From an optimization exercise on the open Yosys and OpenROAD flow, aimed at small area and a short achievable clock period; shortcuts taken in it are not production practice. At most, simulation tests tie the RTL to the original design; equivalence was not proved. Not every run is shown, and edits may drop behaviour that the tests do not exercise. No functional check of the RTL was part of runs 1 to 4.

**flow/config.mk**
```make
export PLATFORM = sky130hd
export DESIGN_NAME = alu_d
export DESIGN_NICKNAME = alu_d
export VERILOG_FILES = /design/flow/design.v
export SDC_FILE = /design/flow/constraint.sdc
export NUM_CORES = 4
export LEC_CHECK = 0
export ABC_AREA = 1
export CAP_MARGIN = 20
export CORE_MARGIN = 2
export CORE_UTILIZATION = 40
export CTS_CLUSTER_DIAMETER = 60
export CTS_CLUSTER_SIZE = 10
export PLACE_DENSITY = 0.6
export SLEW_MARGIN = 20
```
**flow/flow/run.sh**
```bash
#!/bin/bash
# The standard layout, with the port buffers made of a plain buffer cell
# (buf_2) instead of the delay-cell buffers buffer_ports picks by default,
# and timing repair aimed at a larger setup slack.
set -o pipefail
export BUFFER_PORTS_ARGS="-buffer_cell sky130_fd_sc_hd__buf_2"
export SETUP_SLACK_MARGIN=6
bash standard.sh > standard.log 2>&1
```
**flow/standard.sh**
```bash
#!/bin/bash
# synth_recipe.tcl (not shown) runs the flow's synth.tcl, then flattens the netlist and writes it again
# the make line also repeats each setting of config.mk as NAME=value (left out here)
make -C /OpenROAD-flow-scripts/flow DESIGN_CONFIG=/design/flow/config.mk WORK_HOME=/design/flow/orfs CLKGATE_MAP_FILE= SYNTH_SCRIPT=/design/flow/synth_recipe.tcl "${@:-finish}"
```
**flow/constraint.sdc**
```tcl
create_clock -name core_clock -period 11.0 [get_ports {clk}]
set_input_delay 2.2000 -clock core_clock [delete_from_list [all_inputs] [get_ports {clk}]]
set_output_delay 2.2000 -clock core_clock [all_outputs]
set_load 0.01 [all_outputs]
```
**flow/design.v**
```verilog
module alu_d #(parameter N = 32)
(
  input clk, rst,
  input [1:0] inp_valid,
  input mode,
  input [3:0] cmd,
  input ce, cin,
  input [N-1:0] opa, opb,
  output reg err, g, l, e,
  output oflow, cout,
  output [(2*N-1):0] res
);
  wire go   = ce & ~rst;
  wire v3   = inp_valid[0] & inp_valid[1];
  wire va   = inp_valid[0];
  wire vb   = inp_valid[1];
  wire c0   = (cmd == 4'd0),  c1 = (cmd == 4'd1),  c2 = (cmd == 4'd2),  c3 = (cmd == 4'd3);
  wire c4   = (cmd == 4'd4),  c5 = (cmd == 4'd5),  c6 = (cmd == 4'd6),  c7 = (cmd == 4'd7);
  wire c8   = (cmd == 4'd8),  c9 = (cmd == 4'd9),  c10 = (cmd == 4'd10), c11 = (cmd == 4'd11);
  wire c12  = (cmd == 4'd12), c13 = (cmd == 4'd13);
  wire u_add  = mode & c0,   u_sub  = mode & c1,   u_adc  = mode & c2,   u_sbc  = mode & c3;
  wire u_inca = mode & c4,   u_deca = mode & c5,   u_incb = mode & c6,   u_decb = mode & c7;
  wire u_cmp  = mode & c8,   u_mul  = mode & c9,   u_mul1 = mode & c10,  u_sadd = mode & c11;
  wire u_ssub = mode & c12;
  wire u_and  = ~mode & c0,  u_nand = ~mode & c1,  u_or   = ~mode & c2,  u_nor  = ~mode & c3;
  wire u_xor  = ~mode & c4,  u_xnor = ~mode & c5,  u_nota = ~mode & c6,  u_notb = ~mode & c7;
  wire u_shra = ~mode & c8,  u_shrb = ~mode & c9,  u_shla = ~mode & c10, u_shlb = ~mode & c11;
  wire u_rol  = ~mode & c12, u_ror  = ~mode & c13;
  wire m_add  = go & u_add  & v3;
  wire m_sub  = go & u_sub  & v3;
  wire m_adc  = go & u_adc  & v3;
  wire m_sbc  = go & u_sbc  & v3;
  wire m_inca = go & u_inca & va;
  wire m_deca = go & u_deca & va;
  wire m_incb = go & u_incb & vb;
  wire m_decb = go & u_decb & vb;
  wire m_cmp  = go & u_cmp  & v3;
  wire m_mul  = go & u_mul  & v3;
  wire m_mul1 = go & u_mul1 & v3;
  wire m_sadd = go & u_sadd & v3;
  wire m_ssub = go & u_ssub & v3;
  wire l_and  = go & u_and  & v3;
  wire l_nand = go & u_nand & v3;
  wire l_or   = go & u_or   & v3;
  wire l_nor  = go & u_nor  & v3;
  wire l_xor  = go & u_xor  & v3;
  wire l_xnor = go & u_xnor & v3;
  wire l_nota = go & u_nota & va;
  wire l_notb = go & u_notb & vb;
  wire l_shra = go & u_shra & va;
  wire l_shrb = go & u_shrb & vb;
  wire l_shla = go & u_shla & va;
  wire l_shlb = go & u_shlb & vb;
  wire l_rol  = go & u_rol  & v3;
  wire l_ror  = go & u_ror  & v3;
  wire rot_err = |opb[N-1:5];
  wire l_rolok = l_rol & ~rot_err;
  wire inv_log = l_nand | l_nor | l_xnor | l_nota | l_notb;
  wire sgn     = m_sadd | m_ssub;
  wire [3:0] tt = ({4{u_add | u_adc | u_incb | u_decb | u_mul | u_sadd}} & 4'b1010)
                | ({4{u_sub | u_sbc | u_ssub}} & 4'b0101)
                | ({4{u_deca}} & 4'b1111)
                | ({4{u_and}}  & 4'b1000)
                | ({4{u_nand}} & 4'b0111)
                | ({4{u_or}}   & 4'b1110)
                | ({4{u_nor}}  & 4'b0001)
                | ({4{u_xor}}  & 4'b0110)
                | ({4{u_xnor}} & 4'b1001)
                | ({4{u_nota}} & 4'b0011)
                | ({4{u_notb}} & 4'b0101);
  wire [N:0] b_next;
  genvar gi;
  generate for (gi = 0; gi < N; gi = gi + 1) begin : brow
    wire sl = (gi > 0)   ? opb[(gi > 0) ? gi - 1 : 0] : 1'b0;
    wire sr = (gi < N-1) ? opb[(gi < N-1) ? gi + 1 : 0] : 1'b0;
    assign b_next[gi] = tt[{opa[gi], opb[gi]}] | (u_shlb & sl) | (u_shrb & sr);
  end endgenerate
  assign b_next[N] = u_sub | u_sbc | u_deca | u_nand | u_nor | u_xnor | u_nota | u_notb
                   | (u_sadd & opb[N-1]) | (u_ssub & ~opb[N-1]);
  wire c0_next = u_sub | u_ssub | u_inca | u_incb | u_mul | (u_adc & cin) | (u_sbc & ~cin);
  wire [33:0] y = ({34{u_mul}} & {2'b00, opb}) | ({34{u_mul1}} & {1'b0, opb, 1'b0});
  wire [4:0] ramt = ({5{u_rol}} & opb[4:0]) | ({5{u_ror}} & (5'd0 - opb[4:0]))
                  | ({5{u_shla}} & 5'd1) | ({5{u_shra}} & 5'd31);
  wire rsel = u_rol | u_ror | u_shla | u_shra;
  wire [16:0] neg_next, one_next, two_next;
  generate for (gi = 0; gi < 17; gi = gi + 1) begin : benc
    wire yh = y[2*gi+1];
    wire ym = y[2*gi];
    wire yl = (gi > 0) ? y[(gi > 0) ? 2*gi-1 : 0] : 1'b0;
    wire hit = rsel & (ramt[4:1] == gi);
    assign neg_next[gi] = yh & ~(ym & yl);
    assign one_next[gi] = (ym ^ yl) | (hit & ~ramt[0]);
    assign two_next[gi] = (yh & ~ym & ~yl) | (~yh & ym & yl) | (hit & ramt[0]);
  end endgenerate
  wire csel = m_cmp | sgn;
  wire usg = u_sadd | u_ssub;
  wire [N-1:0] ax = {opa[N-1] ^ usg, opa[N-2:0]};
  wire [N-1:0] bx = {opb[N-1] ^ usg, opb[N-2:0]};
  wire lt = ax < bx;
  wire eq = opa == opb;
  reg [N-1:0] a_r;
  reg [N:0]   b_r;
  reg [16:0]  dneg, done, dtwo;
  reg c0_r, ena_r, seta_r, sxa_r;
  reg sel_lo, sel_hi, sel_t32, sel_mul, sel_ext, sel_cout, sel_subov, sel_sov;
  reg g_r, l_r, e_r, err_r;
  always @(posedge clk) begin
    a_r  <= opa;
    b_r  <= b_next;
    dneg <= neg_next;
    done <= one_next;
    dtwo <= two_next;
    c0_r <= c0_next;
    ena_r  <= u_add | u_sub | u_adc | u_sbc | u_inca | u_deca | u_mul | u_sadd | u_ssub;
    seta_r <= u_decb;
    sxa_r  <= u_sadd | u_ssub;
    sel_lo  <= m_add | m_sub | m_adc | m_sbc | m_inca | m_deca | m_incb | m_decb | m_mul | m_mul1 | sgn
             | l_and | l_or | l_xor | inv_log | l_shrb | l_shlb | l_shla | l_rolok | l_ror;
    sel_hi  <= l_rolok | l_ror | l_shra;
    sel_t32 <= m_add | m_sub | m_adc | m_sbc | m_inca | m_deca | m_incb | m_decb | m_mul | m_mul1 | sgn | inv_log;
    sel_mul <= m_mul | m_mul1;
    sel_ext <= m_sub | m_sbc | m_deca | m_decb | sgn | inv_log;
    sel_cout <= m_add | m_adc | m_sbc | sgn;
    sel_subov <= m_sub;
    sel_sov <= sgn & (opa[N-1] == opb[N-1]);
    g_r <= csel & ~lt & ~eq;
    l_r <= csel & lt;
    e_r <= csel & eq;
    err_r <= (l_rol | l_ror) & rot_err;
  end
  wire [N:0] arow = {(a_r[N-1] & sxa_r) | seta_r, (a_r & {N{ena_r}}) | {N{seta_r}}};
  wire [32:0] pp [0:16];
  generate for (gi = 0; gi < 17; gi = gi + 1) begin : ppg
    wire [33:0] ax2 = {1'b0, a_r, 1'b0};
    genvar gj;
    for (gj = 0; gj < 33; gj = gj + 1) begin : ppb
      assign pp[gi][gj] = ((ax2[gj+1] & done[gi]) | (ax2[gj] & dtwo[gi])) ^ dneg[gi];
    end
  end endgenerate
  wire s1;
  wire k2;
  wire s3;
  wire k4;
  wire s5;
  wire k6;
  wire p7;
  wire s8;
  wire k9;
  wire s10;
  wire k11;
  wire p12;
  wire s13;
  wire k14;
  wire s15;
  wire k16;
  wire p17;
  wire s18;
  wire k19;
  wire p20;
  wire s21;
  wire k22;
  wire s23;
  wire k24;
  wire p25;
  wire s26;
  wire k27;
  wire p28;
  wire s29;
  wire k30;
  wire s31;
  wire k32;
  wire p33;
  wire s34;
  wire k35;
  wire p36;
  wire s37;
  wire k38;
  wire p39;
  wire s40;
  wire k41;
  wire s42;
  wire k43;
  wire p44;
  wire s45;
  wire k46;
  wire p47;
  wire s48;
  wire k49;
  wire p50;
  wire s51;
  wire k52;
  wire s53;
  wire k54;
  wire p55;
  wire s56;
  wire k57;
  wire p58;
  wire s59;
  wire k60;
  wire p61;
  wire s62;
  wire k63;
  wire p64;
  wire s65;
  wire k66;
  wire s67;
  wire k68;
  wire p69;
  wire s70;
  wire k71;
  wire p72;
  wire s73;
  wire k74;
  wire p75;
  wire s76;
  wire k77;
  wire p78;
  wire s79;
  wire k80;
  wire s81;
  wire k82;
  wire p83;
  wire s84;
  wire k85;
  wire p86;
  wire s87;
  wire k88;
  wire p89;
  wire s90;
  wire k91;
  wire p92;
  wire s93;
  wire k94;
  wire p95;
  wire s96;
  wire k97;
  wire s98;
  wire k99;
  wire p100;
  wire s101;
  wire k102;
  wire p103;
  wire s104;
  wire k105;
  wire p106;
  wire s107;
  wire k108;
  wire p109;
  wire s110;
  wire k111;
  wire p112;
  wire s113;
  wire k114;
  wire s115;
  wire k116;
  wire p117;
  wire s118;
  wire k119;
  wire p120;
  wire s121;
  wire k122;
  wire p123;
  wire s124;
  wire k125;
  wire p126;
  wire s127;
  wire k128;
  wire p129;
  wire s130;
  wire k131;
  wire p132;
  wire s133;
  wire k134;
  wire p135;
  wire s136;
  wire k137;
  wire p138;
  wire s139;
  wire k140;
  wire p141;
  wire s142;
  wire k143;
  wire p144;
  wire s145;
  wire k146;
  wire p147;
  wire s148;
  wire k149;
  wire s150;
  wire k151;
  wire p152;
  wire s153;
  wire k154;
  wire p155;
  wire s156;
  wire k157;
  wire p158;
  wire s159;
  wire k160;
  wire p161;
  wire s162;
  wire k163;
  wire p164;
  wire s165;
  wire k166;
  wire p167;
  wire s168;
  wire k169;
  wire p170;
  wire s171;
  wire k172;
  wire p173;
  wire s174;
  wire k175;
  wire p176;
  wire s177;
  wire k178;
  wire p179;
  wire s180;
  wire k181;
  wire p182;
  wire s183;
  wire k184;
  wire p185;
  wire s186;
  wire k187;
  wire s188;
  wire k189;
  wire p190;
  wire s191;
  wire k192;
  wire p193;
  wire s194;
  wire k195;
  wire p196;
  wire s197;
  wire k198;
  wire p199;
  wire s200;
  wire k201;
  wire p202;
  wire s203;
  wire k204;
  wire s205;
  wire k206;
  wire p207;
  wire s208;
  wire k209;
  wire p210;
  wire s211;
  wire k212;
  wire p213;
  wire s214;
  wire k215;
  wire s216;
  wire k217;
  wire p218;
  wire s219;
  wire k220;
  wire s221;
  wire k222;
  wire s223;
  wire k224;
  wire s225;
  wire k226;
  wire p227;
  wire s228;
  wire k229;
  wire s230;
  wire k231;
  wire p232;
  wire s233;
  wire k234;
  wire s235;
  wire k236;
  wire p237;
  wire s238;
  wire k239;
  wire p240;
  wire s241;
  wire k242;
  wire s243;
  wire k244;
  wire p245;
  wire s246;
  wire k247;
  wire p248;
  wire s249;
  wire k250;
  wire s251;
  wire k252;
  wire p253;
  wire s254;
  wire k255;
  wire p256;
  wire s257;
  wire k258;
  wire p259;
  wire s260;
  wire k261;
  wire s262;
  wire k263;
  wire p264;
  wire s265;
  wire k266;
  wire p267;
  wire s268;
  wire k269;
  wire p270;
  wire s271;
  wire k272;
  wire s273;
  wire k274;
  wire p275;
  wire s276;
  wire k277;
  wire p278;
  wire s279;
  wire k280;
  wire p281;
  wire s282;
  wire k283;
  wire p284;
  wire s285;
  wire k286;
  wire p287;
  wire s288;
  wire k289;
  wire p290;
  wire s291;
  wire k292;
  wire p293;
  wire s294;
  wire k295;
  wire p296;
  wire s297;
  wire k298;
  wire p299;
  wire s300;
  wire k301;
  wire p302;
  wire s303;
  wire k304;
  wire p305;
  wire s306;
  wire k307;
  wire p308;
  wire s309;
  wire k310;
  wire p311;
  wire s312;
  wire k313;
  wire p314;
  wire s315;
  wire k316;
  wire p317;
  wire s318;
  wire k319;
  wire p320;
  wire s321;
  wire k322;
  wire p323;
  wire s324;
  wire k325;
  wire p326;
  wire s327;
  wire k328;
  wire p329;
  wire s330;
  wire k331;
  wire p332;
  wire s333;
  wire k334;
  wire p335;
  wire s336;
  wire k337;
  wire p338;
  wire s339;
  wire k340;
  wire p341;
  wire s342;
  wire k343;
  wire p344;
  wire s345;
  wire k346;
  wire p347;
  wire s348;
  wire k349;
  wire p350;
  wire s351;
  wire k352;
  wire p353;
  wire s354;
  wire k355;
  wire p356;
  wire s357;
  wire k358;
  wire p359;
  wire s360;
  wire k361;
  wire p362;
  wire s363;
  wire k364;
  wire p365;
  wire s366;
  wire k367;
  wire p368;
  wire s369;
  wire k370;
  wire p371;
  wire s372;
  wire k373;
  wire p374;
  wire s375;
  wire k376;
  wire p377;
  wire s378;
  wire k379;
  wire p380;
  wire s381;
  wire k382;
  wire p383;
  wire s384;
  wire k385;
  wire p386;
  wire s387;
  wire k388;
  wire p389;
  wire s390;
  wire k391;
  wire p392;
  wire s393;
  wire k394;
  wire p395;
  wire s396;
  wire k397;
  wire p398;
  wire s399;
  wire k400;
  wire p401;
  wire s402;
  wire k403;
  wire p404;
  wire s405;
  wire k406;
  wire p407;
  wire s408;
  wire k409;
  wire p410;
  wire s411;
  wire k412;
  wire p413;
  wire s414;
  wire k415;
  wire p416;
  wire s417;
  wire k418;
  wire p419;
  wire s420;
  wire k421;
  wire p422;
  wire s423;
  wire k424;
  wire p425;
  wire s426;
  wire k427;
  wire p428;
  wire s429;
  wire k430;
  wire p431;
  wire s432;
  wire k433;
  wire p434;
  wire s435;
  wire k436;
  wire p437;
  wire s438;
  wire k439;
  wire p440;
  wire s441;
  wire k442;
  wire p443;
  wire s444;
  wire k445;
  wire p446;
  wire s447;
  wire k448;
  wire p449;
  wire s450;
  wire k451;
  wire p452;
  wire s453;
  wire k454;
  wire p455;
  wire s456;
  wire k457;
  wire p458;
  wire s459;
  wire k460;
  wire p461;
  wire s462;
  wire k463;
  wire p464;
  wire s465;
  wire k466;
  wire p467;
  wire s468;
  wire k469;
  wire p470;
  wire s471;
  wire k472;
  wire p473;
  wire s474;
  wire k475;
  wire p476;
  wire s477;
  wire k478;
  wire p479;
  wire s480;
  wire k481;
  wire p482;
  wire s483;
  wire k484;
  wire p485;
  wire s486;
  wire k487;
  wire p488;
  wire s489;
  wire k490;
  wire p491;
  wire s492;
  wire k493;
  wire p494;
  wire s495;
  wire k496;
  wire p497;
  wire s498;
  wire k499;
  wire p500;
  wire s501;
  wire k502;
  wire p503;
  wire s504;
  wire k505;
  wire p506;
  wire s507;
  wire k508;
  wire p509;
  wire s510;
  wire k511;
  wire p512;
  wire s513;
  wire k514;
  wire p515;
  wire s516;
  wire k517;
  wire p518;
  wire s519;
  wire k520;
  wire p521;
  wire s522;
  wire k523;
  wire p524;
  wire s525;
  wire k526;
  wire p527;
  wire s528;
  wire k529;
  wire p530;
  wire s531;
  wire k532;
  wire p533;
  wire s534;
  wire k535;
  wire p536;
  wire s537;
  wire k538;
  wire p539;
  wire s540;
  wire k541;
  wire p542;
  wire s543;
  wire k544;
  wire p545;
  wire s546;
  wire k547;
  wire p548;
  wire s549;
  wire k550;
  wire p551;
  wire s552;
  wire k553;
  wire p554;
  wire s555;
  wire k556;
  wire p557;
  wire s558;
  wire k559;
  wire p560;
  wire s561;
  wire k562;
  wire p563;
  wire s564;
  wire k565;
  wire p566;
  wire s567;
  wire k568;
  wire p569;
  wire s570;
  wire k571;
  wire s572;
  wire k573;
  wire p574;
  wire s575;
  wire k576;
  wire p577;
  wire s578;
  wire k579;
  wire p580;
  wire s581;
  wire k582;
  wire p583;
  wire s584;
  wire k585;
  wire p586;
  wire s587;
  wire k588;
  wire s589;
  wire k590;
  wire p591;
  wire s592;
  wire k593;
  wire p594;
  wire s595;
  wire k596;
  wire p597;
  wire s598;
  wire k599;
  wire s600;
  wire k601;
  wire p602;
  wire s603;
  wire k604;
  wire s605;
  wire k606;
  wire s607;
  wire k608;
  wire s609;
  wire k610;
  wire p611;
  wire s612;
  wire k613;
  wire s614;
  wire k615;
  wire p616;
  wire s617;
  wire k618;
  wire s619;
  wire k620;
  wire p621;
  wire s622;
  wire k623;
  wire p624;
  wire s625;
  wire k626;
  wire s627;
  wire k628;
  wire p629;
  wire s630;
  wire k631;
  wire p632;
  wire s633;
  wire k634;
  wire s635;
  wire k636;
  wire p637;
  wire s638;
  wire k639;
  wire p640;
  wire s641;
  wire k642;
  wire p643;
  wire s644;
  wire k645;
  wire p646;
  wire s647;
  wire k648;
  wire p649;
  wire s650;
  wire k651;
  wire p652;
  wire s653;
  wire k654;
  wire p655;
  wire s656;
  wire k657;
  wire p658;
  wire s659;
  wire k660;
  wire p661;
  wire s662;
  wire k663;
  wire p664;
  wire s665;
  wire k666;
  wire p667;
  wire s668;
  wire k669;
  wire p670;
  wire s671;
  wire k672;
  wire p673;
  wire s674;
  wire k675;
  wire p676;
  wire s677;
  wire k678;
  wire p679;
  wire s680;
  wire k681;
  wire p682;
  wire s683;
  wire k684;
  wire p685;
  wire s686;
  wire k687;
  wire p688;
  wire s689;
  wire k690;
  wire p691;
  wire s692;
  wire k693;
  wire p694;
  wire s695;
  wire k696;
  wire p697;
  wire s698;
  wire k699;
  wire p700;
  wire s701;
  wire k702;
  wire p703;
  wire s704;
  wire k705;
  wire p706;
  wire s707;
  wire k708;
  wire p709;
  wire s710;
  wire k711;
  wire p712;
  wire s713;
  wire k714;
  wire p715;
  wire s716;
  wire k717;
  wire p718;
  wire s719;
  wire k720;
  wire p721;
  wire s722;
  wire k723;
  wire p724;
  wire s725;
  wire k726;
  wire p727;
  wire s728;
  wire k729;
  wire p730;
  wire s731;
  wire k732;
  wire p733;
  wire s734;
  wire k735;
  wire p736;
  wire s737;
  wire k738;
  wire p739;
  wire s740;
  wire k741;
  wire p742;
  wire s743;
  wire k744;
  wire p745;
  wire s746;
  wire k747;
  wire p748;
  wire s749;
  wire k750;
  wire p751;
  wire s752;
  wire k753;
  wire p754;
  wire s755;
  wire k756;
  wire p757;
  wire s758;
  wire k759;
  wire p760;
  wire s761;
  wire k762;
  wire p763;
  wire s764;
  wire k765;
  wire p766;
  wire s767;
  wire k768;
  wire p769;
  wire s770;
  wire k771;
  wire p772;
  wire s773;
  wire k774;
  wire p775;
  wire s776;
  wire k777;
  wire p778;
  wire s779;
  wire k780;
  wire p781;
  wire s782;
  wire k783;
  wire p784;
  wire s785;
  wire k786;
  wire p787;
  wire s788;
  wire k789;
  wire p790;
  wire s791;
  wire k792;
  wire p793;
  wire s794;
  wire k795;
  wire p796;
  wire s797;
  wire k798;
  wire p799;
  wire s800;
  wire k801;
  wire p802;
  wire s803;
  wire k804;
  wire p805;
  wire s806;
  wire k807;
  wire p808;
  wire s809;
  wire k810;
  wire p811;
  wire s812;
  wire k813;
  wire p814;
  wire s815;
  wire k816;
  wire p817;
  wire s818;
  wire k819;
  wire p820;
  wire s821;
  wire k822;
  wire p823;
  wire s824;
  wire k825;
  wire p826;
  wire s827;
  wire k828;
  wire p829;
  wire s830;
  wire k831;
  wire p832;
  wire s833;
  wire k834;
  wire p835;
  wire s836;
  wire k837;
  wire p838;
  wire s839;
  wire k840;
  wire p841;
  wire s842;
  wire k843;
  wire p844;
  wire s845;
  wire k846;
  wire p847;
  wire s848;
  wire k849;
  wire p850;
  wire s851;
  wire k852;
  wire p853;
  wire s854;
  wire k855;
  wire p856;
  wire s857;
  wire k858;
  wire p859;
  wire s860;
  wire k861;
  wire p862;
  wire s863;
  wire k864;
  wire p865;
  wire s866;
  wire k867;
  wire p868;
  wire s869;
  wire k870;
  wire p871;
  wire s872;
  wire k873;
  wire p874;
  wire s875;
  wire k876;
  wire p877;
  wire s878;
  wire k879;
  wire p880;
  wire s881;
  wire k882;
  wire p883;
  wire s884;
  wire k885;
  wire p886;
  wire s887;
  wire k888;
  wire p889;
  wire s890;
  wire k891;
  wire p892;
  wire s893;
  wire k894;
  wire p895;
  wire s896;
  wire k897;
  wire p898;
  wire s899;
  wire k900;
  wire p901;
  wire s902;
  wire k903;
  wire p904;
  wire s905;
  wire k906;
  wire p907;
  wire s908;
  wire k909;
  wire p910;
  wire s911;
  wire k912;
  wire p913;
  wire s914;
  wire k915;
  wire p916;
  wire s917;
  wire k918;
  wire p919;
  wire s920;
  wire k921;
  wire p922;
  wire s923;
  wire k924;
  wire p925;
  wire s926;
  wire k927;
  wire p928;
  wire s929;
  wire k930;
  wire p931;
  wire s932;
  wire k933;
  wire p934;
  wire s935;
  wire k936;
  wire p937;
  wire s938;
  wire k939;
  wire p940;
  wire s941;
  wire k942;
  wire p943;
  wire s944;
  wire k945;
  wire p946;
  wire s947;
  wire k948;
  wire p949;
  wire s950;
  wire k951;
  wire p952;
  wire s953;
  wire k954;
  wire p955;
  wire s956;
  wire k957;
  wire p958;
  wire s959;
  wire k960;
  wire p961;
  wire s962;
  wire k963;
  wire p964;
  wire s965;
  wire k966;
  wire p967;
  wire s968;
  wire k969;
  wire p970;
  wire s971;
  wire k972;
  wire p973;
  wire s974;
  wire k975;
  wire p976;
  wire s977;
  wire k978;
  wire p979;
  wire s980;
  wire k981;
  wire p982;
  wire s983;
  wire k984;
  wire p985;
  wire s986;
  wire k987;
  wire p988;
  wire s989;
  wire k990;
  wire p991;
  wire s992;
  wire k993;
  wire p994;
  wire s995;
  wire k996;
  wire p997;
  wire s998;
  wire k999;
  wire p1000;
  wire s1001;
  wire k1002;
  wire s1003;
  wire k1004;
  wire p1005;
  wire s1006;
  wire k1007;
  wire p1008;
  wire s1009;
  wire k1010;
  wire p1011;
  wire s1012;
  wire k1013;
  wire s1014;
  wire k1015;
  wire p1016;
  wire s1017;
  wire k1018;
  wire s1019;
  wire k1020;
  wire s1021;
  wire k1022;
  wire s1023;
  wire k1024;
  wire s1025;
  wire k1026;
  wire p1027;
  wire s1028;
  wire k1029;
  wire s1030;
  wire k1031;
  wire p1032;
  wire s1033;
  wire k1034;
  wire s1035;
  wire k1036;
  wire p1037;
  wire s1038;
  wire k1039;
  wire p1040;
  wire s1041;
  wire k1042;
  wire p1043;
  wire s1044;
  wire k1045;
  wire p1046;
  wire s1047;
  wire k1048;
  wire p1049;
  wire s1050;
  wire k1051;
  wire p1052;
  wire s1053;
  wire k1054;
  wire p1055;
  wire s1056;
  wire k1057;
  wire p1058;
  wire s1059;
  wire k1060;
  wire p1061;
  wire s1062;
  wire k1063;
  wire p1064;
  wire s1065;
  wire k1066;
  wire p1067;
  wire s1068;
  wire k1069;
  wire p1070;
  wire s1071;
  wire k1072;
  wire p1073;
  wire s1074;
  wire k1075;
  wire p1076;
  wire s1077;
  wire k1078;
  wire p1079;
  wire s1080;
  wire k1081;
  wire p1082;
  wire s1083;
  wire k1084;
  wire p1085;
  wire s1086;
  wire k1087;
  wire p1088;
  wire s1089;
  wire k1090;
  wire p1091;
  wire s1092;
  wire k1093;
  wire p1094;
  wire s1095;
  wire k1096;
  wire p1097;
  wire s1098;
  wire k1099;
  wire p1100;
  wire s1101;
  wire k1102;
  wire p1103;
  wire s1104;
  wire k1105;
  wire p1106;
  wire s1107;
  wire k1108;
  wire p1109;
  wire s1110;
  wire k1111;
  wire p1112;
  wire s1113;
  wire k1114;
  wire p1115;
  wire s1116;
  wire k1117;
  wire p1118;
  wire s1119;
  wire k1120;
  wire p1121;
  wire s1122;
  wire k1123;
  wire p1124;
  wire s1125;
  wire k1126;
  wire p1127;
  wire s1128;
  wire k1129;
  wire p1130;
  wire s1131;
  wire k1132;
  wire p1133;
  wire s1134;
  wire k1135;
  wire p1136;
  wire s1137;
  wire k1138;
  wire p1139;
  wire s1140;
  wire k1141;
  wire p1142;
  wire s1143;
  wire k1144;
  wire p1145;
  wire s1146;
  wire k1147;
  wire p1148;
  wire s1149;
  wire k1150;
  wire p1151;
  wire s1152;
  wire k1153;
  wire p1154;
  wire s1155;
  wire k1156;
  wire p1157;
  wire s1158;
  wire k1159;
  wire p1160;
  wire s1161;
  wire k1162;
  wire p1163;
  wire s1164;
  wire k1165;
  wire p1166;
  wire s1167;
  wire k1168;
  wire p1169;
  wire s1170;
  wire k1171;
  wire p1172;
  wire s1173;
  wire k1174;
  wire p1175;
  wire s1176;
  wire k1177;
  wire p1178;
  wire s1179;
  wire k1180;
  wire p1181;
  wire s1182;
  wire k1183;
  wire p1184;
  wire s1185;
  wire k1186;
  wire p1187;
  wire s1188;
  wire k1189;
  wire p1190;
  wire s1191;
  wire k1192;
  wire p1193;
  wire s1194;
  wire k1195;
  wire p1196;
  wire s1197;
  wire k1198;
  wire p1199;
  wire s1200;
  wire k1201;
  wire p1202;
  wire s1203;
  wire k1204;
  wire p1205;
  wire s1206;
  wire k1207;
  wire p1208;
  wire s1209;
  wire k1210;
  wire p1211;
  wire s1212;
  wire k1213;
  wire p1214;
  wire s1215;
  wire k1216;
  wire p1217;
  wire s1218;
  wire k1219;
  wire p1220;
  wire s1221;
  wire k1222;
  wire p1223;
  wire s1224;
  wire k1225;
  wire p1226;
  wire s1227;
  wire k1228;
  wire p1229;
  wire s1230;
  wire k1231;
  wire p1232;
  wire s1233;
  wire k1234;
  wire p1235;
  wire s1236;
  wire k1237;
  wire p1238;
  wire s1239;
  wire k1240;
  wire p1241;
  wire s1242;
  wire k1243;
  wire p1244;
  wire s1245;
  wire k1246;
  wire p1247;
  wire s1248;
  wire k1249;
  wire p1250;
  wire s1251;
  wire k1252;
  wire p1253;
  wire s1254;
  wire k1255;
  wire p1256;
  wire s1257;
  wire k1258;
  wire p1259;
  wire s1260;
  wire k1261;
  wire p1262;
  wire s1263;
  wire k1264;
  wire p1265;
  wire s1266;
  wire k1267;
  wire p1268;
  wire s1269;
  wire k1270;
  wire p1271;
  wire s1272;
  wire k1273;
  wire p1274;
  wire s1275;
  wire k1276;
  wire p1277;
  wire s1278;
  wire k1279;
  wire p1280;
  wire s1281;
  wire k1282;
  wire p1283;
  wire s1284;
  wire k1285;
  wire p1286;
  wire s1287;
  wire k1288;
  wire p1289;
  wire s1290;
  wire k1291;
  wire p1292;
  wire s1293;
  wire k1294;
  wire p1295;
  wire s1296;
  wire k1297;
  wire p1298;
  wire s1299;
  wire k1300;
  wire p1301;
  wire s1302;
  wire k1303;
  wire p1304;
  wire s1305;
  wire k1306;
  wire p1307;
  wire s1308;
  wire k1309;
  wire p1310;
  wire s1311;
  wire k1312;
  wire p1313;
  wire s1314;
  wire k1315;
  wire p1316;
  wire s1317;
  wire k1318;
  wire p1319;
  wire s1320;
  wire k1321;
  wire p1322;
  wire s1323;
  wire k1324;
  wire p1325;
  wire s1326;
  wire k1327;
  wire p1328;
  wire s1329;
  wire k1330;
  wire p1331;
  wire s1332;
  wire k1333;
  wire p1334;
  wire s1335;
  wire k1336;
  wire p1337;
  wire s1338;
  wire k1339;
  wire p1340;
  wire s1341;
  wire k1342;
  wire p1343;
  wire s1344;
  wire k1345;
  wire p1346;
  wire s1347;
  wire k1348;
  wire p1349;
  wire s1350;
  wire k1351;
  wire s1352;
  wire k1353;
  wire p1354;
  wire s1355;
  wire k1356;
  wire s1357;
  wire k1358;
  wire s1359;
  wire k1360;
  wire p1361;
  wire s1362;
  wire k1363;
  wire p1364;
  wire s1365;
  wire k1366;
  wire p1367;
  wire s1368;
  wire k1369;
  wire p1370;
  wire s1371;
  wire k1372;
  wire p1373;
  wire s1374;
  wire k1375;
  wire p1376;
  wire s1377;
  wire k1378;
  wire p1379;
  wire s1380;
  wire k1381;
  wire p1382;
  wire s1383;
  wire k1384;
  wire p1385;
  wire s1386;
  wire k1387;
  wire p1388;
  wire s1389;
  wire k1390;
  wire p1391;
  wire s1392;
  wire k1393;
  wire p1394;
  wire s1395;
  wire k1396;
  wire p1397;
  wire s1398;
  wire k1399;
  wire p1400;
  wire s1401;
  wire k1402;
  wire p1403;
  wire s1404;
  wire k1405;
  wire p1406;
  wire s1407;
  wire k1408;
  wire p1409;
  wire s1410;
  wire k1411;
  wire p1412;
  wire s1413;
  wire k1414;
  wire p1415;
  wire s1416;
  wire k1417;
  wire p1418;
  wire s1419;
  wire k1420;
  wire p1421;
  wire s1422;
  wire k1423;
  wire p1424;
  wire s1425;
  wire k1426;
  wire p1427;
  wire s1428;
  wire k1429;
  wire p1430;
  wire s1431;
  wire k1432;
  wire p1433;
  wire s1434;
  wire k1435;
  wire p1436;
  wire s1437;
  wire k1438;
  wire p1439;
  wire s1440;
  wire k1441;
  wire p1442;
  wire s1443;
  wire k1444;
  wire p1445;
  wire s1446;
  wire k1447;
  wire p1448;
  wire s1449;
  wire k1450;
  wire p1451;
  wire s1452;
  wire k1453;
  wire p1454;
  wire s1455;
  wire k1456;
  wire p1457;
  wire s1458;
  wire k1459;
  wire p1460;
  wire s1461;
  wire k1462;
  wire p1463;
  wire s1464;
  wire k1465;
  wire p1466;
  wire s1467;
  wire k1468;
  wire p1469;
  wire s1470;
  wire k1471;
  wire p1472;
  wire s1473;
  wire k1474;
  wire p1475;
  wire s1476;
  wire k1477;
  wire p1478;
  wire s1479;
  wire k1480;
  wire p1481;
  wire s1482;
  wire k1483;
  wire p1484;
  wire s1485;
  wire k1486;
  wire p1487;
  wire s1488;
  wire k1489;
  wire p1490;
  wire s1491;
  wire k1492;
  wire p1493;
  wire s1494;
  wire k1495;
  wire p1496;
  wire s1497;
  wire k1498;
  wire p1499;
  wire s1500;
  wire k1501;
  wire p1502;
  wire s1503;
  wire k1504;
  wire p1505;
  wire s1506;
  wire k1507;
  wire p1508;
  wire s1509;
  wire k1510;
  wire p1511;
  wire s1512;
  wire k1513;
  wire p1514;
  wire s1515;
  wire k1516;
  wire p1517;
  wire s1518;
  wire k1519;
  wire p1520;
  wire s1521;
  wire k1522;
  wire p1523;
  wire s1524;
  wire k1525;
  wire p1526;
  wire s1527;
  wire k1528;
  wire p1529;
  wire s1530;
  wire k1531;
  wire p1532;
  wire s1533;
  wire k1534;
  wire p1535;
  wire s1536;
  wire k1537;
  wire p1538;
  wire s1539;
  wire k1540;
  wire p1541;
  wire s1542;
  wire k1543;
  wire s1544;
  wire k1545;
  wire s1546;
  wire k1547;
  wire p1548;
  wire s1549;
  wire k1550;
  wire p1551;
  wire s1552;
  wire k1553;
  wire p1554;
  wire s1555;
  wire k1556;
  wire p1557;
  wire s1558;
  wire k1559;
  wire p1560;
  wire s1561;
  wire k1562;
  wire p1563;
  wire s1564;
  wire k1565;
  wire p1566;
  wire s1567;
  wire k1568;
  wire p1569;
  wire s1570;
  wire k1571;
  wire p1572;
  wire s1573;
  wire k1574;
  wire p1575;
  wire s1576;
  wire k1577;
  wire p1578;
  wire s1579;
  wire k1580;
  wire p1581;
  wire s1582;
  wire k1583;
  wire p1584;
  wire s1585;
  wire k1586;
  wire p1587;
  wire s1588;
  wire k1589;
  wire p1590;
  wire s1591;
  wire k1592;
  wire p1593;
  wire s1594;
  wire k1595;
  wire p1596;
  wire s1597;
  wire k1598;
  wire p1599;
  wire s1600;
  wire k1601;
  wire p1602;
  wire s1603;
  wire k1604;
  wire p1605;
  wire s1606;
  wire k1607;
  wire p1608;
  wire s1609;
  wire k1610;
  wire p1611;
  wire s1612;
  wire k1613;
  wire p1614;
  wire s1615;
  wire k1616;
  wire p1617;
  wire s1618;
  wire k1619;
  wire p1620;
  wire s1621;
  wire k1622;
  wire p1623;
  wire s1624;
  wire k1625;
  wire p1626;
  wire s1627;
  wire k1628;
  wire p1629;
  wire s1630;
  wire k1631;
  wire p1632;
  wire s1633;
  wire k1634;
  wire p1635;
  wire s1636;
  wire k1637;
  wire p1638;
  wire s1639;
  wire k1640;
  wire p1641;
  wire s1642;
  wire k1643;
  wire p1644;
  wire s1645;
  wire k1646;
  wire p1647;
  wire s1648;
  wire k1649;
  wire p1650;
  wire s1651;
  wire k1652;
  wire p1653;
  wire s1654;
  wire k1655;
  wire p1656;
  wire s1657;
  wire k1658;
  wire p1659;
  wire s1660;
  wire k1661;
  wire p1662;
  wire s1663;
  wire k1664;
  wire p1665;
  wire s1666;
  wire k1667;
  wire p1668;
  wire s1669;
  wire k1670;
  wire p1671;
  wire s1672;
  wire k1673;
  wire p1674;
  wire s1675;
  wire k1676;
  wire p1677;
  wire s1678;
  wire k1679;
  wire p1680;
  wire s1681;
  wire k1682;
  wire p1683;
  wire s1684;
  wire k1685;
  wire p1686;
  wire s1687;
  wire k1688;
  wire p1689;
  wire s1690;
  wire k1691;
  wire p1692;
  wire s1693;
  wire k1694;
  wire p1695;
  wire s1696;
  wire k1697;
  wire p1698;
  wire s1699;
  wire k1700;
  wire p1701;
  wire s1702;
  wire k1703;
  wire p1704;
  wire s1705;
  wire k1706;
  wire p1707;
  wire s1708;
  wire k1709;
  wire p1710;
  wire s1711;
  wire k1712;
  wire p1713;
  wire s1714;
  wire k1715;
  wire p1716;
  wire s1717;
  wire k1718;
  wire p1719;
  wire s1720;
  wire k1721;
  wire p1722;
  wire s1723;
  wire k1724;
  wire p1725;
  wire s1726;
  wire k1727;
  wire p1728;
  wire s1729;
  wire k1730;
  wire p1731;
  wire s1732;
  wire k1733;
  wire p1734;
  assign s1 = arow[20] ^ b_r[20];
  assign k2 = arow[20] & b_r[20];
  assign s3 = arow[21] ^ b_r[21];
  assign k4 = arow[21] & b_r[21];
  assign p7 = arow[22] ^ b_r[22];
  assign s5 = p7 ^ dneg[11];
  assign k6 = (arow[22] & b_r[22]) | (p7 & dneg[11]);
  assign s8 = pp[0][22] ^ pp[1][20];
  assign k9 = pp[0][22] & pp[1][20];
  assign p12 = arow[23] ^ b_r[23];
  assign s10 = p12 ^ pp[0][23];
  assign k11 = (arow[23] & b_r[23]) | (p12 & pp[0][23]);
  assign s13 = pp[1][21] ^ pp[2][19];
  assign k14 = pp[1][21] & pp[2][19];
  assign p17 = arow[24] ^ b_r[24];
  assign s15 = p17 ^ dneg[12];
  assign k16 = (arow[24] & b_r[24]) | (p17 & dneg[12]);
  assign p20 = pp[0][24] ^ pp[1][22];
  assign s18 = p20 ^ pp[2][20];
  assign k19 = (pp[0][24] & pp[1][22]) | (p20 & pp[2][20]);
  assign s21 = pp[3][18] ^ pp[4][16];
  assign k22 = pp[3][18] & pp[4][16];
  assign p25 = arow[25] ^ b_r[25];
  assign s23 = p25 ^ pp[0][25];
  assign k24 = (arow[25] & b_r[25]) | (p25 & pp[0][25]);
  assign p28 = pp[1][23] ^ pp[2][21];
  assign s26 = p28 ^ pp[3][19];
  assign k27 = (pp[1][23] & pp[2][21]) | (p28 & pp[3][19]);
  assign s29 = pp[4][17] ^ pp[5][15];
  assign k30 = pp[4][17] & pp[5][15];
  assign p33 = arow[26] ^ b_r[26];
  assign s31 = p33 ^ dneg[13];
  assign k32 = (arow[26] & b_r[26]) | (p33 & dneg[13]);
  assign p36 = pp[0][26] ^ pp[1][24];
  assign s34 = p36 ^ pp[2][22];
  assign k35 = (pp[0][26] & pp[1][24]) | (p36 & pp[2][22]);
  assign p39 = pp[3][20] ^ pp[4][18];
  assign s37 = p39 ^ pp[5][16];
  assign k38 = (pp[3][20] & pp[4][18]) | (p39 & pp[5][16]);
  assign s40 = pp[6][14] ^ pp[7][12];
  assign k41 = pp[6][14] & pp[7][12];
  assign p44 = arow[27] ^ b_r[27];
  assign s42 = p44 ^ pp[0][27];
  assign k43 = (arow[27] & b_r[27]) | (p44 & pp[0][27]);
  assign p47 = pp[1][25] ^ pp[2][23];
  assign s45 = p47 ^ pp[3][21];
  assign k46 = (pp[1][25] & pp[2][23]) | (p47 & pp[3][21]);
  assign p50 = pp[4][19] ^ pp[5][17];
  assign s48 = p50 ^ pp[6][15];
  assign k49 = (pp[4][19] & pp[5][17]) | (p50 & pp[6][15]);
  assign s51 = pp[7][13] ^ pp[8][11];
  assign k52 = pp[7][13] & pp[8][11];
  assign p55 = arow[28] ^ b_r[28];
  assign s53 = p55 ^ dneg[14];
  assign k54 = (arow[28] & b_r[28]) | (p55 & dneg[14]);
  assign p58 = pp[0][28] ^ pp[1][26];
  assign s56 = p58 ^ pp[2][24];
  assign k57 = (pp[0][28] & pp[1][26]) | (p58 & pp[2][24]);
  assign p61 = pp[3][22] ^ pp[4][20];
  assign s59 = p61 ^ pp[5][18];
  assign k60 = (pp[3][22] & pp[4][20]) | (p61 & pp[5][18]);
  assign p64 = pp[6][16] ^ pp[7][14];
  assign s62 = p64 ^ pp[8][12];
  assign k63 = (pp[6][16] & pp[7][14]) | (p64 & pp[8][12]);
  assign s65 = pp[9][10] ^ pp[10][8];
  assign k66 = pp[9][10] & pp[10][8];
  assign p69 = arow[29] ^ b_r[29];
  assign s67 = p69 ^ pp[0][29];
  assign k68 = (arow[29] & b_r[29]) | (p69 & pp[0][29]);
  assign p72 = pp[1][27] ^ pp[2][25];
  assign s70 = p72 ^ pp[3][23];
  assign k71 = (pp[1][27] & pp[2][25]) | (p72 & pp[3][23]);
  assign p75 = pp[4][21] ^ pp[5][19];
  assign s73 = p75 ^ pp[6][17];
  assign k74 = (pp[4][21] & pp[5][19]) | (p75 & pp[6][17]);
  assign p78 = pp[7][15] ^ pp[8][13];
  assign s76 = p78 ^ pp[9][11];
  assign k77 = (pp[7][15] & pp[8][13]) | (p78 & pp[9][11]);
  assign s79 = pp[10][9] ^ pp[11][7];
  assign k80 = pp[10][9] & pp[11][7];
  assign p83 = arow[30] ^ b_r[30];
  assign s81 = p83 ^ dneg[15];
  assign k82 = (arow[30] & b_r[30]) | (p83 & dneg[15]);
  assign p86 = pp[0][30] ^ pp[1][28];
  assign s84 = p86 ^ pp[2][26];
  assign k85 = (pp[0][30] & pp[1][28]) | (p86 & pp[2][26]);
  assign p89 = pp[3][24] ^ pp[4][22];
  assign s87 = p89 ^ pp[5][20];
  assign k88 = (pp[3][24] & pp[4][22]) | (p89 & pp[5][20]);
  assign p92 = pp[6][18] ^ pp[7][16];
  assign s90 = p92 ^ pp[8][14];
  assign k91 = (pp[6][18] & pp[7][16]) | (p92 & pp[8][14]);
  assign p95 = pp[9][12] ^ pp[10][10];
  assign s93 = p95 ^ pp[11][8];
  assign k94 = (pp[9][12] & pp[10][10]) | (p95 & pp[11][8]);
  assign s96 = pp[12][6] ^ pp[13][4];
  assign k97 = pp[12][6] & pp[13][4];
  assign p100 = arow[31] ^ b_r[31];
  assign s98 = p100 ^ pp[0][31];
  assign k99 = (arow[31] & b_r[31]) | (p100 & pp[0][31]);
  assign p103 = pp[1][29] ^ pp[2][27];
  assign s101 = p103 ^ pp[3][25];
  assign k102 = (pp[1][29] & pp[2][27]) | (p103 & pp[3][25]);
  assign p106 = pp[4][23] ^ pp[5][21];
  assign s104 = p106 ^ pp[6][19];
  assign k105 = (pp[4][23] & pp[5][21]) | (p106 & pp[6][19]);
  assign p109 = pp[7][17] ^ pp[8][15];
  assign s107 = p109 ^ pp[9][13];
  assign k108 = (pp[7][17] & pp[8][15]) | (p109 & pp[9][13]);
  assign p112 = pp[10][11] ^ pp[11][9];
  assign s110 = p112 ^ pp[12][7];
  assign k111 = (pp[10][11] & pp[11][9]) | (p112 & pp[12][7]);
  assign s113 = pp[13][5] ^ pp[14][3];
  assign k114 = pp[13][5] & pp[14][3];
  assign p117 = arow[32] ^ b_r[32];
  assign s115 = p117 ^ pp[0][32];
  assign k116 = (arow[32] & b_r[32]) | (p117 & pp[0][32]);
  assign p120 = pp[1][30] ^ pp[2][28];
  assign s118 = p120 ^ pp[3][26];
  assign k119 = (pp[1][30] & pp[2][28]) | (p120 & pp[3][26]);
  assign p123 = pp[4][24] ^ pp[5][22];
  assign s121 = p123 ^ pp[6][20];
  assign k122 = (pp[4][24] & pp[5][22]) | (p123 & pp[6][20]);
  assign p126 = pp[7][18] ^ pp[8][16];
  assign s124 = p126 ^ pp[9][14];
  assign k125 = (pp[7][18] & pp[8][16]) | (p126 & pp[9][14]);
  assign p129 = pp[10][12] ^ pp[11][10];
  assign s127 = p129 ^ pp[12][8];
  assign k128 = (pp[10][12] & pp[11][10]) | (p129 & pp[12][8]);
  assign p132 = pp[13][6] ^ pp[14][4];
  assign s130 = p132 ^ pp[15][2];
  assign k131 = (pp[13][6] & pp[14][4]) | (p132 & pp[15][2]);
  assign p135 = 1'b1 ^ ~dneg[0];
  assign s133 = p135 ^ pp[1][31];
  assign k134 = (1'b1 & ~dneg[0]) | (p135 & pp[1][31]);
  assign p138 = pp[2][29] ^ pp[3][27];
  assign s136 = p138 ^ pp[4][25];
  assign k137 = (pp[2][29] & pp[3][27]) | (p138 & pp[4][25]);
  assign p141 = pp[5][23] ^ pp[6][21];
  assign s139 = p141 ^ pp[7][19];
  assign k140 = (pp[5][23] & pp[6][21]) | (p141 & pp[7][19]);
  assign p144 = pp[8][17] ^ pp[9][15];
  assign s142 = p144 ^ pp[10][13];
  assign k143 = (pp[8][17] & pp[9][15]) | (p144 & pp[10][13]);
  assign p147 = pp[11][11] ^ pp[12][9];
  assign s145 = p147 ^ pp[13][7];
  assign k146 = (pp[11][11] & pp[12][9]) | (p147 & pp[13][7]);
  assign s148 = pp[14][5] ^ pp[15][3];
  assign k149 = pp[14][5] & pp[15][3];
  assign p152 = 1'b1 ^ pp[1][32];
  assign s150 = p152 ^ pp[2][30];
  assign k151 = (1'b1 & pp[1][32]) | (p152 & pp[2][30]);
  assign p155 = pp[3][28] ^ pp[4][26];
  assign s153 = p155 ^ pp[5][24];
  assign k154 = (pp[3][28] & pp[4][26]) | (p155 & pp[5][24]);
  assign p158 = pp[6][22] ^ pp[7][20];
  assign s156 = p158 ^ pp[8][18];
  assign k157 = (pp[6][22] & pp[7][20]) | (p158 & pp[8][18]);
  assign p161 = pp[9][16] ^ pp[10][14];
  assign s159 = p161 ^ pp[11][12];
  assign k160 = (pp[9][16] & pp[10][14]) | (p161 & pp[11][12]);
  assign p164 = pp[12][10] ^ pp[13][8];
  assign s162 = p164 ^ pp[14][6];
  assign k163 = (pp[12][10] & pp[13][8]) | (p164 & pp[14][6]);
  assign p167 = ~dneg[1] ^ pp[2][31];
  assign s165 = p167 ^ pp[3][29];
  assign k166 = (~dneg[1] & pp[2][31]) | (p167 & pp[3][29]);
  assign p170 = pp[4][27] ^ pp[5][25];
  assign s168 = p170 ^ pp[6][23];
  assign k169 = (pp[4][27] & pp[5][25]) | (p170 & pp[6][23]);
  assign p173 = pp[7][21] ^ pp[8][19];
  assign s171 = p173 ^ pp[9][17];
  assign k172 = (pp[7][21] & pp[8][19]) | (p173 & pp[9][17]);
  assign p176 = pp[10][15] ^ pp[11][13];
  assign s174 = p176 ^ pp[12][11];
  assign k175 = (pp[10][15] & pp[11][13]) | (p176 & pp[12][11]);
  assign p179 = 1'b1 ^ pp[2][32];
  assign s177 = p179 ^ pp[3][30];
  assign k178 = (1'b1 & pp[2][32]) | (p179 & pp[3][30]);
  assign p182 = pp[4][28] ^ pp[5][26];
  assign s180 = p182 ^ pp[6][24];
  assign k181 = (pp[4][28] & pp[5][26]) | (p182 & pp[6][24]);
  assign p185 = pp[7][22] ^ pp[8][20];
  assign s183 = p185 ^ pp[9][18];
  assign k184 = (pp[7][22] & pp[8][20]) | (p185 & pp[9][18]);
  assign s186 = pp[10][16] ^ pp[11][14];
  assign k187 = pp[10][16] & pp[11][14];
  assign p190 = ~dneg[2] ^ pp[3][31];
  assign s188 = p190 ^ pp[4][29];
  assign k189 = (~dneg[2] & pp[3][31]) | (p190 & pp[4][29]);
  assign p193 = pp[5][27] ^ pp[6][25];
  assign s191 = p193 ^ pp[7][23];
  assign k192 = (pp[5][27] & pp[6][25]) | (p193 & pp[7][23]);
  assign p196 = pp[8][21] ^ pp[9][19];
  assign s194 = p196 ^ pp[10][17];
  assign k195 = (pp[8][21] & pp[9][19]) | (p196 & pp[10][17]);
  assign p199 = 1'b1 ^ pp[3][32];
  assign s197 = p199 ^ pp[4][30];
  assign k198 = (1'b1 & pp[3][32]) | (p199 & pp[4][30]);
  assign p202 = pp[5][28] ^ pp[6][26];
  assign s200 = p202 ^ pp[7][24];
  assign k201 = (pp[5][28] & pp[6][26]) | (p202 & pp[7][24]);
  assign s203 = pp[8][22] ^ pp[9][20];
  assign k204 = pp[8][22] & pp[9][20];
  assign p207 = ~dneg[3] ^ pp[4][31];
  assign s205 = p207 ^ pp[5][29];
  assign k206 = (~dneg[3] & pp[4][31]) | (p207 & pp[5][29]);
  assign p210 = pp[6][27] ^ pp[7][25];
  assign s208 = p210 ^ pp[8][23];
  assign k209 = (pp[6][27] & pp[7][25]) | (p210 & pp[8][23]);
  assign p213 = 1'b1 ^ pp[4][32];
  assign s211 = p213 ^ pp[5][30];
  assign k212 = (1'b1 & pp[4][32]) | (p213 & pp[5][30]);
  assign s214 = pp[6][28] ^ pp[7][26];
  assign k215 = pp[6][28] & pp[7][26];
  assign p218 = ~dneg[4] ^ pp[5][31];
  assign s216 = p218 ^ pp[6][29];
  assign k217 = (~dneg[4] & pp[5][31]) | (p218 & pp[6][29]);
  assign s219 = 1'b1 ^ pp[5][32];
  assign k220 = 1'b1 & pp[5][32];
  assign s221 = arow[12] ^ b_r[12];
  assign k222 = arow[12] & b_r[12];
  assign s223 = arow[13] ^ b_r[13];
  assign k224 = arow[13] & b_r[13];
  assign p227 = arow[14] ^ b_r[14];
  assign s225 = p227 ^ dneg[7];
  assign k226 = (arow[14] & b_r[14]) | (p227 & dneg[7]);
  assign s228 = pp[0][14] ^ pp[1][12];
  assign k229 = pp[0][14] & pp[1][12];
  assign p232 = arow[15] ^ b_r[15];
  assign s230 = p232 ^ pp[0][15];
  assign k231 = (arow[15] & b_r[15]) | (p232 & pp[0][15]);
  assign s233 = pp[1][13] ^ pp[2][11];
  assign k234 = pp[1][13] & pp[2][11];
  assign p237 = arow[16] ^ b_r[16];
  assign s235 = p237 ^ dneg[8];
  assign k236 = (arow[16] & b_r[16]) | (p237 & dneg[8]);
  assign p240 = pp[0][16] ^ pp[1][14];
  assign s238 = p240 ^ pp[2][12];
  assign k239 = (pp[0][16] & pp[1][14]) | (p240 & pp[2][12]);
  assign s241 = pp[3][10] ^ pp[4][8];
  assign k242 = pp[3][10] & pp[4][8];
  assign p245 = arow[17] ^ b_r[17];
  assign s243 = p245 ^ pp[0][17];
  assign k244 = (arow[17] & b_r[17]) | (p245 & pp[0][17]);
  assign p248 = pp[1][15] ^ pp[2][13];
  assign s246 = p248 ^ pp[3][11];
  assign k247 = (pp[1][15] & pp[2][13]) | (p248 & pp[3][11]);
  assign s249 = pp[4][9] ^ pp[5][7];
  assign k250 = pp[4][9] & pp[5][7];
  assign p253 = arow[18] ^ b_r[18];
  assign s251 = p253 ^ dneg[9];
  assign k252 = (arow[18] & b_r[18]) | (p253 & dneg[9]);
  assign p256 = pp[0][18] ^ pp[1][16];
  assign s254 = p256 ^ pp[2][14];
  assign k255 = (pp[0][18] & pp[1][16]) | (p256 & pp[2][14]);
  assign p259 = pp[3][12] ^ pp[4][10];
  assign s257 = p259 ^ pp[5][8];
  assign k258 = (pp[3][12] & pp[4][10]) | (p259 & pp[5][8]);
  assign s260 = pp[6][6] ^ pp[7][4];
  assign k261 = pp[6][6] & pp[7][4];
  assign p264 = arow[19] ^ b_r[19];
  assign s262 = p264 ^ pp[0][19];
  assign k263 = (arow[19] & b_r[19]) | (p264 & pp[0][19]);
  assign p267 = pp[1][17] ^ pp[2][15];
  assign s265 = p267 ^ pp[3][13];
  assign k266 = (pp[1][17] & pp[2][15]) | (p267 & pp[3][13]);
  assign p270 = pp[4][11] ^ pp[5][9];
  assign s268 = p270 ^ pp[6][7];
  assign k269 = (pp[4][11] & pp[5][9]) | (p270 & pp[6][7]);
  assign s271 = pp[7][5] ^ pp[8][3];
  assign k272 = pp[7][5] & pp[8][3];
  assign p275 = s1 ^ dneg[10];
  assign s273 = p275 ^ pp[0][20];
  assign k274 = (s1 & dneg[10]) | (p275 & pp[0][20]);
  assign p278 = pp[1][18] ^ pp[2][16];
  assign s276 = p278 ^ pp[3][14];
  assign k277 = (pp[1][18] & pp[2][16]) | (p278 & pp[3][14]);
  assign p281 = pp[4][12] ^ pp[5][10];
  assign s279 = p281 ^ pp[6][8];
  assign k280 = (pp[4][12] & pp[5][10]) | (p281 & pp[6][8]);
  assign p284 = pp[7][6] ^ pp[8][4];
  assign s282 = p284 ^ pp[9][2];
  assign k283 = (pp[7][6] & pp[8][4]) | (p284 & pp[9][2]);
  assign p287 = k2 ^ s3;
  assign s285 = p287 ^ pp[0][21];
  assign k286 = (k2 & s3) | (p287 & pp[0][21]);
  assign p290 = pp[1][19] ^ pp[2][17];
  assign s288 = p290 ^ pp[3][15];
  assign k289 = (pp[1][19] & pp[2][17]) | (p290 & pp[3][15]);
  assign p293 = pp[4][13] ^ pp[5][11];
  assign s291 = p293 ^ pp[6][9];
  assign k292 = (pp[4][13] & pp[5][11]) | (p293 & pp[6][9]);
  assign p296 = pp[7][7] ^ pp[8][5];
  assign s294 = p296 ^ pp[9][3];
  assign k295 = (pp[7][7] & pp[8][5]) | (p296 & pp[9][3]);
  assign p299 = k4 ^ pp[2][18];
  assign s297 = p299 ^ pp[3][16];
  assign k298 = (k4 & pp[2][18]) | (p299 & pp[3][16]);
  assign p302 = pp[4][14] ^ pp[5][12];
  assign s300 = p302 ^ pp[6][10];
  assign k301 = (pp[4][14] & pp[5][12]) | (p302 & pp[6][10]);
  assign p305 = pp[7][8] ^ pp[8][6];
  assign s303 = p305 ^ pp[9][4];
  assign k304 = (pp[7][8] & pp[8][6]) | (p305 & pp[9][4]);
  assign p308 = pp[10][2] ^ pp[11][0];
  assign s306 = p308 ^ s5;
  assign k307 = (pp[10][2] & pp[11][0]) | (p308 & s5);
  assign p311 = pp[3][17] ^ pp[4][15];
  assign s309 = p311 ^ pp[5][13];
  assign k310 = (pp[3][17] & pp[4][15]) | (p311 & pp[5][13]);
  assign p314 = pp[6][11] ^ pp[7][9];
  assign s312 = p314 ^ pp[8][7];
  assign k313 = (pp[6][11] & pp[7][9]) | (p314 & pp[8][7]);
  assign p317 = pp[9][5] ^ pp[10][3];
  assign s315 = p317 ^ pp[11][1];
  assign k316 = (pp[9][5] & pp[10][3]) | (p317 & pp[11][1]);
  assign p320 = k6 ^ k9;
  assign s318 = p320 ^ s13;
  assign k319 = (k6 & k9) | (p320 & s13);
  assign p323 = pp[5][14] ^ pp[6][12];
  assign s321 = p323 ^ pp[7][10];
  assign k322 = (pp[5][14] & pp[6][12]) | (p323 & pp[7][10]);
  assign p326 = pp[8][8] ^ pp[9][6];
  assign s324 = p326 ^ pp[10][4];
  assign k325 = (pp[8][8] & pp[9][6]) | (p326 & pp[10][4]);
  assign p329 = pp[11][2] ^ pp[12][0];
  assign s327 = p329 ^ s15;
  assign k328 = (pp[11][2] & pp[12][0]) | (p329 & s15);
  assign p332 = k14 ^ s21;
  assign s330 = p332 ^ k11;
  assign k331 = (k14 & s21) | (p332 & k11);
  assign p335 = pp[6][13] ^ pp[7][11];
  assign s333 = p335 ^ pp[8][9];
  assign k334 = (pp[6][13] & pp[7][11]) | (p335 & pp[8][9]);
  assign p338 = pp[9][7] ^ pp[10][5];
  assign s336 = p338 ^ pp[11][3];
  assign k337 = (pp[9][7] & pp[10][5]) | (p338 & pp[11][3]);
  assign p341 = pp[12][1] ^ k16;
  assign s339 = p341 ^ k22;
  assign k340 = (pp[12][1] & k16) | (p341 & k22);
  assign p344 = s29 ^ s23;
  assign s342 = p344 ^ k19;
  assign k343 = (s29 & s23) | (p344 & k19);
  assign p347 = pp[8][10] ^ pp[9][8];
  assign s345 = p347 ^ pp[10][6];
  assign k346 = (pp[8][10] & pp[9][8]) | (p347 & pp[10][6]);
  assign p350 = pp[11][4] ^ pp[12][2];
  assign s348 = p350 ^ pp[13][0];
  assign k349 = (pp[11][4] & pp[12][2]) | (p350 & pp[13][0]);
  assign p353 = s31 ^ k30;
  assign s351 = p353 ^ s40;
  assign k352 = (s31 & k30) | (p353 & s40);
  assign p356 = k24 ^ k27;
  assign s354 = p356 ^ s34;
  assign k355 = (k24 & k27) | (p356 & s34);
  assign p359 = pp[9][9] ^ pp[10][7];
  assign s357 = p359 ^ pp[11][5];
  assign k358 = (pp[9][9] & pp[10][7]) | (p359 & pp[11][5]);
  assign p362 = pp[12][3] ^ pp[13][1];
  assign s360 = p362 ^ k32;
  assign k361 = (pp[12][3] & pp[13][1]) | (p362 & k32);
  assign p365 = k41 ^ s51;
  assign s363 = p365 ^ s42;
  assign k364 = (k41 & s51) | (p365 & s42);
  assign p368 = k35 ^ k38;
  assign s366 = p368 ^ s45;
  assign k367 = (k35 & k38) | (p368 & s45);
  assign p371 = pp[11][6] ^ pp[12][4];
  assign s369 = p371 ^ pp[13][2];
  assign k370 = (pp[11][6] & pp[12][4]) | (p371 & pp[13][2]);
  assign p374 = pp[14][0] ^ s53;
  assign s372 = p374 ^ k52;
  assign k373 = (pp[14][0] & s53) | (p374 & k52);
  assign p377 = s65 ^ k43;
  assign s375 = p377 ^ k46;
  assign k376 = (s65 & k43) | (p377 & k46);
  assign p380 = k49 ^ s56;
  assign s378 = p380 ^ s59;
  assign k379 = (k49 & s56) | (p380 & s59);
  assign p383 = pp[12][5] ^ pp[13][3];
  assign s381 = p383 ^ pp[14][1];
  assign k382 = (pp[12][5] & pp[13][3]) | (p383 & pp[14][1]);
  assign p386 = k54 ^ k66;
  assign s384 = p386 ^ s79;
  assign k385 = (k54 & k66) | (p386 & s79);
  assign p389 = s67 ^ k57;
  assign s387 = p389 ^ k60;
  assign k388 = (s67 & k57) | (p389 & k60);
  assign p392 = k63 ^ s70;
  assign s390 = p392 ^ s73;
  assign k391 = (k63 & s70) | (p392 & s73);
  assign p395 = pp[14][2] ^ pp[15][0];
  assign s393 = p395 ^ s81;
  assign k394 = (pp[14][2] & pp[15][0]) | (p395 & s81);
  assign p398 = k80 ^ s96;
  assign s396 = p398 ^ k68;
  assign k397 = (k80 & s96) | (p398 & k68);
  assign p401 = k71 ^ k74;
  assign s399 = p401 ^ k77;
  assign k400 = (k71 & k74) | (p401 & k77);
  assign p404 = s84 ^ s87;
  assign s402 = p404 ^ s90;
  assign k403 = (s84 & s87) | (p404 & s90);
  assign p407 = pp[15][1] ^ k82;
  assign s405 = p407 ^ k97;
  assign k406 = (pp[15][1] & k82) | (p407 & k97);
  assign p410 = s113 ^ s98;
  assign s408 = p410 ^ k85;
  assign k409 = (s113 & s98) | (p410 & k85);
  assign p413 = k88 ^ k91;
  assign s411 = p413 ^ k94;
  assign k412 = (k88 & k91) | (p413 & k94);
  assign p416 = s101 ^ s104;
  assign s414 = p416 ^ s107;
  assign k415 = (s101 & s104) | (p416 & s107);
  assign p419 = pp[16][0] ^ k114;
  assign s417 = p419 ^ k99;
  assign k418 = (pp[16][0] & k114) | (p419 & k99);
  assign p422 = s115 ^ k102;
  assign s420 = p422 ^ k105;
  assign k421 = (s115 & k102) | (p422 & k105);
  assign p425 = k108 ^ k111;
  assign s423 = p425 ^ s118;
  assign k424 = (k108 & k111) | (p425 & s118);
  assign p428 = s121 ^ s124;
  assign s426 = p428 ^ s127;
  assign k427 = (s121 & s124) | (p428 & s127);
  assign p431 = pp[16][1] ^ s148;
  assign s429 = p431 ^ k116;
  assign k430 = (pp[16][1] & s148) | (p431 & k116);
  assign p434 = s133 ^ k119;
  assign s432 = p434 ^ k122;
  assign k433 = (s133 & k119) | (p434 & k122);
  assign p437 = k125 ^ k128;
  assign s435 = p437 ^ k131;
  assign k436 = (k125 & k128) | (p437 & k131);
  assign p440 = s136 ^ s139;
  assign s438 = p440 ^ s142;
  assign k439 = (s136 & s139) | (p440 & s142);
  assign p443 = pp[15][4] ^ pp[16][2];
  assign s441 = p443 ^ k149;
  assign k442 = (pp[15][4] & pp[16][2]) | (p443 & k149);
  assign p446 = k134 ^ k137;
  assign s444 = p446 ^ k140;
  assign k445 = (k134 & k137) | (p446 & k140);
  assign p449 = k143 ^ k146;
  assign s447 = p449 ^ s150;
  assign k448 = (k143 & k146) | (p449 & s150);
  assign p452 = s153 ^ s156;
  assign s450 = p452 ^ s159;
  assign k451 = (s153 & s156) | (p452 & s159);
  assign p455 = pp[13][9] ^ pp[14][7];
  assign s453 = p455 ^ pp[15][5];
  assign k454 = (pp[13][9] & pp[14][7]) | (p455 & pp[15][5]);
  assign p458 = pp[16][3] ^ k151;
  assign s456 = p458 ^ k154;
  assign k457 = (pp[16][3] & k151) | (p458 & k154);
  assign p461 = k157 ^ k160;
  assign s459 = p461 ^ k163;
  assign k460 = (k157 & k160) | (p461 & k163);
  assign p464 = s165 ^ s168;
  assign s462 = p464 ^ s171;
  assign k463 = (s165 & s168) | (p464 & s171);
  assign p467 = pp[12][12] ^ pp[13][10];
  assign s465 = p467 ^ pp[14][8];
  assign k466 = (pp[12][12] & pp[13][10]) | (p467 & pp[14][8]);
  assign p470 = pp[15][6] ^ pp[16][4];
  assign s468 = p470 ^ s186;
  assign k469 = (pp[15][6] & pp[16][4]) | (p470 & s186);
  assign p473 = k166 ^ k169;
  assign s471 = p473 ^ k172;
  assign k472 = (k166 & k169) | (p473 & k172);
  assign p476 = k175 ^ s177;
  assign s474 = p476 ^ s180;
  assign k475 = (k175 & s177) | (p476 & s180);
  assign p479 = pp[11][15] ^ pp[12][13];
  assign s477 = p479 ^ pp[13][11];
  assign k478 = (pp[11][15] & pp[12][13]) | (p479 & pp[13][11]);
  assign p482 = pp[14][9] ^ pp[15][7];
  assign s480 = p482 ^ pp[16][5];
  assign k481 = (pp[14][9] & pp[15][7]) | (p482 & pp[16][5]);
  assign p485 = k187 ^ k178;
  assign s483 = p485 ^ k181;
  assign k484 = (k187 & k178) | (p485 & k181);
  assign p488 = k184 ^ s188;
  assign s486 = p488 ^ s191;
  assign k487 = (k184 & s188) | (p488 & s191);
  assign p491 = pp[10][18] ^ pp[11][16];
  assign s489 = p491 ^ pp[12][14];
  assign k490 = (pp[10][18] & pp[11][16]) | (p491 & pp[12][14]);
  assign p494 = pp[13][12] ^ pp[14][10];
  assign s492 = p494 ^ pp[15][8];
  assign k493 = (pp[13][12] & pp[14][10]) | (p494 & pp[15][8]);
  assign p497 = pp[16][6] ^ s203;
  assign s495 = p497 ^ k189;
  assign k496 = (pp[16][6] & s203) | (p497 & k189);
  assign p500 = k192 ^ k195;
  assign s498 = p500 ^ s197;
  assign k499 = (k192 & k195) | (p500 & s197);
  assign p503 = pp[9][21] ^ pp[10][19];
  assign s501 = p503 ^ pp[11][17];
  assign k502 = (pp[9][21] & pp[10][19]) | (p503 & pp[11][17]);
  assign p506 = pp[12][15] ^ pp[13][13];
  assign s504 = p506 ^ pp[14][11];
  assign k505 = (pp[12][15] & pp[13][13]) | (p506 & pp[14][11]);
  assign p509 = pp[15][9] ^ pp[16][7];
  assign s507 = p509 ^ k204;
  assign k508 = (pp[15][9] & pp[16][7]) | (p509 & k204);
  assign p512 = k198 ^ k201;
  assign s510 = p512 ^ s205;
  assign k511 = (k198 & k201) | (p512 & s205);
  assign p515 = pp[8][24] ^ pp[9][22];
  assign s513 = p515 ^ pp[10][20];
  assign k514 = (pp[8][24] & pp[9][22]) | (p515 & pp[10][20]);
  assign p518 = pp[11][18] ^ pp[12][16];
  assign s516 = p518 ^ pp[13][14];
  assign k517 = (pp[11][18] & pp[12][16]) | (p518 & pp[13][14]);
  assign p521 = pp[14][12] ^ pp[15][10];
  assign s519 = p521 ^ pp[16][8];
  assign k520 = (pp[14][12] & pp[15][10]) | (p521 & pp[16][8]);
  assign p524 = s214 ^ k206;
  assign s522 = p524 ^ k209;
  assign k523 = (s214 & k206) | (p524 & k209);
  assign p527 = pp[7][27] ^ pp[8][25];
  assign s525 = p527 ^ pp[9][23];
  assign k526 = (pp[7][27] & pp[8][25]) | (p527 & pp[9][23]);
  assign p530 = pp[10][21] ^ pp[11][19];
  assign s528 = p530 ^ pp[12][17];
  assign k529 = (pp[10][21] & pp[11][19]) | (p530 & pp[12][17]);
  assign p533 = pp[13][15] ^ pp[14][13];
  assign s531 = p533 ^ pp[15][11];
  assign k532 = (pp[13][15] & pp[14][13]) | (p533 & pp[15][11]);
  assign p536 = pp[16][9] ^ k215;
  assign s534 = p536 ^ k212;
  assign k535 = (pp[16][9] & k215) | (p536 & k212);
  assign p539 = pp[6][30] ^ pp[7][28];
  assign s537 = p539 ^ pp[8][26];
  assign k538 = (pp[6][30] & pp[7][28]) | (p539 & pp[8][26]);
  assign p542 = pp[9][24] ^ pp[10][22];
  assign s540 = p542 ^ pp[11][20];
  assign k541 = (pp[9][24] & pp[10][22]) | (p542 & pp[11][20]);
  assign p545 = pp[12][18] ^ pp[13][16];
  assign s543 = p545 ^ pp[14][14];
  assign k544 = (pp[12][18] & pp[13][16]) | (p545 & pp[14][14]);
  assign p548 = pp[15][12] ^ pp[16][10];
  assign s546 = p548 ^ s219;
  assign k547 = (pp[15][12] & pp[16][10]) | (p548 & s219);
  assign p551 = ~dneg[5] ^ pp[6][31];
  assign s549 = p551 ^ pp[7][29];
  assign k550 = (~dneg[5] & pp[6][31]) | (p551 & pp[7][29]);
  assign p554 = pp[8][27] ^ pp[9][25];
  assign s552 = p554 ^ pp[10][23];
  assign k553 = (pp[8][27] & pp[9][25]) | (p554 & pp[10][23]);
  assign p557 = pp[11][21] ^ pp[12][19];
  assign s555 = p557 ^ pp[13][17];
  assign k556 = (pp[11][21] & pp[12][19]) | (p557 & pp[13][17]);
  assign p560 = pp[14][15] ^ pp[15][13];
  assign s558 = p560 ^ pp[16][11];
  assign k559 = (pp[14][15] & pp[15][13]) | (p560 & pp[16][11]);
  assign p563 = 1'b1 ^ pp[6][32];
  assign s561 = p563 ^ pp[7][30];
  assign k562 = (1'b1 & pp[6][32]) | (p563 & pp[7][30]);
  assign p566 = pp[8][28] ^ pp[9][26];
  assign s564 = p566 ^ pp[10][24];
  assign k565 = (pp[8][28] & pp[9][26]) | (p566 & pp[10][24]);
  assign p569 = pp[11][22] ^ pp[12][20];
  assign s567 = p569 ^ pp[13][18];
  assign k568 = (pp[11][22] & pp[12][20]) | (p569 & pp[13][18]);
  assign s570 = pp[14][16] ^ pp[15][14];
  assign k571 = pp[14][16] & pp[15][14];
  assign p574 = ~dneg[6] ^ pp[7][31];
  assign s572 = p574 ^ pp[8][29];
  assign k573 = (~dneg[6] & pp[7][31]) | (p574 & pp[8][29]);
  assign p577 = pp[9][27] ^ pp[10][25];
  assign s575 = p577 ^ pp[11][23];
  assign k576 = (pp[9][27] & pp[10][25]) | (p577 & pp[11][23]);
  assign p580 = pp[12][21] ^ pp[13][19];
  assign s578 = p580 ^ pp[14][17];
  assign k579 = (pp[12][21] & pp[13][19]) | (p580 & pp[14][17]);
  assign p583 = 1'b1 ^ pp[7][32];
  assign s581 = p583 ^ pp[8][30];
  assign k582 = (1'b1 & pp[7][32]) | (p583 & pp[8][30]);
  assign p586 = pp[9][28] ^ pp[10][26];
  assign s584 = p586 ^ pp[11][24];
  assign k585 = (pp[9][28] & pp[10][26]) | (p586 & pp[11][24]);
  assign s587 = pp[12][22] ^ pp[13][20];
  assign k588 = pp[12][22] & pp[13][20];
  assign p591 = ~dneg[7] ^ pp[8][31];
  assign s589 = p591 ^ pp[9][29];
  assign k590 = (~dneg[7] & pp[8][31]) | (p591 & pp[9][29]);
  assign p594 = pp[10][27] ^ pp[11][25];
  assign s592 = p594 ^ pp[12][23];
  assign k593 = (pp[10][27] & pp[11][25]) | (p594 & pp[12][23]);
  assign p597 = 1'b1 ^ pp[8][32];
  assign s595 = p597 ^ pp[9][30];
  assign k596 = (1'b1 & pp[8][32]) | (p597 & pp[9][30]);
  assign s598 = pp[10][28] ^ pp[11][26];
  assign k599 = pp[10][28] & pp[11][26];
  assign p602 = ~dneg[8] ^ pp[9][31];
  assign s600 = p602 ^ pp[10][29];
  assign k601 = (~dneg[8] & pp[9][31]) | (p602 & pp[10][29]);
  assign s603 = 1'b1 ^ pp[9][32];
  assign k604 = 1'b1 & pp[9][32];
  assign s605 = arow[6] ^ b_r[6];
  assign k606 = arow[6] & b_r[6];
  assign s607 = arow[7] ^ b_r[7];
  assign k608 = arow[7] & b_r[7];
  assign p611 = arow[8] ^ b_r[8];
  assign s609 = p611 ^ dneg[4];
  assign k610 = (arow[8] & b_r[8]) | (p611 & dneg[4]);
  assign s612 = pp[0][8] ^ pp[1][6];
  assign k613 = pp[0][8] & pp[1][6];
  assign p616 = arow[9] ^ b_r[9];
  assign s614 = p616 ^ pp[0][9];
  assign k615 = (arow[9] & b_r[9]) | (p616 & pp[0][9]);
  assign s617 = pp[1][7] ^ pp[2][5];
  assign k618 = pp[1][7] & pp[2][5];
  assign p621 = arow[10] ^ b_r[10];
  assign s619 = p621 ^ dneg[5];
  assign k620 = (arow[10] & b_r[10]) | (p621 & dneg[5]);
  assign p624 = pp[0][10] ^ pp[1][8];
  assign s622 = p624 ^ pp[2][6];
  assign k623 = (pp[0][10] & pp[1][8]) | (p624 & pp[2][6]);
  assign s625 = pp[3][4] ^ pp[4][2];
  assign k626 = pp[3][4] & pp[4][2];
  assign p629 = arow[11] ^ b_r[11];
  assign s627 = p629 ^ pp[0][11];
  assign k628 = (arow[11] & b_r[11]) | (p629 & pp[0][11]);
  assign p632 = pp[1][9] ^ pp[2][7];
  assign s630 = p632 ^ pp[3][5];
  assign k631 = (pp[1][9] & pp[2][7]) | (p632 & pp[3][5]);
  assign s633 = pp[4][3] ^ pp[5][1];
  assign k634 = pp[4][3] & pp[5][1];
  assign p637 = s221 ^ dneg[6];
  assign s635 = p637 ^ pp[0][12];
  assign k636 = (s221 & dneg[6]) | (p637 & pp[0][12]);
  assign p640 = pp[1][10] ^ pp[2][8];
  assign s638 = p640 ^ pp[3][6];
  assign k639 = (pp[1][10] & pp[2][8]) | (p640 & pp[3][6]);
  assign p643 = pp[4][4] ^ pp[5][2];
  assign s641 = p643 ^ pp[6][0];
  assign k642 = (pp[4][4] & pp[5][2]) | (p643 & pp[6][0]);
  assign p646 = k222 ^ s223;
  assign s644 = p646 ^ pp[0][13];
  assign k645 = (k222 & s223) | (p646 & pp[0][13]);
  assign p649 = pp[1][11] ^ pp[2][9];
  assign s647 = p649 ^ pp[3][7];
  assign k648 = (pp[1][11] & pp[2][9]) | (p649 & pp[3][7]);
  assign p652 = pp[4][5] ^ pp[5][3];
  assign s650 = p652 ^ pp[6][1];
  assign k651 = (pp[4][5] & pp[5][3]) | (p652 & pp[6][1]);
  assign p655 = k224 ^ pp[2][10];
  assign s653 = p655 ^ pp[3][8];
  assign k654 = (k224 & pp[2][10]) | (p655 & pp[3][8]);
  assign p658 = pp[4][6] ^ pp[5][4];
  assign s656 = p658 ^ pp[6][2];
  assign k657 = (pp[4][6] & pp[5][4]) | (p658 & pp[6][2]);
  assign p661 = pp[7][0] ^ s225;
  assign s659 = p661 ^ s228;
  assign k660 = (pp[7][0] & s225) | (p661 & s228);
  assign p664 = pp[3][9] ^ pp[4][7];
  assign s662 = p664 ^ pp[5][5];
  assign k663 = (pp[3][9] & pp[4][7]) | (p664 & pp[5][5]);
  assign p667 = pp[6][3] ^ pp[7][1];
  assign s665 = p667 ^ k226;
  assign k666 = (pp[6][3] & pp[7][1]) | (p667 & k226);
  assign p670 = k229 ^ s233;
  assign s668 = p670 ^ s230;
  assign k669 = (k229 & s233) | (p670 & s230);
  assign p673 = pp[5][6] ^ pp[6][4];
  assign s671 = p673 ^ pp[7][2];
  assign k672 = (pp[5][6] & pp[6][4]) | (p673 & pp[7][2]);
  assign p676 = pp[8][0] ^ s235;
  assign s674 = p676 ^ k234;
  assign k675 = (pp[8][0] & s235) | (p676 & k234);
  assign p679 = s241 ^ k231;
  assign s677 = p679 ^ s238;
  assign k678 = (s241 & k231) | (p679 & s238);
  assign p682 = pp[6][5] ^ pp[7][3];
  assign s680 = p682 ^ pp[8][1];
  assign k681 = (pp[6][5] & pp[7][3]) | (p682 & pp[8][1]);
  assign p685 = k236 ^ k242;
  assign s683 = p685 ^ s249;
  assign k684 = (k236 & k242) | (p685 & s249);
  assign p688 = s243 ^ k239;
  assign s686 = p688 ^ s246;
  assign k687 = (s243 & k239) | (p688 & s246);
  assign p691 = pp[8][2] ^ pp[9][0];
  assign s689 = p691 ^ s251;
  assign k690 = (pp[8][2] & pp[9][0]) | (p691 & s251);
  assign p694 = k250 ^ s260;
  assign s692 = p694 ^ k244;
  assign k693 = (k250 & s260) | (p694 & k244);
  assign p697 = k247 ^ s254;
  assign s695 = p697 ^ s257;
  assign k696 = (k247 & s254) | (p697 & s257);
  assign p700 = pp[9][1] ^ k252;
  assign s698 = p700 ^ k261;
  assign k699 = (pp[9][1] & k252) | (p700 & k261);
  assign p703 = s271 ^ s262;
  assign s701 = p703 ^ k255;
  assign k702 = (s271 & s262) | (p703 & k255);
  assign p706 = k258 ^ s265;
  assign s704 = p706 ^ s268;
  assign k705 = (k258 & s265) | (p706 & s268);
  assign p709 = pp[10][0] ^ k272;
  assign s707 = p709 ^ k263;
  assign k708 = (pp[10][0] & k272) | (p709 & k263);
  assign p712 = s273 ^ k266;
  assign s710 = p712 ^ k269;
  assign k711 = (s273 & k266) | (p712 & k269);
  assign p715 = s276 ^ s279;
  assign s713 = p715 ^ s282;
  assign k714 = (s276 & s279) | (p715 & s282);
  assign p718 = pp[10][1] ^ k274;
  assign s716 = p718 ^ s285;
  assign k717 = (pp[10][1] & k274) | (p718 & s285);
  assign p721 = k277 ^ k280;
  assign s719 = p721 ^ k283;
  assign k720 = (k277 & k280) | (p721 & k283);
  assign p724 = s288 ^ s291;
  assign s722 = p724 ^ s294;
  assign k723 = (s288 & s291) | (p724 & s294);
  assign p727 = s8 ^ k286;
  assign s725 = p727 ^ k289;
  assign k726 = (s8 & k286) | (p727 & k289);
  assign p730 = k292 ^ k295;
  assign s728 = p730 ^ s297;
  assign k729 = (k292 & k295) | (p730 & s297);
  assign p733 = s300 ^ s303;
  assign s731 = p733 ^ s306;
  assign k732 = (s300 & s303) | (p733 & s306);
  assign p736 = s10 ^ k298;
  assign s734 = p736 ^ k301;
  assign k735 = (s10 & k298) | (p736 & k301);
  assign p739 = k304 ^ s309;
  assign s737 = p739 ^ s312;
  assign k738 = (k304 & s309) | (p739 & s312);
  assign p742 = s315 ^ k307;
  assign s740 = p742 ^ s318;
  assign k741 = (s315 & k307) | (p742 & s318);
  assign p745 = k310 ^ k313;
  assign s743 = p745 ^ k316;
  assign k744 = (k310 & k313) | (p745 & k316);
  assign p748 = s18 ^ s321;
  assign s746 = p748 ^ s324;
  assign k747 = (s18 & s321) | (p748 & s324);
  assign p751 = s327 ^ k319;
  assign s749 = p751 ^ s330;
  assign k750 = (s327 & k319) | (p751 & s330);
  assign p754 = k322 ^ k325;
  assign s752 = p754 ^ s26;
  assign k753 = (k322 & k325) | (p754 & s26);
  assign p757 = s333 ^ s336;
  assign s755 = p757 ^ k328;
  assign k756 = (s333 & s336) | (p757 & k328);
  assign p760 = s339 ^ k331;
  assign s758 = p760 ^ s342;
  assign k759 = (s339 & k331) | (p760 & s342);
  assign p763 = k334 ^ k337;
  assign s761 = p763 ^ s37;
  assign k762 = (k334 & k337) | (p763 & s37);
  assign p766 = s345 ^ s348;
  assign s764 = p766 ^ k340;
  assign k765 = (s345 & s348) | (p766 & k340);
  assign p769 = s351 ^ k343;
  assign s767 = p769 ^ s354;
  assign k768 = (s351 & k343) | (p769 & s354);
  assign p772 = k346 ^ k349;
  assign s770 = p772 ^ s48;
  assign k771 = (k346 & k349) | (p772 & s48);
  assign p775 = s357 ^ s360;
  assign s773 = p775 ^ k352;
  assign k774 = (s357 & s360) | (p775 & k352);
  assign p778 = s363 ^ k355;
  assign s776 = p778 ^ s366;
  assign k777 = (s363 & k355) | (p778 & s366);
  assign p781 = k358 ^ s62;
  assign s779 = p781 ^ s369;
  assign k780 = (k358 & s62) | (p781 & s369);
  assign p784 = k361 ^ s372;
  assign s782 = p784 ^ k364;
  assign k783 = (k361 & s372) | (p784 & k364);
  assign p787 = s375 ^ k367;
  assign s785 = p787 ^ s378;
  assign k786 = (s375 & k367) | (p787 & s378);
  assign p790 = k370 ^ s76;
  assign s788 = p790 ^ s381;
  assign k789 = (k370 & s76) | (p790 & s381);
  assign p793 = k373 ^ s384;
  assign s791 = p793 ^ k376;
  assign k792 = (k373 & s384) | (p793 & k376);
  assign p796 = s387 ^ k379;
  assign s794 = p796 ^ s390;
  assign k795 = (s387 & k379) | (p796 & s390);
  assign p799 = k382 ^ s93;
  assign s797 = p799 ^ s393;
  assign k798 = (k382 & s93) | (p799 & s393);
  assign p802 = k385 ^ s396;
  assign s800 = p802 ^ k388;
  assign k801 = (k385 & s396) | (p802 & k388);
  assign p805 = s399 ^ k391;
  assign s803 = p805 ^ s402;
  assign k804 = (s399 & k391) | (p805 & s402);
  assign p808 = s110 ^ k394;
  assign s806 = p808 ^ s405;
  assign k807 = (s110 & k394) | (p808 & s405);
  assign p811 = k397 ^ k400;
  assign s809 = p811 ^ s408;
  assign k810 = (k397 & k400) | (p811 & s408);
  assign p814 = s411 ^ k403;
  assign s812 = p814 ^ s414;
  assign k813 = (s411 & k403) | (p814 & s414);
  assign p817 = s130 ^ k406;
  assign s815 = p817 ^ s417;
  assign k816 = (s130 & k406) | (p817 & s417);
  assign p820 = k409 ^ k412;
  assign s818 = p820 ^ s420;
  assign k819 = (k409 & k412) | (p820 & s420);
  assign p823 = s423 ^ k415;
  assign s821 = p823 ^ s426;
  assign k822 = (s423 & k415) | (p823 & s426);
  assign p826 = s145 ^ k418;
  assign s824 = p826 ^ s429;
  assign k825 = (s145 & k418) | (p826 & s429);
  assign p829 = k421 ^ k424;
  assign s827 = p829 ^ s432;
  assign k828 = (k421 & k424) | (p829 & s432);
  assign p832 = s435 ^ k427;
  assign s830 = p832 ^ s438;
  assign k831 = (s435 & k427) | (p832 & s438);
  assign p835 = s162 ^ s441;
  assign s833 = p835 ^ k430;
  assign k834 = (s162 & s441) | (p835 & k430);
  assign p838 = k433 ^ k436;
  assign s836 = p838 ^ s444;
  assign k837 = (k433 & k436) | (p838 & s444);
  assign p841 = s447 ^ k439;
  assign s839 = p841 ^ s450;
  assign k840 = (s447 & k439) | (p841 & s450);
  assign p844 = s174 ^ s453;
  assign s842 = p844 ^ k442;
  assign k843 = (s174 & s453) | (p844 & k442);
  assign p847 = k445 ^ k448;
  assign s845 = p847 ^ s456;
  assign k846 = (k445 & k448) | (p847 & s456);
  assign p850 = s459 ^ k451;
  assign s848 = p850 ^ s462;
  assign k849 = (s459 & k451) | (p850 & s462);
  assign p853 = k454 ^ s183;
  assign s851 = p853 ^ s465;
  assign k852 = (k454 & s183) | (p853 & s465);
  assign p856 = s468 ^ k457;
  assign s854 = p856 ^ k460;
  assign k855 = (s468 & k457) | (p856 & k460);
  assign p859 = s471 ^ k463;
  assign s857 = p859 ^ s474;
  assign k858 = (s471 & k463) | (p859 & s474);
  assign p862 = k466 ^ s194;
  assign s860 = p862 ^ s477;
  assign k861 = (k466 & s194) | (p862 & s477);
  assign p865 = s480 ^ k469;
  assign s863 = p865 ^ k472;
  assign k864 = (s480 & k469) | (p865 & k472);
  assign p868 = s483 ^ k475;
  assign s866 = p868 ^ s486;
  assign k867 = (s483 & k475) | (p868 & s486);
  assign p871 = k478 ^ k481;
  assign s869 = p871 ^ s200;
  assign k870 = (k478 & k481) | (p871 & s200);
  assign p874 = s489 ^ s492;
  assign s872 = p874 ^ s495;
  assign k873 = (s489 & s492) | (p874 & s495);
  assign p877 = k484 ^ s498;
  assign s875 = p877 ^ k487;
  assign k876 = (k484 & s498) | (p877 & k487);
  assign p880 = k490 ^ k493;
  assign s878 = p880 ^ s208;
  assign k879 = (k490 & k493) | (p880 & s208);
  assign p883 = s501 ^ s504;
  assign s881 = p883 ^ s507;
  assign k882 = (s501 & s504) | (p883 & s507);
  assign p886 = k496 ^ k499;
  assign s884 = p886 ^ s510;
  assign k885 = (k496 & k499) | (p886 & s510);
  assign p889 = k502 ^ k505;
  assign s887 = p889 ^ s211;
  assign k888 = (k502 & k505) | (p889 & s211);
  assign p892 = s513 ^ s516;
  assign s890 = p892 ^ s519;
  assign k891 = (s513 & s516) | (p892 & s519);
  assign p895 = k508 ^ k511;
  assign s893 = p895 ^ s522;
  assign k894 = (k508 & k511) | (p895 & s522);
  assign p898 = k514 ^ k517;
  assign s896 = p898 ^ k520;
  assign k897 = (k514 & k517) | (p898 & k520);
  assign p901 = s216 ^ s525;
  assign s899 = p901 ^ s528;
  assign k900 = (s216 & s525) | (p901 & s528);
  assign p904 = s531 ^ s534;
  assign s902 = p904 ^ k523;
  assign k903 = (s531 & s534) | (p904 & k523);
  assign p907 = k217 ^ k526;
  assign s905 = p907 ^ k529;
  assign k906 = (k217 & k526) | (p907 & k529);
  assign p910 = k532 ^ s537;
  assign s908 = p910 ^ s540;
  assign k909 = (k532 & s537) | (p910 & s540);
  assign p913 = s543 ^ s546;
  assign s911 = p913 ^ k535;
  assign k912 = (s543 & s546) | (p913 & k535);
  assign p916 = k220 ^ k538;
  assign s914 = p916 ^ k541;
  assign k915 = (k220 & k538) | (p916 & k541);
  assign p919 = k544 ^ s549;
  assign s917 = p919 ^ s552;
  assign k918 = (k544 & s549) | (p919 & s552);
  assign p922 = s555 ^ s558;
  assign s920 = p922 ^ k547;
  assign k921 = (s555 & s558) | (p922 & k547);
  assign p925 = pp[16][12] ^ s570;
  assign s923 = p925 ^ k550;
  assign k924 = (pp[16][12] & s570) | (p925 & k550);
  assign p928 = k553 ^ k556;
  assign s926 = p928 ^ k559;
  assign k927 = (k553 & k556) | (p928 & k559);
  assign p931 = s561 ^ s564;
  assign s929 = p931 ^ s567;
  assign k930 = (s561 & s564) | (p931 & s567);
  assign p934 = pp[15][15] ^ pp[16][13];
  assign s932 = p934 ^ k571;
  assign k933 = (pp[15][15] & pp[16][13]) | (p934 & k571);
  assign p937 = k562 ^ k565;
  assign s935 = p937 ^ k568;
  assign k936 = (k562 & k565) | (p937 & k568);
  assign p940 = s572 ^ s575;
  assign s938 = p940 ^ s578;
  assign k939 = (s572 & s575) | (p940 & s578);
  assign p943 = pp[14][18] ^ pp[15][16];
  assign s941 = p943 ^ pp[16][14];
  assign k942 = (pp[14][18] & pp[15][16]) | (p943 & pp[16][14]);
  assign p946 = s587 ^ k573;
  assign s944 = p946 ^ k576;
  assign k945 = (s587 & k573) | (p946 & k576);
  assign p949 = k579 ^ s581;
  assign s947 = p949 ^ s584;
  assign k948 = (k579 & s581) | (p949 & s584);
  assign p952 = pp[13][21] ^ pp[14][19];
  assign s950 = p952 ^ pp[15][17];
  assign k951 = (pp[13][21] & pp[14][19]) | (p952 & pp[15][17]);
  assign p955 = pp[16][15] ^ k588;
  assign s953 = p955 ^ k582;
  assign k954 = (pp[16][15] & k588) | (p955 & k582);
  assign p958 = k585 ^ s589;
  assign s956 = p958 ^ s592;
  assign k957 = (k585 & s589) | (p958 & s592);
  assign p961 = pp[12][24] ^ pp[13][22];
  assign s959 = p961 ^ pp[14][20];
  assign k960 = (pp[12][24] & pp[13][22]) | (p961 & pp[14][20]);
  assign p964 = pp[15][18] ^ pp[16][16];
  assign s962 = p964 ^ s598;
  assign k963 = (pp[15][18] & pp[16][16]) | (p964 & s598);
  assign p967 = k590 ^ k593;
  assign s965 = p967 ^ s595;
  assign k966 = (k590 & k593) | (p967 & s595);
  assign p970 = pp[11][27] ^ pp[12][25];
  assign s968 = p970 ^ pp[13][23];
  assign k969 = (pp[11][27] & pp[12][25]) | (p970 & pp[13][23]);
  assign p973 = pp[14][21] ^ pp[15][19];
  assign s971 = p973 ^ pp[16][17];
  assign k972 = (pp[14][21] & pp[15][19]) | (p973 & pp[16][17]);
  assign p976 = k599 ^ k596;
  assign s974 = p976 ^ s600;
  assign k975 = (k599 & k596) | (p976 & s600);
  assign p979 = pp[10][30] ^ pp[11][28];
  assign s977 = p979 ^ pp[12][26];
  assign k978 = (pp[10][30] & pp[11][28]) | (p979 & pp[12][26]);
  assign p982 = pp[13][24] ^ pp[14][22];
  assign s980 = p982 ^ pp[15][20];
  assign k981 = (pp[13][24] & pp[14][22]) | (p982 & pp[15][20]);
  assign p985 = pp[16][18] ^ s603;
  assign s983 = p985 ^ k601;
  assign k984 = (pp[16][18] & s603) | (p985 & k601);
  assign p988 = ~dneg[9] ^ pp[10][31];
  assign s986 = p988 ^ pp[11][29];
  assign k987 = (~dneg[9] & pp[10][31]) | (p988 & pp[11][29]);
  assign p991 = pp[12][27] ^ pp[13][25];
  assign s989 = p991 ^ pp[14][23];
  assign k990 = (pp[12][27] & pp[13][25]) | (p991 & pp[14][23]);
  assign p994 = pp[15][21] ^ pp[16][19];
  assign s992 = p994 ^ k604;
  assign k993 = (pp[15][21] & pp[16][19]) | (p994 & k604);
  assign p997 = 1'b1 ^ pp[10][32];
  assign s995 = p997 ^ pp[11][30];
  assign k996 = (1'b1 & pp[10][32]) | (p997 & pp[11][30]);
  assign p1000 = pp[12][28] ^ pp[13][26];
  assign s998 = p1000 ^ pp[14][24];
  assign k999 = (pp[12][28] & pp[13][26]) | (p1000 & pp[14][24]);
  assign s1001 = pp[15][22] ^ pp[16][20];
  assign k1002 = pp[15][22] & pp[16][20];
  assign p1005 = ~dneg[10] ^ pp[11][31];
  assign s1003 = p1005 ^ pp[12][29];
  assign k1004 = (~dneg[10] & pp[11][31]) | (p1005 & pp[12][29]);
  assign p1008 = pp[13][27] ^ pp[14][25];
  assign s1006 = p1008 ^ pp[15][23];
  assign k1007 = (pp[13][27] & pp[14][25]) | (p1008 & pp[15][23]);
  assign p1011 = 1'b1 ^ pp[11][32];
  assign s1009 = p1011 ^ pp[12][30];
  assign k1010 = (1'b1 & pp[11][32]) | (p1011 & pp[12][30]);
  assign s1012 = pp[13][28] ^ pp[14][26];
  assign k1013 = pp[13][28] & pp[14][26];
  assign p1016 = ~dneg[11] ^ pp[12][31];
  assign s1014 = p1016 ^ pp[13][29];
  assign k1015 = (~dneg[11] & pp[12][31]) | (p1016 & pp[13][29]);
  assign s1017 = 1'b1 ^ pp[12][32];
  assign k1018 = 1'b1 & pp[12][32];
  assign s1019 = arow[0] ^ b_r[0];
  assign k1020 = arow[0] & b_r[0];
  assign s1021 = arow[2] ^ b_r[2];
  assign k1022 = arow[2] & b_r[2];
  assign s1023 = arow[3] ^ b_r[3];
  assign k1024 = arow[3] & b_r[3];
  assign p1027 = arow[4] ^ b_r[4];
  assign s1025 = p1027 ^ dneg[2];
  assign k1026 = (arow[4] & b_r[4]) | (p1027 & dneg[2]);
  assign s1028 = pp[0][4] ^ pp[1][2];
  assign k1029 = pp[0][4] & pp[1][2];
  assign p1032 = arow[5] ^ b_r[5];
  assign s1030 = p1032 ^ pp[0][5];
  assign k1031 = (arow[5] & b_r[5]) | (p1032 & pp[0][5]);
  assign s1033 = pp[1][3] ^ pp[2][1];
  assign k1034 = pp[1][3] & pp[2][1];
  assign p1037 = s605 ^ dneg[3];
  assign s1035 = p1037 ^ pp[0][6];
  assign k1036 = (s605 & dneg[3]) | (p1037 & pp[0][6]);
  assign p1040 = pp[1][4] ^ pp[2][2];
  assign s1038 = p1040 ^ pp[3][0];
  assign k1039 = (pp[1][4] & pp[2][2]) | (p1040 & pp[3][0]);
  assign p1043 = k606 ^ s607;
  assign s1041 = p1043 ^ pp[0][7];
  assign k1042 = (k606 & s607) | (p1043 & pp[0][7]);
  assign p1046 = pp[1][5] ^ pp[2][3];
  assign s1044 = p1046 ^ pp[3][1];
  assign k1045 = (pp[1][5] & pp[2][3]) | (p1046 & pp[3][1]);
  assign p1049 = k608 ^ pp[2][4];
  assign s1047 = p1049 ^ pp[3][2];
  assign k1048 = (k608 & pp[2][4]) | (p1049 & pp[3][2]);
  assign p1052 = pp[4][0] ^ s609;
  assign s1050 = p1052 ^ s612;
  assign k1051 = (pp[4][0] & s609) | (p1052 & s612);
  assign p1055 = pp[3][3] ^ pp[4][1];
  assign s1053 = p1055 ^ k610;
  assign k1054 = (pp[3][3] & pp[4][1]) | (p1055 & k610);
  assign p1058 = k613 ^ s617;
  assign s1056 = p1058 ^ s614;
  assign k1057 = (k613 & s617) | (p1058 & s614);
  assign p1061 = pp[5][0] ^ s619;
  assign s1059 = p1061 ^ k618;
  assign k1060 = (pp[5][0] & s619) | (p1061 & k618);
  assign p1064 = s625 ^ k615;
  assign s1062 = p1064 ^ s622;
  assign k1063 = (s625 & k615) | (p1064 & s622);
  assign p1067 = k620 ^ k626;
  assign s1065 = p1067 ^ s633;
  assign k1066 = (k620 & k626) | (p1067 & s633);
  assign p1070 = s627 ^ k623;
  assign s1068 = p1070 ^ s630;
  assign k1069 = (s627 & k623) | (p1070 & s630);
  assign p1073 = k634 ^ k628;
  assign s1071 = p1073 ^ s635;
  assign k1072 = (k634 & k628) | (p1073 & s635);
  assign p1076 = k631 ^ s638;
  assign s1074 = p1076 ^ s641;
  assign k1075 = (k631 & s638) | (p1076 & s641);
  assign p1079 = k636 ^ s644;
  assign s1077 = p1079 ^ k639;
  assign k1078 = (k636 & s644) | (p1079 & k639);
  assign p1082 = k642 ^ s647;
  assign s1080 = p1082 ^ s650;
  assign k1081 = (k642 & s647) | (p1082 & s650);
  assign p1085 = k645 ^ k648;
  assign s1083 = p1085 ^ k651;
  assign k1084 = (k645 & k648) | (p1085 & k651);
  assign p1088 = s653 ^ s656;
  assign s1086 = p1088 ^ s659;
  assign k1087 = (s653 & s656) | (p1088 & s659);
  assign p1091 = k654 ^ k657;
  assign s1089 = p1091 ^ s662;
  assign k1090 = (k654 & k657) | (p1091 & s662);
  assign p1094 = s665 ^ k660;
  assign s1092 = p1094 ^ s668;
  assign k1093 = (s665 & k660) | (p1094 & s668);
  assign p1097 = k663 ^ s671;
  assign s1095 = p1097 ^ k666;
  assign k1096 = (k663 & s671) | (p1097 & k666);
  assign p1100 = s674 ^ k669;
  assign s1098 = p1100 ^ s677;
  assign k1099 = (s674 & k669) | (p1100 & s677);
  assign p1103 = k672 ^ s680;
  assign s1101 = p1103 ^ k675;
  assign k1102 = (k672 & s680) | (p1103 & k675);
  assign p1106 = s683 ^ k678;
  assign s1104 = p1106 ^ s686;
  assign k1105 = (s683 & k678) | (p1106 & s686);
  assign p1109 = k681 ^ s689;
  assign s1107 = p1109 ^ k684;
  assign k1108 = (k681 & s689) | (p1109 & k684);
  assign p1112 = s692 ^ k687;
  assign s1110 = p1112 ^ s695;
  assign k1111 = (s692 & k687) | (p1112 & s695);
  assign p1115 = k690 ^ s698;
  assign s1113 = p1115 ^ k693;
  assign k1114 = (k690 & s698) | (p1115 & k693);
  assign p1118 = s701 ^ k696;
  assign s1116 = p1118 ^ s704;
  assign k1117 = (s701 & k696) | (p1118 & s704);
  assign p1121 = k699 ^ s707;
  assign s1119 = p1121 ^ k702;
  assign k1120 = (k699 & s707) | (p1121 & k702);
  assign p1124 = s710 ^ k705;
  assign s1122 = p1124 ^ s713;
  assign k1123 = (s710 & k705) | (p1124 & s713);
  assign p1127 = k708 ^ k711;
  assign s1125 = p1127 ^ s716;
  assign k1126 = (k708 & k711) | (p1127 & s716);
  assign p1130 = s719 ^ k714;
  assign s1128 = p1130 ^ s722;
  assign k1129 = (s719 & k714) | (p1130 & s722);
  assign p1133 = k717 ^ k720;
  assign s1131 = p1133 ^ s725;
  assign k1132 = (k717 & k720) | (p1133 & s725);
  assign p1136 = s728 ^ k723;
  assign s1134 = p1136 ^ s731;
  assign k1135 = (s728 & k723) | (p1136 & s731);
  assign p1139 = k726 ^ k729;
  assign s1137 = p1139 ^ s734;
  assign k1138 = (k726 & k729) | (p1139 & s734);
  assign p1142 = s737 ^ k732;
  assign s1140 = p1142 ^ s740;
  assign k1141 = (s737 & k732) | (p1142 & s740);
  assign p1145 = k735 ^ s743;
  assign s1143 = p1145 ^ k738;
  assign k1144 = (k735 & s743) | (p1145 & k738);
  assign p1148 = s746 ^ k741;
  assign s1146 = p1148 ^ s749;
  assign k1147 = (s746 & k741) | (p1148 & s749);
  assign p1151 = k744 ^ s752;
  assign s1149 = p1151 ^ k747;
  assign k1150 = (k744 & s752) | (p1151 & k747);
  assign p1154 = s755 ^ k750;
  assign s1152 = p1154 ^ s758;
  assign k1153 = (s755 & k750) | (p1154 & s758);
  assign p1157 = k753 ^ s761;
  assign s1155 = p1157 ^ k756;
  assign k1156 = (k753 & s761) | (p1157 & k756);
  assign p1160 = s764 ^ k759;
  assign s1158 = p1160 ^ s767;
  assign k1159 = (s764 & k759) | (p1160 & s767);
  assign p1163 = k762 ^ s770;
  assign s1161 = p1163 ^ k765;
  assign k1162 = (k762 & s770) | (p1163 & k765);
  assign p1166 = s773 ^ k768;
  assign s1164 = p1166 ^ s776;
  assign k1165 = (s773 & k768) | (p1166 & s776);
  assign p1169 = k771 ^ s779;
  assign s1167 = p1169 ^ k774;
  assign k1168 = (k771 & s779) | (p1169 & k774);
  assign p1172 = s782 ^ k777;
  assign s1170 = p1172 ^ s785;
  assign k1171 = (s782 & k777) | (p1172 & s785);
  assign p1175 = k780 ^ s788;
  assign s1173 = p1175 ^ k783;
  assign k1174 = (k780 & s788) | (p1175 & k783);
  assign p1178 = s791 ^ k786;
  assign s1176 = p1178 ^ s794;
  assign k1177 = (s791 & k786) | (p1178 & s794);
  assign p1181 = k789 ^ s797;
  assign s1179 = p1181 ^ k792;
  assign k1180 = (k789 & s797) | (p1181 & k792);
  assign p1184 = s800 ^ k795;
  assign s1182 = p1184 ^ s803;
  assign k1183 = (s800 & k795) | (p1184 & s803);
  assign p1187 = k798 ^ s806;
  assign s1185 = p1187 ^ k801;
  assign k1186 = (k798 & s806) | (p1187 & k801);
  assign p1190 = s809 ^ k804;
  assign s1188 = p1190 ^ s812;
  assign k1189 = (s809 & k804) | (p1190 & s812);
  assign p1193 = k807 ^ s815;
  assign s1191 = p1193 ^ k810;
  assign k1192 = (k807 & s815) | (p1193 & k810);
  assign p1196 = s818 ^ k813;
  assign s1194 = p1196 ^ s821;
  assign k1195 = (s818 & k813) | (p1196 & s821);
  assign p1199 = k816 ^ s824;
  assign s1197 = p1199 ^ k819;
  assign k1198 = (k816 & s824) | (p1199 & k819);
  assign p1202 = s827 ^ k822;
  assign s1200 = p1202 ^ s830;
  assign k1201 = (s827 & k822) | (p1202 & s830);
  assign p1205 = s833 ^ k825;
  assign s1203 = p1205 ^ k828;
  assign k1204 = (s833 & k825) | (p1205 & k828);
  assign p1208 = s836 ^ k831;
  assign s1206 = p1208 ^ s839;
  assign k1207 = (s836 & k831) | (p1208 & s839);
  assign p1211 = s842 ^ k834;
  assign s1209 = p1211 ^ k837;
  assign k1210 = (s842 & k834) | (p1211 & k837);
  assign p1214 = s845 ^ k840;
  assign s1212 = p1214 ^ s848;
  assign k1213 = (s845 & k840) | (p1214 & s848);
  assign p1217 = k843 ^ s851;
  assign s1215 = p1217 ^ k846;
  assign k1216 = (k843 & s851) | (p1217 & k846);
  assign p1220 = s854 ^ k849;
  assign s1218 = p1220 ^ s857;
  assign k1219 = (s854 & k849) | (p1220 & s857);
  assign p1223 = k852 ^ s860;
  assign s1221 = p1223 ^ s863;
  assign k1222 = (k852 & s860) | (p1223 & s863);
  assign p1226 = k855 ^ k858;
  assign s1224 = p1226 ^ s866;
  assign k1225 = (k855 & k858) | (p1226 & s866);
  assign p1229 = s869 ^ k861;
  assign s1227 = p1229 ^ k864;
  assign k1228 = (s869 & k861) | (p1229 & k864);
  assign p1232 = s872 ^ k867;
  assign s1230 = p1232 ^ s875;
  assign k1231 = (s872 & k867) | (p1232 & s875);
  assign p1235 = k870 ^ s878;
  assign s1233 = p1235 ^ s881;
  assign k1234 = (k870 & s878) | (p1235 & s881);
  assign p1238 = k873 ^ k876;
  assign s1236 = p1238 ^ s884;
  assign k1237 = (k873 & k876) | (p1238 & s884);
  assign p1241 = k879 ^ s887;
  assign s1239 = p1241 ^ s890;
  assign k1240 = (k879 & s887) | (p1241 & s890);
  assign p1244 = k882 ^ k885;
  assign s1242 = p1244 ^ s893;
  assign k1243 = (k882 & k885) | (p1244 & s893);
  assign p1247 = k888 ^ s896;
  assign s1245 = p1247 ^ k891;
  assign k1246 = (k888 & s896) | (p1247 & k891);
  assign p1250 = s899 ^ k894;
  assign s1248 = p1250 ^ s902;
  assign k1249 = (s899 & k894) | (p1250 & s902);
  assign p1253 = k897 ^ s905;
  assign s1251 = p1253 ^ k900;
  assign k1252 = (k897 & s905) | (p1253 & k900);
  assign p1256 = s908 ^ s911;
  assign s1254 = p1256 ^ k903;
  assign k1255 = (s908 & s911) | (p1256 & k903);
  assign p1259 = k906 ^ s914;
  assign s1257 = p1259 ^ k909;
  assign k1258 = (k906 & s914) | (p1259 & k909);
  assign p1262 = s917 ^ s920;
  assign s1260 = p1262 ^ k912;
  assign k1261 = (s917 & s920) | (p1262 & k912);
  assign p1265 = s923 ^ k915;
  assign s1263 = p1265 ^ s926;
  assign k1264 = (s923 & k915) | (p1265 & s926);
  assign p1268 = k918 ^ s929;
  assign s1266 = p1268 ^ k921;
  assign k1267 = (k918 & s929) | (p1268 & k921);
  assign p1271 = s932 ^ k924;
  assign s1269 = p1271 ^ k927;
  assign k1270 = (s932 & k924) | (p1271 & k927);
  assign p1274 = s935 ^ k930;
  assign s1272 = p1274 ^ s938;
  assign k1273 = (s935 & k930) | (p1274 & s938);
  assign p1277 = s941 ^ k933;
  assign s1275 = p1277 ^ k936;
  assign k1276 = (s941 & k933) | (p1277 & k936);
  assign p1280 = s944 ^ k939;
  assign s1278 = p1280 ^ s947;
  assign k1279 = (s944 & k939) | (p1280 & s947);
  assign p1283 = k942 ^ s950;
  assign s1281 = p1283 ^ s953;
  assign k1282 = (k942 & s950) | (p1283 & s953);
  assign p1286 = k945 ^ k948;
  assign s1284 = p1286 ^ s956;
  assign k1285 = (k945 & k948) | (p1286 & s956);
  assign p1289 = k951 ^ s959;
  assign s1287 = p1289 ^ s962;
  assign k1288 = (k951 & s959) | (p1289 & s962);
  assign p1292 = k954 ^ s965;
  assign s1290 = p1292 ^ k957;
  assign k1291 = (k954 & s965) | (p1292 & k957);
  assign p1295 = k960 ^ s968;
  assign s1293 = p1295 ^ s971;
  assign k1294 = (k960 & s968) | (p1295 & s971);
  assign p1298 = k963 ^ k966;
  assign s1296 = p1298 ^ s974;
  assign k1297 = (k963 & k966) | (p1298 & s974);
  assign p1301 = k969 ^ k972;
  assign s1299 = p1301 ^ s977;
  assign k1300 = (k969 & k972) | (p1301 & s977);
  assign p1304 = s980 ^ s983;
  assign s1302 = p1304 ^ k975;
  assign k1303 = (s980 & s983) | (p1304 & k975);
  assign p1307 = k978 ^ k981;
  assign s1305 = p1307 ^ s986;
  assign k1306 = (k978 & k981) | (p1307 & s986);
  assign p1310 = s989 ^ s992;
  assign s1308 = p1310 ^ k984;
  assign k1309 = (s989 & s992) | (p1310 & k984);
  assign p1313 = s1001 ^ k987;
  assign s1311 = p1313 ^ k990;
  assign k1312 = (s1001 & k987) | (p1313 & k990);
  assign p1316 = s995 ^ s998;
  assign s1314 = p1316 ^ k993;
  assign k1315 = (s995 & s998) | (p1316 & k993);
  assign p1319 = pp[16][21] ^ k1002;
  assign s1317 = p1319 ^ k996;
  assign k1318 = (pp[16][21] & k1002) | (p1319 & k996);
  assign p1322 = k999 ^ s1003;
  assign s1320 = p1322 ^ s1006;
  assign k1321 = (k999 & s1003) | (p1322 & s1006);
  assign p1325 = pp[15][24] ^ pp[16][22];
  assign s1323 = p1325 ^ s1012;
  assign k1324 = (pp[15][24] & pp[16][22]) | (p1325 & s1012);
  assign p1328 = k1004 ^ k1007;
  assign s1326 = p1328 ^ s1009;
  assign k1327 = (k1004 & k1007) | (p1328 & s1009);
  assign p1331 = pp[14][27] ^ pp[15][25];
  assign s1329 = p1331 ^ pp[16][23];
  assign k1330 = (pp[14][27] & pp[15][25]) | (p1331 & pp[16][23]);
  assign p1334 = k1013 ^ k1010;
  assign s1332 = p1334 ^ s1014;
  assign k1333 = (k1013 & k1010) | (p1334 & s1014);
  assign p1337 = pp[13][30] ^ pp[14][28];
  assign s1335 = p1337 ^ pp[15][26];
  assign k1336 = (pp[13][30] & pp[14][28]) | (p1337 & pp[15][26]);
  assign p1340 = pp[16][24] ^ s1017;
  assign s1338 = p1340 ^ k1015;
  assign k1339 = (pp[16][24] & s1017) | (p1340 & k1015);
  assign p1343 = ~dneg[12] ^ pp[13][31];
  assign s1341 = p1343 ^ pp[14][29];
  assign k1342 = (~dneg[12] & pp[13][31]) | (p1343 & pp[14][29]);
  assign p1346 = pp[15][27] ^ pp[16][25];
  assign s1344 = p1346 ^ k1018;
  assign k1345 = (pp[15][27] & pp[16][25]) | (p1346 & k1018);
  assign p1349 = 1'b1 ^ pp[13][32];
  assign s1347 = p1349 ^ pp[14][30];
  assign k1348 = (1'b1 & pp[13][32]) | (p1349 & pp[14][30]);
  assign s1350 = pp[15][28] ^ pp[16][26];
  assign k1351 = pp[15][28] & pp[16][26];
  assign p1354 = ~dneg[13] ^ pp[14][31];
  assign s1352 = p1354 ^ pp[15][29];
  assign k1353 = (~dneg[13] & pp[14][31]) | (p1354 & pp[15][29]);
  assign s1355 = 1'b1 ^ pp[14][32];
  assign k1356 = 1'b1 & pp[14][32];
  assign s1357 = c0_r ^ s1019;
  assign k1358 = c0_r & s1019;
  assign p1361 = arow[1] ^ b_r[1];
  assign s1359 = p1361 ^ k1020;
  assign k1360 = (arow[1] & b_r[1]) | (p1361 & k1020);
  assign p1364 = s1021 ^ dneg[1];
  assign s1362 = p1364 ^ pp[0][2];
  assign k1363 = (s1021 & dneg[1]) | (p1364 & pp[0][2]);
  assign p1367 = k1022 ^ s1023;
  assign s1365 = p1367 ^ pp[0][3];
  assign k1366 = (k1022 & s1023) | (p1367 & pp[0][3]);
  assign p1370 = k1024 ^ pp[2][0];
  assign s1368 = p1370 ^ s1025;
  assign k1369 = (k1024 & pp[2][0]) | (p1370 & s1025);
  assign p1373 = k1026 ^ k1029;
  assign s1371 = p1373 ^ s1033;
  assign k1372 = (k1026 & k1029) | (p1373 & s1033);
  assign p1376 = k1034 ^ k1031;
  assign s1374 = p1376 ^ s1035;
  assign k1375 = (k1034 & k1031) | (p1376 & s1035);
  assign p1379 = k1036 ^ s1041;
  assign s1377 = p1379 ^ k1039;
  assign k1378 = (k1036 & s1041) | (p1379 & k1039);
  assign p1382 = k1042 ^ k1045;
  assign s1380 = p1382 ^ s1047;
  assign k1381 = (k1042 & k1045) | (p1382 & s1047);
  assign p1385 = k1048 ^ s1053;
  assign s1383 = p1385 ^ k1051;
  assign k1384 = (k1048 & s1053) | (p1385 & k1051);
  assign p1388 = k1054 ^ s1059;
  assign s1386 = p1388 ^ k1057;
  assign k1387 = (k1054 & s1059) | (p1388 & k1057);
  assign p1391 = k1060 ^ s1065;
  assign s1389 = p1391 ^ k1063;
  assign k1390 = (k1060 & s1065) | (p1391 & k1063);
  assign p1394 = k1066 ^ s1071;
  assign s1392 = p1394 ^ k1069;
  assign k1393 = (k1066 & s1071) | (p1394 & k1069);
  assign p1397 = k1072 ^ s1077;
  assign s1395 = p1397 ^ k1075;
  assign k1396 = (k1072 & s1077) | (p1397 & k1075);
  assign p1400 = k1078 ^ s1083;
  assign s1398 = p1400 ^ k1081;
  assign k1399 = (k1078 & s1083) | (p1400 & k1081);
  assign p1403 = k1084 ^ s1089;
  assign s1401 = p1403 ^ k1087;
  assign k1402 = (k1084 & s1089) | (p1403 & k1087);
  assign p1406 = k1090 ^ s1095;
  assign s1404 = p1406 ^ k1093;
  assign k1405 = (k1090 & s1095) | (p1406 & k1093);
  assign p1409 = k1096 ^ s1101;
  assign s1407 = p1409 ^ k1099;
  assign k1408 = (k1096 & s1101) | (p1409 & k1099);
  assign p1412 = k1102 ^ s1107;
  assign s1410 = p1412 ^ k1105;
  assign k1411 = (k1102 & s1107) | (p1412 & k1105);
  assign p1415 = k1108 ^ s1113;
  assign s1413 = p1415 ^ k1111;
  assign k1414 = (k1108 & s1113) | (p1415 & k1111);
  assign p1418 = k1114 ^ s1119;
  assign s1416 = p1418 ^ k1117;
  assign k1417 = (k1114 & s1119) | (p1418 & k1117);
  assign p1421 = k1120 ^ s1125;
  assign s1419 = p1421 ^ k1123;
  assign k1420 = (k1120 & s1125) | (p1421 & k1123);
  assign p1424 = k1126 ^ s1131;
  assign s1422 = p1424 ^ k1129;
  assign k1423 = (k1126 & s1131) | (p1424 & k1129);
  assign p1427 = k1132 ^ s1137;
  assign s1425 = p1427 ^ k1135;
  assign k1426 = (k1132 & s1137) | (p1427 & k1135);
  assign p1430 = k1138 ^ s1143;
  assign s1428 = p1430 ^ k1141;
  assign k1429 = (k1138 & s1143) | (p1430 & k1141);
  assign p1433 = k1144 ^ s1149;
  assign s1431 = p1433 ^ k1147;
  assign k1432 = (k1144 & s1149) | (p1433 & k1147);
  assign p1436 = k1150 ^ s1155;
  assign s1434 = p1436 ^ k1153;
  assign k1435 = (k1150 & s1155) | (p1436 & k1153);
  assign p1439 = k1156 ^ s1161;
  assign s1437 = p1439 ^ k1159;
  assign k1438 = (k1156 & s1161) | (p1439 & k1159);
  assign p1442 = k1162 ^ s1167;
  assign s1440 = p1442 ^ k1165;
  assign k1441 = (k1162 & s1167) | (p1442 & k1165);
  assign p1445 = k1168 ^ s1173;
  assign s1443 = p1445 ^ k1171;
  assign k1444 = (k1168 & s1173) | (p1445 & k1171);
  assign p1448 = k1174 ^ s1179;
  assign s1446 = p1448 ^ k1177;
  assign k1447 = (k1174 & s1179) | (p1448 & k1177);
  assign p1451 = k1180 ^ s1185;
  assign s1449 = p1451 ^ k1183;
  assign k1450 = (k1180 & s1185) | (p1451 & k1183);
  assign p1454 = k1186 ^ s1191;
  assign s1452 = p1454 ^ k1189;
  assign k1453 = (k1186 & s1191) | (p1454 & k1189);
  assign p1457 = k1192 ^ s1197;
  assign s1455 = p1457 ^ k1195;
  assign k1456 = (k1192 & s1197) | (p1457 & k1195);
  assign p1460 = k1198 ^ s1203;
  assign s1458 = p1460 ^ k1201;
  assign k1459 = (k1198 & s1203) | (p1460 & k1201);
  assign p1463 = k1204 ^ s1209;
  assign s1461 = p1463 ^ k1207;
  assign k1462 = (k1204 & s1209) | (p1463 & k1207);
  assign p1466 = k1210 ^ s1215;
  assign s1464 = p1466 ^ k1213;
  assign k1465 = (k1210 & s1215) | (p1466 & k1213);
  assign p1469 = s1221 ^ k1216;
  assign s1467 = p1469 ^ k1219;
  assign k1468 = (s1221 & k1216) | (p1469 & k1219);
  assign p1472 = s1227 ^ k1222;
  assign s1470 = p1472 ^ k1225;
  assign k1471 = (s1227 & k1222) | (p1472 & k1225);
  assign p1475 = s1233 ^ k1228;
  assign s1473 = p1475 ^ k1231;
  assign k1474 = (s1233 & k1228) | (p1475 & k1231);
  assign p1478 = s1239 ^ k1234;
  assign s1476 = p1478 ^ k1237;
  assign k1477 = (s1239 & k1234) | (p1478 & k1237);
  assign p1481 = k1240 ^ s1245;
  assign s1479 = p1481 ^ k1243;
  assign k1480 = (k1240 & s1245) | (p1481 & k1243);
  assign p1484 = k1246 ^ s1251;
  assign s1482 = p1484 ^ s1254;
  assign k1483 = (k1246 & s1251) | (p1484 & s1254);
  assign p1487 = k1252 ^ s1257;
  assign s1485 = p1487 ^ s1260;
  assign k1486 = (k1252 & s1257) | (p1487 & s1260);
  assign p1490 = s1263 ^ k1258;
  assign s1488 = p1490 ^ s1266;
  assign k1489 = (s1263 & k1258) | (p1490 & s1266);
  assign p1493 = s1269 ^ k1264;
  assign s1491 = p1493 ^ s1272;
  assign k1492 = (s1269 & k1264) | (p1493 & s1272);
  assign p1496 = k1270 ^ s1275;
  assign s1494 = p1496 ^ k1273;
  assign k1495 = (k1270 & s1275) | (p1496 & k1273);
  assign p1499 = k1276 ^ s1281;
  assign s1497 = p1499 ^ k1279;
  assign k1498 = (k1276 & s1281) | (p1499 & k1279);
  assign p1502 = s1287 ^ k1282;
  assign s1500 = p1502 ^ k1285;
  assign k1501 = (s1287 & k1282) | (p1502 & k1285);
  assign p1505 = s1293 ^ k1288;
  assign s1503 = p1505 ^ k1291;
  assign k1504 = (s1293 & k1288) | (p1505 & k1291);
  assign p1508 = s1299 ^ k1294;
  assign s1506 = p1508 ^ k1297;
  assign k1507 = (s1299 & k1294) | (p1508 & k1297);
  assign p1511 = k1300 ^ s1305;
  assign s1509 = p1511 ^ s1308;
  assign k1510 = (k1300 & s1305) | (p1511 & s1308);
  assign p1514 = k1306 ^ s1311;
  assign s1512 = p1514 ^ s1314;
  assign k1513 = (k1306 & s1311) | (p1514 & s1314);
  assign p1517 = s1317 ^ k1312;
  assign s1515 = p1517 ^ k1315;
  assign k1516 = (s1317 & k1312) | (p1517 & k1315);
  assign p1520 = s1323 ^ k1318;
  assign s1518 = p1520 ^ s1326;
  assign k1519 = (s1323 & k1318) | (p1520 & s1326);
  assign p1523 = s1329 ^ k1324;
  assign s1521 = p1523 ^ k1327;
  assign k1522 = (s1329 & k1324) | (p1523 & k1327);
  assign p1526 = k1330 ^ s1335;
  assign s1524 = p1526 ^ s1338;
  assign k1525 = (k1330 & s1335) | (p1526 & s1338);
  assign p1529 = k1336 ^ s1341;
  assign s1527 = p1529 ^ s1344;
  assign k1528 = (k1336 & s1341) | (p1529 & s1344);
  assign p1532 = s1350 ^ k1342;
  assign s1530 = p1532 ^ s1347;
  assign k1531 = (s1350 & k1342) | (p1532 & s1347);
  assign p1535 = pp[16][27] ^ k1351;
  assign s1533 = p1535 ^ k1348;
  assign k1534 = (pp[16][27] & k1351) | (p1535 & k1348);
  assign p1538 = pp[15][30] ^ pp[16][28];
  assign s1536 = p1538 ^ s1355;
  assign k1537 = (pp[15][30] & pp[16][28]) | (p1538 & s1355);
  assign p1541 = ~dneg[14] ^ pp[15][31];
  assign s1539 = p1541 ^ pp[16][29];
  assign k1540 = (~dneg[14] & pp[15][31]) | (p1541 & pp[16][29]);
  assign s1542 = 1'b1 ^ pp[15][32];
  assign k1543 = 1'b1 & pp[15][32];
  assign s1544 = s1357 ^ dneg[0];
  assign k1545 = s1357 & dneg[0];
  assign p1548 = k1358 ^ s1359;
  assign s1546 = p1548 ^ pp[0][1];
  assign k1547 = (k1358 & s1359) | (p1548 & pp[0][1]);
  assign p1551 = k1360 ^ pp[1][0];
  assign s1549 = p1551 ^ s1362;
  assign k1550 = (k1360 & pp[1][0]) | (p1551 & s1362);
  assign p1554 = pp[1][1] ^ k1363;
  assign s1552 = p1554 ^ s1365;
  assign k1553 = (pp[1][1] & k1363) | (p1554 & s1365);
  assign p1557 = s1028 ^ k1366;
  assign s1555 = p1557 ^ s1368;
  assign k1556 = (s1028 & k1366) | (p1557 & s1368);
  assign p1560 = s1030 ^ k1369;
  assign s1558 = p1560 ^ s1371;
  assign k1559 = (s1030 & k1369) | (p1560 & s1371);
  assign p1563 = s1038 ^ k1372;
  assign s1561 = p1563 ^ s1374;
  assign k1562 = (s1038 & k1372) | (p1563 & s1374);
  assign p1566 = s1044 ^ k1375;
  assign s1564 = p1566 ^ s1377;
  assign k1565 = (s1044 & k1375) | (p1566 & s1377);
  assign p1569 = s1050 ^ k1378;
  assign s1567 = p1569 ^ s1380;
  assign k1568 = (s1050 & k1378) | (p1569 & s1380);
  assign p1572 = s1056 ^ k1381;
  assign s1570 = p1572 ^ s1383;
  assign k1571 = (s1056 & k1381) | (p1572 & s1383);
  assign p1575 = s1062 ^ k1384;
  assign s1573 = p1575 ^ s1386;
  assign k1574 = (s1062 & k1384) | (p1575 & s1386);
  assign p1578 = s1068 ^ k1387;
  assign s1576 = p1578 ^ s1389;
  assign k1577 = (s1068 & k1387) | (p1578 & s1389);
  assign p1581 = s1074 ^ k1390;
  assign s1579 = p1581 ^ s1392;
  assign k1580 = (s1074 & k1390) | (p1581 & s1392);
  assign p1584 = s1080 ^ k1393;
  assign s1582 = p1584 ^ s1395;
  assign k1583 = (s1080 & k1393) | (p1584 & s1395);
  assign p1587 = s1086 ^ k1396;
  assign s1585 = p1587 ^ s1398;
  assign k1586 = (s1086 & k1396) | (p1587 & s1398);
  assign p1590 = s1092 ^ k1399;
  assign s1588 = p1590 ^ s1401;
  assign k1589 = (s1092 & k1399) | (p1590 & s1401);
  assign p1593 = s1098 ^ k1402;
  assign s1591 = p1593 ^ s1404;
  assign k1592 = (s1098 & k1402) | (p1593 & s1404);
  assign p1596 = s1104 ^ k1405;
  assign s1594 = p1596 ^ s1407;
  assign k1595 = (s1104 & k1405) | (p1596 & s1407);
  assign p1599 = s1110 ^ k1408;
  assign s1597 = p1599 ^ s1410;
  assign k1598 = (s1110 & k1408) | (p1599 & s1410);
  assign p1602 = s1116 ^ k1411;
  assign s1600 = p1602 ^ s1413;
  assign k1601 = (s1116 & k1411) | (p1602 & s1413);
  assign p1605 = s1122 ^ k1414;
  assign s1603 = p1605 ^ s1416;
  assign k1604 = (s1122 & k1414) | (p1605 & s1416);
  assign p1608 = s1128 ^ k1417;
  assign s1606 = p1608 ^ s1419;
  assign k1607 = (s1128 & k1417) | (p1608 & s1419);
  assign p1611 = s1134 ^ k1420;
  assign s1609 = p1611 ^ s1422;
  assign k1610 = (s1134 & k1420) | (p1611 & s1422);
  assign p1614 = s1140 ^ k1423;
  assign s1612 = p1614 ^ s1425;
  assign k1613 = (s1140 & k1423) | (p1614 & s1425);
  assign p1617 = s1146 ^ k1426;
  assign s1615 = p1617 ^ s1428;
  assign k1616 = (s1146 & k1426) | (p1617 & s1428);
  assign p1620 = s1152 ^ k1429;
  assign s1618 = p1620 ^ s1431;
  assign k1619 = (s1152 & k1429) | (p1620 & s1431);
  assign p1623 = s1158 ^ k1432;
  assign s1621 = p1623 ^ s1434;
  assign k1622 = (s1158 & k1432) | (p1623 & s1434);
  assign p1626 = s1164 ^ k1435;
  assign s1624 = p1626 ^ s1437;
  assign k1625 = (s1164 & k1435) | (p1626 & s1437);
  assign p1629 = s1170 ^ k1438;
  assign s1627 = p1629 ^ s1440;
  assign k1628 = (s1170 & k1438) | (p1629 & s1440);
  assign p1632 = s1176 ^ k1441;
  assign s1630 = p1632 ^ s1443;
  assign k1631 = (s1176 & k1441) | (p1632 & s1443);
  assign p1635 = s1182 ^ k1444;
  assign s1633 = p1635 ^ s1446;
  assign k1634 = (s1182 & k1444) | (p1635 & s1446);
  assign p1638 = s1188 ^ k1447;
  assign s1636 = p1638 ^ s1449;
  assign k1637 = (s1188 & k1447) | (p1638 & s1449);
  assign p1641 = s1194 ^ k1450;
  assign s1639 = p1641 ^ s1452;
  assign k1640 = (s1194 & k1450) | (p1641 & s1452);
  assign p1644 = s1200 ^ k1453;
  assign s1642 = p1644 ^ s1455;
  assign k1643 = (s1200 & k1453) | (p1644 & s1455);
  assign p1647 = s1206 ^ k1456;
  assign s1645 = p1647 ^ s1458;
  assign k1646 = (s1206 & k1456) | (p1647 & s1458);
  assign p1650 = s1212 ^ k1459;
  assign s1648 = p1650 ^ s1461;
  assign k1649 = (s1212 & k1459) | (p1650 & s1461);
  assign p1653 = s1218 ^ k1462;
  assign s1651 = p1653 ^ s1464;
  assign k1652 = (s1218 & k1462) | (p1653 & s1464);
  assign p1656 = s1224 ^ k1465;
  assign s1654 = p1656 ^ s1467;
  assign k1655 = (s1224 & k1465) | (p1656 & s1467);
  assign p1659 = s1230 ^ k1468;
  assign s1657 = p1659 ^ s1470;
  assign k1658 = (s1230 & k1468) | (p1659 & s1470);
  assign p1662 = s1236 ^ k1471;
  assign s1660 = p1662 ^ s1473;
  assign k1661 = (s1236 & k1471) | (p1662 & s1473);
  assign p1665 = s1242 ^ s1476;
  assign s1663 = p1665 ^ k1474;
  assign k1664 = (s1242 & s1476) | (p1665 & k1474);
  assign p1668 = s1248 ^ k1477;
  assign s1666 = p1668 ^ s1479;
  assign k1667 = (s1248 & k1477) | (p1668 & s1479);
  assign p1671 = k1249 ^ s1482;
  assign s1669 = p1671 ^ k1480;
  assign k1670 = (k1249 & s1482) | (p1671 & k1480);
  assign p1674 = k1255 ^ s1485;
  assign s1672 = p1674 ^ k1483;
  assign k1673 = (k1255 & s1485) | (p1674 & k1483);
  assign p1677 = k1261 ^ s1488;
  assign s1675 = p1677 ^ k1486;
  assign k1676 = (k1261 & s1488) | (p1677 & k1486);
  assign p1680 = k1267 ^ s1491;
  assign s1678 = p1680 ^ k1489;
  assign k1679 = (k1267 & s1491) | (p1680 & k1489);
  assign p1683 = s1278 ^ s1494;
  assign s1681 = p1683 ^ k1492;
  assign k1682 = (s1278 & s1494) | (p1683 & k1492);
  assign p1686 = s1284 ^ k1495;
  assign s1684 = p1686 ^ s1497;
  assign k1685 = (s1284 & k1495) | (p1686 & s1497);
  assign p1689 = s1290 ^ k1498;
  assign s1687 = p1689 ^ s1500;
  assign k1688 = (s1290 & k1498) | (p1689 & s1500);
  assign p1692 = s1296 ^ s1503;
  assign s1690 = p1692 ^ k1501;
  assign k1691 = (s1296 & s1503) | (p1692 & k1501);
  assign p1695 = s1302 ^ s1506;
  assign s1693 = p1695 ^ k1504;
  assign k1694 = (s1302 & s1506) | (p1695 & k1504);
  assign p1698 = k1303 ^ s1509;
  assign s1696 = p1698 ^ k1507;
  assign k1697 = (k1303 & s1509) | (p1698 & k1507);
  assign p1701 = k1309 ^ s1512;
  assign s1699 = p1701 ^ k1510;
  assign k1700 = (k1309 & s1512) | (p1701 & k1510);
  assign p1704 = s1320 ^ s1515;
  assign s1702 = p1704 ^ k1513;
  assign k1703 = (s1320 & s1515) | (p1704 & k1513);
  assign p1707 = k1321 ^ s1518;
  assign s1705 = p1707 ^ k1516;
  assign k1706 = (k1321 & s1518) | (p1707 & k1516);
  assign p1710 = s1332 ^ s1521;
  assign s1708 = p1710 ^ k1519;
  assign k1709 = (s1332 & s1521) | (p1710 & k1519);
  assign p1713 = k1333 ^ s1524;
  assign s1711 = p1713 ^ k1522;
  assign k1712 = (k1333 & s1524) | (p1713 & k1522);
  assign p1716 = k1339 ^ s1527;
  assign s1714 = p1716 ^ k1525;
  assign k1715 = (k1339 & s1527) | (p1716 & k1525);
  assign p1719 = k1345 ^ s1530;
  assign s1717 = p1719 ^ k1528;
  assign k1718 = (k1345 & s1530) | (p1719 & k1528);
  assign p1722 = s1352 ^ s1533;
  assign s1720 = p1722 ^ k1531;
  assign k1721 = (s1352 & s1533) | (p1722 & k1531);
  assign p1725 = k1353 ^ s1536;
  assign s1723 = p1725 ^ k1534;
  assign k1724 = (k1353 & s1536) | (p1725 & k1534);
  assign p1728 = k1356 ^ s1539;
  assign s1726 = p1728 ^ k1537;
  assign k1727 = (k1356 & s1539) | (p1728 & k1537);
  assign p1731 = pp[16][30] ^ s1542;
  assign s1729 = p1731 ^ k1540;
  assign k1730 = (pp[16][30] & s1542) | (p1731 & k1540);
  assign p1734 = ~dneg[15] ^ pp[16][31];
  assign s1732 = p1734 ^ k1543;
  assign k1733 = (~dneg[15] & pp[16][31]) | (p1734 & k1543);
  wire [63:0] ts = {s1732, s1729, s1726, s1723, s1720, s1717, s1714, s1711, s1708, s1705, s1702, s1699, s1696, s1693, s1690, s1687, s1684, s1681, s1678, s1675, s1672, s1669, s1666, s1663, s1660, s1657, s1654, s1651, s1648, s1645, s1642, s1639, s1636, s1633, s1630, s1627, s1624, s1621, s1618, s1615, s1612, s1609, s1606, s1603, s1600, s1597, s1594, s1591, s1588, s1585, s1582, s1579, s1576, s1573, s1570, s1567, s1564, s1561, s1558, s1555, s1552, s1549, s1546, pp[0][0]};
  wire [63:0] tc = {k1730, k1727, k1724, k1721, k1718, k1715, k1712, k1709, k1706, k1703, k1700, k1697, k1694, k1691, k1688, k1685, k1682, k1679, k1676, k1673, k1670, k1667, k1664, k1661, k1658, k1655, k1652, k1649, k1646, k1643, k1640, k1637, k1634, k1631, k1628, k1625, k1622, k1619, k1616, k1613, k1610, k1607, k1604, k1601, k1598, k1595, k1592, k1589, k1586, k1583, k1580, k1577, k1574, k1571, k1568, k1565, k1562, k1559, k1556, k1553, k1550, k1547, k1545, s1544};
  wire nr = ~rst;
  reg [63:0] s_r, c_r;
  reg o_lo, o_hi, o_t32, o_mul, o_ext, o_cout, o_subov, o_sov, o_sova;
  always @(posedge clk) begin
    s_r <= ts ^ tc;
    c_r <= ts & tc;
    o_lo    <= sel_lo & nr;
    o_hi    <= sel_hi & nr;
    o_t32   <= sel_t32 & nr;
    o_mul   <= sel_mul & nr;
    o_ext   <= sel_ext & nr;
    o_cout  <= sel_cout & nr;
    o_subov <= sel_subov & nr;
    o_sov   <= sel_sov & nr;
    o_sova  <= a_r[N-1];
    g     <= g_r & nr;
    l     <= l_r & nr;
    e     <= e_r & nr;
    err   <= err_r & nr;
  end
  wire [63:0] t;
  wire [63:0] pg_p = s_r;
  wire [63:0] pg_g = c_r;
  wire sg0_1 = pg_g[1] | (pg_p[1] & pg_g[0]);
  wire sg0_2 = pg_g[2] | (pg_p[2] & pg_g[1]);
  wire sp0_2 = pg_p[2] & pg_p[1];
  wire sg0_3 = pg_g[3] | (pg_p[3] & pg_g[2]);
  wire sp0_3 = pg_p[3] & pg_p[2];
  wire sg0_4 = pg_g[4] | (pg_p[4] & pg_g[3]);
  wire sp0_4 = pg_p[4] & pg_p[3];
  wire sg0_5 = pg_g[5] | (pg_p[5] & pg_g[4]);
  wire sp0_5 = pg_p[5] & pg_p[4];
  wire sg0_6 = pg_g[6] | (pg_p[6] & pg_g[5]);
  wire sp0_6 = pg_p[6] & pg_p[5];
  wire sg0_7 = pg_g[7] | (pg_p[7] & pg_g[6]);
  wire sp0_7 = pg_p[7] & pg_p[6];
  wire sg0_8 = pg_g[8] | (pg_p[8] & pg_g[7]);
  wire sp0_8 = pg_p[8] & pg_p[7];
  wire sg0_9 = pg_g[9] | (pg_p[9] & pg_g[8]);
  wire sp0_9 = pg_p[9] & pg_p[8];
  wire sg0_10 = pg_g[10] | (pg_p[10] & pg_g[9]);
  wire sp0_10 = pg_p[10] & pg_p[9];
  wire sg0_11 = pg_g[11] | (pg_p[11] & pg_g[10]);
  wire sp0_11 = pg_p[11] & pg_p[10];
  wire sg0_12 = pg_g[12] | (pg_p[12] & pg_g[11]);
  wire sp0_12 = pg_p[12] & pg_p[11];
  wire sg0_13 = pg_g[13] | (pg_p[13] & pg_g[12]);
  wire sp0_13 = pg_p[13] & pg_p[12];
  wire sg0_14 = pg_g[14] | (pg_p[14] & pg_g[13]);
  wire sp0_14 = pg_p[14] & pg_p[13];
  wire sg0_15 = pg_g[15] | (pg_p[15] & pg_g[14]);
  wire sp0_15 = pg_p[15] & pg_p[14];
  wire sg0_16 = pg_g[16] | (pg_p[16] & pg_g[15]);
  wire sp0_16 = pg_p[16] & pg_p[15];
  wire sg0_17 = pg_g[17] | (pg_p[17] & pg_g[16]);
  wire sp0_17 = pg_p[17] & pg_p[16];
  wire sg0_18 = pg_g[18] | (pg_p[18] & pg_g[17]);
  wire sp0_18 = pg_p[18] & pg_p[17];
  wire sg0_19 = pg_g[19] | (pg_p[19] & pg_g[18]);
  wire sp0_19 = pg_p[19] & pg_p[18];
  wire sg0_20 = pg_g[20] | (pg_p[20] & pg_g[19]);
  wire sp0_20 = pg_p[20] & pg_p[19];
  wire sg0_21 = pg_g[21] | (pg_p[21] & pg_g[20]);
  wire sp0_21 = pg_p[21] & pg_p[20];
  wire sg0_22 = pg_g[22] | (pg_p[22] & pg_g[21]);
  wire sp0_22 = pg_p[22] & pg_p[21];
  wire sg0_23 = pg_g[23] | (pg_p[23] & pg_g[22]);
  wire sp0_23 = pg_p[23] & pg_p[22];
  wire sg0_24 = pg_g[24] | (pg_p[24] & pg_g[23]);
  wire sp0_24 = pg_p[24] & pg_p[23];
  wire sg0_25 = pg_g[25] | (pg_p[25] & pg_g[24]);
  wire sp0_25 = pg_p[25] & pg_p[24];
  wire sg0_26 = pg_g[26] | (pg_p[26] & pg_g[25]);
  wire sp0_26 = pg_p[26] & pg_p[25];
  wire sg0_27 = pg_g[27] | (pg_p[27] & pg_g[26]);
  wire sp0_27 = pg_p[27] & pg_p[26];
  wire sg0_28 = pg_g[28] | (pg_p[28] & pg_g[27]);
  wire sp0_28 = pg_p[28] & pg_p[27];
  wire sg0_29 = pg_g[29] | (pg_p[29] & pg_g[28]);
  wire sp0_29 = pg_p[29] & pg_p[28];
  wire sg0_30 = pg_g[30] | (pg_p[30] & pg_g[29]);
  wire sp0_30 = pg_p[30] & pg_p[29];
  wire sg0_31 = pg_g[31] | (pg_p[31] & pg_g[30]);
  wire sp0_31 = pg_p[31] & pg_p[30];
  wire sg0_32 = pg_g[32] | (pg_p[32] & pg_g[31]);
  wire sp0_32 = pg_p[32] & pg_p[31];
  wire sg0_33 = pg_g[33] | (pg_p[33] & pg_g[32]);
  wire sp0_33 = pg_p[33] & pg_p[32];
  wire sg0_34 = pg_g[34] | (pg_p[34] & pg_g[33]);
  wire sp0_34 = pg_p[34] & pg_p[33];
  wire sg0_35 = pg_g[35] | (pg_p[35] & pg_g[34]);
  wire sp0_35 = pg_p[35] & pg_p[34];
  wire sg0_36 = pg_g[36] | (pg_p[36] & pg_g[35]);
  wire sp0_36 = pg_p[36] & pg_p[35];
  wire sg0_37 = pg_g[37] | (pg_p[37] & pg_g[36]);
  wire sp0_37 = pg_p[37] & pg_p[36];
  wire sg0_38 = pg_g[38] | (pg_p[38] & pg_g[37]);
  wire sp0_38 = pg_p[38] & pg_p[37];
  wire sg0_39 = pg_g[39] | (pg_p[39] & pg_g[38]);
  wire sp0_39 = pg_p[39] & pg_p[38];
  wire sg0_40 = pg_g[40] | (pg_p[40] & pg_g[39]);
  wire sp0_40 = pg_p[40] & pg_p[39];
  wire sg0_41 = pg_g[41] | (pg_p[41] & pg_g[40]);
  wire sp0_41 = pg_p[41] & pg_p[40];
  wire sg0_42 = pg_g[42] | (pg_p[42] & pg_g[41]);
  wire sp0_42 = pg_p[42] & pg_p[41];
  wire sg0_43 = pg_g[43] | (pg_p[43] & pg_g[42]);
  wire sp0_43 = pg_p[43] & pg_p[42];
  wire sg0_44 = pg_g[44] | (pg_p[44] & pg_g[43]);
  wire sp0_44 = pg_p[44] & pg_p[43];
  wire sg0_45 = pg_g[45] | (pg_p[45] & pg_g[44]);
  wire sp0_45 = pg_p[45] & pg_p[44];
  wire sg0_46 = pg_g[46] | (pg_p[46] & pg_g[45]);
  wire sp0_46 = pg_p[46] & pg_p[45];
  wire sg0_47 = pg_g[47] | (pg_p[47] & pg_g[46]);
  wire sp0_47 = pg_p[47] & pg_p[46];
  wire sg0_48 = pg_g[48] | (pg_p[48] & pg_g[47]);
  wire sp0_48 = pg_p[48] & pg_p[47];
  wire sg0_49 = pg_g[49] | (pg_p[49] & pg_g[48]);
  wire sp0_49 = pg_p[49] & pg_p[48];
  wire sg0_50 = pg_g[50] | (pg_p[50] & pg_g[49]);
  wire sp0_50 = pg_p[50] & pg_p[49];
  wire sg0_51 = pg_g[51] | (pg_p[51] & pg_g[50]);
  wire sp0_51 = pg_p[51] & pg_p[50];
  wire sg0_52 = pg_g[52] | (pg_p[52] & pg_g[51]);
  wire sp0_52 = pg_p[52] & pg_p[51];
  wire sg0_53 = pg_g[53] | (pg_p[53] & pg_g[52]);
  wire sp0_53 = pg_p[53] & pg_p[52];
  wire sg0_54 = pg_g[54] | (pg_p[54] & pg_g[53]);
  wire sp0_54 = pg_p[54] & pg_p[53];
  wire sg0_55 = pg_g[55] | (pg_p[55] & pg_g[54]);
  wire sp0_55 = pg_p[55] & pg_p[54];
  wire sg0_56 = pg_g[56] | (pg_p[56] & pg_g[55]);
  wire sp0_56 = pg_p[56] & pg_p[55];
  wire sg0_57 = pg_g[57] | (pg_p[57] & pg_g[56]);
  wire sp0_57 = pg_p[57] & pg_p[56];
  wire sg0_58 = pg_g[58] | (pg_p[58] & pg_g[57]);
  wire sp0_58 = pg_p[58] & pg_p[57];
  wire sg0_59 = pg_g[59] | (pg_p[59] & pg_g[58]);
  wire sp0_59 = pg_p[59] & pg_p[58];
  wire sg0_60 = pg_g[60] | (pg_p[60] & pg_g[59]);
  wire sp0_60 = pg_p[60] & pg_p[59];
  wire sg0_61 = pg_g[61] | (pg_p[61] & pg_g[60]);
  wire sp0_61 = pg_p[61] & pg_p[60];
  wire sg0_62 = pg_g[62] | (pg_p[62] & pg_g[61]);
  wire sp0_62 = pg_p[62] & pg_p[61];
  wire sg0_63 = pg_g[63] | (pg_p[63] & pg_g[62]);
  wire sp0_63 = pg_p[63] & pg_p[62];
  wire sg1_2 = sg0_2 | (sp0_2 & pg_g[0]);
  wire sg1_3 = sg0_3 | (sp0_3 & sg0_1);
  wire sg1_4 = sg0_4 | (sp0_4 & sg0_2);
  wire sp1_4 = sp0_4 & sp0_2;
  wire sg1_5 = sg0_5 | (sp0_5 & sg0_3);
  wire sp1_5 = sp0_5 & sp0_3;
  wire sg1_6 = sg0_6 | (sp0_6 & sg0_4);
  wire sp1_6 = sp0_6 & sp0_4;
  wire sg1_7 = sg0_7 | (sp0_7 & sg0_5);
  wire sp1_7 = sp0_7 & sp0_5;
  wire sg1_8 = sg0_8 | (sp0_8 & sg0_6);
  wire sp1_8 = sp0_8 & sp0_6;
  wire sg1_9 = sg0_9 | (sp0_9 & sg0_7);
  wire sp1_9 = sp0_9 & sp0_7;
  wire sg1_10 = sg0_10 | (sp0_10 & sg0_8);
  wire sp1_10 = sp0_10 & sp0_8;
  wire sg1_11 = sg0_11 | (sp0_11 & sg0_9);
  wire sp1_11 = sp0_11 & sp0_9;
  wire sg1_12 = sg0_12 | (sp0_12 & sg0_10);
  wire sp1_12 = sp0_12 & sp0_10;
  wire sg1_13 = sg0_13 | (sp0_13 & sg0_11);
  wire sp1_13 = sp0_13 & sp0_11;
  wire sg1_14 = sg0_14 | (sp0_14 & sg0_12);
  wire sp1_14 = sp0_14 & sp0_12;
  wire sg1_15 = sg0_15 | (sp0_15 & sg0_13);
  wire sp1_15 = sp0_15 & sp0_13;
  wire sg1_16 = sg0_16 | (sp0_16 & sg0_14);
  wire sp1_16 = sp0_16 & sp0_14;
  wire sg1_17 = sg0_17 | (sp0_17 & sg0_15);
  wire sp1_17 = sp0_17 & sp0_15;
  wire sg1_18 = sg0_18 | (sp0_18 & sg0_16);
  wire sp1_18 = sp0_18 & sp0_16;
  wire sg1_19 = sg0_19 | (sp0_19 & sg0_17);
  wire sp1_19 = sp0_19 & sp0_17;
  wire sg1_20 = sg0_20 | (sp0_20 & sg0_18);
  wire sp1_20 = sp0_20 & sp0_18;
  wire sg1_21 = sg0_21 | (sp0_21 & sg0_19);
  wire sp1_21 = sp0_21 & sp0_19;
  wire sg1_22 = sg0_22 | (sp0_22 & sg0_20);
  wire sp1_22 = sp0_22 & sp0_20;
  wire sg1_23 = sg0_23 | (sp0_23 & sg0_21);
  wire sp1_23 = sp0_23 & sp0_21;
  wire sg1_24 = sg0_24 | (sp0_24 & sg0_22);
  wire sp1_24 = sp0_24 & sp0_22;
  wire sg1_25 = sg0_25 | (sp0_25 & sg0_23);
  wire sp1_25 = sp0_25 & sp0_23;
  wire sg1_26 = sg0_26 | (sp0_26 & sg0_24);
  wire sp1_26 = sp0_26 & sp0_24;
  wire sg1_27 = sg0_27 | (sp0_27 & sg0_25);
  wire sp1_27 = sp0_27 & sp0_25;
  wire sg1_28 = sg0_28 | (sp0_28 & sg0_26);
  wire sp1_28 = sp0_28 & sp0_26;
  wire sg1_29 = sg0_29 | (sp0_29 & sg0_27);
  wire sp1_29 = sp0_29 & sp0_27;
  wire sg1_30 = sg0_30 | (sp0_30 & sg0_28);
  wire sp1_30 = sp0_30 & sp0_28;
  wire sg1_31 = sg0_31 | (sp0_31 & sg0_29);
  wire sp1_31 = sp0_31 & sp0_29;
  wire sg1_32 = sg0_32 | (sp0_32 & sg0_30);
  wire sp1_32 = sp0_32 & sp0_30;
  wire sg1_33 = sg0_33 | (sp0_33 & sg0_31);
  wire sp1_33 = sp0_33 & sp0_31;
  wire sg1_34 = sg0_34 | (sp0_34 & sg0_32);
  wire sp1_34 = sp0_34 & sp0_32;
  wire sg1_35 = sg0_35 | (sp0_35 & sg0_33);
  wire sp1_35 = sp0_35 & sp0_33;
  wire sg1_36 = sg0_36 | (sp0_36 & sg0_34);
  wire sp1_36 = sp0_36 & sp0_34;
  wire sg1_37 = sg0_37 | (sp0_37 & sg0_35);
  wire sp1_37 = sp0_37 & sp0_35;
  wire sg1_38 = sg0_38 | (sp0_38 & sg0_36);
  wire sp1_38 = sp0_38 & sp0_36;
  wire sg1_39 = sg0_39 | (sp0_39 & sg0_37);
  wire sp1_39 = sp0_39 & sp0_37;
  wire sg1_40 = sg0_40 | (sp0_40 & sg0_38);
  wire sp1_40 = sp0_40 & sp0_38;
  wire sg1_41 = sg0_41 | (sp0_41 & sg0_39);
  wire sp1_41 = sp0_41 & sp0_39;
  wire sg1_42 = sg0_42 | (sp0_42 & sg0_40);
  wire sp1_42 = sp0_42 & sp0_40;
  wire sg1_43 = sg0_43 | (sp0_43 & sg0_41);
  wire sp1_43 = sp0_43 & sp0_41;
  wire sg1_44 = sg0_44 | (sp0_44 & sg0_42);
  wire sp1_44 = sp0_44 & sp0_42;
  wire sg1_45 = sg0_45 | (sp0_45 & sg0_43);
  wire sp1_45 = sp0_45 & sp0_43;
  wire sg1_46 = sg0_46 | (sp0_46 & sg0_44);
  wire sp1_46 = sp0_46 & sp0_44;
  wire sg1_47 = sg0_47 | (sp0_47 & sg0_45);
  wire sp1_47 = sp0_47 & sp0_45;
  wire sg1_48 = sg0_48 | (sp0_48 & sg0_46);
  wire sp1_48 = sp0_48 & sp0_46;
  wire sg1_49 = sg0_49 | (sp0_49 & sg0_47);
  wire sp1_49 = sp0_49 & sp0_47;
  wire sg1_50 = sg0_50 | (sp0_50 & sg0_48);
  wire sp1_50 = sp0_50 & sp0_48;
  wire sg1_51 = sg0_51 | (sp0_51 & sg0_49);
  wire sp1_51 = sp0_51 & sp0_49;
  wire sg1_52 = sg0_52 | (sp0_52 & sg0_50);
  wire sp1_52 = sp0_52 & sp0_50;
  wire sg1_53 = sg0_53 | (sp0_53 & sg0_51);
  wire sp1_53 = sp0_53 & sp0_51;
  wire sg1_54 = sg0_54 | (sp0_54 & sg0_52);
  wire sp1_54 = sp0_54 & sp0_52;
  wire sg1_55 = sg0_55 | (sp0_55 & sg0_53);
  wire sp1_55 = sp0_55 & sp0_53;
  wire sg1_56 = sg0_56 | (sp0_56 & sg0_54);
  wire sp1_56 = sp0_56 & sp0_54;
  wire sg1_57 = sg0_57 | (sp0_57 & sg0_55);
  wire sp1_57 = sp0_57 & sp0_55;
  wire sg1_58 = sg0_58 | (sp0_58 & sg0_56);
  wire sp1_58 = sp0_58 & sp0_56;
  wire sg1_59 = sg0_59 | (sp0_59 & sg0_57);
  wire sp1_59 = sp0_59 & sp0_57;
  wire sg1_60 = sg0_60 | (sp0_60 & sg0_58);
  wire sp1_60 = sp0_60 & sp0_58;
  wire sg1_61 = sg0_61 | (sp0_61 & sg0_59);
  wire sp1_61 = sp0_61 & sp0_59;
  wire sg1_62 = sg0_62 | (sp0_62 & sg0_60);
  wire sp1_62 = sp0_62 & sp0_60;
  wire sg1_63 = sg0_63 | (sp0_63 & sg0_61);
  wire sp1_63 = sp0_63 & sp0_61;
  wire sg2_4 = sg1_4 | (sp1_4 & pg_g[0]);
  wire sg2_5 = sg1_5 | (sp1_5 & sg0_1);
  wire sg2_6 = sg1_6 | (sp1_6 & sg1_2);
  wire sg2_7 = sg1_7 | (sp1_7 & sg1_3);
  wire sg2_8 = sg1_8 | (sp1_8 & sg1_4);
  wire sp2_8 = sp1_8 & sp1_4;
  wire sg2_9 = sg1_9 | (sp1_9 & sg1_5);
  wire sp2_9 = sp1_9 & sp1_5;
  wire sg2_10 = sg1_10 | (sp1_10 & sg1_6);
  wire sp2_10 = sp1_10 & sp1_6;
  wire sg2_11 = sg1_11 | (sp1_11 & sg1_7);
  wire sp2_11 = sp1_11 & sp1_7;
  wire sg2_12 = sg1_12 | (sp1_12 & sg1_8);
  wire sp2_12 = sp1_12 & sp1_8;
  wire sg2_13 = sg1_13 | (sp1_13 & sg1_9);
  wire sp2_13 = sp1_13 & sp1_9;
  wire sg2_14 = sg1_14 | (sp1_14 & sg1_10);
  wire sp2_14 = sp1_14 & sp1_10;
  wire sg2_15 = sg1_15 | (sp1_15 & sg1_11);
  wire sp2_15 = sp1_15 & sp1_11;
  wire sg2_16 = sg1_16 | (sp1_16 & sg1_12);
  wire sp2_16 = sp1_16 & sp1_12;
  wire sg2_17 = sg1_17 | (sp1_17 & sg1_13);
  wire sp2_17 = sp1_17 & sp1_13;
  wire sg2_18 = sg1_18 | (sp1_18 & sg1_14);
  wire sp2_18 = sp1_18 & sp1_14;
  wire sg2_19 = sg1_19 | (sp1_19 & sg1_15);
  wire sp2_19 = sp1_19 & sp1_15;
  wire sg2_20 = sg1_20 | (sp1_20 & sg1_16);
  wire sp2_20 = sp1_20 & sp1_16;
  wire sg2_21 = sg1_21 | (sp1_21 & sg1_17);
  wire sp2_21 = sp1_21 & sp1_17;
  wire sg2_22 = sg1_22 | (sp1_22 & sg1_18);
  wire sp2_22 = sp1_22 & sp1_18;
  wire sg2_23 = sg1_23 | (sp1_23 & sg1_19);
  wire sp2_23 = sp1_23 & sp1_19;
  wire sg2_24 = sg1_24 | (sp1_24 & sg1_20);
  wire sp2_24 = sp1_24 & sp1_20;
  wire sg2_25 = sg1_25 | (sp1_25 & sg1_21);
  wire sp2_25 = sp1_25 & sp1_21;
  wire sg2_26 = sg1_26 | (sp1_26 & sg1_22);
  wire sp2_26 = sp1_26 & sp1_22;
  wire sg2_27 = sg1_27 | (sp1_27 & sg1_23);
  wire sp2_27 = sp1_27 & sp1_23;
  wire sg2_28 = sg1_28 | (sp1_28 & sg1_24);
  wire sp2_28 = sp1_28 & sp1_24;
  wire sg2_29 = sg1_29 | (sp1_29 & sg1_25);
  wire sp2_29 = sp1_29 & sp1_25;
  wire sg2_30 = sg1_30 | (sp1_30 & sg1_26);
  wire sp2_30 = sp1_30 & sp1_26;
  wire sg2_31 = sg1_31 | (sp1_31 & sg1_27);
  wire sp2_31 = sp1_31 & sp1_27;
  wire sg2_32 = sg1_32 | (sp1_32 & sg1_28);
  wire sp2_32 = sp1_32 & sp1_28;
  wire sg2_33 = sg1_33 | (sp1_33 & sg1_29);
  wire sp2_33 = sp1_33 & sp1_29;
  wire sg2_34 = sg1_34 | (sp1_34 & sg1_30);
  wire sp2_34 = sp1_34 & sp1_30;
  wire sg2_35 = sg1_35 | (sp1_35 & sg1_31);
  wire sp2_35 = sp1_35 & sp1_31;
  wire sg2_36 = sg1_36 | (sp1_36 & sg1_32);
  wire sp2_36 = sp1_36 & sp1_32;
  wire sg2_37 = sg1_37 | (sp1_37 & sg1_33);
  wire sp2_37 = sp1_37 & sp1_33;
  wire sg2_38 = sg1_38 | (sp1_38 & sg1_34);
  wire sp2_38 = sp1_38 & sp1_34;
  wire sg2_39 = sg1_39 | (sp1_39 & sg1_35);
  wire sp2_39 = sp1_39 & sp1_35;
  wire sg2_40 = sg1_40 | (sp1_40 & sg1_36);
  wire sp2_40 = sp1_40 & sp1_36;
  wire sg2_41 = sg1_41 | (sp1_41 & sg1_37);
  wire sp2_41 = sp1_41 & sp1_37;
  wire sg2_42 = sg1_42 | (sp1_42 & sg1_38);
  wire sp2_42 = sp1_42 & sp1_38;
  wire sg2_43 = sg1_43 | (sp1_43 & sg1_39);
  wire sp2_43 = sp1_43 & sp1_39;
  wire sg2_44 = sg1_44 | (sp1_44 & sg1_40);
  wire sp2_44 = sp1_44 & sp1_40;
  wire sg2_45 = sg1_45 | (sp1_45 & sg1_41);
  wire sp2_45 = sp1_45 & sp1_41;
  wire sg2_46 = sg1_46 | (sp1_46 & sg1_42);
  wire sp2_46 = sp1_46 & sp1_42;
  wire sg2_47 = sg1_47 | (sp1_47 & sg1_43);
  wire sp2_47 = sp1_47 & sp1_43;
  wire sg2_48 = sg1_48 | (sp1_48 & sg1_44);
  wire sp2_48 = sp1_48 & sp1_44;
  wire sg2_49 = sg1_49 | (sp1_49 & sg1_45);
  wire sp2_49 = sp1_49 & sp1_45;
  wire sg2_50 = sg1_50 | (sp1_50 & sg1_46);
  wire sp2_50 = sp1_50 & sp1_46;
  wire sg2_51 = sg1_51 | (sp1_51 & sg1_47);
  wire sp2_51 = sp1_51 & sp1_47;
  wire sg2_52 = sg1_52 | (sp1_52 & sg1_48);
  wire sp2_52 = sp1_52 & sp1_48;
  wire sg2_53 = sg1_53 | (sp1_53 & sg1_49);
  wire sp2_53 = sp1_53 & sp1_49;
  wire sg2_54 = sg1_54 | (sp1_54 & sg1_50);
  wire sp2_54 = sp1_54 & sp1_50;
  wire sg2_55 = sg1_55 | (sp1_55 & sg1_51);
  wire sp2_55 = sp1_55 & sp1_51;
  wire sg2_56 = sg1_56 | (sp1_56 & sg1_52);
  wire sp2_56 = sp1_56 & sp1_52;
  wire sg2_57 = sg1_57 | (sp1_57 & sg1_53);
  wire sp2_57 = sp1_57 & sp1_53;
  wire sg2_58 = sg1_58 | (sp1_58 & sg1_54);
  wire sp2_58 = sp1_58 & sp1_54;
  wire sg2_59 = sg1_59 | (sp1_59 & sg1_55);
  wire sp2_59 = sp1_59 & sp1_55;
  wire sg2_60 = sg1_60 | (sp1_60 & sg1_56);
  wire sp2_60 = sp1_60 & sp1_56;
  wire sg2_61 = sg1_61 | (sp1_61 & sg1_57);
  wire sp2_61 = sp1_61 & sp1_57;
  wire sg2_62 = sg1_62 | (sp1_62 & sg1_58);
  wire sp2_62 = sp1_62 & sp1_58;
  wire sg2_63 = sg1_63 | (sp1_63 & sg1_59);
  wire sp2_63 = sp1_63 & sp1_59;
  wire sg3_8 = sg2_8 | (sp2_8 & pg_g[0]);
  wire sg3_9 = sg2_9 | (sp2_9 & sg0_1);
  wire sg3_10 = sg2_10 | (sp2_10 & sg1_2);
  wire sg3_11 = sg2_11 | (sp2_11 & sg1_3);
  wire sg3_12 = sg2_12 | (sp2_12 & sg2_4);
  wire sg3_13 = sg2_13 | (sp2_13 & sg2_5);
  wire sg3_14 = sg2_14 | (sp2_14 & sg2_6);
  wire sg3_15 = sg2_15 | (sp2_15 & sg2_7);
  wire sg3_16 = sg2_16 | (sp2_16 & sg2_8);
  wire sp3_16 = sp2_16 & sp2_8;
  wire sg3_17 = sg2_17 | (sp2_17 & sg2_9);
  wire sp3_17 = sp2_17 & sp2_9;
  wire sg3_18 = sg2_18 | (sp2_18 & sg2_10);
  wire sp3_18 = sp2_18 & sp2_10;
  wire sg3_19 = sg2_19 | (sp2_19 & sg2_11);
  wire sp3_19 = sp2_19 & sp2_11;
  wire sg3_20 = sg2_20 | (sp2_20 & sg2_12);
  wire sp3_20 = sp2_20 & sp2_12;
  wire sg3_21 = sg2_21 | (sp2_21 & sg2_13);
  wire sp3_21 = sp2_21 & sp2_13;
  wire sg3_22 = sg2_22 | (sp2_22 & sg2_14);
  wire sp3_22 = sp2_22 & sp2_14;
  wire sg3_23 = sg2_23 | (sp2_23 & sg2_15);
  wire sp3_23 = sp2_23 & sp2_15;
  wire sg3_24 = sg2_24 | (sp2_24 & sg2_16);
  wire sp3_24 = sp2_24 & sp2_16;
  wire sg3_25 = sg2_25 | (sp2_25 & sg2_17);
  wire sp3_25 = sp2_25 & sp2_17;
  wire sg3_26 = sg2_26 | (sp2_26 & sg2_18);
  wire sp3_26 = sp2_26 & sp2_18;
  wire sg3_27 = sg2_27 | (sp2_27 & sg2_19);
  wire sp3_27 = sp2_27 & sp2_19;
  wire sg3_28 = sg2_28 | (sp2_28 & sg2_20);
  wire sp3_28 = sp2_28 & sp2_20;
  wire sg3_29 = sg2_29 | (sp2_29 & sg2_21);
  wire sp3_29 = sp2_29 & sp2_21;
  wire sg3_30 = sg2_30 | (sp2_30 & sg2_22);
  wire sp3_30 = sp2_30 & sp2_22;
  wire sg3_31 = sg2_31 | (sp2_31 & sg2_23);
  wire sp3_31 = sp2_31 & sp2_23;
  wire sg3_32 = sg2_32 | (sp2_32 & sg2_24);
  wire sp3_32 = sp2_32 & sp2_24;
  wire sg3_33 = sg2_33 | (sp2_33 & sg2_25);
  wire sp3_33 = sp2_33 & sp2_25;
  wire sg3_34 = sg2_34 | (sp2_34 & sg2_26);
  wire sp3_34 = sp2_34 & sp2_26;
  wire sg3_35 = sg2_35 | (sp2_35 & sg2_27);
  wire sp3_35 = sp2_35 & sp2_27;
  wire sg3_36 = sg2_36 | (sp2_36 & sg2_28);
  wire sp3_36 = sp2_36 & sp2_28;
  wire sg3_37 = sg2_37 | (sp2_37 & sg2_29);
  wire sp3_37 = sp2_37 & sp2_29;
  wire sg3_38 = sg2_38 | (sp2_38 & sg2_30);
  wire sp3_38 = sp2_38 & sp2_30;
  wire sg3_39 = sg2_39 | (sp2_39 & sg2_31);
  wire sp3_39 = sp2_39 & sp2_31;
  wire sg3_40 = sg2_40 | (sp2_40 & sg2_32);
  wire sp3_40 = sp2_40 & sp2_32;
  wire sg3_41 = sg2_41 | (sp2_41 & sg2_33);
  wire sp3_41 = sp2_41 & sp2_33;
  wire sg3_42 = sg2_42 | (sp2_42 & sg2_34);
  wire sp3_42 = sp2_42 & sp2_34;
  wire sg3_43 = sg2_43 | (sp2_43 & sg2_35);
  wire sp3_43 = sp2_43 & sp2_35;
  wire sg3_44 = sg2_44 | (sp2_44 & sg2_36);
  wire sp3_44 = sp2_44 & sp2_36;
  wire sg3_45 = sg2_45 | (sp2_45 & sg2_37);
  wire sp3_45 = sp2_45 & sp2_37;
  wire sg3_46 = sg2_46 | (sp2_46 & sg2_38);
  wire sp3_46 = sp2_46 & sp2_38;
  wire sg3_47 = sg2_47 | (sp2_47 & sg2_39);
  wire sp3_47 = sp2_47 & sp2_39;
  wire sg3_48 = sg2_48 | (sp2_48 & sg2_40);
  wire sp3_48 = sp2_48 & sp2_40;
  wire sg3_49 = sg2_49 | (sp2_49 & sg2_41);
  wire sp3_49 = sp2_49 & sp2_41;
  wire sg3_50 = sg2_50 | (sp2_50 & sg2_42);
  wire sp3_50 = sp2_50 & sp2_42;
  wire sg3_51 = sg2_51 | (sp2_51 & sg2_43);
  wire sp3_51 = sp2_51 & sp2_43;
  wire sg3_52 = sg2_52 | (sp2_52 & sg2_44);
  wire sp3_52 = sp2_52 & sp2_44;
  wire sg3_53 = sg2_53 | (sp2_53 & sg2_45);
  wire sp3_53 = sp2_53 & sp2_45;
  wire sg3_54 = sg2_54 | (sp2_54 & sg2_46);
  wire sp3_54 = sp2_54 & sp2_46;
  wire sg3_55 = sg2_55 | (sp2_55 & sg2_47);
  wire sp3_55 = sp2_55 & sp2_47;
  wire sg3_56 = sg2_56 | (sp2_56 & sg2_48);
  wire sp3_56 = sp2_56 & sp2_48;
  wire sg3_57 = sg2_57 | (sp2_57 & sg2_49);
  wire sp3_57 = sp2_57 & sp2_49;
  wire sg3_58 = sg2_58 | (sp2_58 & sg2_50);
  wire sp3_58 = sp2_58 & sp2_50;
  wire sg3_59 = sg2_59 | (sp2_59 & sg2_51);
  wire sp3_59 = sp2_59 & sp2_51;
  wire sg3_60 = sg2_60 | (sp2_60 & sg2_52);
  wire sp3_60 = sp2_60 & sp2_52;
  wire sg3_61 = sg2_61 | (sp2_61 & sg2_53);
  wire sp3_61 = sp2_61 & sp2_53;
  wire sg3_62 = sg2_62 | (sp2_62 & sg2_54);
  wire sp3_62 = sp2_62 & sp2_54;
  wire sg3_63 = sg2_63 | (sp2_63 & sg2_55);
  wire sp3_63 = sp2_63 & sp2_55;
  wire sg4_16 = sg3_16 | (sp3_16 & pg_g[0]);
  wire sg4_17 = sg3_17 | (sp3_17 & sg0_1);
  wire sg4_18 = sg3_18 | (sp3_18 & sg1_2);
  wire sg4_19 = sg3_19 | (sp3_19 & sg1_3);
  wire sg4_20 = sg3_20 | (sp3_20 & sg2_4);
  wire sg4_21 = sg3_21 | (sp3_21 & sg2_5);
  wire sg4_22 = sg3_22 | (sp3_22 & sg2_6);
  wire sg4_23 = sg3_23 | (sp3_23 & sg2_7);
  wire sg4_24 = sg3_24 | (sp3_24 & sg3_8);
  wire sg4_25 = sg3_25 | (sp3_25 & sg3_9);
  wire sg4_26 = sg3_26 | (sp3_26 & sg3_10);
  wire sg4_27 = sg3_27 | (sp3_27 & sg3_11);
  wire sg4_28 = sg3_28 | (sp3_28 & sg3_12);
  wire sg4_29 = sg3_29 | (sp3_29 & sg3_13);
  wire sg4_30 = sg3_30 | (sp3_30 & sg3_14);
  wire sg4_31 = sg3_31 | (sp3_31 & sg3_15);
  wire sg4_32 = sg3_32 | (sp3_32 & sg3_16);
  wire sp4_32 = sp3_32 & sp3_16;
  wire sg4_33 = sg3_33 | (sp3_33 & sg3_17);
  wire sp4_33 = sp3_33 & sp3_17;
  wire sg4_34 = sg3_34 | (sp3_34 & sg3_18);
  wire sp4_34 = sp3_34 & sp3_18;
  wire sg4_35 = sg3_35 | (sp3_35 & sg3_19);
  wire sp4_35 = sp3_35 & sp3_19;
  wire sg4_36 = sg3_36 | (sp3_36 & sg3_20);
  wire sp4_36 = sp3_36 & sp3_20;
  wire sg4_37 = sg3_37 | (sp3_37 & sg3_21);
  wire sp4_37 = sp3_37 & sp3_21;
  wire sg4_38 = sg3_38 | (sp3_38 & sg3_22);
  wire sp4_38 = sp3_38 & sp3_22;
  wire sg4_39 = sg3_39 | (sp3_39 & sg3_23);
  wire sp4_39 = sp3_39 & sp3_23;
  wire sg4_40 = sg3_40 | (sp3_40 & sg3_24);
  wire sp4_40 = sp3_40 & sp3_24;
  wire sg4_41 = sg3_41 | (sp3_41 & sg3_25);
  wire sp4_41 = sp3_41 & sp3_25;
  wire sg4_42 = sg3_42 | (sp3_42 & sg3_26);
  wire sp4_42 = sp3_42 & sp3_26;
  wire sg4_43 = sg3_43 | (sp3_43 & sg3_27);
  wire sp4_43 = sp3_43 & sp3_27;
  wire sg4_44 = sg3_44 | (sp3_44 & sg3_28);
  wire sp4_44 = sp3_44 & sp3_28;
  wire sg4_45 = sg3_45 | (sp3_45 & sg3_29);
  wire sp4_45 = sp3_45 & sp3_29;
  wire sg4_46 = sg3_46 | (sp3_46 & sg3_30);
  wire sp4_46 = sp3_46 & sp3_30;
  wire sg4_47 = sg3_47 | (sp3_47 & sg3_31);
  wire sp4_47 = sp3_47 & sp3_31;
  wire sg4_48 = sg3_48 | (sp3_48 & sg3_32);
  wire sp4_48 = sp3_48 & sp3_32;
  wire sg4_49 = sg3_49 | (sp3_49 & sg3_33);
  wire sp4_49 = sp3_49 & sp3_33;
  wire sg4_50 = sg3_50 | (sp3_50 & sg3_34);
  wire sp4_50 = sp3_50 & sp3_34;
  wire sg4_51 = sg3_51 | (sp3_51 & sg3_35);
  wire sp4_51 = sp3_51 & sp3_35;
  wire sg4_52 = sg3_52 | (sp3_52 & sg3_36);
  wire sp4_52 = sp3_52 & sp3_36;
  wire sg4_53 = sg3_53 | (sp3_53 & sg3_37);
  wire sp4_53 = sp3_53 & sp3_37;
  wire sg4_54 = sg3_54 | (sp3_54 & sg3_38);
  wire sp4_54 = sp3_54 & sp3_38;
  wire sg4_55 = sg3_55 | (sp3_55 & sg3_39);
  wire sp4_55 = sp3_55 & sp3_39;
  wire sg4_56 = sg3_56 | (sp3_56 & sg3_40);
  wire sp4_56 = sp3_56 & sp3_40;
  wire sg4_57 = sg3_57 | (sp3_57 & sg3_41);
  wire sp4_57 = sp3_57 & sp3_41;
  wire sg4_58 = sg3_58 | (sp3_58 & sg3_42);
  wire sp4_58 = sp3_58 & sp3_42;
  wire sg4_59 = sg3_59 | (sp3_59 & sg3_43);
  wire sp4_59 = sp3_59 & sp3_43;
  wire sg4_60 = sg3_60 | (sp3_60 & sg3_44);
  wire sp4_60 = sp3_60 & sp3_44;
  wire sg4_61 = sg3_61 | (sp3_61 & sg3_45);
  wire sp4_61 = sp3_61 & sp3_45;
  wire sg4_62 = sg3_62 | (sp3_62 & sg3_46);
  wire sp4_62 = sp3_62 & sp3_46;
  wire sg4_63 = sg3_63 | (sp3_63 & sg3_47);
  wire sp4_63 = sp3_63 & sp3_47;
  wire sg5_32 = sg4_32 | (sp4_32 & pg_g[0]);
  wire sg5_33 = sg4_33 | (sp4_33 & sg0_1);
  wire sg5_34 = sg4_34 | (sp4_34 & sg1_2);
  wire sg5_35 = sg4_35 | (sp4_35 & sg1_3);
  wire sg5_36 = sg4_36 | (sp4_36 & sg2_4);
  wire sg5_37 = sg4_37 | (sp4_37 & sg2_5);
  wire sg5_38 = sg4_38 | (sp4_38 & sg2_6);
  wire sg5_39 = sg4_39 | (sp4_39 & sg2_7);
  wire sg5_40 = sg4_40 | (sp4_40 & sg3_8);
  wire sg5_41 = sg4_41 | (sp4_41 & sg3_9);
  wire sg5_42 = sg4_42 | (sp4_42 & sg3_10);
  wire sg5_43 = sg4_43 | (sp4_43 & sg3_11);
  wire sg5_44 = sg4_44 | (sp4_44 & sg3_12);
  wire sg5_45 = sg4_45 | (sp4_45 & sg3_13);
  wire sg5_46 = sg4_46 | (sp4_46 & sg3_14);
  wire sg5_47 = sg4_47 | (sp4_47 & sg3_15);
  wire sg5_48 = sg4_48 | (sp4_48 & sg4_16);
  wire sg5_49 = sg4_49 | (sp4_49 & sg4_17);
  wire sg5_50 = sg4_50 | (sp4_50 & sg4_18);
  wire sg5_51 = sg4_51 | (sp4_51 & sg4_19);
  wire sg5_52 = sg4_52 | (sp4_52 & sg4_20);
  wire sg5_53 = sg4_53 | (sp4_53 & sg4_21);
  wire sg5_54 = sg4_54 | (sp4_54 & sg4_22);
  wire sg5_55 = sg4_55 | (sp4_55 & sg4_23);
  wire sg5_56 = sg4_56 | (sp4_56 & sg4_24);
  wire sg5_57 = sg4_57 | (sp4_57 & sg4_25);
  wire sg5_58 = sg4_58 | (sp4_58 & sg4_26);
  wire sg5_59 = sg4_59 | (sp4_59 & sg4_27);
  wire sg5_60 = sg4_60 | (sp4_60 & sg4_28);
  wire sg5_61 = sg4_61 | (sp4_61 & sg4_29);
  wire sg5_62 = sg4_62 | (sp4_62 & sg4_30);
  wire sg5_63 = sg4_63 | (sp4_63 & sg4_31);
  assign t[0] = pg_p[0];
  assign t[1] = pg_p[1] ^ pg_g[0];
  assign t[2] = pg_p[2] ^ sg0_1;
  assign t[3] = pg_p[3] ^ sg1_2;
  assign t[4] = pg_p[4] ^ sg1_3;
  assign t[5] = pg_p[5] ^ sg2_4;
  assign t[6] = pg_p[6] ^ sg2_5;
  assign t[7] = pg_p[7] ^ sg2_6;
  assign t[8] = pg_p[8] ^ sg2_7;
  assign t[9] = pg_p[9] ^ sg3_8;
  assign t[10] = pg_p[10] ^ sg3_9;
  assign t[11] = pg_p[11] ^ sg3_10;
  assign t[12] = pg_p[12] ^ sg3_11;
  assign t[13] = pg_p[13] ^ sg3_12;
  assign t[14] = pg_p[14] ^ sg3_13;
  assign t[15] = pg_p[15] ^ sg3_14;
  assign t[16] = pg_p[16] ^ sg3_15;
  assign t[17] = pg_p[17] ^ sg4_16;
  assign t[18] = pg_p[18] ^ sg4_17;
  assign t[19] = pg_p[19] ^ sg4_18;
  assign t[20] = pg_p[20] ^ sg4_19;
  assign t[21] = pg_p[21] ^ sg4_20;
  assign t[22] = pg_p[22] ^ sg4_21;
  assign t[23] = pg_p[23] ^ sg4_22;
  assign t[24] = pg_p[24] ^ sg4_23;
  assign t[25] = pg_p[25] ^ sg4_24;
  assign t[26] = pg_p[26] ^ sg4_25;
  assign t[27] = pg_p[27] ^ sg4_26;
  assign t[28] = pg_p[28] ^ sg4_27;
  assign t[29] = pg_p[29] ^ sg4_28;
  assign t[30] = pg_p[30] ^ sg4_29;
  assign t[31] = pg_p[31] ^ sg4_30;
  assign t[32] = pg_p[32] ^ sg4_31;
  assign t[33] = pg_p[33] ^ sg5_32;
  assign t[34] = pg_p[34] ^ sg5_33;
  assign t[35] = pg_p[35] ^ sg5_34;
  assign t[36] = pg_p[36] ^ sg5_35;
  assign t[37] = pg_p[37] ^ sg5_36;
  assign t[38] = pg_p[38] ^ sg5_37;
  assign t[39] = pg_p[39] ^ sg5_38;
  assign t[40] = pg_p[40] ^ sg5_39;
  assign t[41] = pg_p[41] ^ sg5_40;
  assign t[42] = pg_p[42] ^ sg5_41;
  assign t[43] = pg_p[43] ^ sg5_42;
  assign t[44] = pg_p[44] ^ sg5_43;
  assign t[45] = pg_p[45] ^ sg5_44;
  assign t[46] = pg_p[46] ^ sg5_45;
  assign t[47] = pg_p[47] ^ sg5_46;
  assign t[48] = pg_p[48] ^ sg5_47;
  assign t[49] = pg_p[49] ^ sg5_48;
  assign t[50] = pg_p[50] ^ sg5_49;
  assign t[51] = pg_p[51] ^ sg5_50;
  assign t[52] = pg_p[52] ^ sg5_51;
  assign t[53] = pg_p[53] ^ sg5_52;
  assign t[54] = pg_p[54] ^ sg5_53;
  assign t[55] = pg_p[55] ^ sg5_54;
  assign t[56] = pg_p[56] ^ sg5_55;
  assign t[57] = pg_p[57] ^ sg5_56;
  assign t[58] = pg_p[58] ^ sg5_57;
  assign t[59] = pg_p[59] ^ sg5_58;
  assign t[60] = pg_p[60] ^ sg5_59;
  assign t[61] = pg_p[61] ^ sg5_60;
  assign t[62] = pg_p[62] ^ sg5_61;
  assign t[63] = pg_p[63] ^ sg5_62;
  assign res[31:0]  = ({32{o_lo}} & t[31:0]) | ({32{o_hi}} & t[63:32]);
  assign res[32]    = o_t32 & t[32];
  assign res[63:33] = ({31{o_mul}} & t[63:33]) | ({31{o_ext}} & {31{t[32]}});
  assign cout  = o_cout & t[32];
  assign oflow = (o_subov & t[32]) | (o_sov & (t[31] ^ o_sova));
endmodule
```
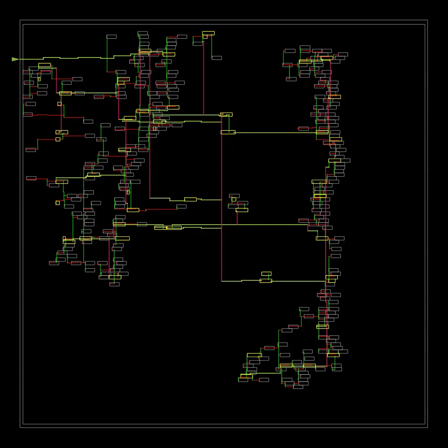
Figure 1: run 1, clock wiring as the flow saved it.
sequential cell count: 271
CTS Buf Count: 38

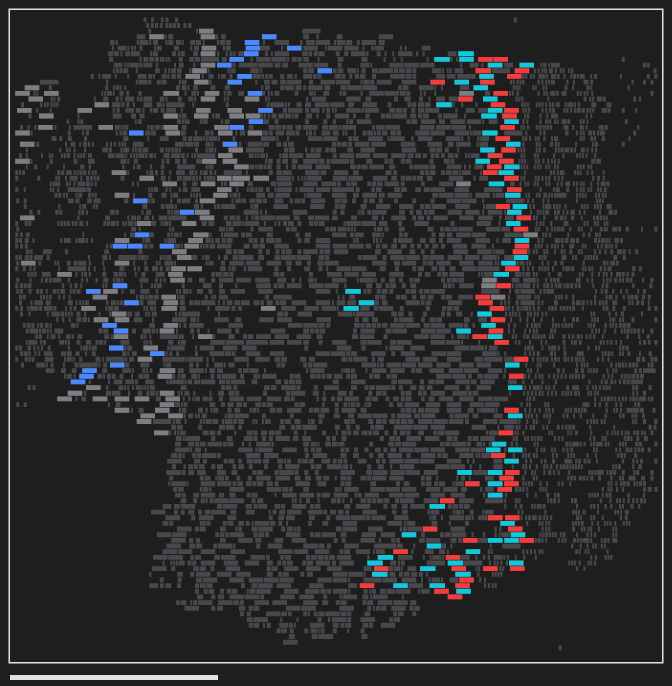
Figure 2: run 1, register map, names as in the netlist.
The bar under the picture is 100 microns long. Other sequential cells in the stronger grey, the rest of the logic in the fainter grey.
| colour | signal | placed flops |
|---|---|---|
| cyan | s_r | 64 |
| red | c_r | 63 |
| blue | b_r | 33 |
Sequential cell area: 5460 sq um
sequential share of cell area: 13.1%

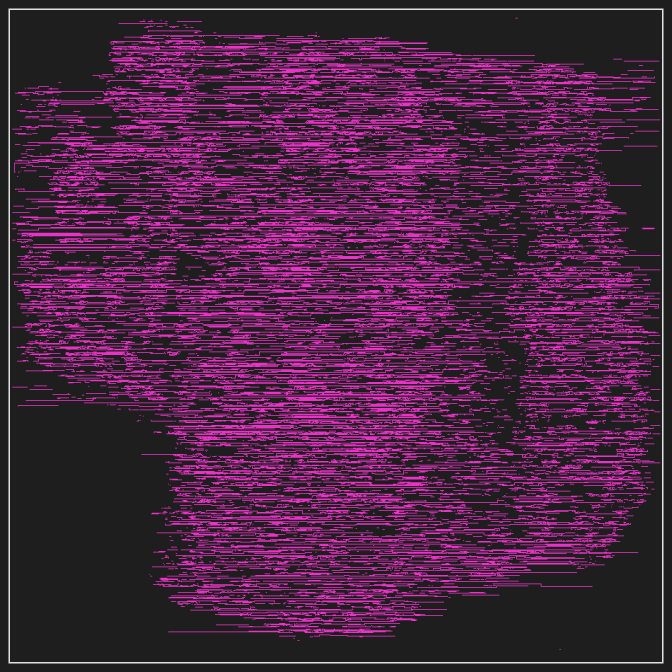
Figure 3: run 1, met1 routing.
share of all routed wire: 39%
main direction: horizontal
nets with wire on the layer: 5,160
longest straight run: 134 microns
wire length on this layer: 61.1 mm
routed wire length: 158,000 microns
global-route track usage on met1: 40.7%

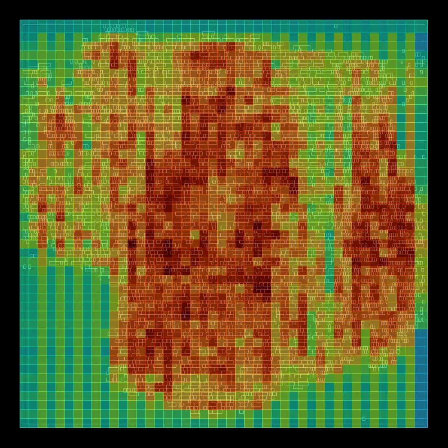
Figure 4: run 1, track usage over the die.
end-of-flow core utilization: 43.9%
Total Routing Usage GR: 31.7%
GR peak layer: met2
global routing usage on met2: 47.1%

==> run summary, run 1 <==
status complete, no violations; reg-to-reg slack, setup 6080 ps; remaining antenna violation count 0; commonest cells after routing, fill and taps aside 848 x sky130_fd_sc_hd__nand2_1, 770 x sky130_fd_sc_hd__inv_1, 578 x sky130_fd_sc_hd__o22ai_1; buffers added on ports 144; number of detailed-route iterations in the first pass 8; area fraction in and, or, nand and nor cells after synthesis 14.3%; commonest non-fill, non-tap cell in the layout sky130_fd_sc_hd__nand2_1; combinational family with the most area after synthesis adder cells; global placer's final weighted congestion 0.992; Worst EP arrival 2730 ps; Post-CTS Hold Buffers 0; min cycle time layout 4930 ps; most instantiated cells after synthesis 872 x sky130_fd_sc_hd__nand2_1, 775 x sky130_fd_sc_hd__inv_1, 578 x sky130_fd_sc_hd__o22ai_1; level count of the clock H-tree 2; vias post-DR 35.3k; Synth area leader sky130_fd_sc_hd__fa_1; adder-cell share of the synthesized area 33.3%; Post-Synthesis Cell Area 38,300 sq um; upper clock frequency limit 203 MHz; detail-routed net length per standard cell 25.9 microns; largest net degree at the start of global routing 36; global-route congestion overflow total 0; detailed-route DRC error count 0; cell depth of the worst hold path 2; largest cells by area after synthesis sky130_fd_sc_hd__fa_1 28%, sky130_fd_sc_hd__dfxtp_1 14%, sky130_fd_sc_hd__xor2_1 12%; CTS sink cnt 271; full die area 98,200 sq um; number of antenna violations at the first check in global routing 1; post-route clock period utilization 44.8%; CP Data Required Time 8800 ps; cell at the root of the clock tree sky130_fd_sc_hd__clkbuf_16; Clock Skews 35.3 ps; worst-path fanout max 5; sum of negative setup slack 0 ps; starting utilization of the core area 40.3%; unrepaired setup endpoints after global routing yes; sequential fraction of the synthesis area 14.2%; via count normalized by instance count 5.77; nets@finish 5,619; count of final max-slew check failures 0; area share of xor/xnor cells in the synthesized design 12.2%; reg2reg end s_r[37]$_DFF_P_; timing startpoint of the critical path s_r[32]$_DFF_P_; Detail Placement HPWL 111,000 microns; Resized cells post-CTS 31; Post-synth EDFFs 0; Slew headroom 24.6%; Setup Crit Path Kind reg2out; Core Box Area 95,000 sq um; Post-CTS Setup Inserts 5; CP endpoint kind output pin; Avg Cell Area, Syn 7.90 sq um; share of final-layout standard cells stronger than drive strength 1 9.55%; R2R Path Start dneg[12]$_DFF_P_; register bit total from synthesis 271; CTS Buffer Depth 3; post-synth cell types 44; Iteration-0 DRC Markers 4,243; proportion of netlist area held by the largest area contributor 27.9%; share of async-settable or async-resettable flops after synthesis 0%; hold worst-path end g$_DFF_P_; Die Y-Extent 313 microns; clock-pin slew reported for the worst setup and hold paths after clock tree synthesis 60 ps; worst setup path endpoint res[11]; synthesized net count 5,624; most common flop cell mapped by yosys sky130_fd_sc_hd__dfxtp_1; hold wc startpoint g_r$_DFF_P_; cell depth of the worst flop-to-flop path 11; clock insertion delay at the later pin of the skew report 600 ps; worst hold-check path type reg2reg; transition time at the pin with the least slew margin 1130 ps; floorplan row count 113; mux share of post-synthesis cell area 0%; number of failing setup endpoints in the final timing report 0; compound-gate portion of the synthesized area 14.3%; global-route wire length before repair 231,000 microns; Post-Synthesis Cells 4,849; most frequently used cell type in the post-synthesis netlist sky130_fd_sc_hd__nand2_1; width of the die 313 microns; # IOs 145; synth-to-layout area growth 8.99%; count of max-cap constraint violations 0; TritonCTS clock tree yes; Ys Warns 1; startpoint kind of the worst setup timing path register; number of hold-slack violations in the final timing report 0; vias in the first global route 35.2k
-- run 1: worst max-delay path: stages, from the launching register on --
cell and delay, ps:
sky130_fd_sc_hd__dfxtp_1 500, sky130_fd_sc_hd__nand2_1 120, sky130_fd_sc_hd__inv_1 90, sky130_fd_sc_hd__nand2_1 130, sky130_fd_sc_hd__nor2_1 350, sky130_fd_sc_hd__nand2_1 150
sky130_fd_sc_hd__inv_1 80, sky130_fd_sc_hd__nand2_1 60, sky130_fd_sc_hd__nand3_1 90, sky130_fd_sc_hd__nand3_1 270, sky130_fd_sc_hd__nand2_1 170, sky130_fd_sc_hd__buf_2 140
-- run 1: metal layers --
layer | track usage [%] | wire length [microns] | share of wire [%] | vias up
li1 | - | - | - | 15500
met1 | 40.7 | 61100 | 39 | 16800
met3 | 11.1 | 21400 | 13 | 598
met4 | 16.1 | 9930 | 6.3 | 0
met5 | 0 | 0 | 0 | -
met2 | 47.1 | 66100 | 42 | 2496
-- run 1: layout make-up --
| cell class | instances | area (sq um) |
|---|---|---|
| diodes | 2 | 5.00 |
| clock buffers | 41 | 982 |
| clock inverters | 14 | 226 |
| fillers | 9619 | 53300 |
| inverters | 859 | 3250 |
| multi-input cells | 3423 | 28700 |
| flip-flops and latches | 271 | 5460 |
| well taps | 1265 | 1580 |
| repair buffers | 251 | 1580 |
-- run 1: metrics by stage --
| step | hold slack (ps) | setup slack (ps) | cell area, sq um | cells |
|---|---|---|---|---|
| 5_1_grt | 431 | 5880 | 41700 | 6124 |
| 2_1_floorplan | 329 | 6250 | 38300 | 4849 |
| 6_report | 407 | 6070 | 41700 | 6126 |
| 3_3_place_gp | 401 | 5430 | 40100 | 6053 |
| 4_1_cts | 410 | 5960 | 41500 | 6115 |
| 3_5_place_dp | 396 | 5340 | 40100 | 6053 |
-- run 1: state kept, by name (all words and copies together) (netlist names), 16 cells and up --
name	flops
s_r	64
c_r	63
b_r	33
a_r	32
done	17
dtwo	17
dneg	16
Figure 5. Placement density heat map (run 1).
The die is cut into 31 by 31 equal tiles; white is low, dark blue is high, 0 to 100% covered.
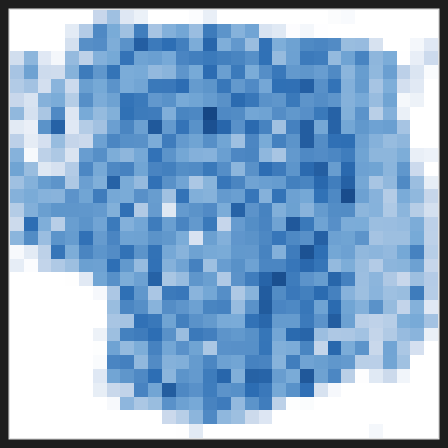

==> run 2: too many edits to list; what changed since run 1 <==
flow/design.v: 4281 -> 3887 lines; modules unchanged: 0
  alu_d: edited, 4281 -> 3887 lines
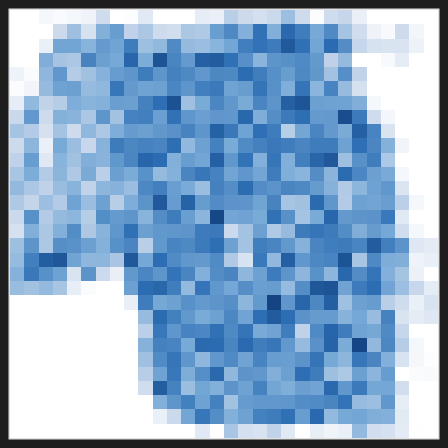
Figure 6: run 2, placement density heat map.
The die is cut into 30 by 30 equal tiles; white is low, dark blue is high, 0 to 100% covered.
mean over tiles: 41%
emptiest ninth of the die: bottom left
fullest tile: 92%
tiles over 75% full: 6.2%
nearly empty tiles: 19%
Core Box Area: 89,900 sq um
end-of-flow core utilization: 43.9%
starting utilization of the core area: 40.3%

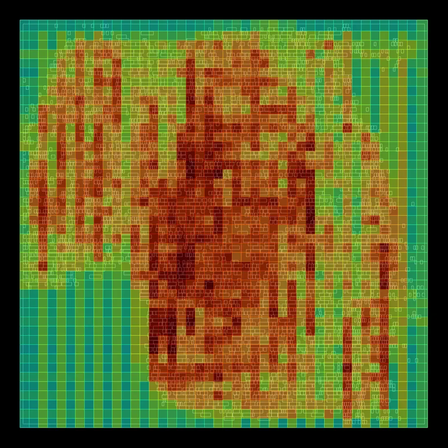
Figure 7: run 2, track usage over the die.
global routing usage on met2: 45.4%
Global Route met3 Usage: 9.84%
global-route track usage on met1: 40.7%

==> run 2 against run 1 <==
Net effect:
- global-route usage is 0.97 points lower
- register-to-register slack is essentially flat
- largest cell class unchanged
- utilization fell by 0.076 points
- synthesized cell count fell by 7.7%
- synthesized area fell by 5.4%
- worst setup slack improved by 0.96 ps
- first-iteration DRC count rose by 9.9%
- cell count down 7.9%
- die area down 5.4%
- fmax about the same
- sequential cell count shrank 3
==> run summary, run 2 <==
status complete, no violations (unchanged); Setup Crit Path Kind reg2reg (was reg2out); via count normalized by instance count 5.89 (was 5.77); most common flop cell mapped by yosys sky130_fd_sc_hd__dfxtp_1 (unchanged); Clock Skews 22.6 ps (was 35.3 ps); largest stage delay on the critical path 590 ps (was 500 ps); register bit total from synthesis 268 (was 271); sum of negative setup slack 0 ps (unchanged); Total Routing Usage GR 30.7% (was 31.7%); remaining antenna violation count 0 (unchanged); CP endpoint kind register (was output pin); number of detailed-route iterations in the first pass 9 (was 8); Largest register FFs 64 (unchanged); reg-to-reg slack, setup 6070 ps (was 6080 ps); most frequently used cell type in the post-synthesis netlist sky130_fd_sc_hd__nand2_1 (unchanged); hold worst-path end o_lo$_DFF_P_ (was g$_DFF_P_); global-route congestion overflow total 0 (unchanged); Avg Cell Area, Syn 8.09 sq um (was 7.90 sq um); Die Y-Extent 305 microns (was 313 microns); worst-path fanout max 14 (was 5); global-route wire length before repair 214,000 microns (was 231,000 microns); width of the die 305 microns (was 313 microns); cell at the slowest stage of the critical path sky130_fd_sc_hd__fa_1 (was sky130_fd_sc_hd__dfxtp_1); floorplan row count 110 (was 113); share of final-layout standard cells stronger than drive strength 1 10.0% (was 9.55%); CTS sink cnt 268 (was 271); Ys Warns 1 (unchanged); hold wc startpoint sel_lo$_DFF_P_ (was g_r$_DFF_P_); detail-routed net length per standard cell 25.8 microns (was 25.9 microns); global placer's final weighted congestion 0.999 (was 0.992); Post-Synthesis Cell Area 36,200 sq um (was 38,300 sq um); cell at the root of the clock tree sky130_fd_sc_hd__clkbuf_16 (unchanged); most instantiated cells after synthesis 645 x sky130_fd_sc_hd__nand2_1, 584 x sky130_fd_sc_hd__inv_1, 543 x sky130_fd_sc_hd__o22ai_1 (was 872 x sky130_fd_sc_hd__nand2_1, 775 x sky130_fd_sc_hd__inv_1, 578 x sky130_fd_sc_hd__o22ai_1); detailed-route DRC error count 0 (unchanged); nets@finish 5,197 (was 5,619); sequential fraction of the synthesis area 14.8% (was 14.2%); Synth area leader sky130_fd_sc_hd__fa_1 (unchanged); largest cells by area after synthesis sky130_fd_sc_hd__fa_1 28%, sky130_fd_sc_hd__dfxtp_1 15%, sky130_fd_sc_hd__xor2_1 13% (was sky130_fd_sc_hd__fa_1 28%, sky130_fd_sc_hd__dfxtp_1 14%, sky130_fd_sc_hd__xor2_1 12%); synthesized net count 5,225 (was 5,624); CTS Buf Count 35 (was 38); cells traversed along the worst timing path buf_4 -> inv_6 -> buf_4 -> xor2_1 -> fa_1 -> fa_1 -> fa_1 -> fa_1 -> fa_1 -> fa_1 -> inv_1 -> ha_1 (was nand2_1 -> inv_1 -> nand2_1 -> nor2_1 -> nand2_1 -> inv_1 -> nand2_1 -> nand3_1 -> nand3_1 -> nand2_1 -> buf_2); number of hold-slack violations in the final timing report 0 (unchanged); upper clock frequency limit 203 MHz (about the same); share of async-settable or async-resettable flops after synthesis 0% (unchanged); CP Data Required Time 11,440 ps (was 8800 ps); Crit path buffers/inverters 4 (was 3); transition time at the pin with the least slew margin 1040 ps (was 1130 ps); number of failing setup endpoints in the final timing report 0 (unchanged); clock insertion delay at the later pin of the skew report 560 ps (was 600 ps); Post-CTS Hold Buffers 0 (unchanged); number of antenna violations at the first check in global routing 1 (unchanged); unrepaired setup endpoints after global routing yes (unchanged); # IOs 145 (unchanged); top flop regs s_r (64), c_r (63), b_r (33) (unchanged); Iteration-0 DRC Markers 4,664 (was 4,243); largest net degree at the start of global routing 36 (unchanged); clock-pin slew reported for the worst setup and hold paths after clock tree synthesis 50 ps (was 60 ps); full die area 93,000 sq um (was 98,200 sq um); Largest delay share family, worst path adder cells (was simple AND/OR/NAND/NOR gates); buffers added on ports 144 (unchanged); post-route clock period utilization 44.8% (about the same); final setup margin 6070 ps (about the same); register bank with the most flops s_r (unchanged); synth-to-layout area growth 8.83% (was 8.99%); cell depth of the worst flop-to-flop path 12 (was 11); Slew headroom 29.6% (was 24.6%); post-synth cell types 46 (was 44); fill cell total of the finished layout 8,968 (was 9,619); Post-Synthesis Cells 4,478 (was 4,849); commonest non-fill, non-tap cell in the layout sky130_fd_sc_hd__nand2_1 (unchanged); proportion of netlist area held by the largest area contributor 27.7% (was 27.9%); reg2reg end s_r[36]$_DFF_P_ (was s_r[37]$_DFF_P_); commonest cells after routing, fill and taps aside 620 x sky130_fd_sc_hd__nand2_1, 580 x sky130_fd_sc_hd__inv_1, 543 x sky130_fd_sc_hd__o22ai_1 (was 848 x sky130_fd_sc_hd__nand2_1, 770 x sky130_fd_sc_hd__inv_1, 578 x sky130_fd_sc_hd__o22ai_1); cell repeated most along the worst path sky130_fd_sc_hd__fa_1 (was sky130_fd_sc_hd__nand2_1); count of final max-slew check failures 0 (unchanged); CTS Buffer Depth 3 (unchanged); routed wire length 146,000 microns (was 158,000 microns); vias in the first global route 32.7k (was 35.2k); min cycle time layout 4930 ps (about the same); Detail Placement HPWL 102,000 microns (was 111,000 microns); Post-synth EDFFs 0 (unchanged); Setup Slack @ Placement 4510 ps (was 5340 ps); count of max-cap constraint violations 0 (unchanged); vias post-DR 33.2k (was 35.3k); Worst EP arrival 5370 ps (was 2730 ps); level count of the clock H-tree 2 (unchanged); worst hold-check path type reg2reg (unchanged); worst hold slack after final layout 403 ps (was 407 ps)
[run 2: cell types whose count changed after synthesis, moves of 29 or more]
cell,change
sky130_fd_sc_hd__o21ai_0,-29
sky130_fd_sc_hd__inv_1,-191
sky130_fd_sc_hd__o22ai_1,-35
sky130_fd_sc_hd__nand3_1,+140
sky130_fd_sc_hd__nand2_1,-227
sky130_fd_sc_hd__fa_1,-33
[run 2: cells by family after synthesis]
family	synth area share [%]
flops	14.8
buf+inv	10.3
compound gates	13.6
fa+ha+maj	33.6
xor+xnor	12.9
simple gates	14.8
[run 2: per-layer routing]
layer	vias up	GRT usage [%]	part of all wire [%]
li1	14600	-	-
met5	-	0	0
met1	15800	40.7	39
met3	484	9.84	13
met4	0	14.2	5.5
met2	2333	45.4	42
[run 2: cell type report]
class,instances,area [sq um],area share (%)
sequential,268,5390,13.7
inverter,653,2500,6.34
antenna,3,7.51,0.0190
timing repair buffer,247,1550,3.92
multi-input combinational,3245,27500,69.8
tap,1176,1470,3.73
clock inverter,8,87.6,0.222
clock buffer,40,925,2.35
[run 2: per-stage QoR]
step,util [%],instances,instance area [sq um]
final,43.9,5640,39400
after global routing,43.9,5637,39400
after CTS,43.6,5629,39200
after detailed placement,42.1,5574,37800
after global placement,42.1,5574,37800
after floorplan,-,4478,36200
[run 2: tightest hold or removal path, cell delays in order, from the launching register on]
cell and delay [ps]:
sky130_fd_sc_hd__dfxtp_1 290, sky130_fd_sc_hd__inv_1 40, sky130_fd_sc_hd__nor2_1 30
[run 2: what timing repair did]
item,in CTS,in global routing
gates cloned,2,1
setup buffers,5,7
endpoints found under the setup margin,115,84
pin swaps,5,9
resized for setup,64,62
[run 2: how the worst max path moves through the flow]
stage	startpoint	endpoint	cells past startpoint
after global placement	c_r[0]$_DFF_P_	res[33]	15
after global routing	s_r[33]$_DFF_P_	res[20]	13
after detailed placement	c_r[0]$_DFF_P_	res[42]	15
after CTS	s_r[25]$_DFF_P_	res[0]	10
after floorplan	dneg[5]$_DFF_P_	s_r[35]$_DFF_P_	12
final	dneg[11]$_DFF_P_	s_r[36]$_DFF_P_	12
Figure 8. Met1 routing (run 2).
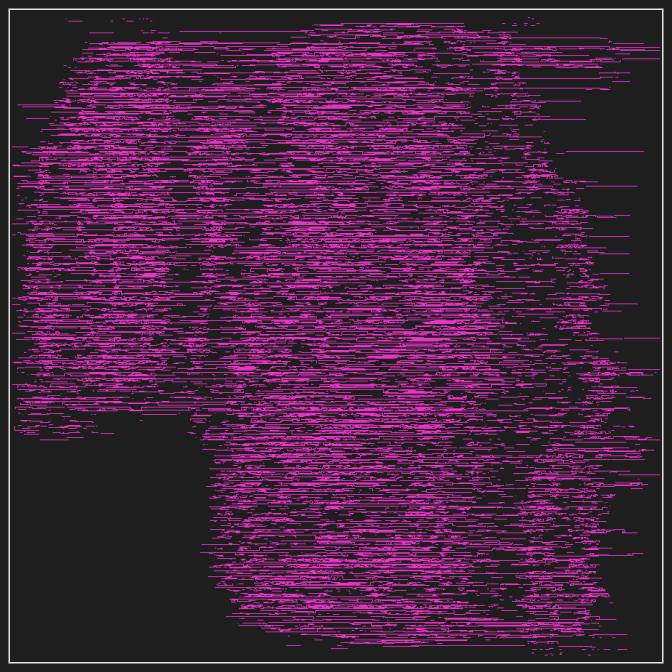

==> run 2 -> run 3 <==
--- a/flow/config.mk
+++ b/flow/config.mk
@@ -10,4 +10,5 @@
 export CORE_MARGIN = 2
 export CORE_UTILIZATION = 40
+export CTS_BUF_LIST = sky130_fd_sc_hd__clkbuf_8
 export CTS_CLUSTER_DIAMETER = 60
 export CTS_CLUSTER_SIZE = 10
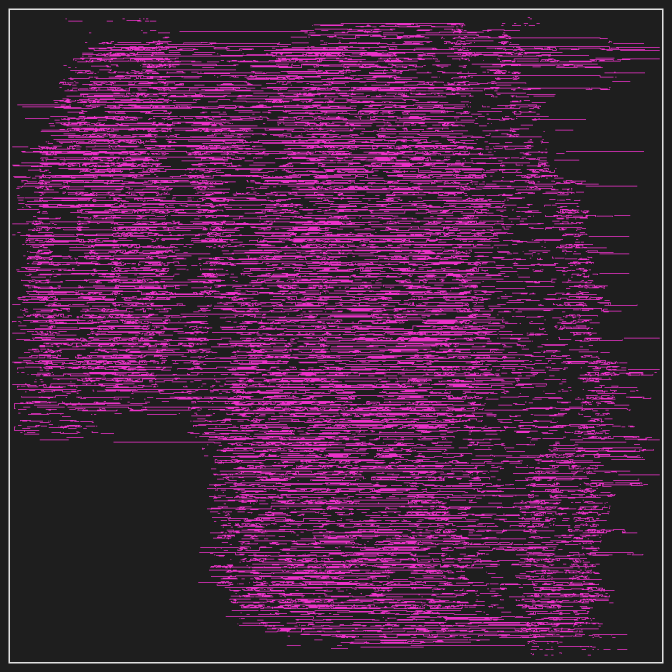
Figure 9: run 3, met1 routing.
main direction: horizontal
wire length on this layer: 57.0 mm
vias post-DR: 33.3k
global-route track usage on met1: 40.5%
routed wire length: 146,000 microns

==> run 3 against run 2 <==
Net effect:
- still clean on timing, DRC and antenna
- global-route usage about the same
- die area stayed put
- final area fell by 0.47%
- hold slack better by 1.2 ps
- largest cell class unchanged
==> run summary, run 3 <==
status complete, no violations (unchanged); transition time at the pin with the least slew margin 1040 ps (about the same); Slew headroom 29.3% (was 29.6%); Ys Warns 1 (unchanged); buffers added on ports 144 (unchanged); GR peak layer met2 (unchanged); Sequential cell area 5390 sq um (about the same); top flop regs s_r (64), c_r (63), b_r (33) (unchanged); number of failing setup endpoints in the final timing report 0 (unchanged); Synth area leader sky130_fd_sc_hd__fa_1 (unchanged); Post-Synthesis Cell Area 36,200 sq um (unchanged); Layout Cell Area excl Fill 39,200 sq um (was 39,400 sq um); full die area 93,000 sq um (unchanged); share of async-settable or async-resettable flops after synthesis 0% (unchanged); Total Routing Usage GR 30.8% (was 30.7%); most common flop cell mapped by yosys sky130_fd_sc_hd__dfxtp_1 (unchanged); count of final max-slew check failures 0 (unchanged); number of antenna violations at the first check in global routing 1 (unchanged); synth-to-layout area growth 8.31% (was 8.83%); area share of xor/xnor cells in the synthesized design 12.9% (unchanged); end-of-flow core utilization 43.7% (was 43.9%); count of max-cap constraint violations 0 (unchanged); largest cells by area after synthesis sky130_fd_sc_hd__fa_1 28%, sky130_fd_sc_hd__dfxtp_1 15%, sky130_fd_sc_hd__xor2_1 13% (unchanged); CP Data Required Time 11,520 ps (was 11,440 ps); unrepaired setup endpoints after global routing yes (unchanged); nets@finish 5,203 (was 5,197); Post-CTS Hold Buffers 0 (unchanged); floorplan row count 110 (unchanged); area fraction in and, or, nand and nor cells after synthesis 14.8% (unchanged); global-route wire length before repair 215,000 microns (was 214,000 microns); via count normalized by instance count 5.89 (about the same); area taken by multi-input logic gates 27,700 sq um (was 27,500 sq um); reg2reg end s_r[34]$_DFF_P_ (was s_r[36]$_DFF_P_); upper clock frequency limit 203 MHz (about the same); CP endpoint kind register (unchanged); cell depth of the worst flop-to-flop path 12 (unchanged); # IOs 145 (unchanged); CTS Buffer Depth 3 (unchanged); commonest cells after routing, fill and taps aside 607 x sky130_fd_sc_hd__nand2_1, 580 x sky130_fd_sc_hd__inv_1, 543 x sky130_fd_sc_hd__o22ai_1 (was 620 x sky130_fd_sc_hd__nand2_1, 580 x sky130_fd_sc_hd__inv_1, 543 x sky130_fd_sc_hd__o22ai_1); register bank with the most flops s_r (unchanged); detail-routed net length per standard cell 25.9 microns (was 25.8 microns); clock insertion delay at the later pin of the skew report 630 ps (was 560 ps); fill cell total of the finished layout 9,001 (was 8,968); post-route clock period utilization 44.8% (about the same); starting utilization of the core area 40.3% (unchanged); Avg Cell Area, Syn 8.09 sq um (unchanged); level count of the clock H-tree 2 (unchanged); worst-path fanout max 15 (was 14); Global Route met3 Usage 9.95% (was 9.84%); Post-synth EDFFs 0 (unchanged); remaining antenna violation count 0 (unchanged); reg-to-reg slack, setup 6070 ps (about the same); Detail Placement HPWL 102,000 microns (unchanged); most frequently used cell type in the post-synthesis netlist sky130_fd_sc_hd__nand2_1 (unchanged); Iteration-0 DRC Markers 4,550 (was 4,664); CTS sink cnt 268 (unchanged); cell at the root of the clock tree sky130_fd_sc_hd__clkbuf_8 (was sky130_fd_sc_hd__clkbuf_16); width of the die 305 microns (unchanged); Setup Crit Path Kind reg2reg (unchanged); post-route insts no fill 5,647 (was 5,640); global routing usage on met2 45.7% (was 45.4%); cell area after placement 37,800 sq um (unchanged); adder-cell share of the synthesized area 33.6% (unchanged); R2R Path Start dneg[10]$_DFF_P_ (was dneg[11]$_DFF_P_); global placer's final weighted congestion 0.999 (unchanged); clock-pin slew reported for the worst setup and hold paths after clock tree synthesis 70 ps (was 50 ps); Core Box Area 89,900 sq um (unchanged); number of detailed-route iterations in the first pass 8 (was 9); worst hold slack after final layout 405 ps (was 403 ps); number of hold-slack violations in the final timing report 0 (unchanged); vias in the first global route 32.7k (about the same); sequential fraction of the synthesis area 14.8% (unchanged); mux share of post-synthesis cell area 0% (unchanged); register bit total from synthesis 268 (unchanged); Die Y-Extent 305 microns (unchanged); commonest non-fill, non-tap cell in the layout sky130_fd_sc_hd__nand2_1 (unchanged); startpoint kind of the worst setup timing path register (unchanged); sum of negative setup slack 0 ps (unchanged); proportion of netlist area held by the largest area contributor 27.7% (unchanged); post-synth cell types 46 (unchanged); most instantiated cells after synthesis 645 x sky130_fd_sc_hd__nand2_1, 584 x sky130_fd_sc_hd__inv_1, 543 x sky130_fd_sc_hd__o22ai_1 (unchanged); min cycle time layout 4930 ps (about the same); share of final-layout standard cells stronger than drive strength 1 11.0% (was 10.0%); Largest register FFs 64 (unchanged); largest net degree at the start of global routing 36 (unchanged); count of placed standard cells including taps 5,574 (unchanged); combinational family with the most area after synthesis adder cells (unchanged); synthesized net count 5,225 (unchanged); compound-gate portion of the synthesized area 13.6% (unchanged); worst setup path endpoint s_r[34]$_DFF_P_ (was s_r[36]$_DFF_P_); detailed-route DRC error count 0 (unchanged); Post-Synthesis Cells 4,478 (unchanged); CTS Buf Count 35 (unchanged); global-route congestion overflow total 0 (unchanged); TritonCTS clock tree yes (unchanged); worst hold-check path type reg2reg (unchanged); Worst EP arrival 5450 ps (was 5370 ps); timing startpoint of the critical path dneg[10]$_DFF_P_ (was dneg[11]$_DFF_P_)
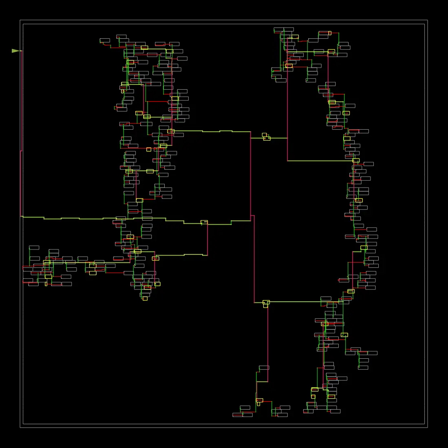
Figure 10: run 3, clock wiring as the flow saved it.
Clock Skews: 52.1 ps

## run 3: how the worst min path moves through the flow
stage | from | end | slack [ps] | depth (start not counted)
finish | sel_lo$_DFF_P_ | o_lo$_DFF_P_ | 400 | 2
global route | sel_lo$_DFF_P_ | o_lo$_DFF_P_ | 420 | 2
CTS | sel_cout$_DFF_P_ | o_cout$_DFF_P_ | 410 | 2
detailed placement | e_r$_DFF_P_ | e$_DFF_P_ | 390 | 2
global placement | sel_lo$_DFF_P_ | o_lo$_DFF_P_ | 400 | 2
floorplan | a_r[31]$_DFF_P_ | o_sova$_DFF_P_ | 330 | 0
## run 3: layer usage
metal	vias up	part of all wire, %
met5	-	0
met4	0	5.7
met3	501	13
met2	2400	42
met1	15800	39
li1	14600	-
## run 3: critical path, cell delays in order, from the launching register on
cell and delay [ps]:
sky130_fd_sc_hd__dfxtp_2 550, sky130_fd_sc_hd__buf_4 310, sky130_fd_sc_hd__inv_6 140, sky130_fd_sc_hd__buf_8 220, sky130_fd_sc_hd__xor2_1 200, sky130_fd_sc_hd__fa_1 510, sky130_fd_sc_hd__fa_1 560, sky130_fd_sc_hd__fa_1 530
sky130_fd_sc_hd__fa_1 450, sky130_fd_sc_hd__fa_1 510, sky130_fd_sc_hd__fa_1 510, sky130_fd_sc_hd__inv_1 40, sky130_fd_sc_hd__ha_1 270
## run 3: cell type report
cell class | instances | share of cell area (%)
diodes | 4 | 0.0255
flip-flops and latches | 268 | 13.7
clock buffers | 38 | 1.33
well taps | 1176 | 3.75
inverters | 653 | 6.37
multi-input cells | 3247 | 70.6
clock inverters | 10 | 0.182
repair buffers | 251 | 4.02
## run 3: through the flow
step                worst slack, ps
global placement               4590
floorplan                      6210
finish                         6070
global route                   5990
CTS                            6000
detailed placement             4510
## run 3: what timing repair did
item                                    4_1_cts  5_1_grt
endpoints found under the hold margin         0        0
resized for setup                            85       92
pin swaps                                    10       11
setup buffers                                12        4
gates cloned                                  3        2
endpoints found under the setup margin      115       82
Figure 11. Track usage over the die (run 3).
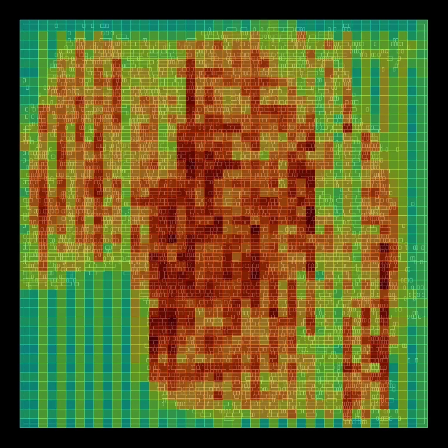

==> run 3 -> run 4 <==
--- a/flow/config.mk
+++ b/flow/config.mk
@@ -10,7 +10,6 @@
 export CORE_MARGIN = 2
 export CORE_UTILIZATION = 40
-export CTS_BUF_LIST = sky130_fd_sc_hd__clkbuf_8
 export CTS_CLUSTER_DIAMETER = 60
 export CTS_CLUSTER_SIZE = 10
-export PLACE_DENSITY = 0.6
+export PLACE_DENSITY = 0.75
 export SLEW_MARGIN = 20
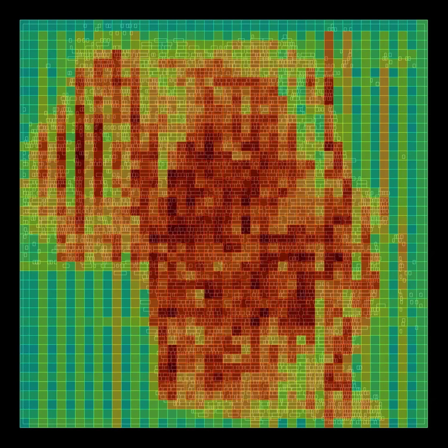
Figure 12: run 4, track usage over the die.
global-route track usage on met1: 36.5%
detail-routed net length per standard cell: 25.0 microns

==> run 4 against run 3 <==
Net effect:
- clock skew decreased by 32 ps
- utilization increased by 0.67 points
- critical path depth decreased by 2
- first-iteration DRC count increased by 6.7%
- sequential share of layout area decreased by 0.21 points
- non-clock buffer count increased by 15
- worst setup slack got worse by 1.3 ps
- sequential cell count unchanged
- critical endpoint is now res[0]
- largest cell class unchanged
==> run summary, run 4 <==
largest cells by area after synthesis sky130_fd_sc_hd__fa_1 28%, sky130_fd_sc_hd__dfxtp_1 15%, sky130_fd_sc_hd__xor2_1 13% (unchanged); largest net degree at the start of global routing 36 (unchanged); sequential fraction of the synthesis area 14.8% (unchanged); synth-to-layout area growth 9.97% (was 8.31%); vias in the first global route 34.0k (was 32.7k); count of placed standard cells including taps 5,579 (was 5,574); number of hold-slack violations in the final timing report 0 (unchanged); most instantiated cells after synthesis 645 x sky130_fd_sc_hd__nand2_1, 584 x sky130_fd_sc_hd__inv_1, 543 x sky130_fd_sc_hd__o22ai_1 (unchanged); Setup Crit Path Kind reg2out (was reg2reg); sum of negative setup slack 0 ps (unchanged); min cycle time layout 4930 ps (about the same); timing startpoint of the critical path s_r[25]$_DFF_P_ (was dneg[10]$_DFF_P_); post-route clock period utilization 44.8% (about the same); Setup Slack @ Placement 4460 ps (was 4510 ps); post-route insts no fill 5,667 (was 5,647); detailed route wirelength on metal2 59,200 microns (was 61,200 microns); CP Data Required Time 8800 ps (was 11,520 ps); most frequently used cell type in the post-synthesis netlist sky130_fd_sc_hd__nand2_1 (unchanged); Worst EP arrival 2730 ps (was 5450 ps); Ys Warns 1 (unchanged); cell at the slowest stage of the critical path sky130_fd_sc_hd__dfxtp_1 (was sky130_fd_sc_hd__fa_1); count of final max-slew check failures 0 (unchanged); R2R Path Start dneg[0]$_DFF_P_ (was dneg[10]$_DFF_P_); Synth area leader sky130_fd_sc_hd__fa_1 (unchanged); starting utilization of the core area 40.3% (unchanged); clock insertion delay at the later pin of the skew report 610 ps (was 630 ps); Iteration-0 DRC Markers 4,855 (was 4,550); synthesized net count 5,225 (unchanged); worst-path fanout max 8 (was 15); cell depth of the worst flop-to-flop path 11 (was 12); count of max-cap constraint violations 0 (unchanged); Post-Synthesis Cells 4,478 (unchanged); clock-pin slew reported for the worst setup and hold paths after clock tree synthesis 60 ps (was 70 ps); Met1 Wirelength 50,600 microns (was 57,000 microns); width of the die 305 microns (unchanged); transition time at the pin with the least slew margin 1040 ps (about the same); compound-gate portion of the synthesized area 13.6% (unchanged); commonest non-fill, non-tap cell in the layout sky130_fd_sc_hd__nand2_1 (unchanged); post-synth cell types 46 (unchanged); register bank with the most flops s_r (unchanged); proportion of netlist area held by the largest area contributor 27.7% (unchanged); commonest cells after routing, fill and taps aside 611 x sky130_fd_sc_hd__nand2_1, 579 x sky130_fd_sc_hd__inv_1, 543 x sky130_fd_sc_hd__o22ai_1 (was 607 x sky130_fd_sc_hd__nand2_1, 580 x sky130_fd_sc_hd__inv_1, 543 x sky130_fd_sc_hd__o22ai_1); uppermost signal routing layer after detailed routing met5 (was met4); cells traversed along the worst timing path nand2_1 -> nor2_4 -> nand2_2 -> nor3_4 -> nand2_8 -> nand2_8 -> ha_4 -> buf_12 -> a22o_1 -> buf_2 (was buf_4 -> inv_6 -> buf_8 -> xor2_1 -> fa_1 -> fa_1 -> fa_1 -> fa_1 -> fa_1 -> fa_1 -> inv_1 -> ha_1); Largest register FFs 64 (unchanged); remaining antenna violation count 0 (unchanged); TritonCTS clock tree yes (unchanged); level count of the clock H-tree 2 (unchanged); global-route wire length before repair 211,000 microns (was 215,000 microns); reg-to-reg slack, setup 6080 ps (was 6070 ps); Detail Placement HPWL 99,600 microns (was 102,000 microns); top flop regs s_r (64), c_r (63), b_r (33) (unchanged); cell repeated most along the worst path sky130_fd_sc_hd__nand2_8 (was sky130_fd_sc_hd__fa_1); global-route congestion overflow total 0 (unchanged); share of final-layout standard cells stronger than drive strength 1 10.8% (was 11.0%); Post-CTS Hold Buffers 0 (unchanged); buffers added on ports 144 (unchanged); area share of xor/xnor cells in the synthesized design 12.9% (unchanged); worst hold slack after final layout 399 ps (was 405 ps); nets@finish 5,220 (was 5,203); Detail Route met3 WL 20,100 microns (was 19,400 microns); CP endpoint kind output pin (was register); number of antenna violations at the first check in global routing 2 (was 1); adder-cell share of the synthesized area 33.6% (unchanged); unrepaired setup endpoints after global routing yes (unchanged); detailed-route DRC error count 0 (unchanged); final setup margin 6070 ps (about the same); most common flop cell mapped by yosys sky130_fd_sc_hd__dfxtp_1 (unchanged); global placer's final weighted congestion 1.01 (was 0.999); floorplan row count 110 (unchanged); worst setup path endpoint res[0] (was s_r[34]$_DFF_P_); upper clock frequency limit 203 MHz (about the same); reg2reg end s_r[27]$_DFF_P_ (was s_r[34]$_DFF_P_); status complete, no violations (unchanged); CTS Buffer Depth 3 (unchanged); CTS Buf Count 39 (was 35); register bit total from synthesis 268 (unchanged); number of failing setup endpoints in the final timing report 0 (unchanged); number of detailed-route iterations in the first pass 10 (was 8); Post-synth EDFFs 0 (unchanged); startpoint kind of the worst setup timing path register (unchanged); Slew headroom 30.7% (was 29.3%); cell at the root of the clock tree sky130_fd_sc_hd__clkbuf_16 (was sky130_fd_sc_hd__clkbuf_8); Post-Synthesis Cell Area 36,200 sq um (unchanged); Clock Skews 19.8 ps (was 52.1 ps); via count normalized by instance count 6.03 (was 5.89); combinational family with the most area after synthesis adder cells (unchanged); Total Routing Usage GR 29.9% (was 30.8%); Die Y-Extent 305 microns (unchanged); share of async-settable or async-resettable flops after synthesis 0% (unchanged); Avg Cell Area, Syn 8.09 sq um (unchanged); Core Box Area 89,900 sq um (unchanged); largest stage delay on the critical path 390 ps (was 560 ps); CTS sink cnt 268 (unchanged); full die area 93,000 sq um (unchanged); worst hold-check path type reg2reg (unchanged); # IOs 145 (unchanged); mux share of post-synthesis cell area 0% (unchanged); area fraction in and, or, nand and nor cells after synthesis 14.8% (unchanged)
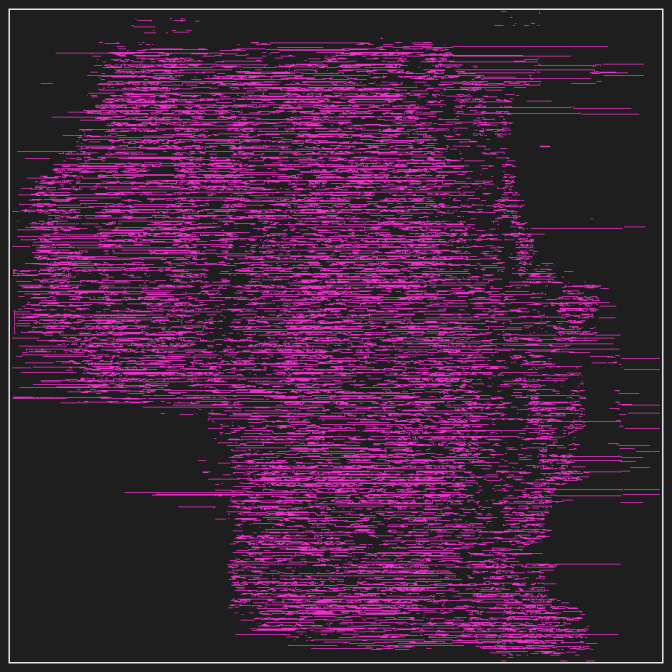
Figure 13: run 4, met1 routing.
main direction: horizontal
wire length on this layer: 50.6 mm
nets with wire on the layer: 4,758
longest straight run: 72.4 microns
routed wire length: 142,000 microns
vias post-DR: 34.2k

run 4: final cells by class:
class	count	area, sq um
Tap cell	1176	1470
Timing Repair Buffer	266	1680
Fill cell	8657	50000
Clock inverter	13	158
Multi-Input combinational cell	3245	27600
Clock buffer	45	1040
Antenna cell	1	2.50
Inverter	653	2490
Sequential cell	268	5390
run 4: metal layers:
layer / global-route usage, % / up-vias
li1: - / 14600
met1: 36.5 / 16000
met2: 44.7 / 2727
met3: 10.7 / 810
met4: 18.9 / 4
met5: 0.103 / -
run 4: how the worst min path moves through the flow:
stage          depth (start not counted)        endpoint             from
2_1_floorplan                          0  o_sova$_DFF_P_  a_r[31]$_DFF_P_
3_3_place_gp                           2    o_lo$_DFF_P_   sel_lo$_DFF_P_
3_5_place_dp                           2   o_sov$_DFF_P_  sel_sov$_DFF_P_
4_1_cts                                2   o_sov$_DFF_P_  sel_sov$_DFF_P_
5_1_grt                                2    o_hi$_DFF_P_   sel_hi$_DFF_P_
6_report                               2   o_sov$_DFF_P_  sel_sov$_DFF_P_
run 4: critical path: cells and delay by family (launching register included):
family | cells | cell delay (ps)
compound gates | 1 | 230
simple gates | 6 | 960
flops | 1 | 390
fa+ha+maj | 1 | 240
buf+inv | 2 | 300
run 4: what timing repair did:
| item | in CTS | in global routing |
|---|---|---|
| pin swaps | 6 | 13 |
| buffers inserted | 6 | 20 |
| hold endpoints to repair | 0 | 0 |
| endpoints found under the setup margin | 120 | 86 |
| resized for setup | 63 | 82 |
| gates cloned | 2 | 1 |
run 4: metrics by stage:
step | area (sq um) | util [%]
2_1_floorplan | 36200 | -
3_3_place_gp | 37900 | 42.1
3_5_place_dp | 37900 | 42.1
4_1_cts | 39400 | 43.8
5_1_grt | 39800 | 44.3
6_report | 39800 | 44.3
Figure 14. Register map, names as in the netlist (run 4).
The bar under the picture is 100 microns long. Other sequential cells in the stronger grey, the rest of the logic in the fainter grey.
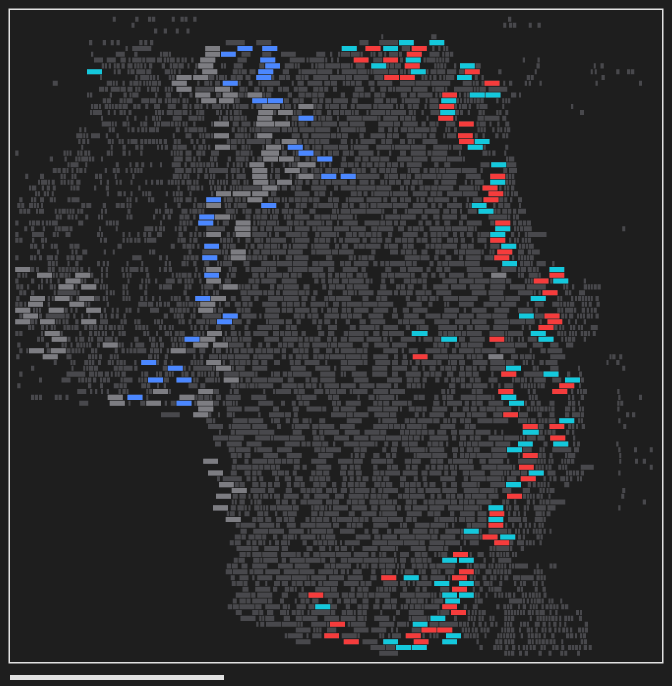

==> run 4 -> run 5 <==
--- a/flow/design.v
+++ b/flow/design.v
@@ -3409,10 +3409,115 @@
   wire [63:0] ts = {s1631, s1628, s1625, s1622, s1619, s1616, s1613, s1610, s1607, s1604, s1601, s1598, s1595, s1592, s1589, s1586, s1583, s1580, s1577, s1574, s1571, s1568, s1565, s1562, s1559, s1556, s1553, s1550, s1547, s1544, s1541, s1538, s1535, s1532, s1529, s1526, s1523, s1520, s1517, s1514, s1511, s1508, s1505, s1502, s1499, s1496, s1493, s1490, s1487, s1484, s1481, s1478, s1475, s1472, s1469, s1466, s1463, s1460, s1457, s1454, s1451, s1448, s1445, pp[0][0]};
   wire [63:0] tc = {k1629, k1626, k1623, k1620, k1617, k1614, k1611, k1608, k1605, k1602, k1599, k1596, k1593, k1590, k1587, k1584, k1581, k1578, k1575, k1572, k1569, k1566, k1563, k1560, k1557, k1554, k1551, k1548, k1545, k1542, k1539, k1536, k1533, k1530, k1527, k1524, k1521, k1518, k1515, k1512, k1509, k1506, k1503, k1500, k1497, k1494, k1491, k1488, k1485, k1482, k1479, k1476, k1473, k1470, k1467, k1464, k1461, k1458, k1455, k1452, k1449, k1446, k1444, s1443};
+  wire [63:0] lp_p = ts ^ tc;
+  wire [63:0] lp_g = ts & tc;
+  wire lg0_1 = lp_g[1] | (lp_p[1] & lp_g[0]);
+  wire lq0_1 = lp_p[1] & lp_p[0];
+  wire lg0_3 = lp_g[3] | (lp_p[3] & lp_g[2]);
+  wire lq0_3 = lp_p[3] & lp_p[2];
+  wire lg0_5 = lp_g[5] | (lp_p[5] & lp_g[4]);
+  wire lq0_5 = lp_p[5] & lp_p[4];
+  wire lg0_7 = lp_g[7] | (lp_p[7] & lp_g[6]);
+  wire lq0_7 = lp_p[7] & lp_p[6];
+  wire lg0_9 = lp_g[9] | (lp_p[9] & lp_g[8]);
+  wire lq0_9 = lp_p[9] & lp_p[8];
+  wire lg0_11 = lp_g[11] | (lp_p[11] & lp_g[10]);
+  wire lq0_11 = lp_p[11] & lp_p[10];
+  wire lg0_13 = lp_g[13] | (lp_p[13] & lp_g[12]);
+  wire lq0_13 = lp_p[13] & lp_p[12];
+  wire lg0_15 = lp_g[15] | (lp_p[15] & lp_g[14]);
+  wire lq0_15 = lp_p[15] & lp_p[14];
+  wire lg0_17 = lp_g[17] | (lp_p[17] & lp_g[16]);
+  wire lq0_17 = lp_p[17] & lp_p[16];
+  wire lg0_19 = lp_g[19] | (lp_p[19] & lp_g[18]);
+  wire lq0_19 = lp_p[19] & lp_p[18];
+  wire lg1_2 = lp_g[2] | (lp_p[2] & lg0_1);
+  wire lq1_2 = lp_p[2] & lq0_1;
+  wire lg1_3 = lg0_3 | (lq0_3 & lg0_1);
+  wire lq1_3 = lq0_3 & lq0_1;
+  wire lg1_6 = lp_g[6] | (lp_p[6] & lg0_5);
+  wire lq1_6 = lp_p[6] & lq0_5;
+  wire lg1_7 = lg0_7 | (lq0_7 & lg0_5);
+  wire lq1_7 = lq0_7 & lq0_5;
+  wire lg1_10 = lp_g[10] | (lp_p[10] & lg0_9);
+  wire lq1_10 = lp_p[10] & lq0_9;
+  wire lg1_11 = lg0_11 | (lq0_11 & lg0_9);
+  wire lq1_11 = lq0_11 & lq0_9;
+  wire lg1_14 = lp_g[14] | (lp_p[14] & lg0_13);
+  wire lq1_14 = lp_p[14] & lq0_13;
+  wire lg1_15 = lg0_15 | (lq0_15 & lg0_13);
+  wire lq1_15 = lq0_15 & lq0_13;
+  wire lg1_18 = lp_g[18] | (lp_p[18] & lg0_17);
+  wire lq1_18 = lp_p[18] & lq0_17;
+  wire lg1_19 = lg0_19 | (lq0_19 & lg0_17);
+  wire lq1_19 = lq0_19 & lq0_17;
+  wire lg2_4 = lp_g[4] | (lp_p[4] & lg1_3);
+  wire lq2_4 = lp_p[4] & lq1_3;
+  wire lg2_5 = lg0_5 | (lq0_5 & lg1_3);
+  wire lq2_5 = lq0_5 & lq1_3;
+  wire lg2_6 = lg1_6 | (lq1_6 & lg1_3);
+  wire lq2_6 = lq1_6 & lq1_3;
+  wire lg2_7 = lg1_7 | (lq1_7 & lg1_3);
+  wire lq2_7 = lq1_7 & lq1_3;
+  wire lg2_12 = lp_g[12] | (lp_p[12] & lg1_11);
+  wire lq2_12 = lp_p[12] & lq1_11;
+  wire lg2_13 = lg0_13 | (lq0_13 & lg1_11);
+  wire lq2_13 = lq0_13 & lq1_11;
+  wire lg2_14 = lg1_14 | (lq1_14 & lg1_11);
+  wire lq2_14 = lq1_14 & lq1_11;
+  wire lg2_15 = lg1_15 | (lq1_15 & lg1_11);
+  wire lq2_15 = lq1_15 & lq1_11;
+  wire lg3_8 = lp_g[8] | (lp_p[8] & lg2_7);
+  wire lq3_8 = lp_p[8] & lq2_7;
+  wire lg3_9 = lg0_9 | (lq0_9 & lg2_7);
+  wire lq3_9 = lq0_9 & lq2_7;
+  wire lg3_10 = lg1_10 | (lq1_10 & lg2_7);
+  wire lq3_10 = lq1_10 & lq2_7;
+  wire lg3_11 = lg1_11 | (lq1_11 & lg2_7);
+  wire lq3_11 = lq1_11 & lq2_7;
+  wire lg3_12 = lg2_12 | (lq2_12 & lg2_7);
+  wire lq3_12 = lq2_12 & lq2_7;
+  wire lg3_13 = lg2_13 | (lq2_13 & lg2_7);
+  wire lq3_13 = lq2_13 & lq2_7;
+  wire lg3_14 = lg2_14 | (lq2_14 & lg2_7);
+  wire lq3_14 = lq2_14 & lq2_7;
+  wire lg3_15 = lg2_15 | (lq2_15 & lg2_7);
+  wire lq3_15 = lq2_15 & lq2_7;
+  wire lg4_16 = lp_g[16] | (lp_p[16] & lg3_15);
+  wire lq4_16 = lp_p[16] & lq3_15;
+  wire lg4_17 = lg0_17 | (lq0_17 & lg3_15);
+  wire lq4_17 = lq0_17 & lq3_15;
+  wire lg4_18 = lg1_18 | (lq1_18 & lg3_15);
+  wire lq4_18 = lq1_18 & lq3_15;
+  wire lg4_19 = lg1_19 | (lq1_19 & lg3_15);
+  wire lq4_19 = lq1_19 & lq3_15;
+  wire [19:0] lo_t;
+  assign lo_t[0] = lp_p[0];
+  assign lo_t[1] = lp_p[1] ^ lp_g[0];
+  assign lo_t[2] = lp_p[2] ^ lg0_1;
+  assign lo_t[3] = lp_p[3] ^ lg1_2;
+  assign lo_t[4] = lp_p[4] ^ lg1_3;
+  assign lo_t[5] = lp_p[5] ^ lg2_4;
+  assign lo_t[6] = lp_p[6] ^ lg2_5;
+  assign lo_t[7] = lp_p[7] ^ lg2_6;
+  assign lo_t[8] = lp_p[8] ^ lg2_7;
+  assign lo_t[9] = lp_p[9] ^ lg3_8;
+  assign lo_t[10] = lp_p[10] ^ lg3_9;
+  assign lo_t[11] = lp_p[11] ^ lg3_10;
+  assign lo_t[12] = lp_p[12] ^ lg3_11;
+  assign lo_t[13] = lp_p[13] ^ lg3_12;
+  assign lo_t[14] = lp_p[14] ^ lg3_13;
+  assign lo_t[15] = lp_p[15] ^ lg3_14;
+  assign lo_t[16] = lp_p[16] ^ lg3_15;
+  assign lo_t[17] = lp_p[17] ^ lg4_16;
+  assign lo_t[18] = lp_p[18] ^ lg4_17;
+  assign lo_t[19] = lp_p[19] ^ lg4_18;
+  wire [63:0] lo_s = {lp_p[63:20], lo_t};
+  wire [63:0] lo_c = {lp_g[63:20], lg4_19, 19'b0};
   wire nr = ~rst;
   reg [63:0] s_r, c_r;
   reg o_lo, o_hi, o_t32, o_mul, o_ext, o_cout, o_subov, o_sov, o_sova;
   always @(posedge clk) begin
-    s_r <= ts ^ tc;
-    c_r <= ts & tc;
+    s_r <= lo_s;
+    c_r <= lo_c;
     o_lo    <= sel_lo & nr;
     o_hi    <= sel_hi & nr;
@@ -3429,7 +3534,9 @@
     err   <= err_r & nr;
   end
-  wire [63:0] t;
-  wire [63:0] pg_p = s_r;
-  wire [63:0] pg_g = c_r;
+  wire [63:0] hs_r = {s_r[63:20], 20'b0};
+  wire [63:0] hc_r = {c_r[63:19], 19'b0};
+  wire [63:0] th;
+  wire [63:0] pg_p = hs_r;
+  wire [63:0] pg_g = hc_r;
   wire sg0_1 = pg_g[1] | (pg_p[1] & pg_g[0]);
   wire sp0_1 = pg_p[1] & pg_p[0];
@@ -3816,68 +3923,69 @@
   wire sg5_63 = sg4_63 | (sp4_63 & sg4_31);
   wire sp5_63 = sp4_63 & sp4_31;
-  assign t[0] = pg_p[0];
-  assign t[1] = pg_p[1] ^ pg_g[0];
-  assign t[2] = pg_p[2] ^ sg0_1;
-  assign t[3] = pg_p[3] ^ sg1_2;
-  assign t[4] = pg_p[4] ^ sg1_3;
-  assign t[5] = pg_p[5] ^ sg2_4;
-  assign t[6] = pg_p[6] ^ sg2_5;
-  assign t[7] = pg_p[7] ^ sg2_6;
-  assign t[8] = pg_p[8] ^ sg2_7;
-  assign t[9] = pg_p[9] ^ sg3_8;
-  assign t[10] = pg_p[10] ^ sg3_9;
-  assign t[11] = pg_p[11] ^ sg3_10;
-  assign t[12] = pg_p[12] ^ sg3_11;
-  assign t[13] = pg_p[13] ^ sg3_12;
-  assign t[14] = pg_p[14] ^ sg3_13;
-  assign t[15] = pg_p[15] ^ sg3_14;
-  assign t[16] = pg_p[16] ^ sg3_15;
-  assign t[17] = pg_p[17] ^ sg4_16;
-  assign t[18] = pg_p[18] ^ sg4_17;
-  assign t[19] = pg_p[19] ^ sg4_18;
-  assign t[20] = pg_p[20] ^ sg4_19;
-  assign t[21] = pg_p[21] ^ sg4_20;
-  assign t[22] = pg_p[22] ^ sg4_21;
-  assign t[23] = pg_p[23] ^ sg4_22;
-  assign t[24] = pg_p[24] ^ sg4_23;
-  assign t[25] = pg_p[25] ^ sg4_24;
-  assign t[26] = pg_p[26] ^ sg4_25;
-  assign t[27] = pg_p[27] ^ sg4_26;
-  assign t[28] = pg_p[28] ^ sg4_27;
-  assign t[29] = pg_p[29] ^ sg4_28;
-  assign t[30] = pg_p[30] ^ sg4_29;
-  assign t[31] = pg_p[31] ^ sg4_30;
-  assign t[32] = pg_p[32] ^ sg4_31;
-  assign t[33] = pg_p[33] ^ sg5_32;
-  assign t[34] = pg_p[34] ^ sg5_33;
-  assign t[35] = pg_p[35] ^ sg5_34;
-  assign t[36] = pg_p[36] ^ sg5_35;
-  assign t[37] = pg_p[37] ^ sg5_36;
-  assign t[38] = pg_p[38] ^ sg5_37;
-  assign t[39] = pg_p[39] ^ sg5_38;
-  assign t[40] = pg_p[40] ^ sg5_39;
-  assign t[41] = pg_p[41] ^ sg5_40;
-  assign t[42] = pg_p[42] ^ sg5_41;
-  assign t[43] = pg_p[43] ^ sg5_42;
-  assign t[44] = pg_p[44] ^ sg5_43;
-  assign t[45] = pg_p[45] ^ sg5_44;
-  assign t[46] = pg_p[46] ^ sg5_45;
-  assign t[47] = pg_p[47] ^ sg5_46;
-  assign t[48] = pg_p[48] ^ sg5_47;
-  assign t[49] = pg_p[49] ^ sg5_48;
-  assign t[50] = pg_p[50] ^ sg5_49;
-  assign t[51] = pg_p[51] ^ sg5_50;
-  assign t[52] = pg_p[52] ^ sg5_51;
-  assign t[53] = pg_p[53] ^ sg5_52;
-  assign t[54] = pg_p[54] ^ sg5_53;
-  assign t[55] = pg_p[55] ^ sg5_54;
-  assign t[56] = pg_p[56] ^ sg5_55;
-  assign t[57] = pg_p[57] ^ sg5_56;
-  assign t[58] = pg_p[58] ^ sg5_57;
-  assign t[59] = pg_p[59] ^ sg5_58;
-  assign t[60] = pg_p[60] ^ sg5_59;
-  assign t[61] = pg_p[61] ^ sg5_60;
-  assign t[62] = pg_p[62] ^ sg5_61;
-  assign t[63] = pg_p[63] ^ sg5_62;
+  assign th[0] = pg_p[0];
+  assign th[1] = pg_p[1] ^ pg_g[0];
+  assign th[2] = pg_p[2] ^ sg0_1;
+  assign th[3] = pg_p[3] ^ sg1_2;
+  assign th[4] = pg_p[4] ^ sg1_3;
+  assign th[5] = pg_p[5] ^ sg2_4;
+  assign th[6] = pg_p[6] ^ sg2_5;
+  assign th[7] = pg_p[7] ^ sg2_6;
+  assign th[8] = pg_p[8] ^ sg2_7;
+  assign th[9] = pg_p[9] ^ sg3_8;
+  assign th[10] = pg_p[10] ^ sg3_9;
+  assign th[11] = pg_p[11] ^ sg3_10;
+  assign th[12] = pg_p[12] ^ sg3_11;
+  assign th[13] = pg_p[13] ^ sg3_12;
+  assign th[14] = pg_p[14] ^ sg3_13;
+  assign th[15] = pg_p[15] ^ sg3_14;
+  assign th[16] = pg_p[16] ^ sg3_15;
+  assign th[17] = pg_p[17] ^ sg4_16;
+  assign th[18] = pg_p[18] ^ sg4_17;
+  assign th[19] = pg_p[19] ^ sg4_18;
+  assign th[20] = pg_p[20] ^ sg4_19;
+  assign th[21] = pg_p[21] ^ sg4_20;
+  assign th[22] = pg_p[22] ^ sg4_21;
+  assign th[23] = pg_p[23] ^ sg4_22;
+  assign th[24] = pg_p[24] ^ sg4_23;
+  assign th[25] = pg_p[25] ^ sg4_24;
+  assign th[26] = pg_p[26] ^ sg4_25;
+  assign th[27] = pg_p[27] ^ sg4_26;
+  assign th[28] = pg_p[28] ^ sg4_27;
+  assign th[29] = pg_p[29] ^ sg4_28;
+  assign th[30] = pg_p[30] ^ sg4_29;
+  assign th[31] = pg_p[31] ^ sg4_30;
+  assign th[32] = pg_p[32] ^ sg4_31;
+  assign th[33] = pg_p[33] ^ sg5_32;
+  assign th[34] = pg_p[34] ^ sg5_33;
+  assign th[35] = pg_p[35] ^ sg5_34;
+  assign th[36] = pg_p[36] ^ sg5_35;
+  assign th[37] = pg_p[37] ^ sg5_36;
+  assign th[38] = pg_p[38] ^ sg5_37;
+  assign th[39] = pg_p[39] ^ sg5_38;
+  assign th[40] = pg_p[40] ^ sg5_39;
+  assign th[41] = pg_p[41] ^ sg5_40;
+  assign th[42] = pg_p[42] ^ sg5_41;
+  assign th[43] = pg_p[43] ^ sg5_42;
+  assign th[44] = pg_p[44] ^ sg5_43;
+  assign th[45] = pg_p[45] ^ sg5_44;
+  assign th[46] = pg_p[46] ^ sg5_45;
+  assign th[47] = pg_p[47] ^ sg5_46;
+  assign th[48] = pg_p[48] ^ sg5_47;
+  assign th[49] = pg_p[49] ^ sg5_48;
+  assign th[50] = pg_p[50] ^ sg5_49;
+  assign th[51] = pg_p[51] ^ sg5_50;
+  assign th[52] = pg_p[52] ^ sg5_51;
+  assign th[53] = pg_p[53] ^ sg5_52;
+  assign th[54] = pg_p[54] ^ sg5_53;
+  assign th[55] = pg_p[55] ^ sg5_54;
+  assign th[56] = pg_p[56] ^ sg5_55;
+  assign th[57] = pg_p[57] ^ sg5_56;
+  assign th[58] = pg_p[58] ^ sg5_57;
+  assign th[59] = pg_p[59] ^ sg5_58;
+  assign th[60] = pg_p[60] ^ sg5_59;
+  assign th[61] = pg_p[61] ^ sg5_60;
+  assign th[62] = pg_p[62] ^ sg5_61;
+  assign th[63] = pg_p[63] ^ sg5_62;
+  wire [63:0] t = {th[63:20], s_r[19:0]};
   assign res[31:0]  = ({32{o_lo}} & t[31:0]) | ({32{o_hi}} & t[63:32]);
   assign res[32]    = o_t32 & t[32];
--- a/flow/flow/run.sh
+++ b/flow/flow/run.sh
@@ -5,4 +5,4 @@
 set -o pipefail
 export BUFFER_PORTS_ARGS="-buffer_cell sky130_fd_sc_hd__buf_2"
-export SETUP_SLACK_MARGIN=6
+export SETUP_SLACK_MARGIN=6.25
 bash standard.sh > standard.log 2>&1
--- a/flow/config.mk
+++ b/flow/config.mk
@@ -10,6 +10,7 @@
 export CORE_MARGIN = 2
 export CORE_UTILIZATION = 40
+export CTS_BUF_LIST = sky130_fd_sc_hd__clkbuf_8
 export CTS_CLUSTER_DIAMETER = 60
 export CTS_CLUSTER_SIZE = 10
-export PLACE_DENSITY = 0.75
+export PLACE_DENSITY = 0.6
 export SLEW_MARGIN = 20
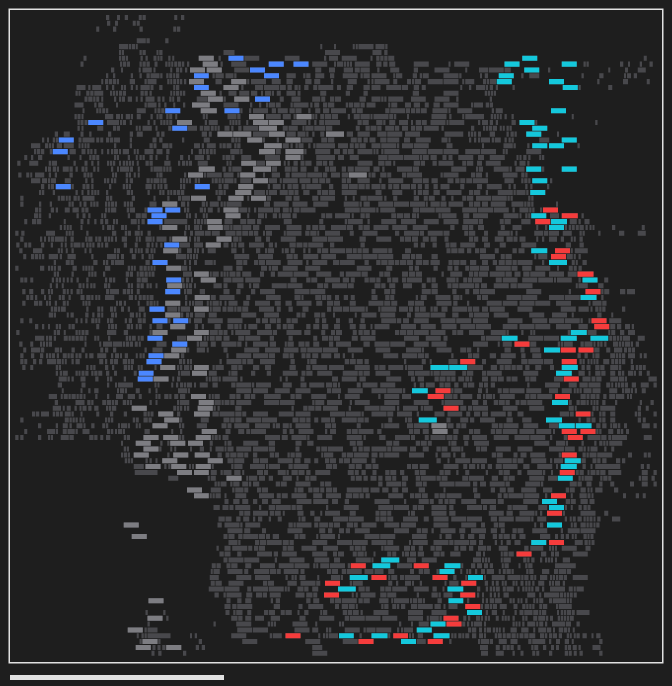
Figure 15: run 5, register map, names as in the netlist.
The bar under the picture is 100 microns long. Other sequential cells in the stronger grey, the rest of the logic in the fainter grey.
| colour | signal | placed flops |
|---|---|---|
| red | c_r | 44 |
| blue | b_r | 33 |
| cyan | s_r | 64 |
not coloured: 108
sequential share of cell area: 12.5%
Sequential cell area: 5080 sq um

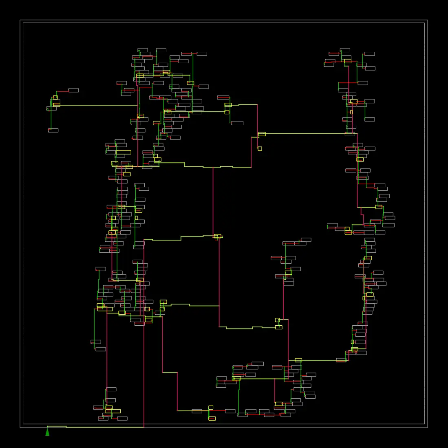
Figure 16: run 5, clock wiring as the flow saved it.
sequential cell count: 249

==> run 5 against run 4 <==
Net effect:
- sequential cell count shrank 19
- cell count grew 0.26%
- utilization grew 0.95 points
- clock-buffer cell count shrank 7
- register-to-register slack gained 230 ps
- non-clock buffer count grew 20
- via count shrank 1.8%
- sequential share of layout area shrank 1.0 points
- global-route usage grew 1.2 points
- worst setup slack gained 200 ps
- critical path type unchanged
==> run summary, run 5 <==
combinational family with the most area after synthesis adder cells (unchanged); CTS Buf Count 37 (was 39); number of failing setup endpoints in the final timing report 0 (unchanged); Ys Warns 1 (unchanged); Largest delay share family, worst path simple AND/OR/NAND/NOR gates (unchanged); sequential fraction of the synthesis area 13.8% (was 14.8%); Detail Placement HPWL 103,000 microns (was 99,600 microns); remaining antenna violation count 0 (unchanged); floorplan row count 110 (unchanged); global-route wire length before repair 216,000 microns (was 211,000 microns); startpoint kind of the worst setup timing path register (unchanged); Die Y-Extent 304 microns (was 305 microns); Post-synth EDFFs 0 (unchanged); commonest cells after routing, fill and taps aside 589 x sky130_fd_sc_hd__nand2_1, 573 x sky130_fd_sc_hd__inv_1, 535 x sky130_fd_sc_hd__xor2_1 (was 611 x sky130_fd_sc_hd__nand2_1, 579 x sky130_fd_sc_hd__inv_1, 543 x sky130_fd_sc_hd__o22ai_1); number of hold-slack violations in the final timing report 0 (unchanged); width of the die 304 microns (was 305 microns); Slew headroom 25.4% (was 30.7%); largest stage delay on the critical path 340 ps (was 390 ps); GR peak layer met2 (unchanged); Clock Skews 37.0 ps (was 19.8 ps); largest cells by area after synthesis sky130_fd_sc_hd__fa_1 28%, sky130_fd_sc_hd__dfxtp_1 14%, sky130_fd_sc_hd__xor2_1 13% (was sky130_fd_sc_hd__fa_1 28%, sky130_fd_sc_hd__dfxtp_1 15%, sky130_fd_sc_hd__xor2_1 13%); detailed-route DRC error count 0 (unchanged); Avg Cell Area, Syn 8.05 sq um (was 8.09 sq um); cell at the slowest stage of the critical path sky130_fd_sc_hd__dfxtp_2 (was sky130_fd_sc_hd__dfxtp_1); synth-to-layout area growth 12.6% (was 9.97%); Iteration-0 DRC Markers 4,471 (was 4,855); largest net degree at the start of global routing 35 (was 36); via count normalized by instance count 5.90 (was 6.03); adder-cell share of the synthesized area 33.9% (was 33.6%); count of final max-slew check failures 0 (unchanged); CP Data Required Time 8800 ps (about the same); most common flop cell mapped by yosys sky130_fd_sc_hd__dfxtp_1 (unchanged); Post-CTS Hold Buffers 0 (unchanged); global placer's final weighted congestion 0.987 (was 1.01); register bank with the most flops s_r (unchanged); unrepaired setup endpoints after global routing yes (unchanged); compound-gate portion of the synthesized area 12.6% (was 13.6%); Post-Synthesis Cell Area 36,000 sq um (was 36,200 sq um); min cycle time layout 4730 ps (was 4930 ps); number of detailed-route iterations in the first pass 6 (was 10); Setup Crit Path Kind reg2out (unchanged); starting utilization of the core area 40.2% (was 40.3%); commonest non-fill, non-tap cell in the layout sky130_fd_sc_hd__nand2_1 (unchanged); transition time at the pin with the least slew margin 1120 ps (was 1040 ps); global-route track usage on met1 41.0% (was 36.5%); detail-routed net length per standard cell 26.1 microns (was 25.0 microns); area taken by multi-input logic gates 28,300 sq um (was 27,600 sq um); post-synth cell types 54 (was 46); clock insertion delay at the later pin of the skew report 660 ps (was 610 ps); status complete, no violations (unchanged); count of max-cap constraint violations 0 (unchanged); nets@finish 5,236 (was 5,220); worst-path fanout max 8 (unchanged); number of antenna violations at the first check in global routing 4 (was 2); most frequently used cell type in the post-synthesis netlist sky130_fd_sc_hd__nand2_1 (unchanged); level count of the clock H-tree 2 (unchanged); mux share of post-synthesis cell area 0% (unchanged); Core Box Area 89,600 sq um (was 89,900 sq um); sum of negative setup slack 0 ps (unchanged); Post-Synthesis Cells 4,476 (was 4,478); clock-pin slew reported for the worst setup and hold paths after clock tree synthesis 70 ps (was 60 ps); worst hold slack after final layout 401 ps (was 399 ps); routed wire length 148,000 microns (was 142,000 microns); synthesized net count 5,224 (was 5,225)
[run 5: changes by cell type after synthesis, sizes merged, moves of 8 or more]
cell	previous run	this run
a21oi	84	72
a31o	11	3
dfxtp	268	249
nand2	652	698
nand3	289	307
nand3b	8	19
nor2	209	222
nor3	46	15
o211ai	50	6
xor2	533	542
[run 5: routing by layer]
| layer | vias up | share of wire (%) |
|---|---|---|
| li1 | 14500 | - |
| met1 | 16000 | 39 |
| met2 | 2443 | 42 |
| met3 | 499 | 13 |
| met4 | 6 | 5.8 |
| met5 | - | 0.12 |
[run 5: worst min-delay path, delay by kind of cell (launching register included)]
kind	cells	cell delay [ps]
flops	1	300
simple gates	1	30
buf+inv	1	40
[run 5: timing repair]
action | CTS | global route
buffers inserted | 23 | 21
endpoints found under the setup margin | 121 | 94
resized for setup | 162 | 327
pin swaps | 29 | 67
gates cloned | 6 | 3
[run 5: worst paths after layout]
| check | start | end | slack [ps] | cells past startpoint |
|---|---|---|---|---|
| max | s_r[25]$_DFF_P_ | res[51] | 6270 | 12 |
| min reg2reg | l_r$_DFF_P_ | l$_DFF_P_ | 400 | 2 |
| min | l_r$_DFF_P_ | l$_DFF_P_ | 400 | 2 |
| max reg2reg | dneg[1]$_DFF_P_ | s_r[28]$_DFF_P_ | 6310 | 12 |
[run 5: final cells by class]
type | instances | share of cell area, %
diodes | 1 | 0.00617
inverters | 645 | 6.16
multi-input cells | 3269 | 69.8
clock inverters | 18 | 0.487
clock buffers | 38 | 1.29
repair buffers | 286 | 6.07
well taps | 1176 | 3.63
flip-flops and latches | 249 | 12.5
[run 5: metrics by stage]
step                      worst slack, ps  cell area (sq um)  utilization (%)  std cells
after global routing                 6210              40600             45.3       5682
after floorplan                      6250              36000                -       4476
after CTS                            6200              39100             43.7       5657
after global placement               5660              37600             41.9       5572
after detailed placement             5610              37600             41.9       5572
final                                6270              40600             45.3       5682
[run 5: cell families after synthesis]
kind of cell / count (synthesis)
AND/OR/NAND/NOR: 1318
AO/OA/AOI/OAI: 729
flip-flops: 249
buffers and inverters: 963
adder cells (fa/ha/maj): 673
XOR/XNOR: 544
Figure 17. Selected gate families (run 5).
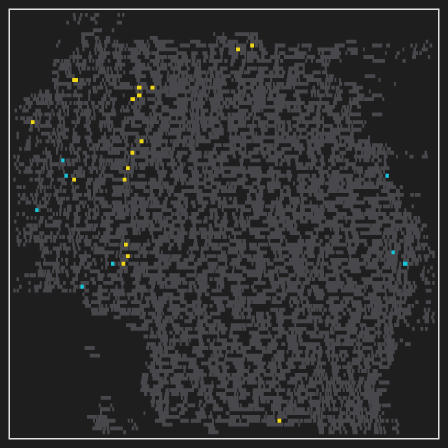

==> run 5 -> run 6 <==
--- a/flow/flow/run.sh
+++ b/flow/flow/run.sh
@@ -5,4 +5,4 @@
 set -o pipefail
 export BUFFER_PORTS_ARGS="-buffer_cell sky130_fd_sc_hd__buf_2"
-export SETUP_SLACK_MARGIN=6.25
+export SETUP_SLACK_MARGIN=6
 bash standard.sh > standard.log 2>&1
--- a/flow/config.mk
+++ b/flow/config.mk
@@ -12,5 +12,5 @@
 export CTS_BUF_LIST = sky130_fd_sc_hd__clkbuf_8
 export CTS_CLUSTER_DIAMETER = 60
-export CTS_CLUSTER_SIZE = 10
+export CTS_CLUSTER_SIZE = 14
 export PLACE_DENSITY = 0.6
 export SLEW_MARGIN = 20
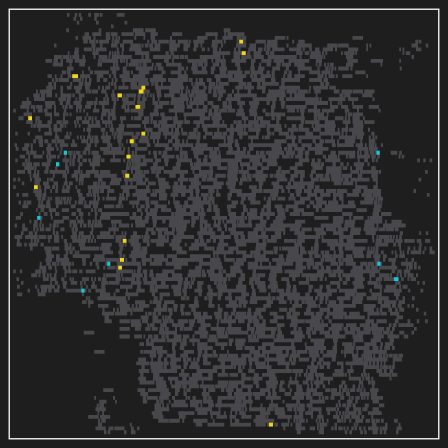
Figure 18: run 6, selected gate families.
| colour | family | cells | most used |
|---|---|---|---|
| cyan | and/or cells | 8 | or2_2 |
| yellow | non-inverting ao/oa cells | 17 | a21o_1 |
post-route insts no fill: 5,639
commonest non-fill, non-tap cell in the layout: sky130_fd_sc_hd__nand2_1
fraction of standard cell area in multi-input logic: 70.9%

==> run 6 against run 5 <==
Net effect:
- synthesized cell count unchanged
- largest cell class unchanged
- sequential share of layout area increased by 0.41 points
- sequential cell count unchanged
- cell count decreased by 0.76%
- via count decreased by 1.3%
- global-route usage decreased by 0.82 points
- clock-buffer cell count decreased by 6
- clock skew decreased by 3.0 ps
==> run summary, run 6 <==
min cycle time layout 4960 ps (was 4730 ps); detail-routed net length per standard cell 25.6 microns (was 26.1 microns); Setup Slack @ Placement 5250 ps (was 5610 ps); combinational family with the most area after synthesis adder cells (unchanged); largest cells by area after synthesis sky130_fd_sc_hd__fa_1 28%, sky130_fd_sc_hd__dfxtp_1 14%, sky130_fd_sc_hd__xor2_1 13% (unchanged); number of failing setup endpoints in the final timing report 0 (unchanged); global placer's final weighted congestion 0.948 (was 0.987); cells traversed along the worst timing path nand2_2 -> inv_1 -> nand2_1 -> nand2_2 -> a21oi_2 -> nand2_4 -> buf_12 -> ha_4 -> nor2_4 -> xor2_2 -> buf_4 -> o21ai_0 -> buf_2 (was nand2_2 -> nand2_2 -> nand2_2 -> nand2_4 -> a21oi_4 -> nand2_4 -> buf_12 -> ha_4 -> buf_12 -> nand2_8 -> nand2_4 -> buf_6); global-route wire length before repair 211,000 microns (was 216,000 microns); synth-to-layout area growth 7.68% (was 12.6%); via count normalized by instance count 5.87 (was 5.90); transition time at the pin with the least slew margin 1040 ps (was 1120 ps); Largest delay share family, worst path buffers and inverters (was simple AND/OR/NAND/NOR gates); post-synth cell types 54 (unchanged); worst-path fanout max 8 (unchanged); Detail Placement HPWL 102,000 microns (was 103,000 microns); Post-Synthesis Cells 4,476 (unchanged); adder-cell share of the synthesized area 33.9% (unchanged); Core Box Area 89,600 sq um (unchanged); largest stage delay on the critical path 350 ps (was 340 ps); count of max-cap constraint violations 0 (unchanged); CTS Buf Count 31 (was 37); number of hold-slack violations in the final timing report 0 (unchanged); upper clock frequency limit 201 MHz (was 211 MHz); Sequential cell area 5020 sq um (was 5080 sq um); largest net degree at the start of global routing 35 (unchanged); Avg Cell Area, Syn 8.05 sq um (unchanged); sequential fraction of the synthesis area 13.8% (unchanged); most frequently used cell type in the post-synthesis netlist sky130_fd_sc_hd__nand2_1 (unchanged); remaining antenna violation count 0 (unchanged); Iteration-0 DRC Markers 4,155 (was 4,471); cell repeated most along the worst path sky130_fd_sc_hd__nand2_2; nets@finish 5,189 (was 5,236); status complete, no violations (unchanged); register bank with the most flops s_r (unchanged); Post-CTS Hold Buffers 0 (unchanged); top flop regs s_r (64), c_r (44), b_r (33) (unchanged); full die area 92,400 sq um (unchanged); CTS Buffer Depth 3 (unchanged); compound-gate portion of the synthesized area 12.6% (unchanged); starting utilization of the core area 40.2% (unchanged); Ys Warns 1 (unchanged); Worst EP arrival 2760 ps (was 2530 ps); Post-synth EDFFs 0 (unchanged); number of antenna violations at the first check in global routing 5 (was 4); sum of negative setup slack 0 ps (unchanged); buffers added on ports 144 (unchanged); worst hold-check path type reg2reg (unchanged); GR peak layer met2 (unchanged); commonest cells after routing, fill and taps aside 671 x sky130_fd_sc_hd__nand2_1, 576 x sky130_fd_sc_hd__inv_1, 546 x sky130_fd_sc_hd__o22ai_1 (was 589 x sky130_fd_sc_hd__nand2_1, 573 x sky130_fd_sc_hd__inv_1, 535 x sky130_fd_sc_hd__xor2_1); Crit path buffers/inverters 4 (was 3); clock-pin slew reported for the worst setup and hold paths after clock tree synthesis 90 ps (was 70 ps); level count of the clock H-tree 1 (was 2); cell at the slowest stage of the critical path sky130_fd_sc_hd__dfxtp_1 (was sky130_fd_sc_hd__dfxtp_2); global-route congestion overflow total 0 (unchanged); count of final max-slew check failures 0 (unchanged); fill cell total of the finished layout 9,017 (was 8,856); # IOs 145 (unchanged); area taken by multi-input logic gates 27,500 sq um (was 28,300 sq um); register bit total from synthesis 249 (unchanged); global routing usage on met2 45.5% (was 45.3%); clock insertion delay at the later pin of the skew report 700 ps (was 660 ps); share of async-settable or async-resettable flops after synthesis 0% (unchanged); Largest register FFs 64 (unchanged); mux share of post-synthesis cell area 0% (unchanged); final setup margin 6040 ps (was 6270 ps); synthesized net count 5,224 (unchanged); share of final-layout standard cells stronger than drive strength 1 10.1% (was 14.9%); Global Route met3 Usage 8.83% (was 10.2%); Clock Skews 34.0 ps (was 37.0 ps); Setup Crit Path Kind reg2out (unchanged); most common flop cell mapped by yosys sky130_fd_sc_hd__dfxtp_1 (unchanged); Total Routing Usage GR 30.3% (was 31.1%); floorplan row count 110 (unchanged); Slew headroom 30.2% (was 25.4%); area fraction in and, or, nand and nor cells after synthesis 15.9% (unchanged); Die Y-Extent 304 microns (unchanged); number of detailed-route iterations in the first pass 6 (unchanged); Post-Synthesis Cell Area 36,000 sq um (unchanged); proportion of netlist area held by the largest area contributor 28.1% (unchanged); most instantiated cells after synthesis 685 x sky130_fd_sc_hd__nand2_1, 578 x sky130_fd_sc_hd__inv_1, 546 x sky130_fd_sc_hd__o22ai_1 (unchanged); vias in the first global route 32.4k (was 32.7k); CTS sink cnt 249 (unchanged); cell at the root of the clock tree sky130_fd_sc_hd__clkbuf_8 (unchanged); TritonCTS clock tree yes (unchanged); detailed-route DRC error count 0 (unchanged); area share of xor/xnor cells in the synthesized design 13.2% (unchanged); width of the die 304 microns (unchanged); Synth area leader sky130_fd_sc_hd__fa_1 (unchanged); post-route clock period utilization 45.1% (was 43.0%); CP Data Required Time 8800 ps (about the same); CP endpoint kind output pin (unchanged); startpoint kind of the worst setup timing path register (unchanged); unrepaired setup endpoints after global routing yes (unchanged)
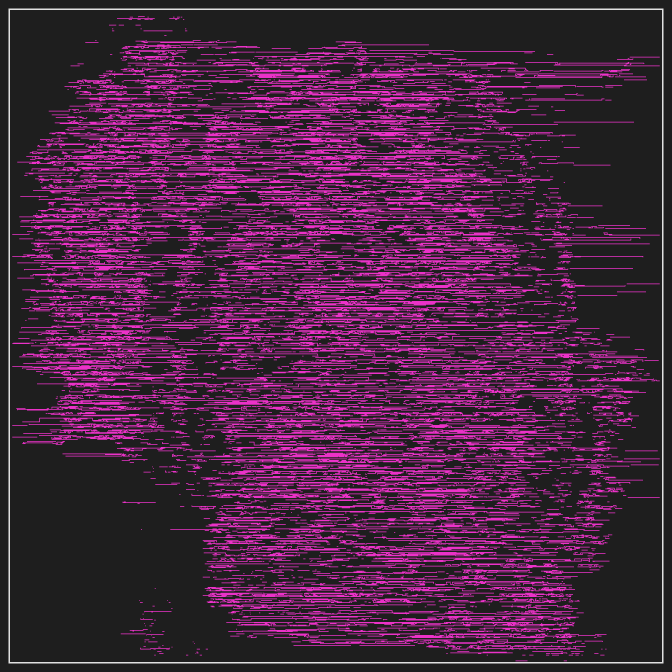
Figure 19: run 6, met1 routing.
longest straight run: 110 microns
share of all routed wire: 39%
routed wire length: 144,000 microns
global-route track usage on met1: 40.1%
vias post-DR: 33.1k

-- run 6: cell families after synthesis --
logic type / Yosys count
AOI/OAI and AO/OA: 729
xor gates and xnor gates: 544
adders and majority gates: 673
buffers and inverters: 963
DFF: 249
and+or+nand+nor: 1318
-- run 6: layer usage --
metal  vias to the layer above  wire, microns
met5                         -             32
met4                         4           7970
met3                       483          18300
met2                      2266          61600
met1                     15900          56300
li1                      14400              -
-- run 6: final timing paths --
kind                                       from              end  slack [ps]  cells past startpoint
worst max-delay path            s_r[27]$_DFF_P_          res[33]        6040                     13
worst min-delay path            sel_t32$_DFF_P_    o_t32$_DFF_P_         400                      2
worst max register to register  dtwo[5]$_DFF_P_  s_r[37]$_DFF_P_        6100                     12
worst min register to register  sel_t32$_DFF_P_    o_t32$_DFF_P_         400                      2
-- run 6: through the flow --
stage                     area (sq um)  hold WS, ps  instances  util (%)
after floorplan                  36000          329       4476         -
after global placement           37500          392       5568      41.9
after detailed placement         37500          392       5568      41.9
after CTS                        38400          400       5630      42.9
after global routing             38800          421       5639      43.3
final                            38800          395       5639      43.3
-- run 6: worst register-to-register path, cell delays in order (launching register included) --
cell	delay, ps
sky130_fd_sc_hd__dfxtp_2	460
sky130_fd_sc_hd__clkinvlp_4	220
sky130_fd_sc_hd__buf_4	280
sky130_fd_sc_hd__o22ai_1	180
sky130_fd_sc_hd__xor2_1	230
sky130_fd_sc_hd__fa_1	480
sky130_fd_sc_hd__fa_1	520
sky130_fd_sc_hd__fa_1	520
sky130_fd_sc_hd__fa_1	480
sky130_fd_sc_hd__fa_1	540
sky130_fd_sc_hd__fa_1	580
sky130_fd_sc_hd__inv_1	50
sky130_fd_sc_hd__ha_1	260
-- run 6: layout make-up --
cell class / count / share of cell area [%]
Multi-Input combinational cell: 3265 / 70.9
Sequential cell: 249 / 12.9
Inverter: 645 / 6.37
Timing Repair Buffer: 249 / 4.25
Tap cell: 1176 / 3.79
Clock buffer: 32 / 1.14
Clock inverter: 21 / 0.542
Antenna cell: 2 / 0.0129
-- run 6: repair_timing --
action,4_1_cts,5_1_grt
pin swaps,1,7
hold endpoints to repair,0,0
setup endpoints to repair,123,63
cloned,0,3
resized for setup,54,79
setup buffers,9,4
Figure 20. Track usage over the die (run 6).
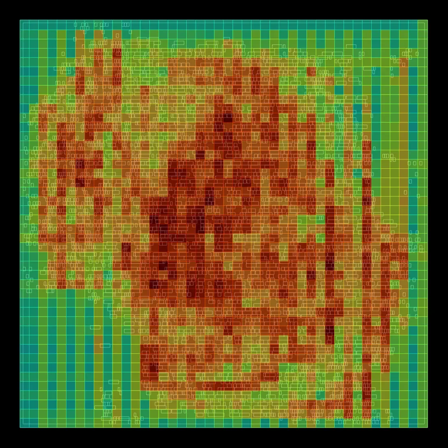

==> run 6 -> run 7 <==
--- a/flow/config.mk
+++ b/flow/config.mk
@@ -12,5 +12,5 @@
 export CTS_BUF_LIST = sky130_fd_sc_hd__clkbuf_8
 export CTS_CLUSTER_DIAMETER = 60
-export CTS_CLUSTER_SIZE = 14
+export CTS_CLUSTER_SIZE = 10
 export PLACE_DENSITY = 0.6
 export SLEW_MARGIN = 20
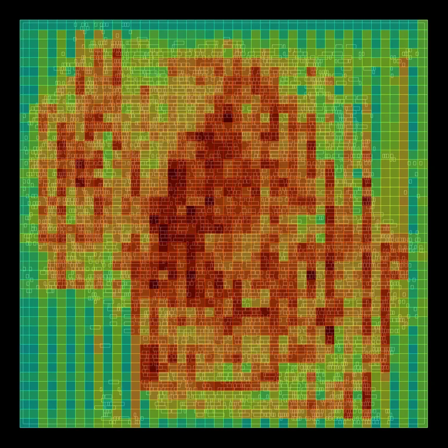
Figure 21: run 7, track usage over the die.
global routing usage on met2: 45.6%
detail-routed net length per standard cell: 25.5 microns
Total Routing Usage GR: 30.4%
end-of-flow core utilization: 43.2%
Global Route met3 Usage: 9.42%

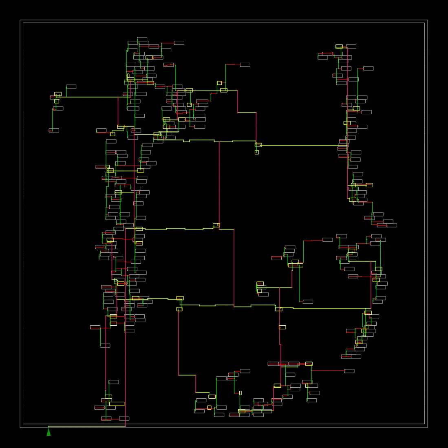
Figure 22: run 7, clock wiring as the flow saved it.
CTS sink cnt: 249
number of clock buffers in the layout: 43

==> run 7 against run 6 <==
Net effect:
- first-iteration DRC count increased by 2.8%
- sequential cell count is the same
- via count fell by 0.26%
- critical endpoint is now res[12]
- largest cell class unchanged
- highest routed layer unchanged
==> run summary, run 7 <==
full die area 92,400 sq um (unchanged); unrepaired setup endpoints after global routing yes (unchanged); level count of the clock H-tree 2 (was 1); Die Y-Extent 304 microns (unchanged); global-route congestion overflow total 0 (unchanged); detailed-route DRC error count 0 (unchanged); most common flop cell mapped by yosys sky130_fd_sc_hd__dfxtp_1 (unchanged); proportion of netlist area held by the largest area contributor 28.1% (unchanged); remaining antenna violation count 0 (unchanged); cell at the root of the clock tree sky130_fd_sc_hd__clkbuf_8 (unchanged); worst hold-check path type reg2reg (unchanged); R2R Path Start dneg[4]$_DFF_P_ (was dtwo[5]$_DFF_P_); Largest register FFs 64 (unchanged); Setup Crit Path Kind reg2out (unchanged); CP Data Required Time 8800 ps (about the same); largest cells by area after synthesis sky130_fd_sc_hd__fa_1 28%, sky130_fd_sc_hd__dfxtp_1 14%, sky130_fd_sc_hd__xor2_1 13% (unchanged); transition time at the pin with the least slew margin 983 ps (was 1040 ps); width of the die 304 microns (unchanged); CP endpoint kind output pin (unchanged); post-synth cell types 54 (unchanged); top flop regs s_r (64), c_r (44), b_r (33) (unchanged); reg-to-reg slack, setup 6080 ps (was 6100 ps); area taken by multi-input logic gates 27,400 sq um (was 27,500 sq um); Worst EP arrival 2740 ps (was 2760 ps); sum of negative setup slack 0 ps (unchanged); post-route insts no fill 5,640 (was 5,639); largest stage delay on the critical path 390 ps (was 350 ps); cell depth of the worst flop-to-flop path 11 (was 12); number of detailed-route iterations in the first pass 6 (unchanged); startpoint kind of the worst setup timing path register (unchanged); commonest non-fill, non-tap cell in the layout sky130_fd_sc_hd__nand2_1 (unchanged); count of max-cap constraint violations 0 (unchanged); status complete, no violations (unchanged); hold worst-path end o_t32$_DFF_P_ (unchanged); Met1 Wirelength 56,100 microns (was 56,300 microns); Post-Synthesis Cells 4,476 (unchanged); TritonCTS clock tree yes (unchanged); Ys Warns 1 (unchanged); Largest delay share family, worst path simple AND/OR/NAND/NOR gates (was buffers and inverters); Sequential cell area 5020 sq um (about the same); Detail Route met3 WL 18,500 microns (was 18,300 microns); hold wc startpoint sel_t32$_DFF_P_ (unchanged); global-route track usage on met1 39.7% (was 40.1%); reg2reg end s_r[39]$_DFF_P_ (was s_r[37]$_DFF_P_); via count normalized by instance count 5.85 (was 5.87); sequential fraction of the synthesis area 13.8% (unchanged); Crit path buffers/inverters 2 (was 4); vias in the first global route 32.5k (was 32.4k); cells traversed along the worst timing path nand2_2 -> nor2_2 -> and2_1 -> nand2_1 -> nand2_1 -> buf_12 -> nand3_1 -> nand3_1 -> nand3_1 -> nand2_1 -> buf_2 (was nand2_2 -> inv_1 -> nand2_1 -> nand2_2 -> a21oi_2 -> nand2_4 -> buf_12 -> ha_4 -> nor2_4 -> xor2_2 -> buf_4 -> o21ai_0 -> buf_2); cell area after placement 37,500 sq um (unchanged); register bank with the most flops s_r (unchanged); CTS Buffer Depth 3 (unchanged); global placer's final weighted congestion 0.948 (unchanged); detailed route wirelength on metal2 61,400 microns (was 61,600 microns); buffers added on ports 144 (unchanged); min cycle time layout 4940 ps (was 4960 ps); GR peak layer met2 (unchanged); Slew headroom 34.3% (was 30.2%); synth-to-layout area growth 7.54% (was 7.68%); Layout Cell Area excl Fill 38,700 sq um (was 38,800 sq um); Clock Skews 43.2 ps (was 34.0 ps); commonest cells after routing, fill and taps aside 678 x sky130_fd_sc_hd__nand2_1, 575 x sky130_fd_sc_hd__inv_1, 546 x sky130_fd_sc_hd__o22ai_1 (was 671 x sky130_fd_sc_hd__nand2_1, 576 x sky130_fd_sc_hd__inv_1, 546 x sky130_fd_sc_hd__o22ai_1); share of final-layout standard cells stronger than drive strength 1 9.82% (was 10.1%); logic depth of the worst setup path including buffers 11 (was 13); number of antenna violations at the first check in global routing 4 (was 5); Avg Cell Area, Syn 8.05 sq um (unchanged); most instantiated cells after synthesis 685 x sky130_fd_sc_hd__nand2_1, 578 x sky130_fd_sc_hd__inv_1, 546 x sky130_fd_sc_hd__o22ai_1 (unchanged); Post-CTS Hold Buffers 0 (unchanged); number of failing setup endpoints in the final timing report 0 (unchanged); clock-pin slew reported for the worst setup and hold paths after clock tree synthesis 70 ps (was 90 ps); # IOs 145 (unchanged); floorplan row count 110 (unchanged); routed wire length 144,000 microns (about the same); global-route wire length before repair 211,000 microns (about the same); starting utilization of the core area 40.2% (unchanged); number of hold-slack violations in the final timing report 0 (unchanged); post-route clock period utilization 44.9% (was 45.1%); Post-Synthesis Cell Area 36,000 sq um (unchanged); nets@finish 5,190 (was 5,189); vias post-DR 33.0k (was 33.1k); upper clock frequency limit 202 MHz (was 201 MHz); count of placed standard cells including taps 5,568 (unchanged); clock insertion delay at the later pin of the skew report 660 ps (was 700 ps); cell depth of the worst hold path 2 (unchanged); worst-path fanout max 31 (was 8); cell at the slowest stage of the critical path sky130_fd_sc_hd__dfxtp_1 (unchanged); uppermost signal routing layer after detailed routing met5 (unchanged); fill cell total of the finished layout 8,995 (was 9,017)
-- run 7: cell counts after synthesis --
Identical to the previous run, type by type.
-- run 7: timing repair --
| item | CTS | global route |
|---|---|---|
| cloned | 0 | 1 |
| resized for setup | 47 | 61 |
| endpoints found under the setup margin | 121 | 54 |
| setup buffers | 4 | 5 |
| pin swaps | 1 | 2 |
-- run 7: cell families (layout without fill, tap and decap cells) --
| group | after synthesis | in the layout | share of synthesized area [%] |
|---|---|---|---|
| AO/OA/AOI/OAI | 729 | 729 | 12.6 |
| other | 0 | 3 | 0 |
| flip-flops | 249 | 249 | 13.8 |
| XOR/XNOR | 544 | 544 | 13.2 |
| buffers and inverters | 963 | 947 | 10.5 |
| adder cells (fa/ha/maj) | 673 | 673 | 33.9 |
| AND/OR/NAND/NOR | 1318 | 1319 | 15.9 |
-- run 7: final cells by class --
| cell class | instances | area share [%] |
|---|---|---|
| antenna | 3 | 0.0194 |
| clock buffer | 43 | 1.53 |
| clock inverter | 16 | 0.426 |
| inverter | 645 | 6.37 |
| multi-input combinational | 3265 | 70.9 |
| sequential | 249 | 13.0 |
| tap | 1176 | 3.80 |
| timing repair buffer | 243 | 4.04 |
-- run 7: through the flow --
stage	hold WS, ps	setup WS (ps)
after floorplan	329	6220
after global placement	392	5300
after detailed placement	392	5250
after CTS	408	6000
after global routing	426	5960
final	400	6060
-- run 7: how the worst max path moves through the flow --
| stage | start | endpoint | slack, ps |
|---|---|---|---|
| CTS | s_r[33]$_DFF_P_ | res[19] | 6000 |
| floorplan | dneg[5]$_DFF_P_ | s_r[37]$_DFF_P_ | 6220 |
| finish | s_r[27]$_DFF_P_ | res[12] | 6060 |
| global route | s_r[40]$_DFF_P_ | res[22] | 5960 |
| detailed placement | a_r[0]$_DFF_P_ | s_r[16]$_DFF_P_ | 5250 |
| global placement | a_r[0]$_DFF_P_ | s_r[16]$_DFF_P_ | 5300 |

==> static timing again, ports no longer ideal <==
How much do the figures lean on ideal ports? The routed layouts below were timed once more, with nothing changed but the port constraints. Step 1 (the two cells are an assumption about what drives the block):
set clk [get_ports {clk}]
set_driving_cell -lib_cell sky130_fd_sc_hd__clkbuf_16 $clk
set_driving_cell -lib_cell sky130_fd_sc_hd__buf_2 [delete_from_list [all_inputs] $clk]
Step 2, shift: input delay + t, output delay - t, t = (earliest + latest rising clock arrival at the registers) / 2. This alone moves slack from input paths to output paths. Three values: no drivers, after step 1, after step 2; two values: the first two.
run | t (ns) | slack for setup (ns) | worst hold slack (ns) | worst setup path after step 2 | worst data-port slew with drivers (ns)
run 1 | 0.653 | 6.070 / 6.005 / 6.081 | 0.407 / 0.407 / 0.407 | register to register | 0.06
run 2 | 0.623 | 6.071 / 6.002 / 5.633 | 0.403 / 0.403 / 0.403 | input to register | 0.04
run 3 | 0.671 | 6.070 / 6.018 / 5.672 | 0.405 / 0.405 / 0.405 | input to register | 0.04
run 4 | 0.655 | 6.068 / 6.009 / 5.721 | 0.399 / 0.399 / 0.399 | input to register | 0.05
run 5 | 0.702 | 6.271 / 6.209 / 5.775 | 0.401 / 0.401 / 0.401 | input to register | 0.05
run 6 | 0.741 | 6.037 / 5.978 / 5.839 | 0.395 / 0.395 / 0.395 | input to register | 0.07
run 7 | 0.695 | 6.060 / 5.999 / 5.851 | 0.400 / 0.400 / 0.400 | input to register | 0.07
After both steps setup and hold are still met in every run listed. The setup slack of run 5, which loses most, moves by -0.062 ns with the drivers and by -0.496 ns with both steps.
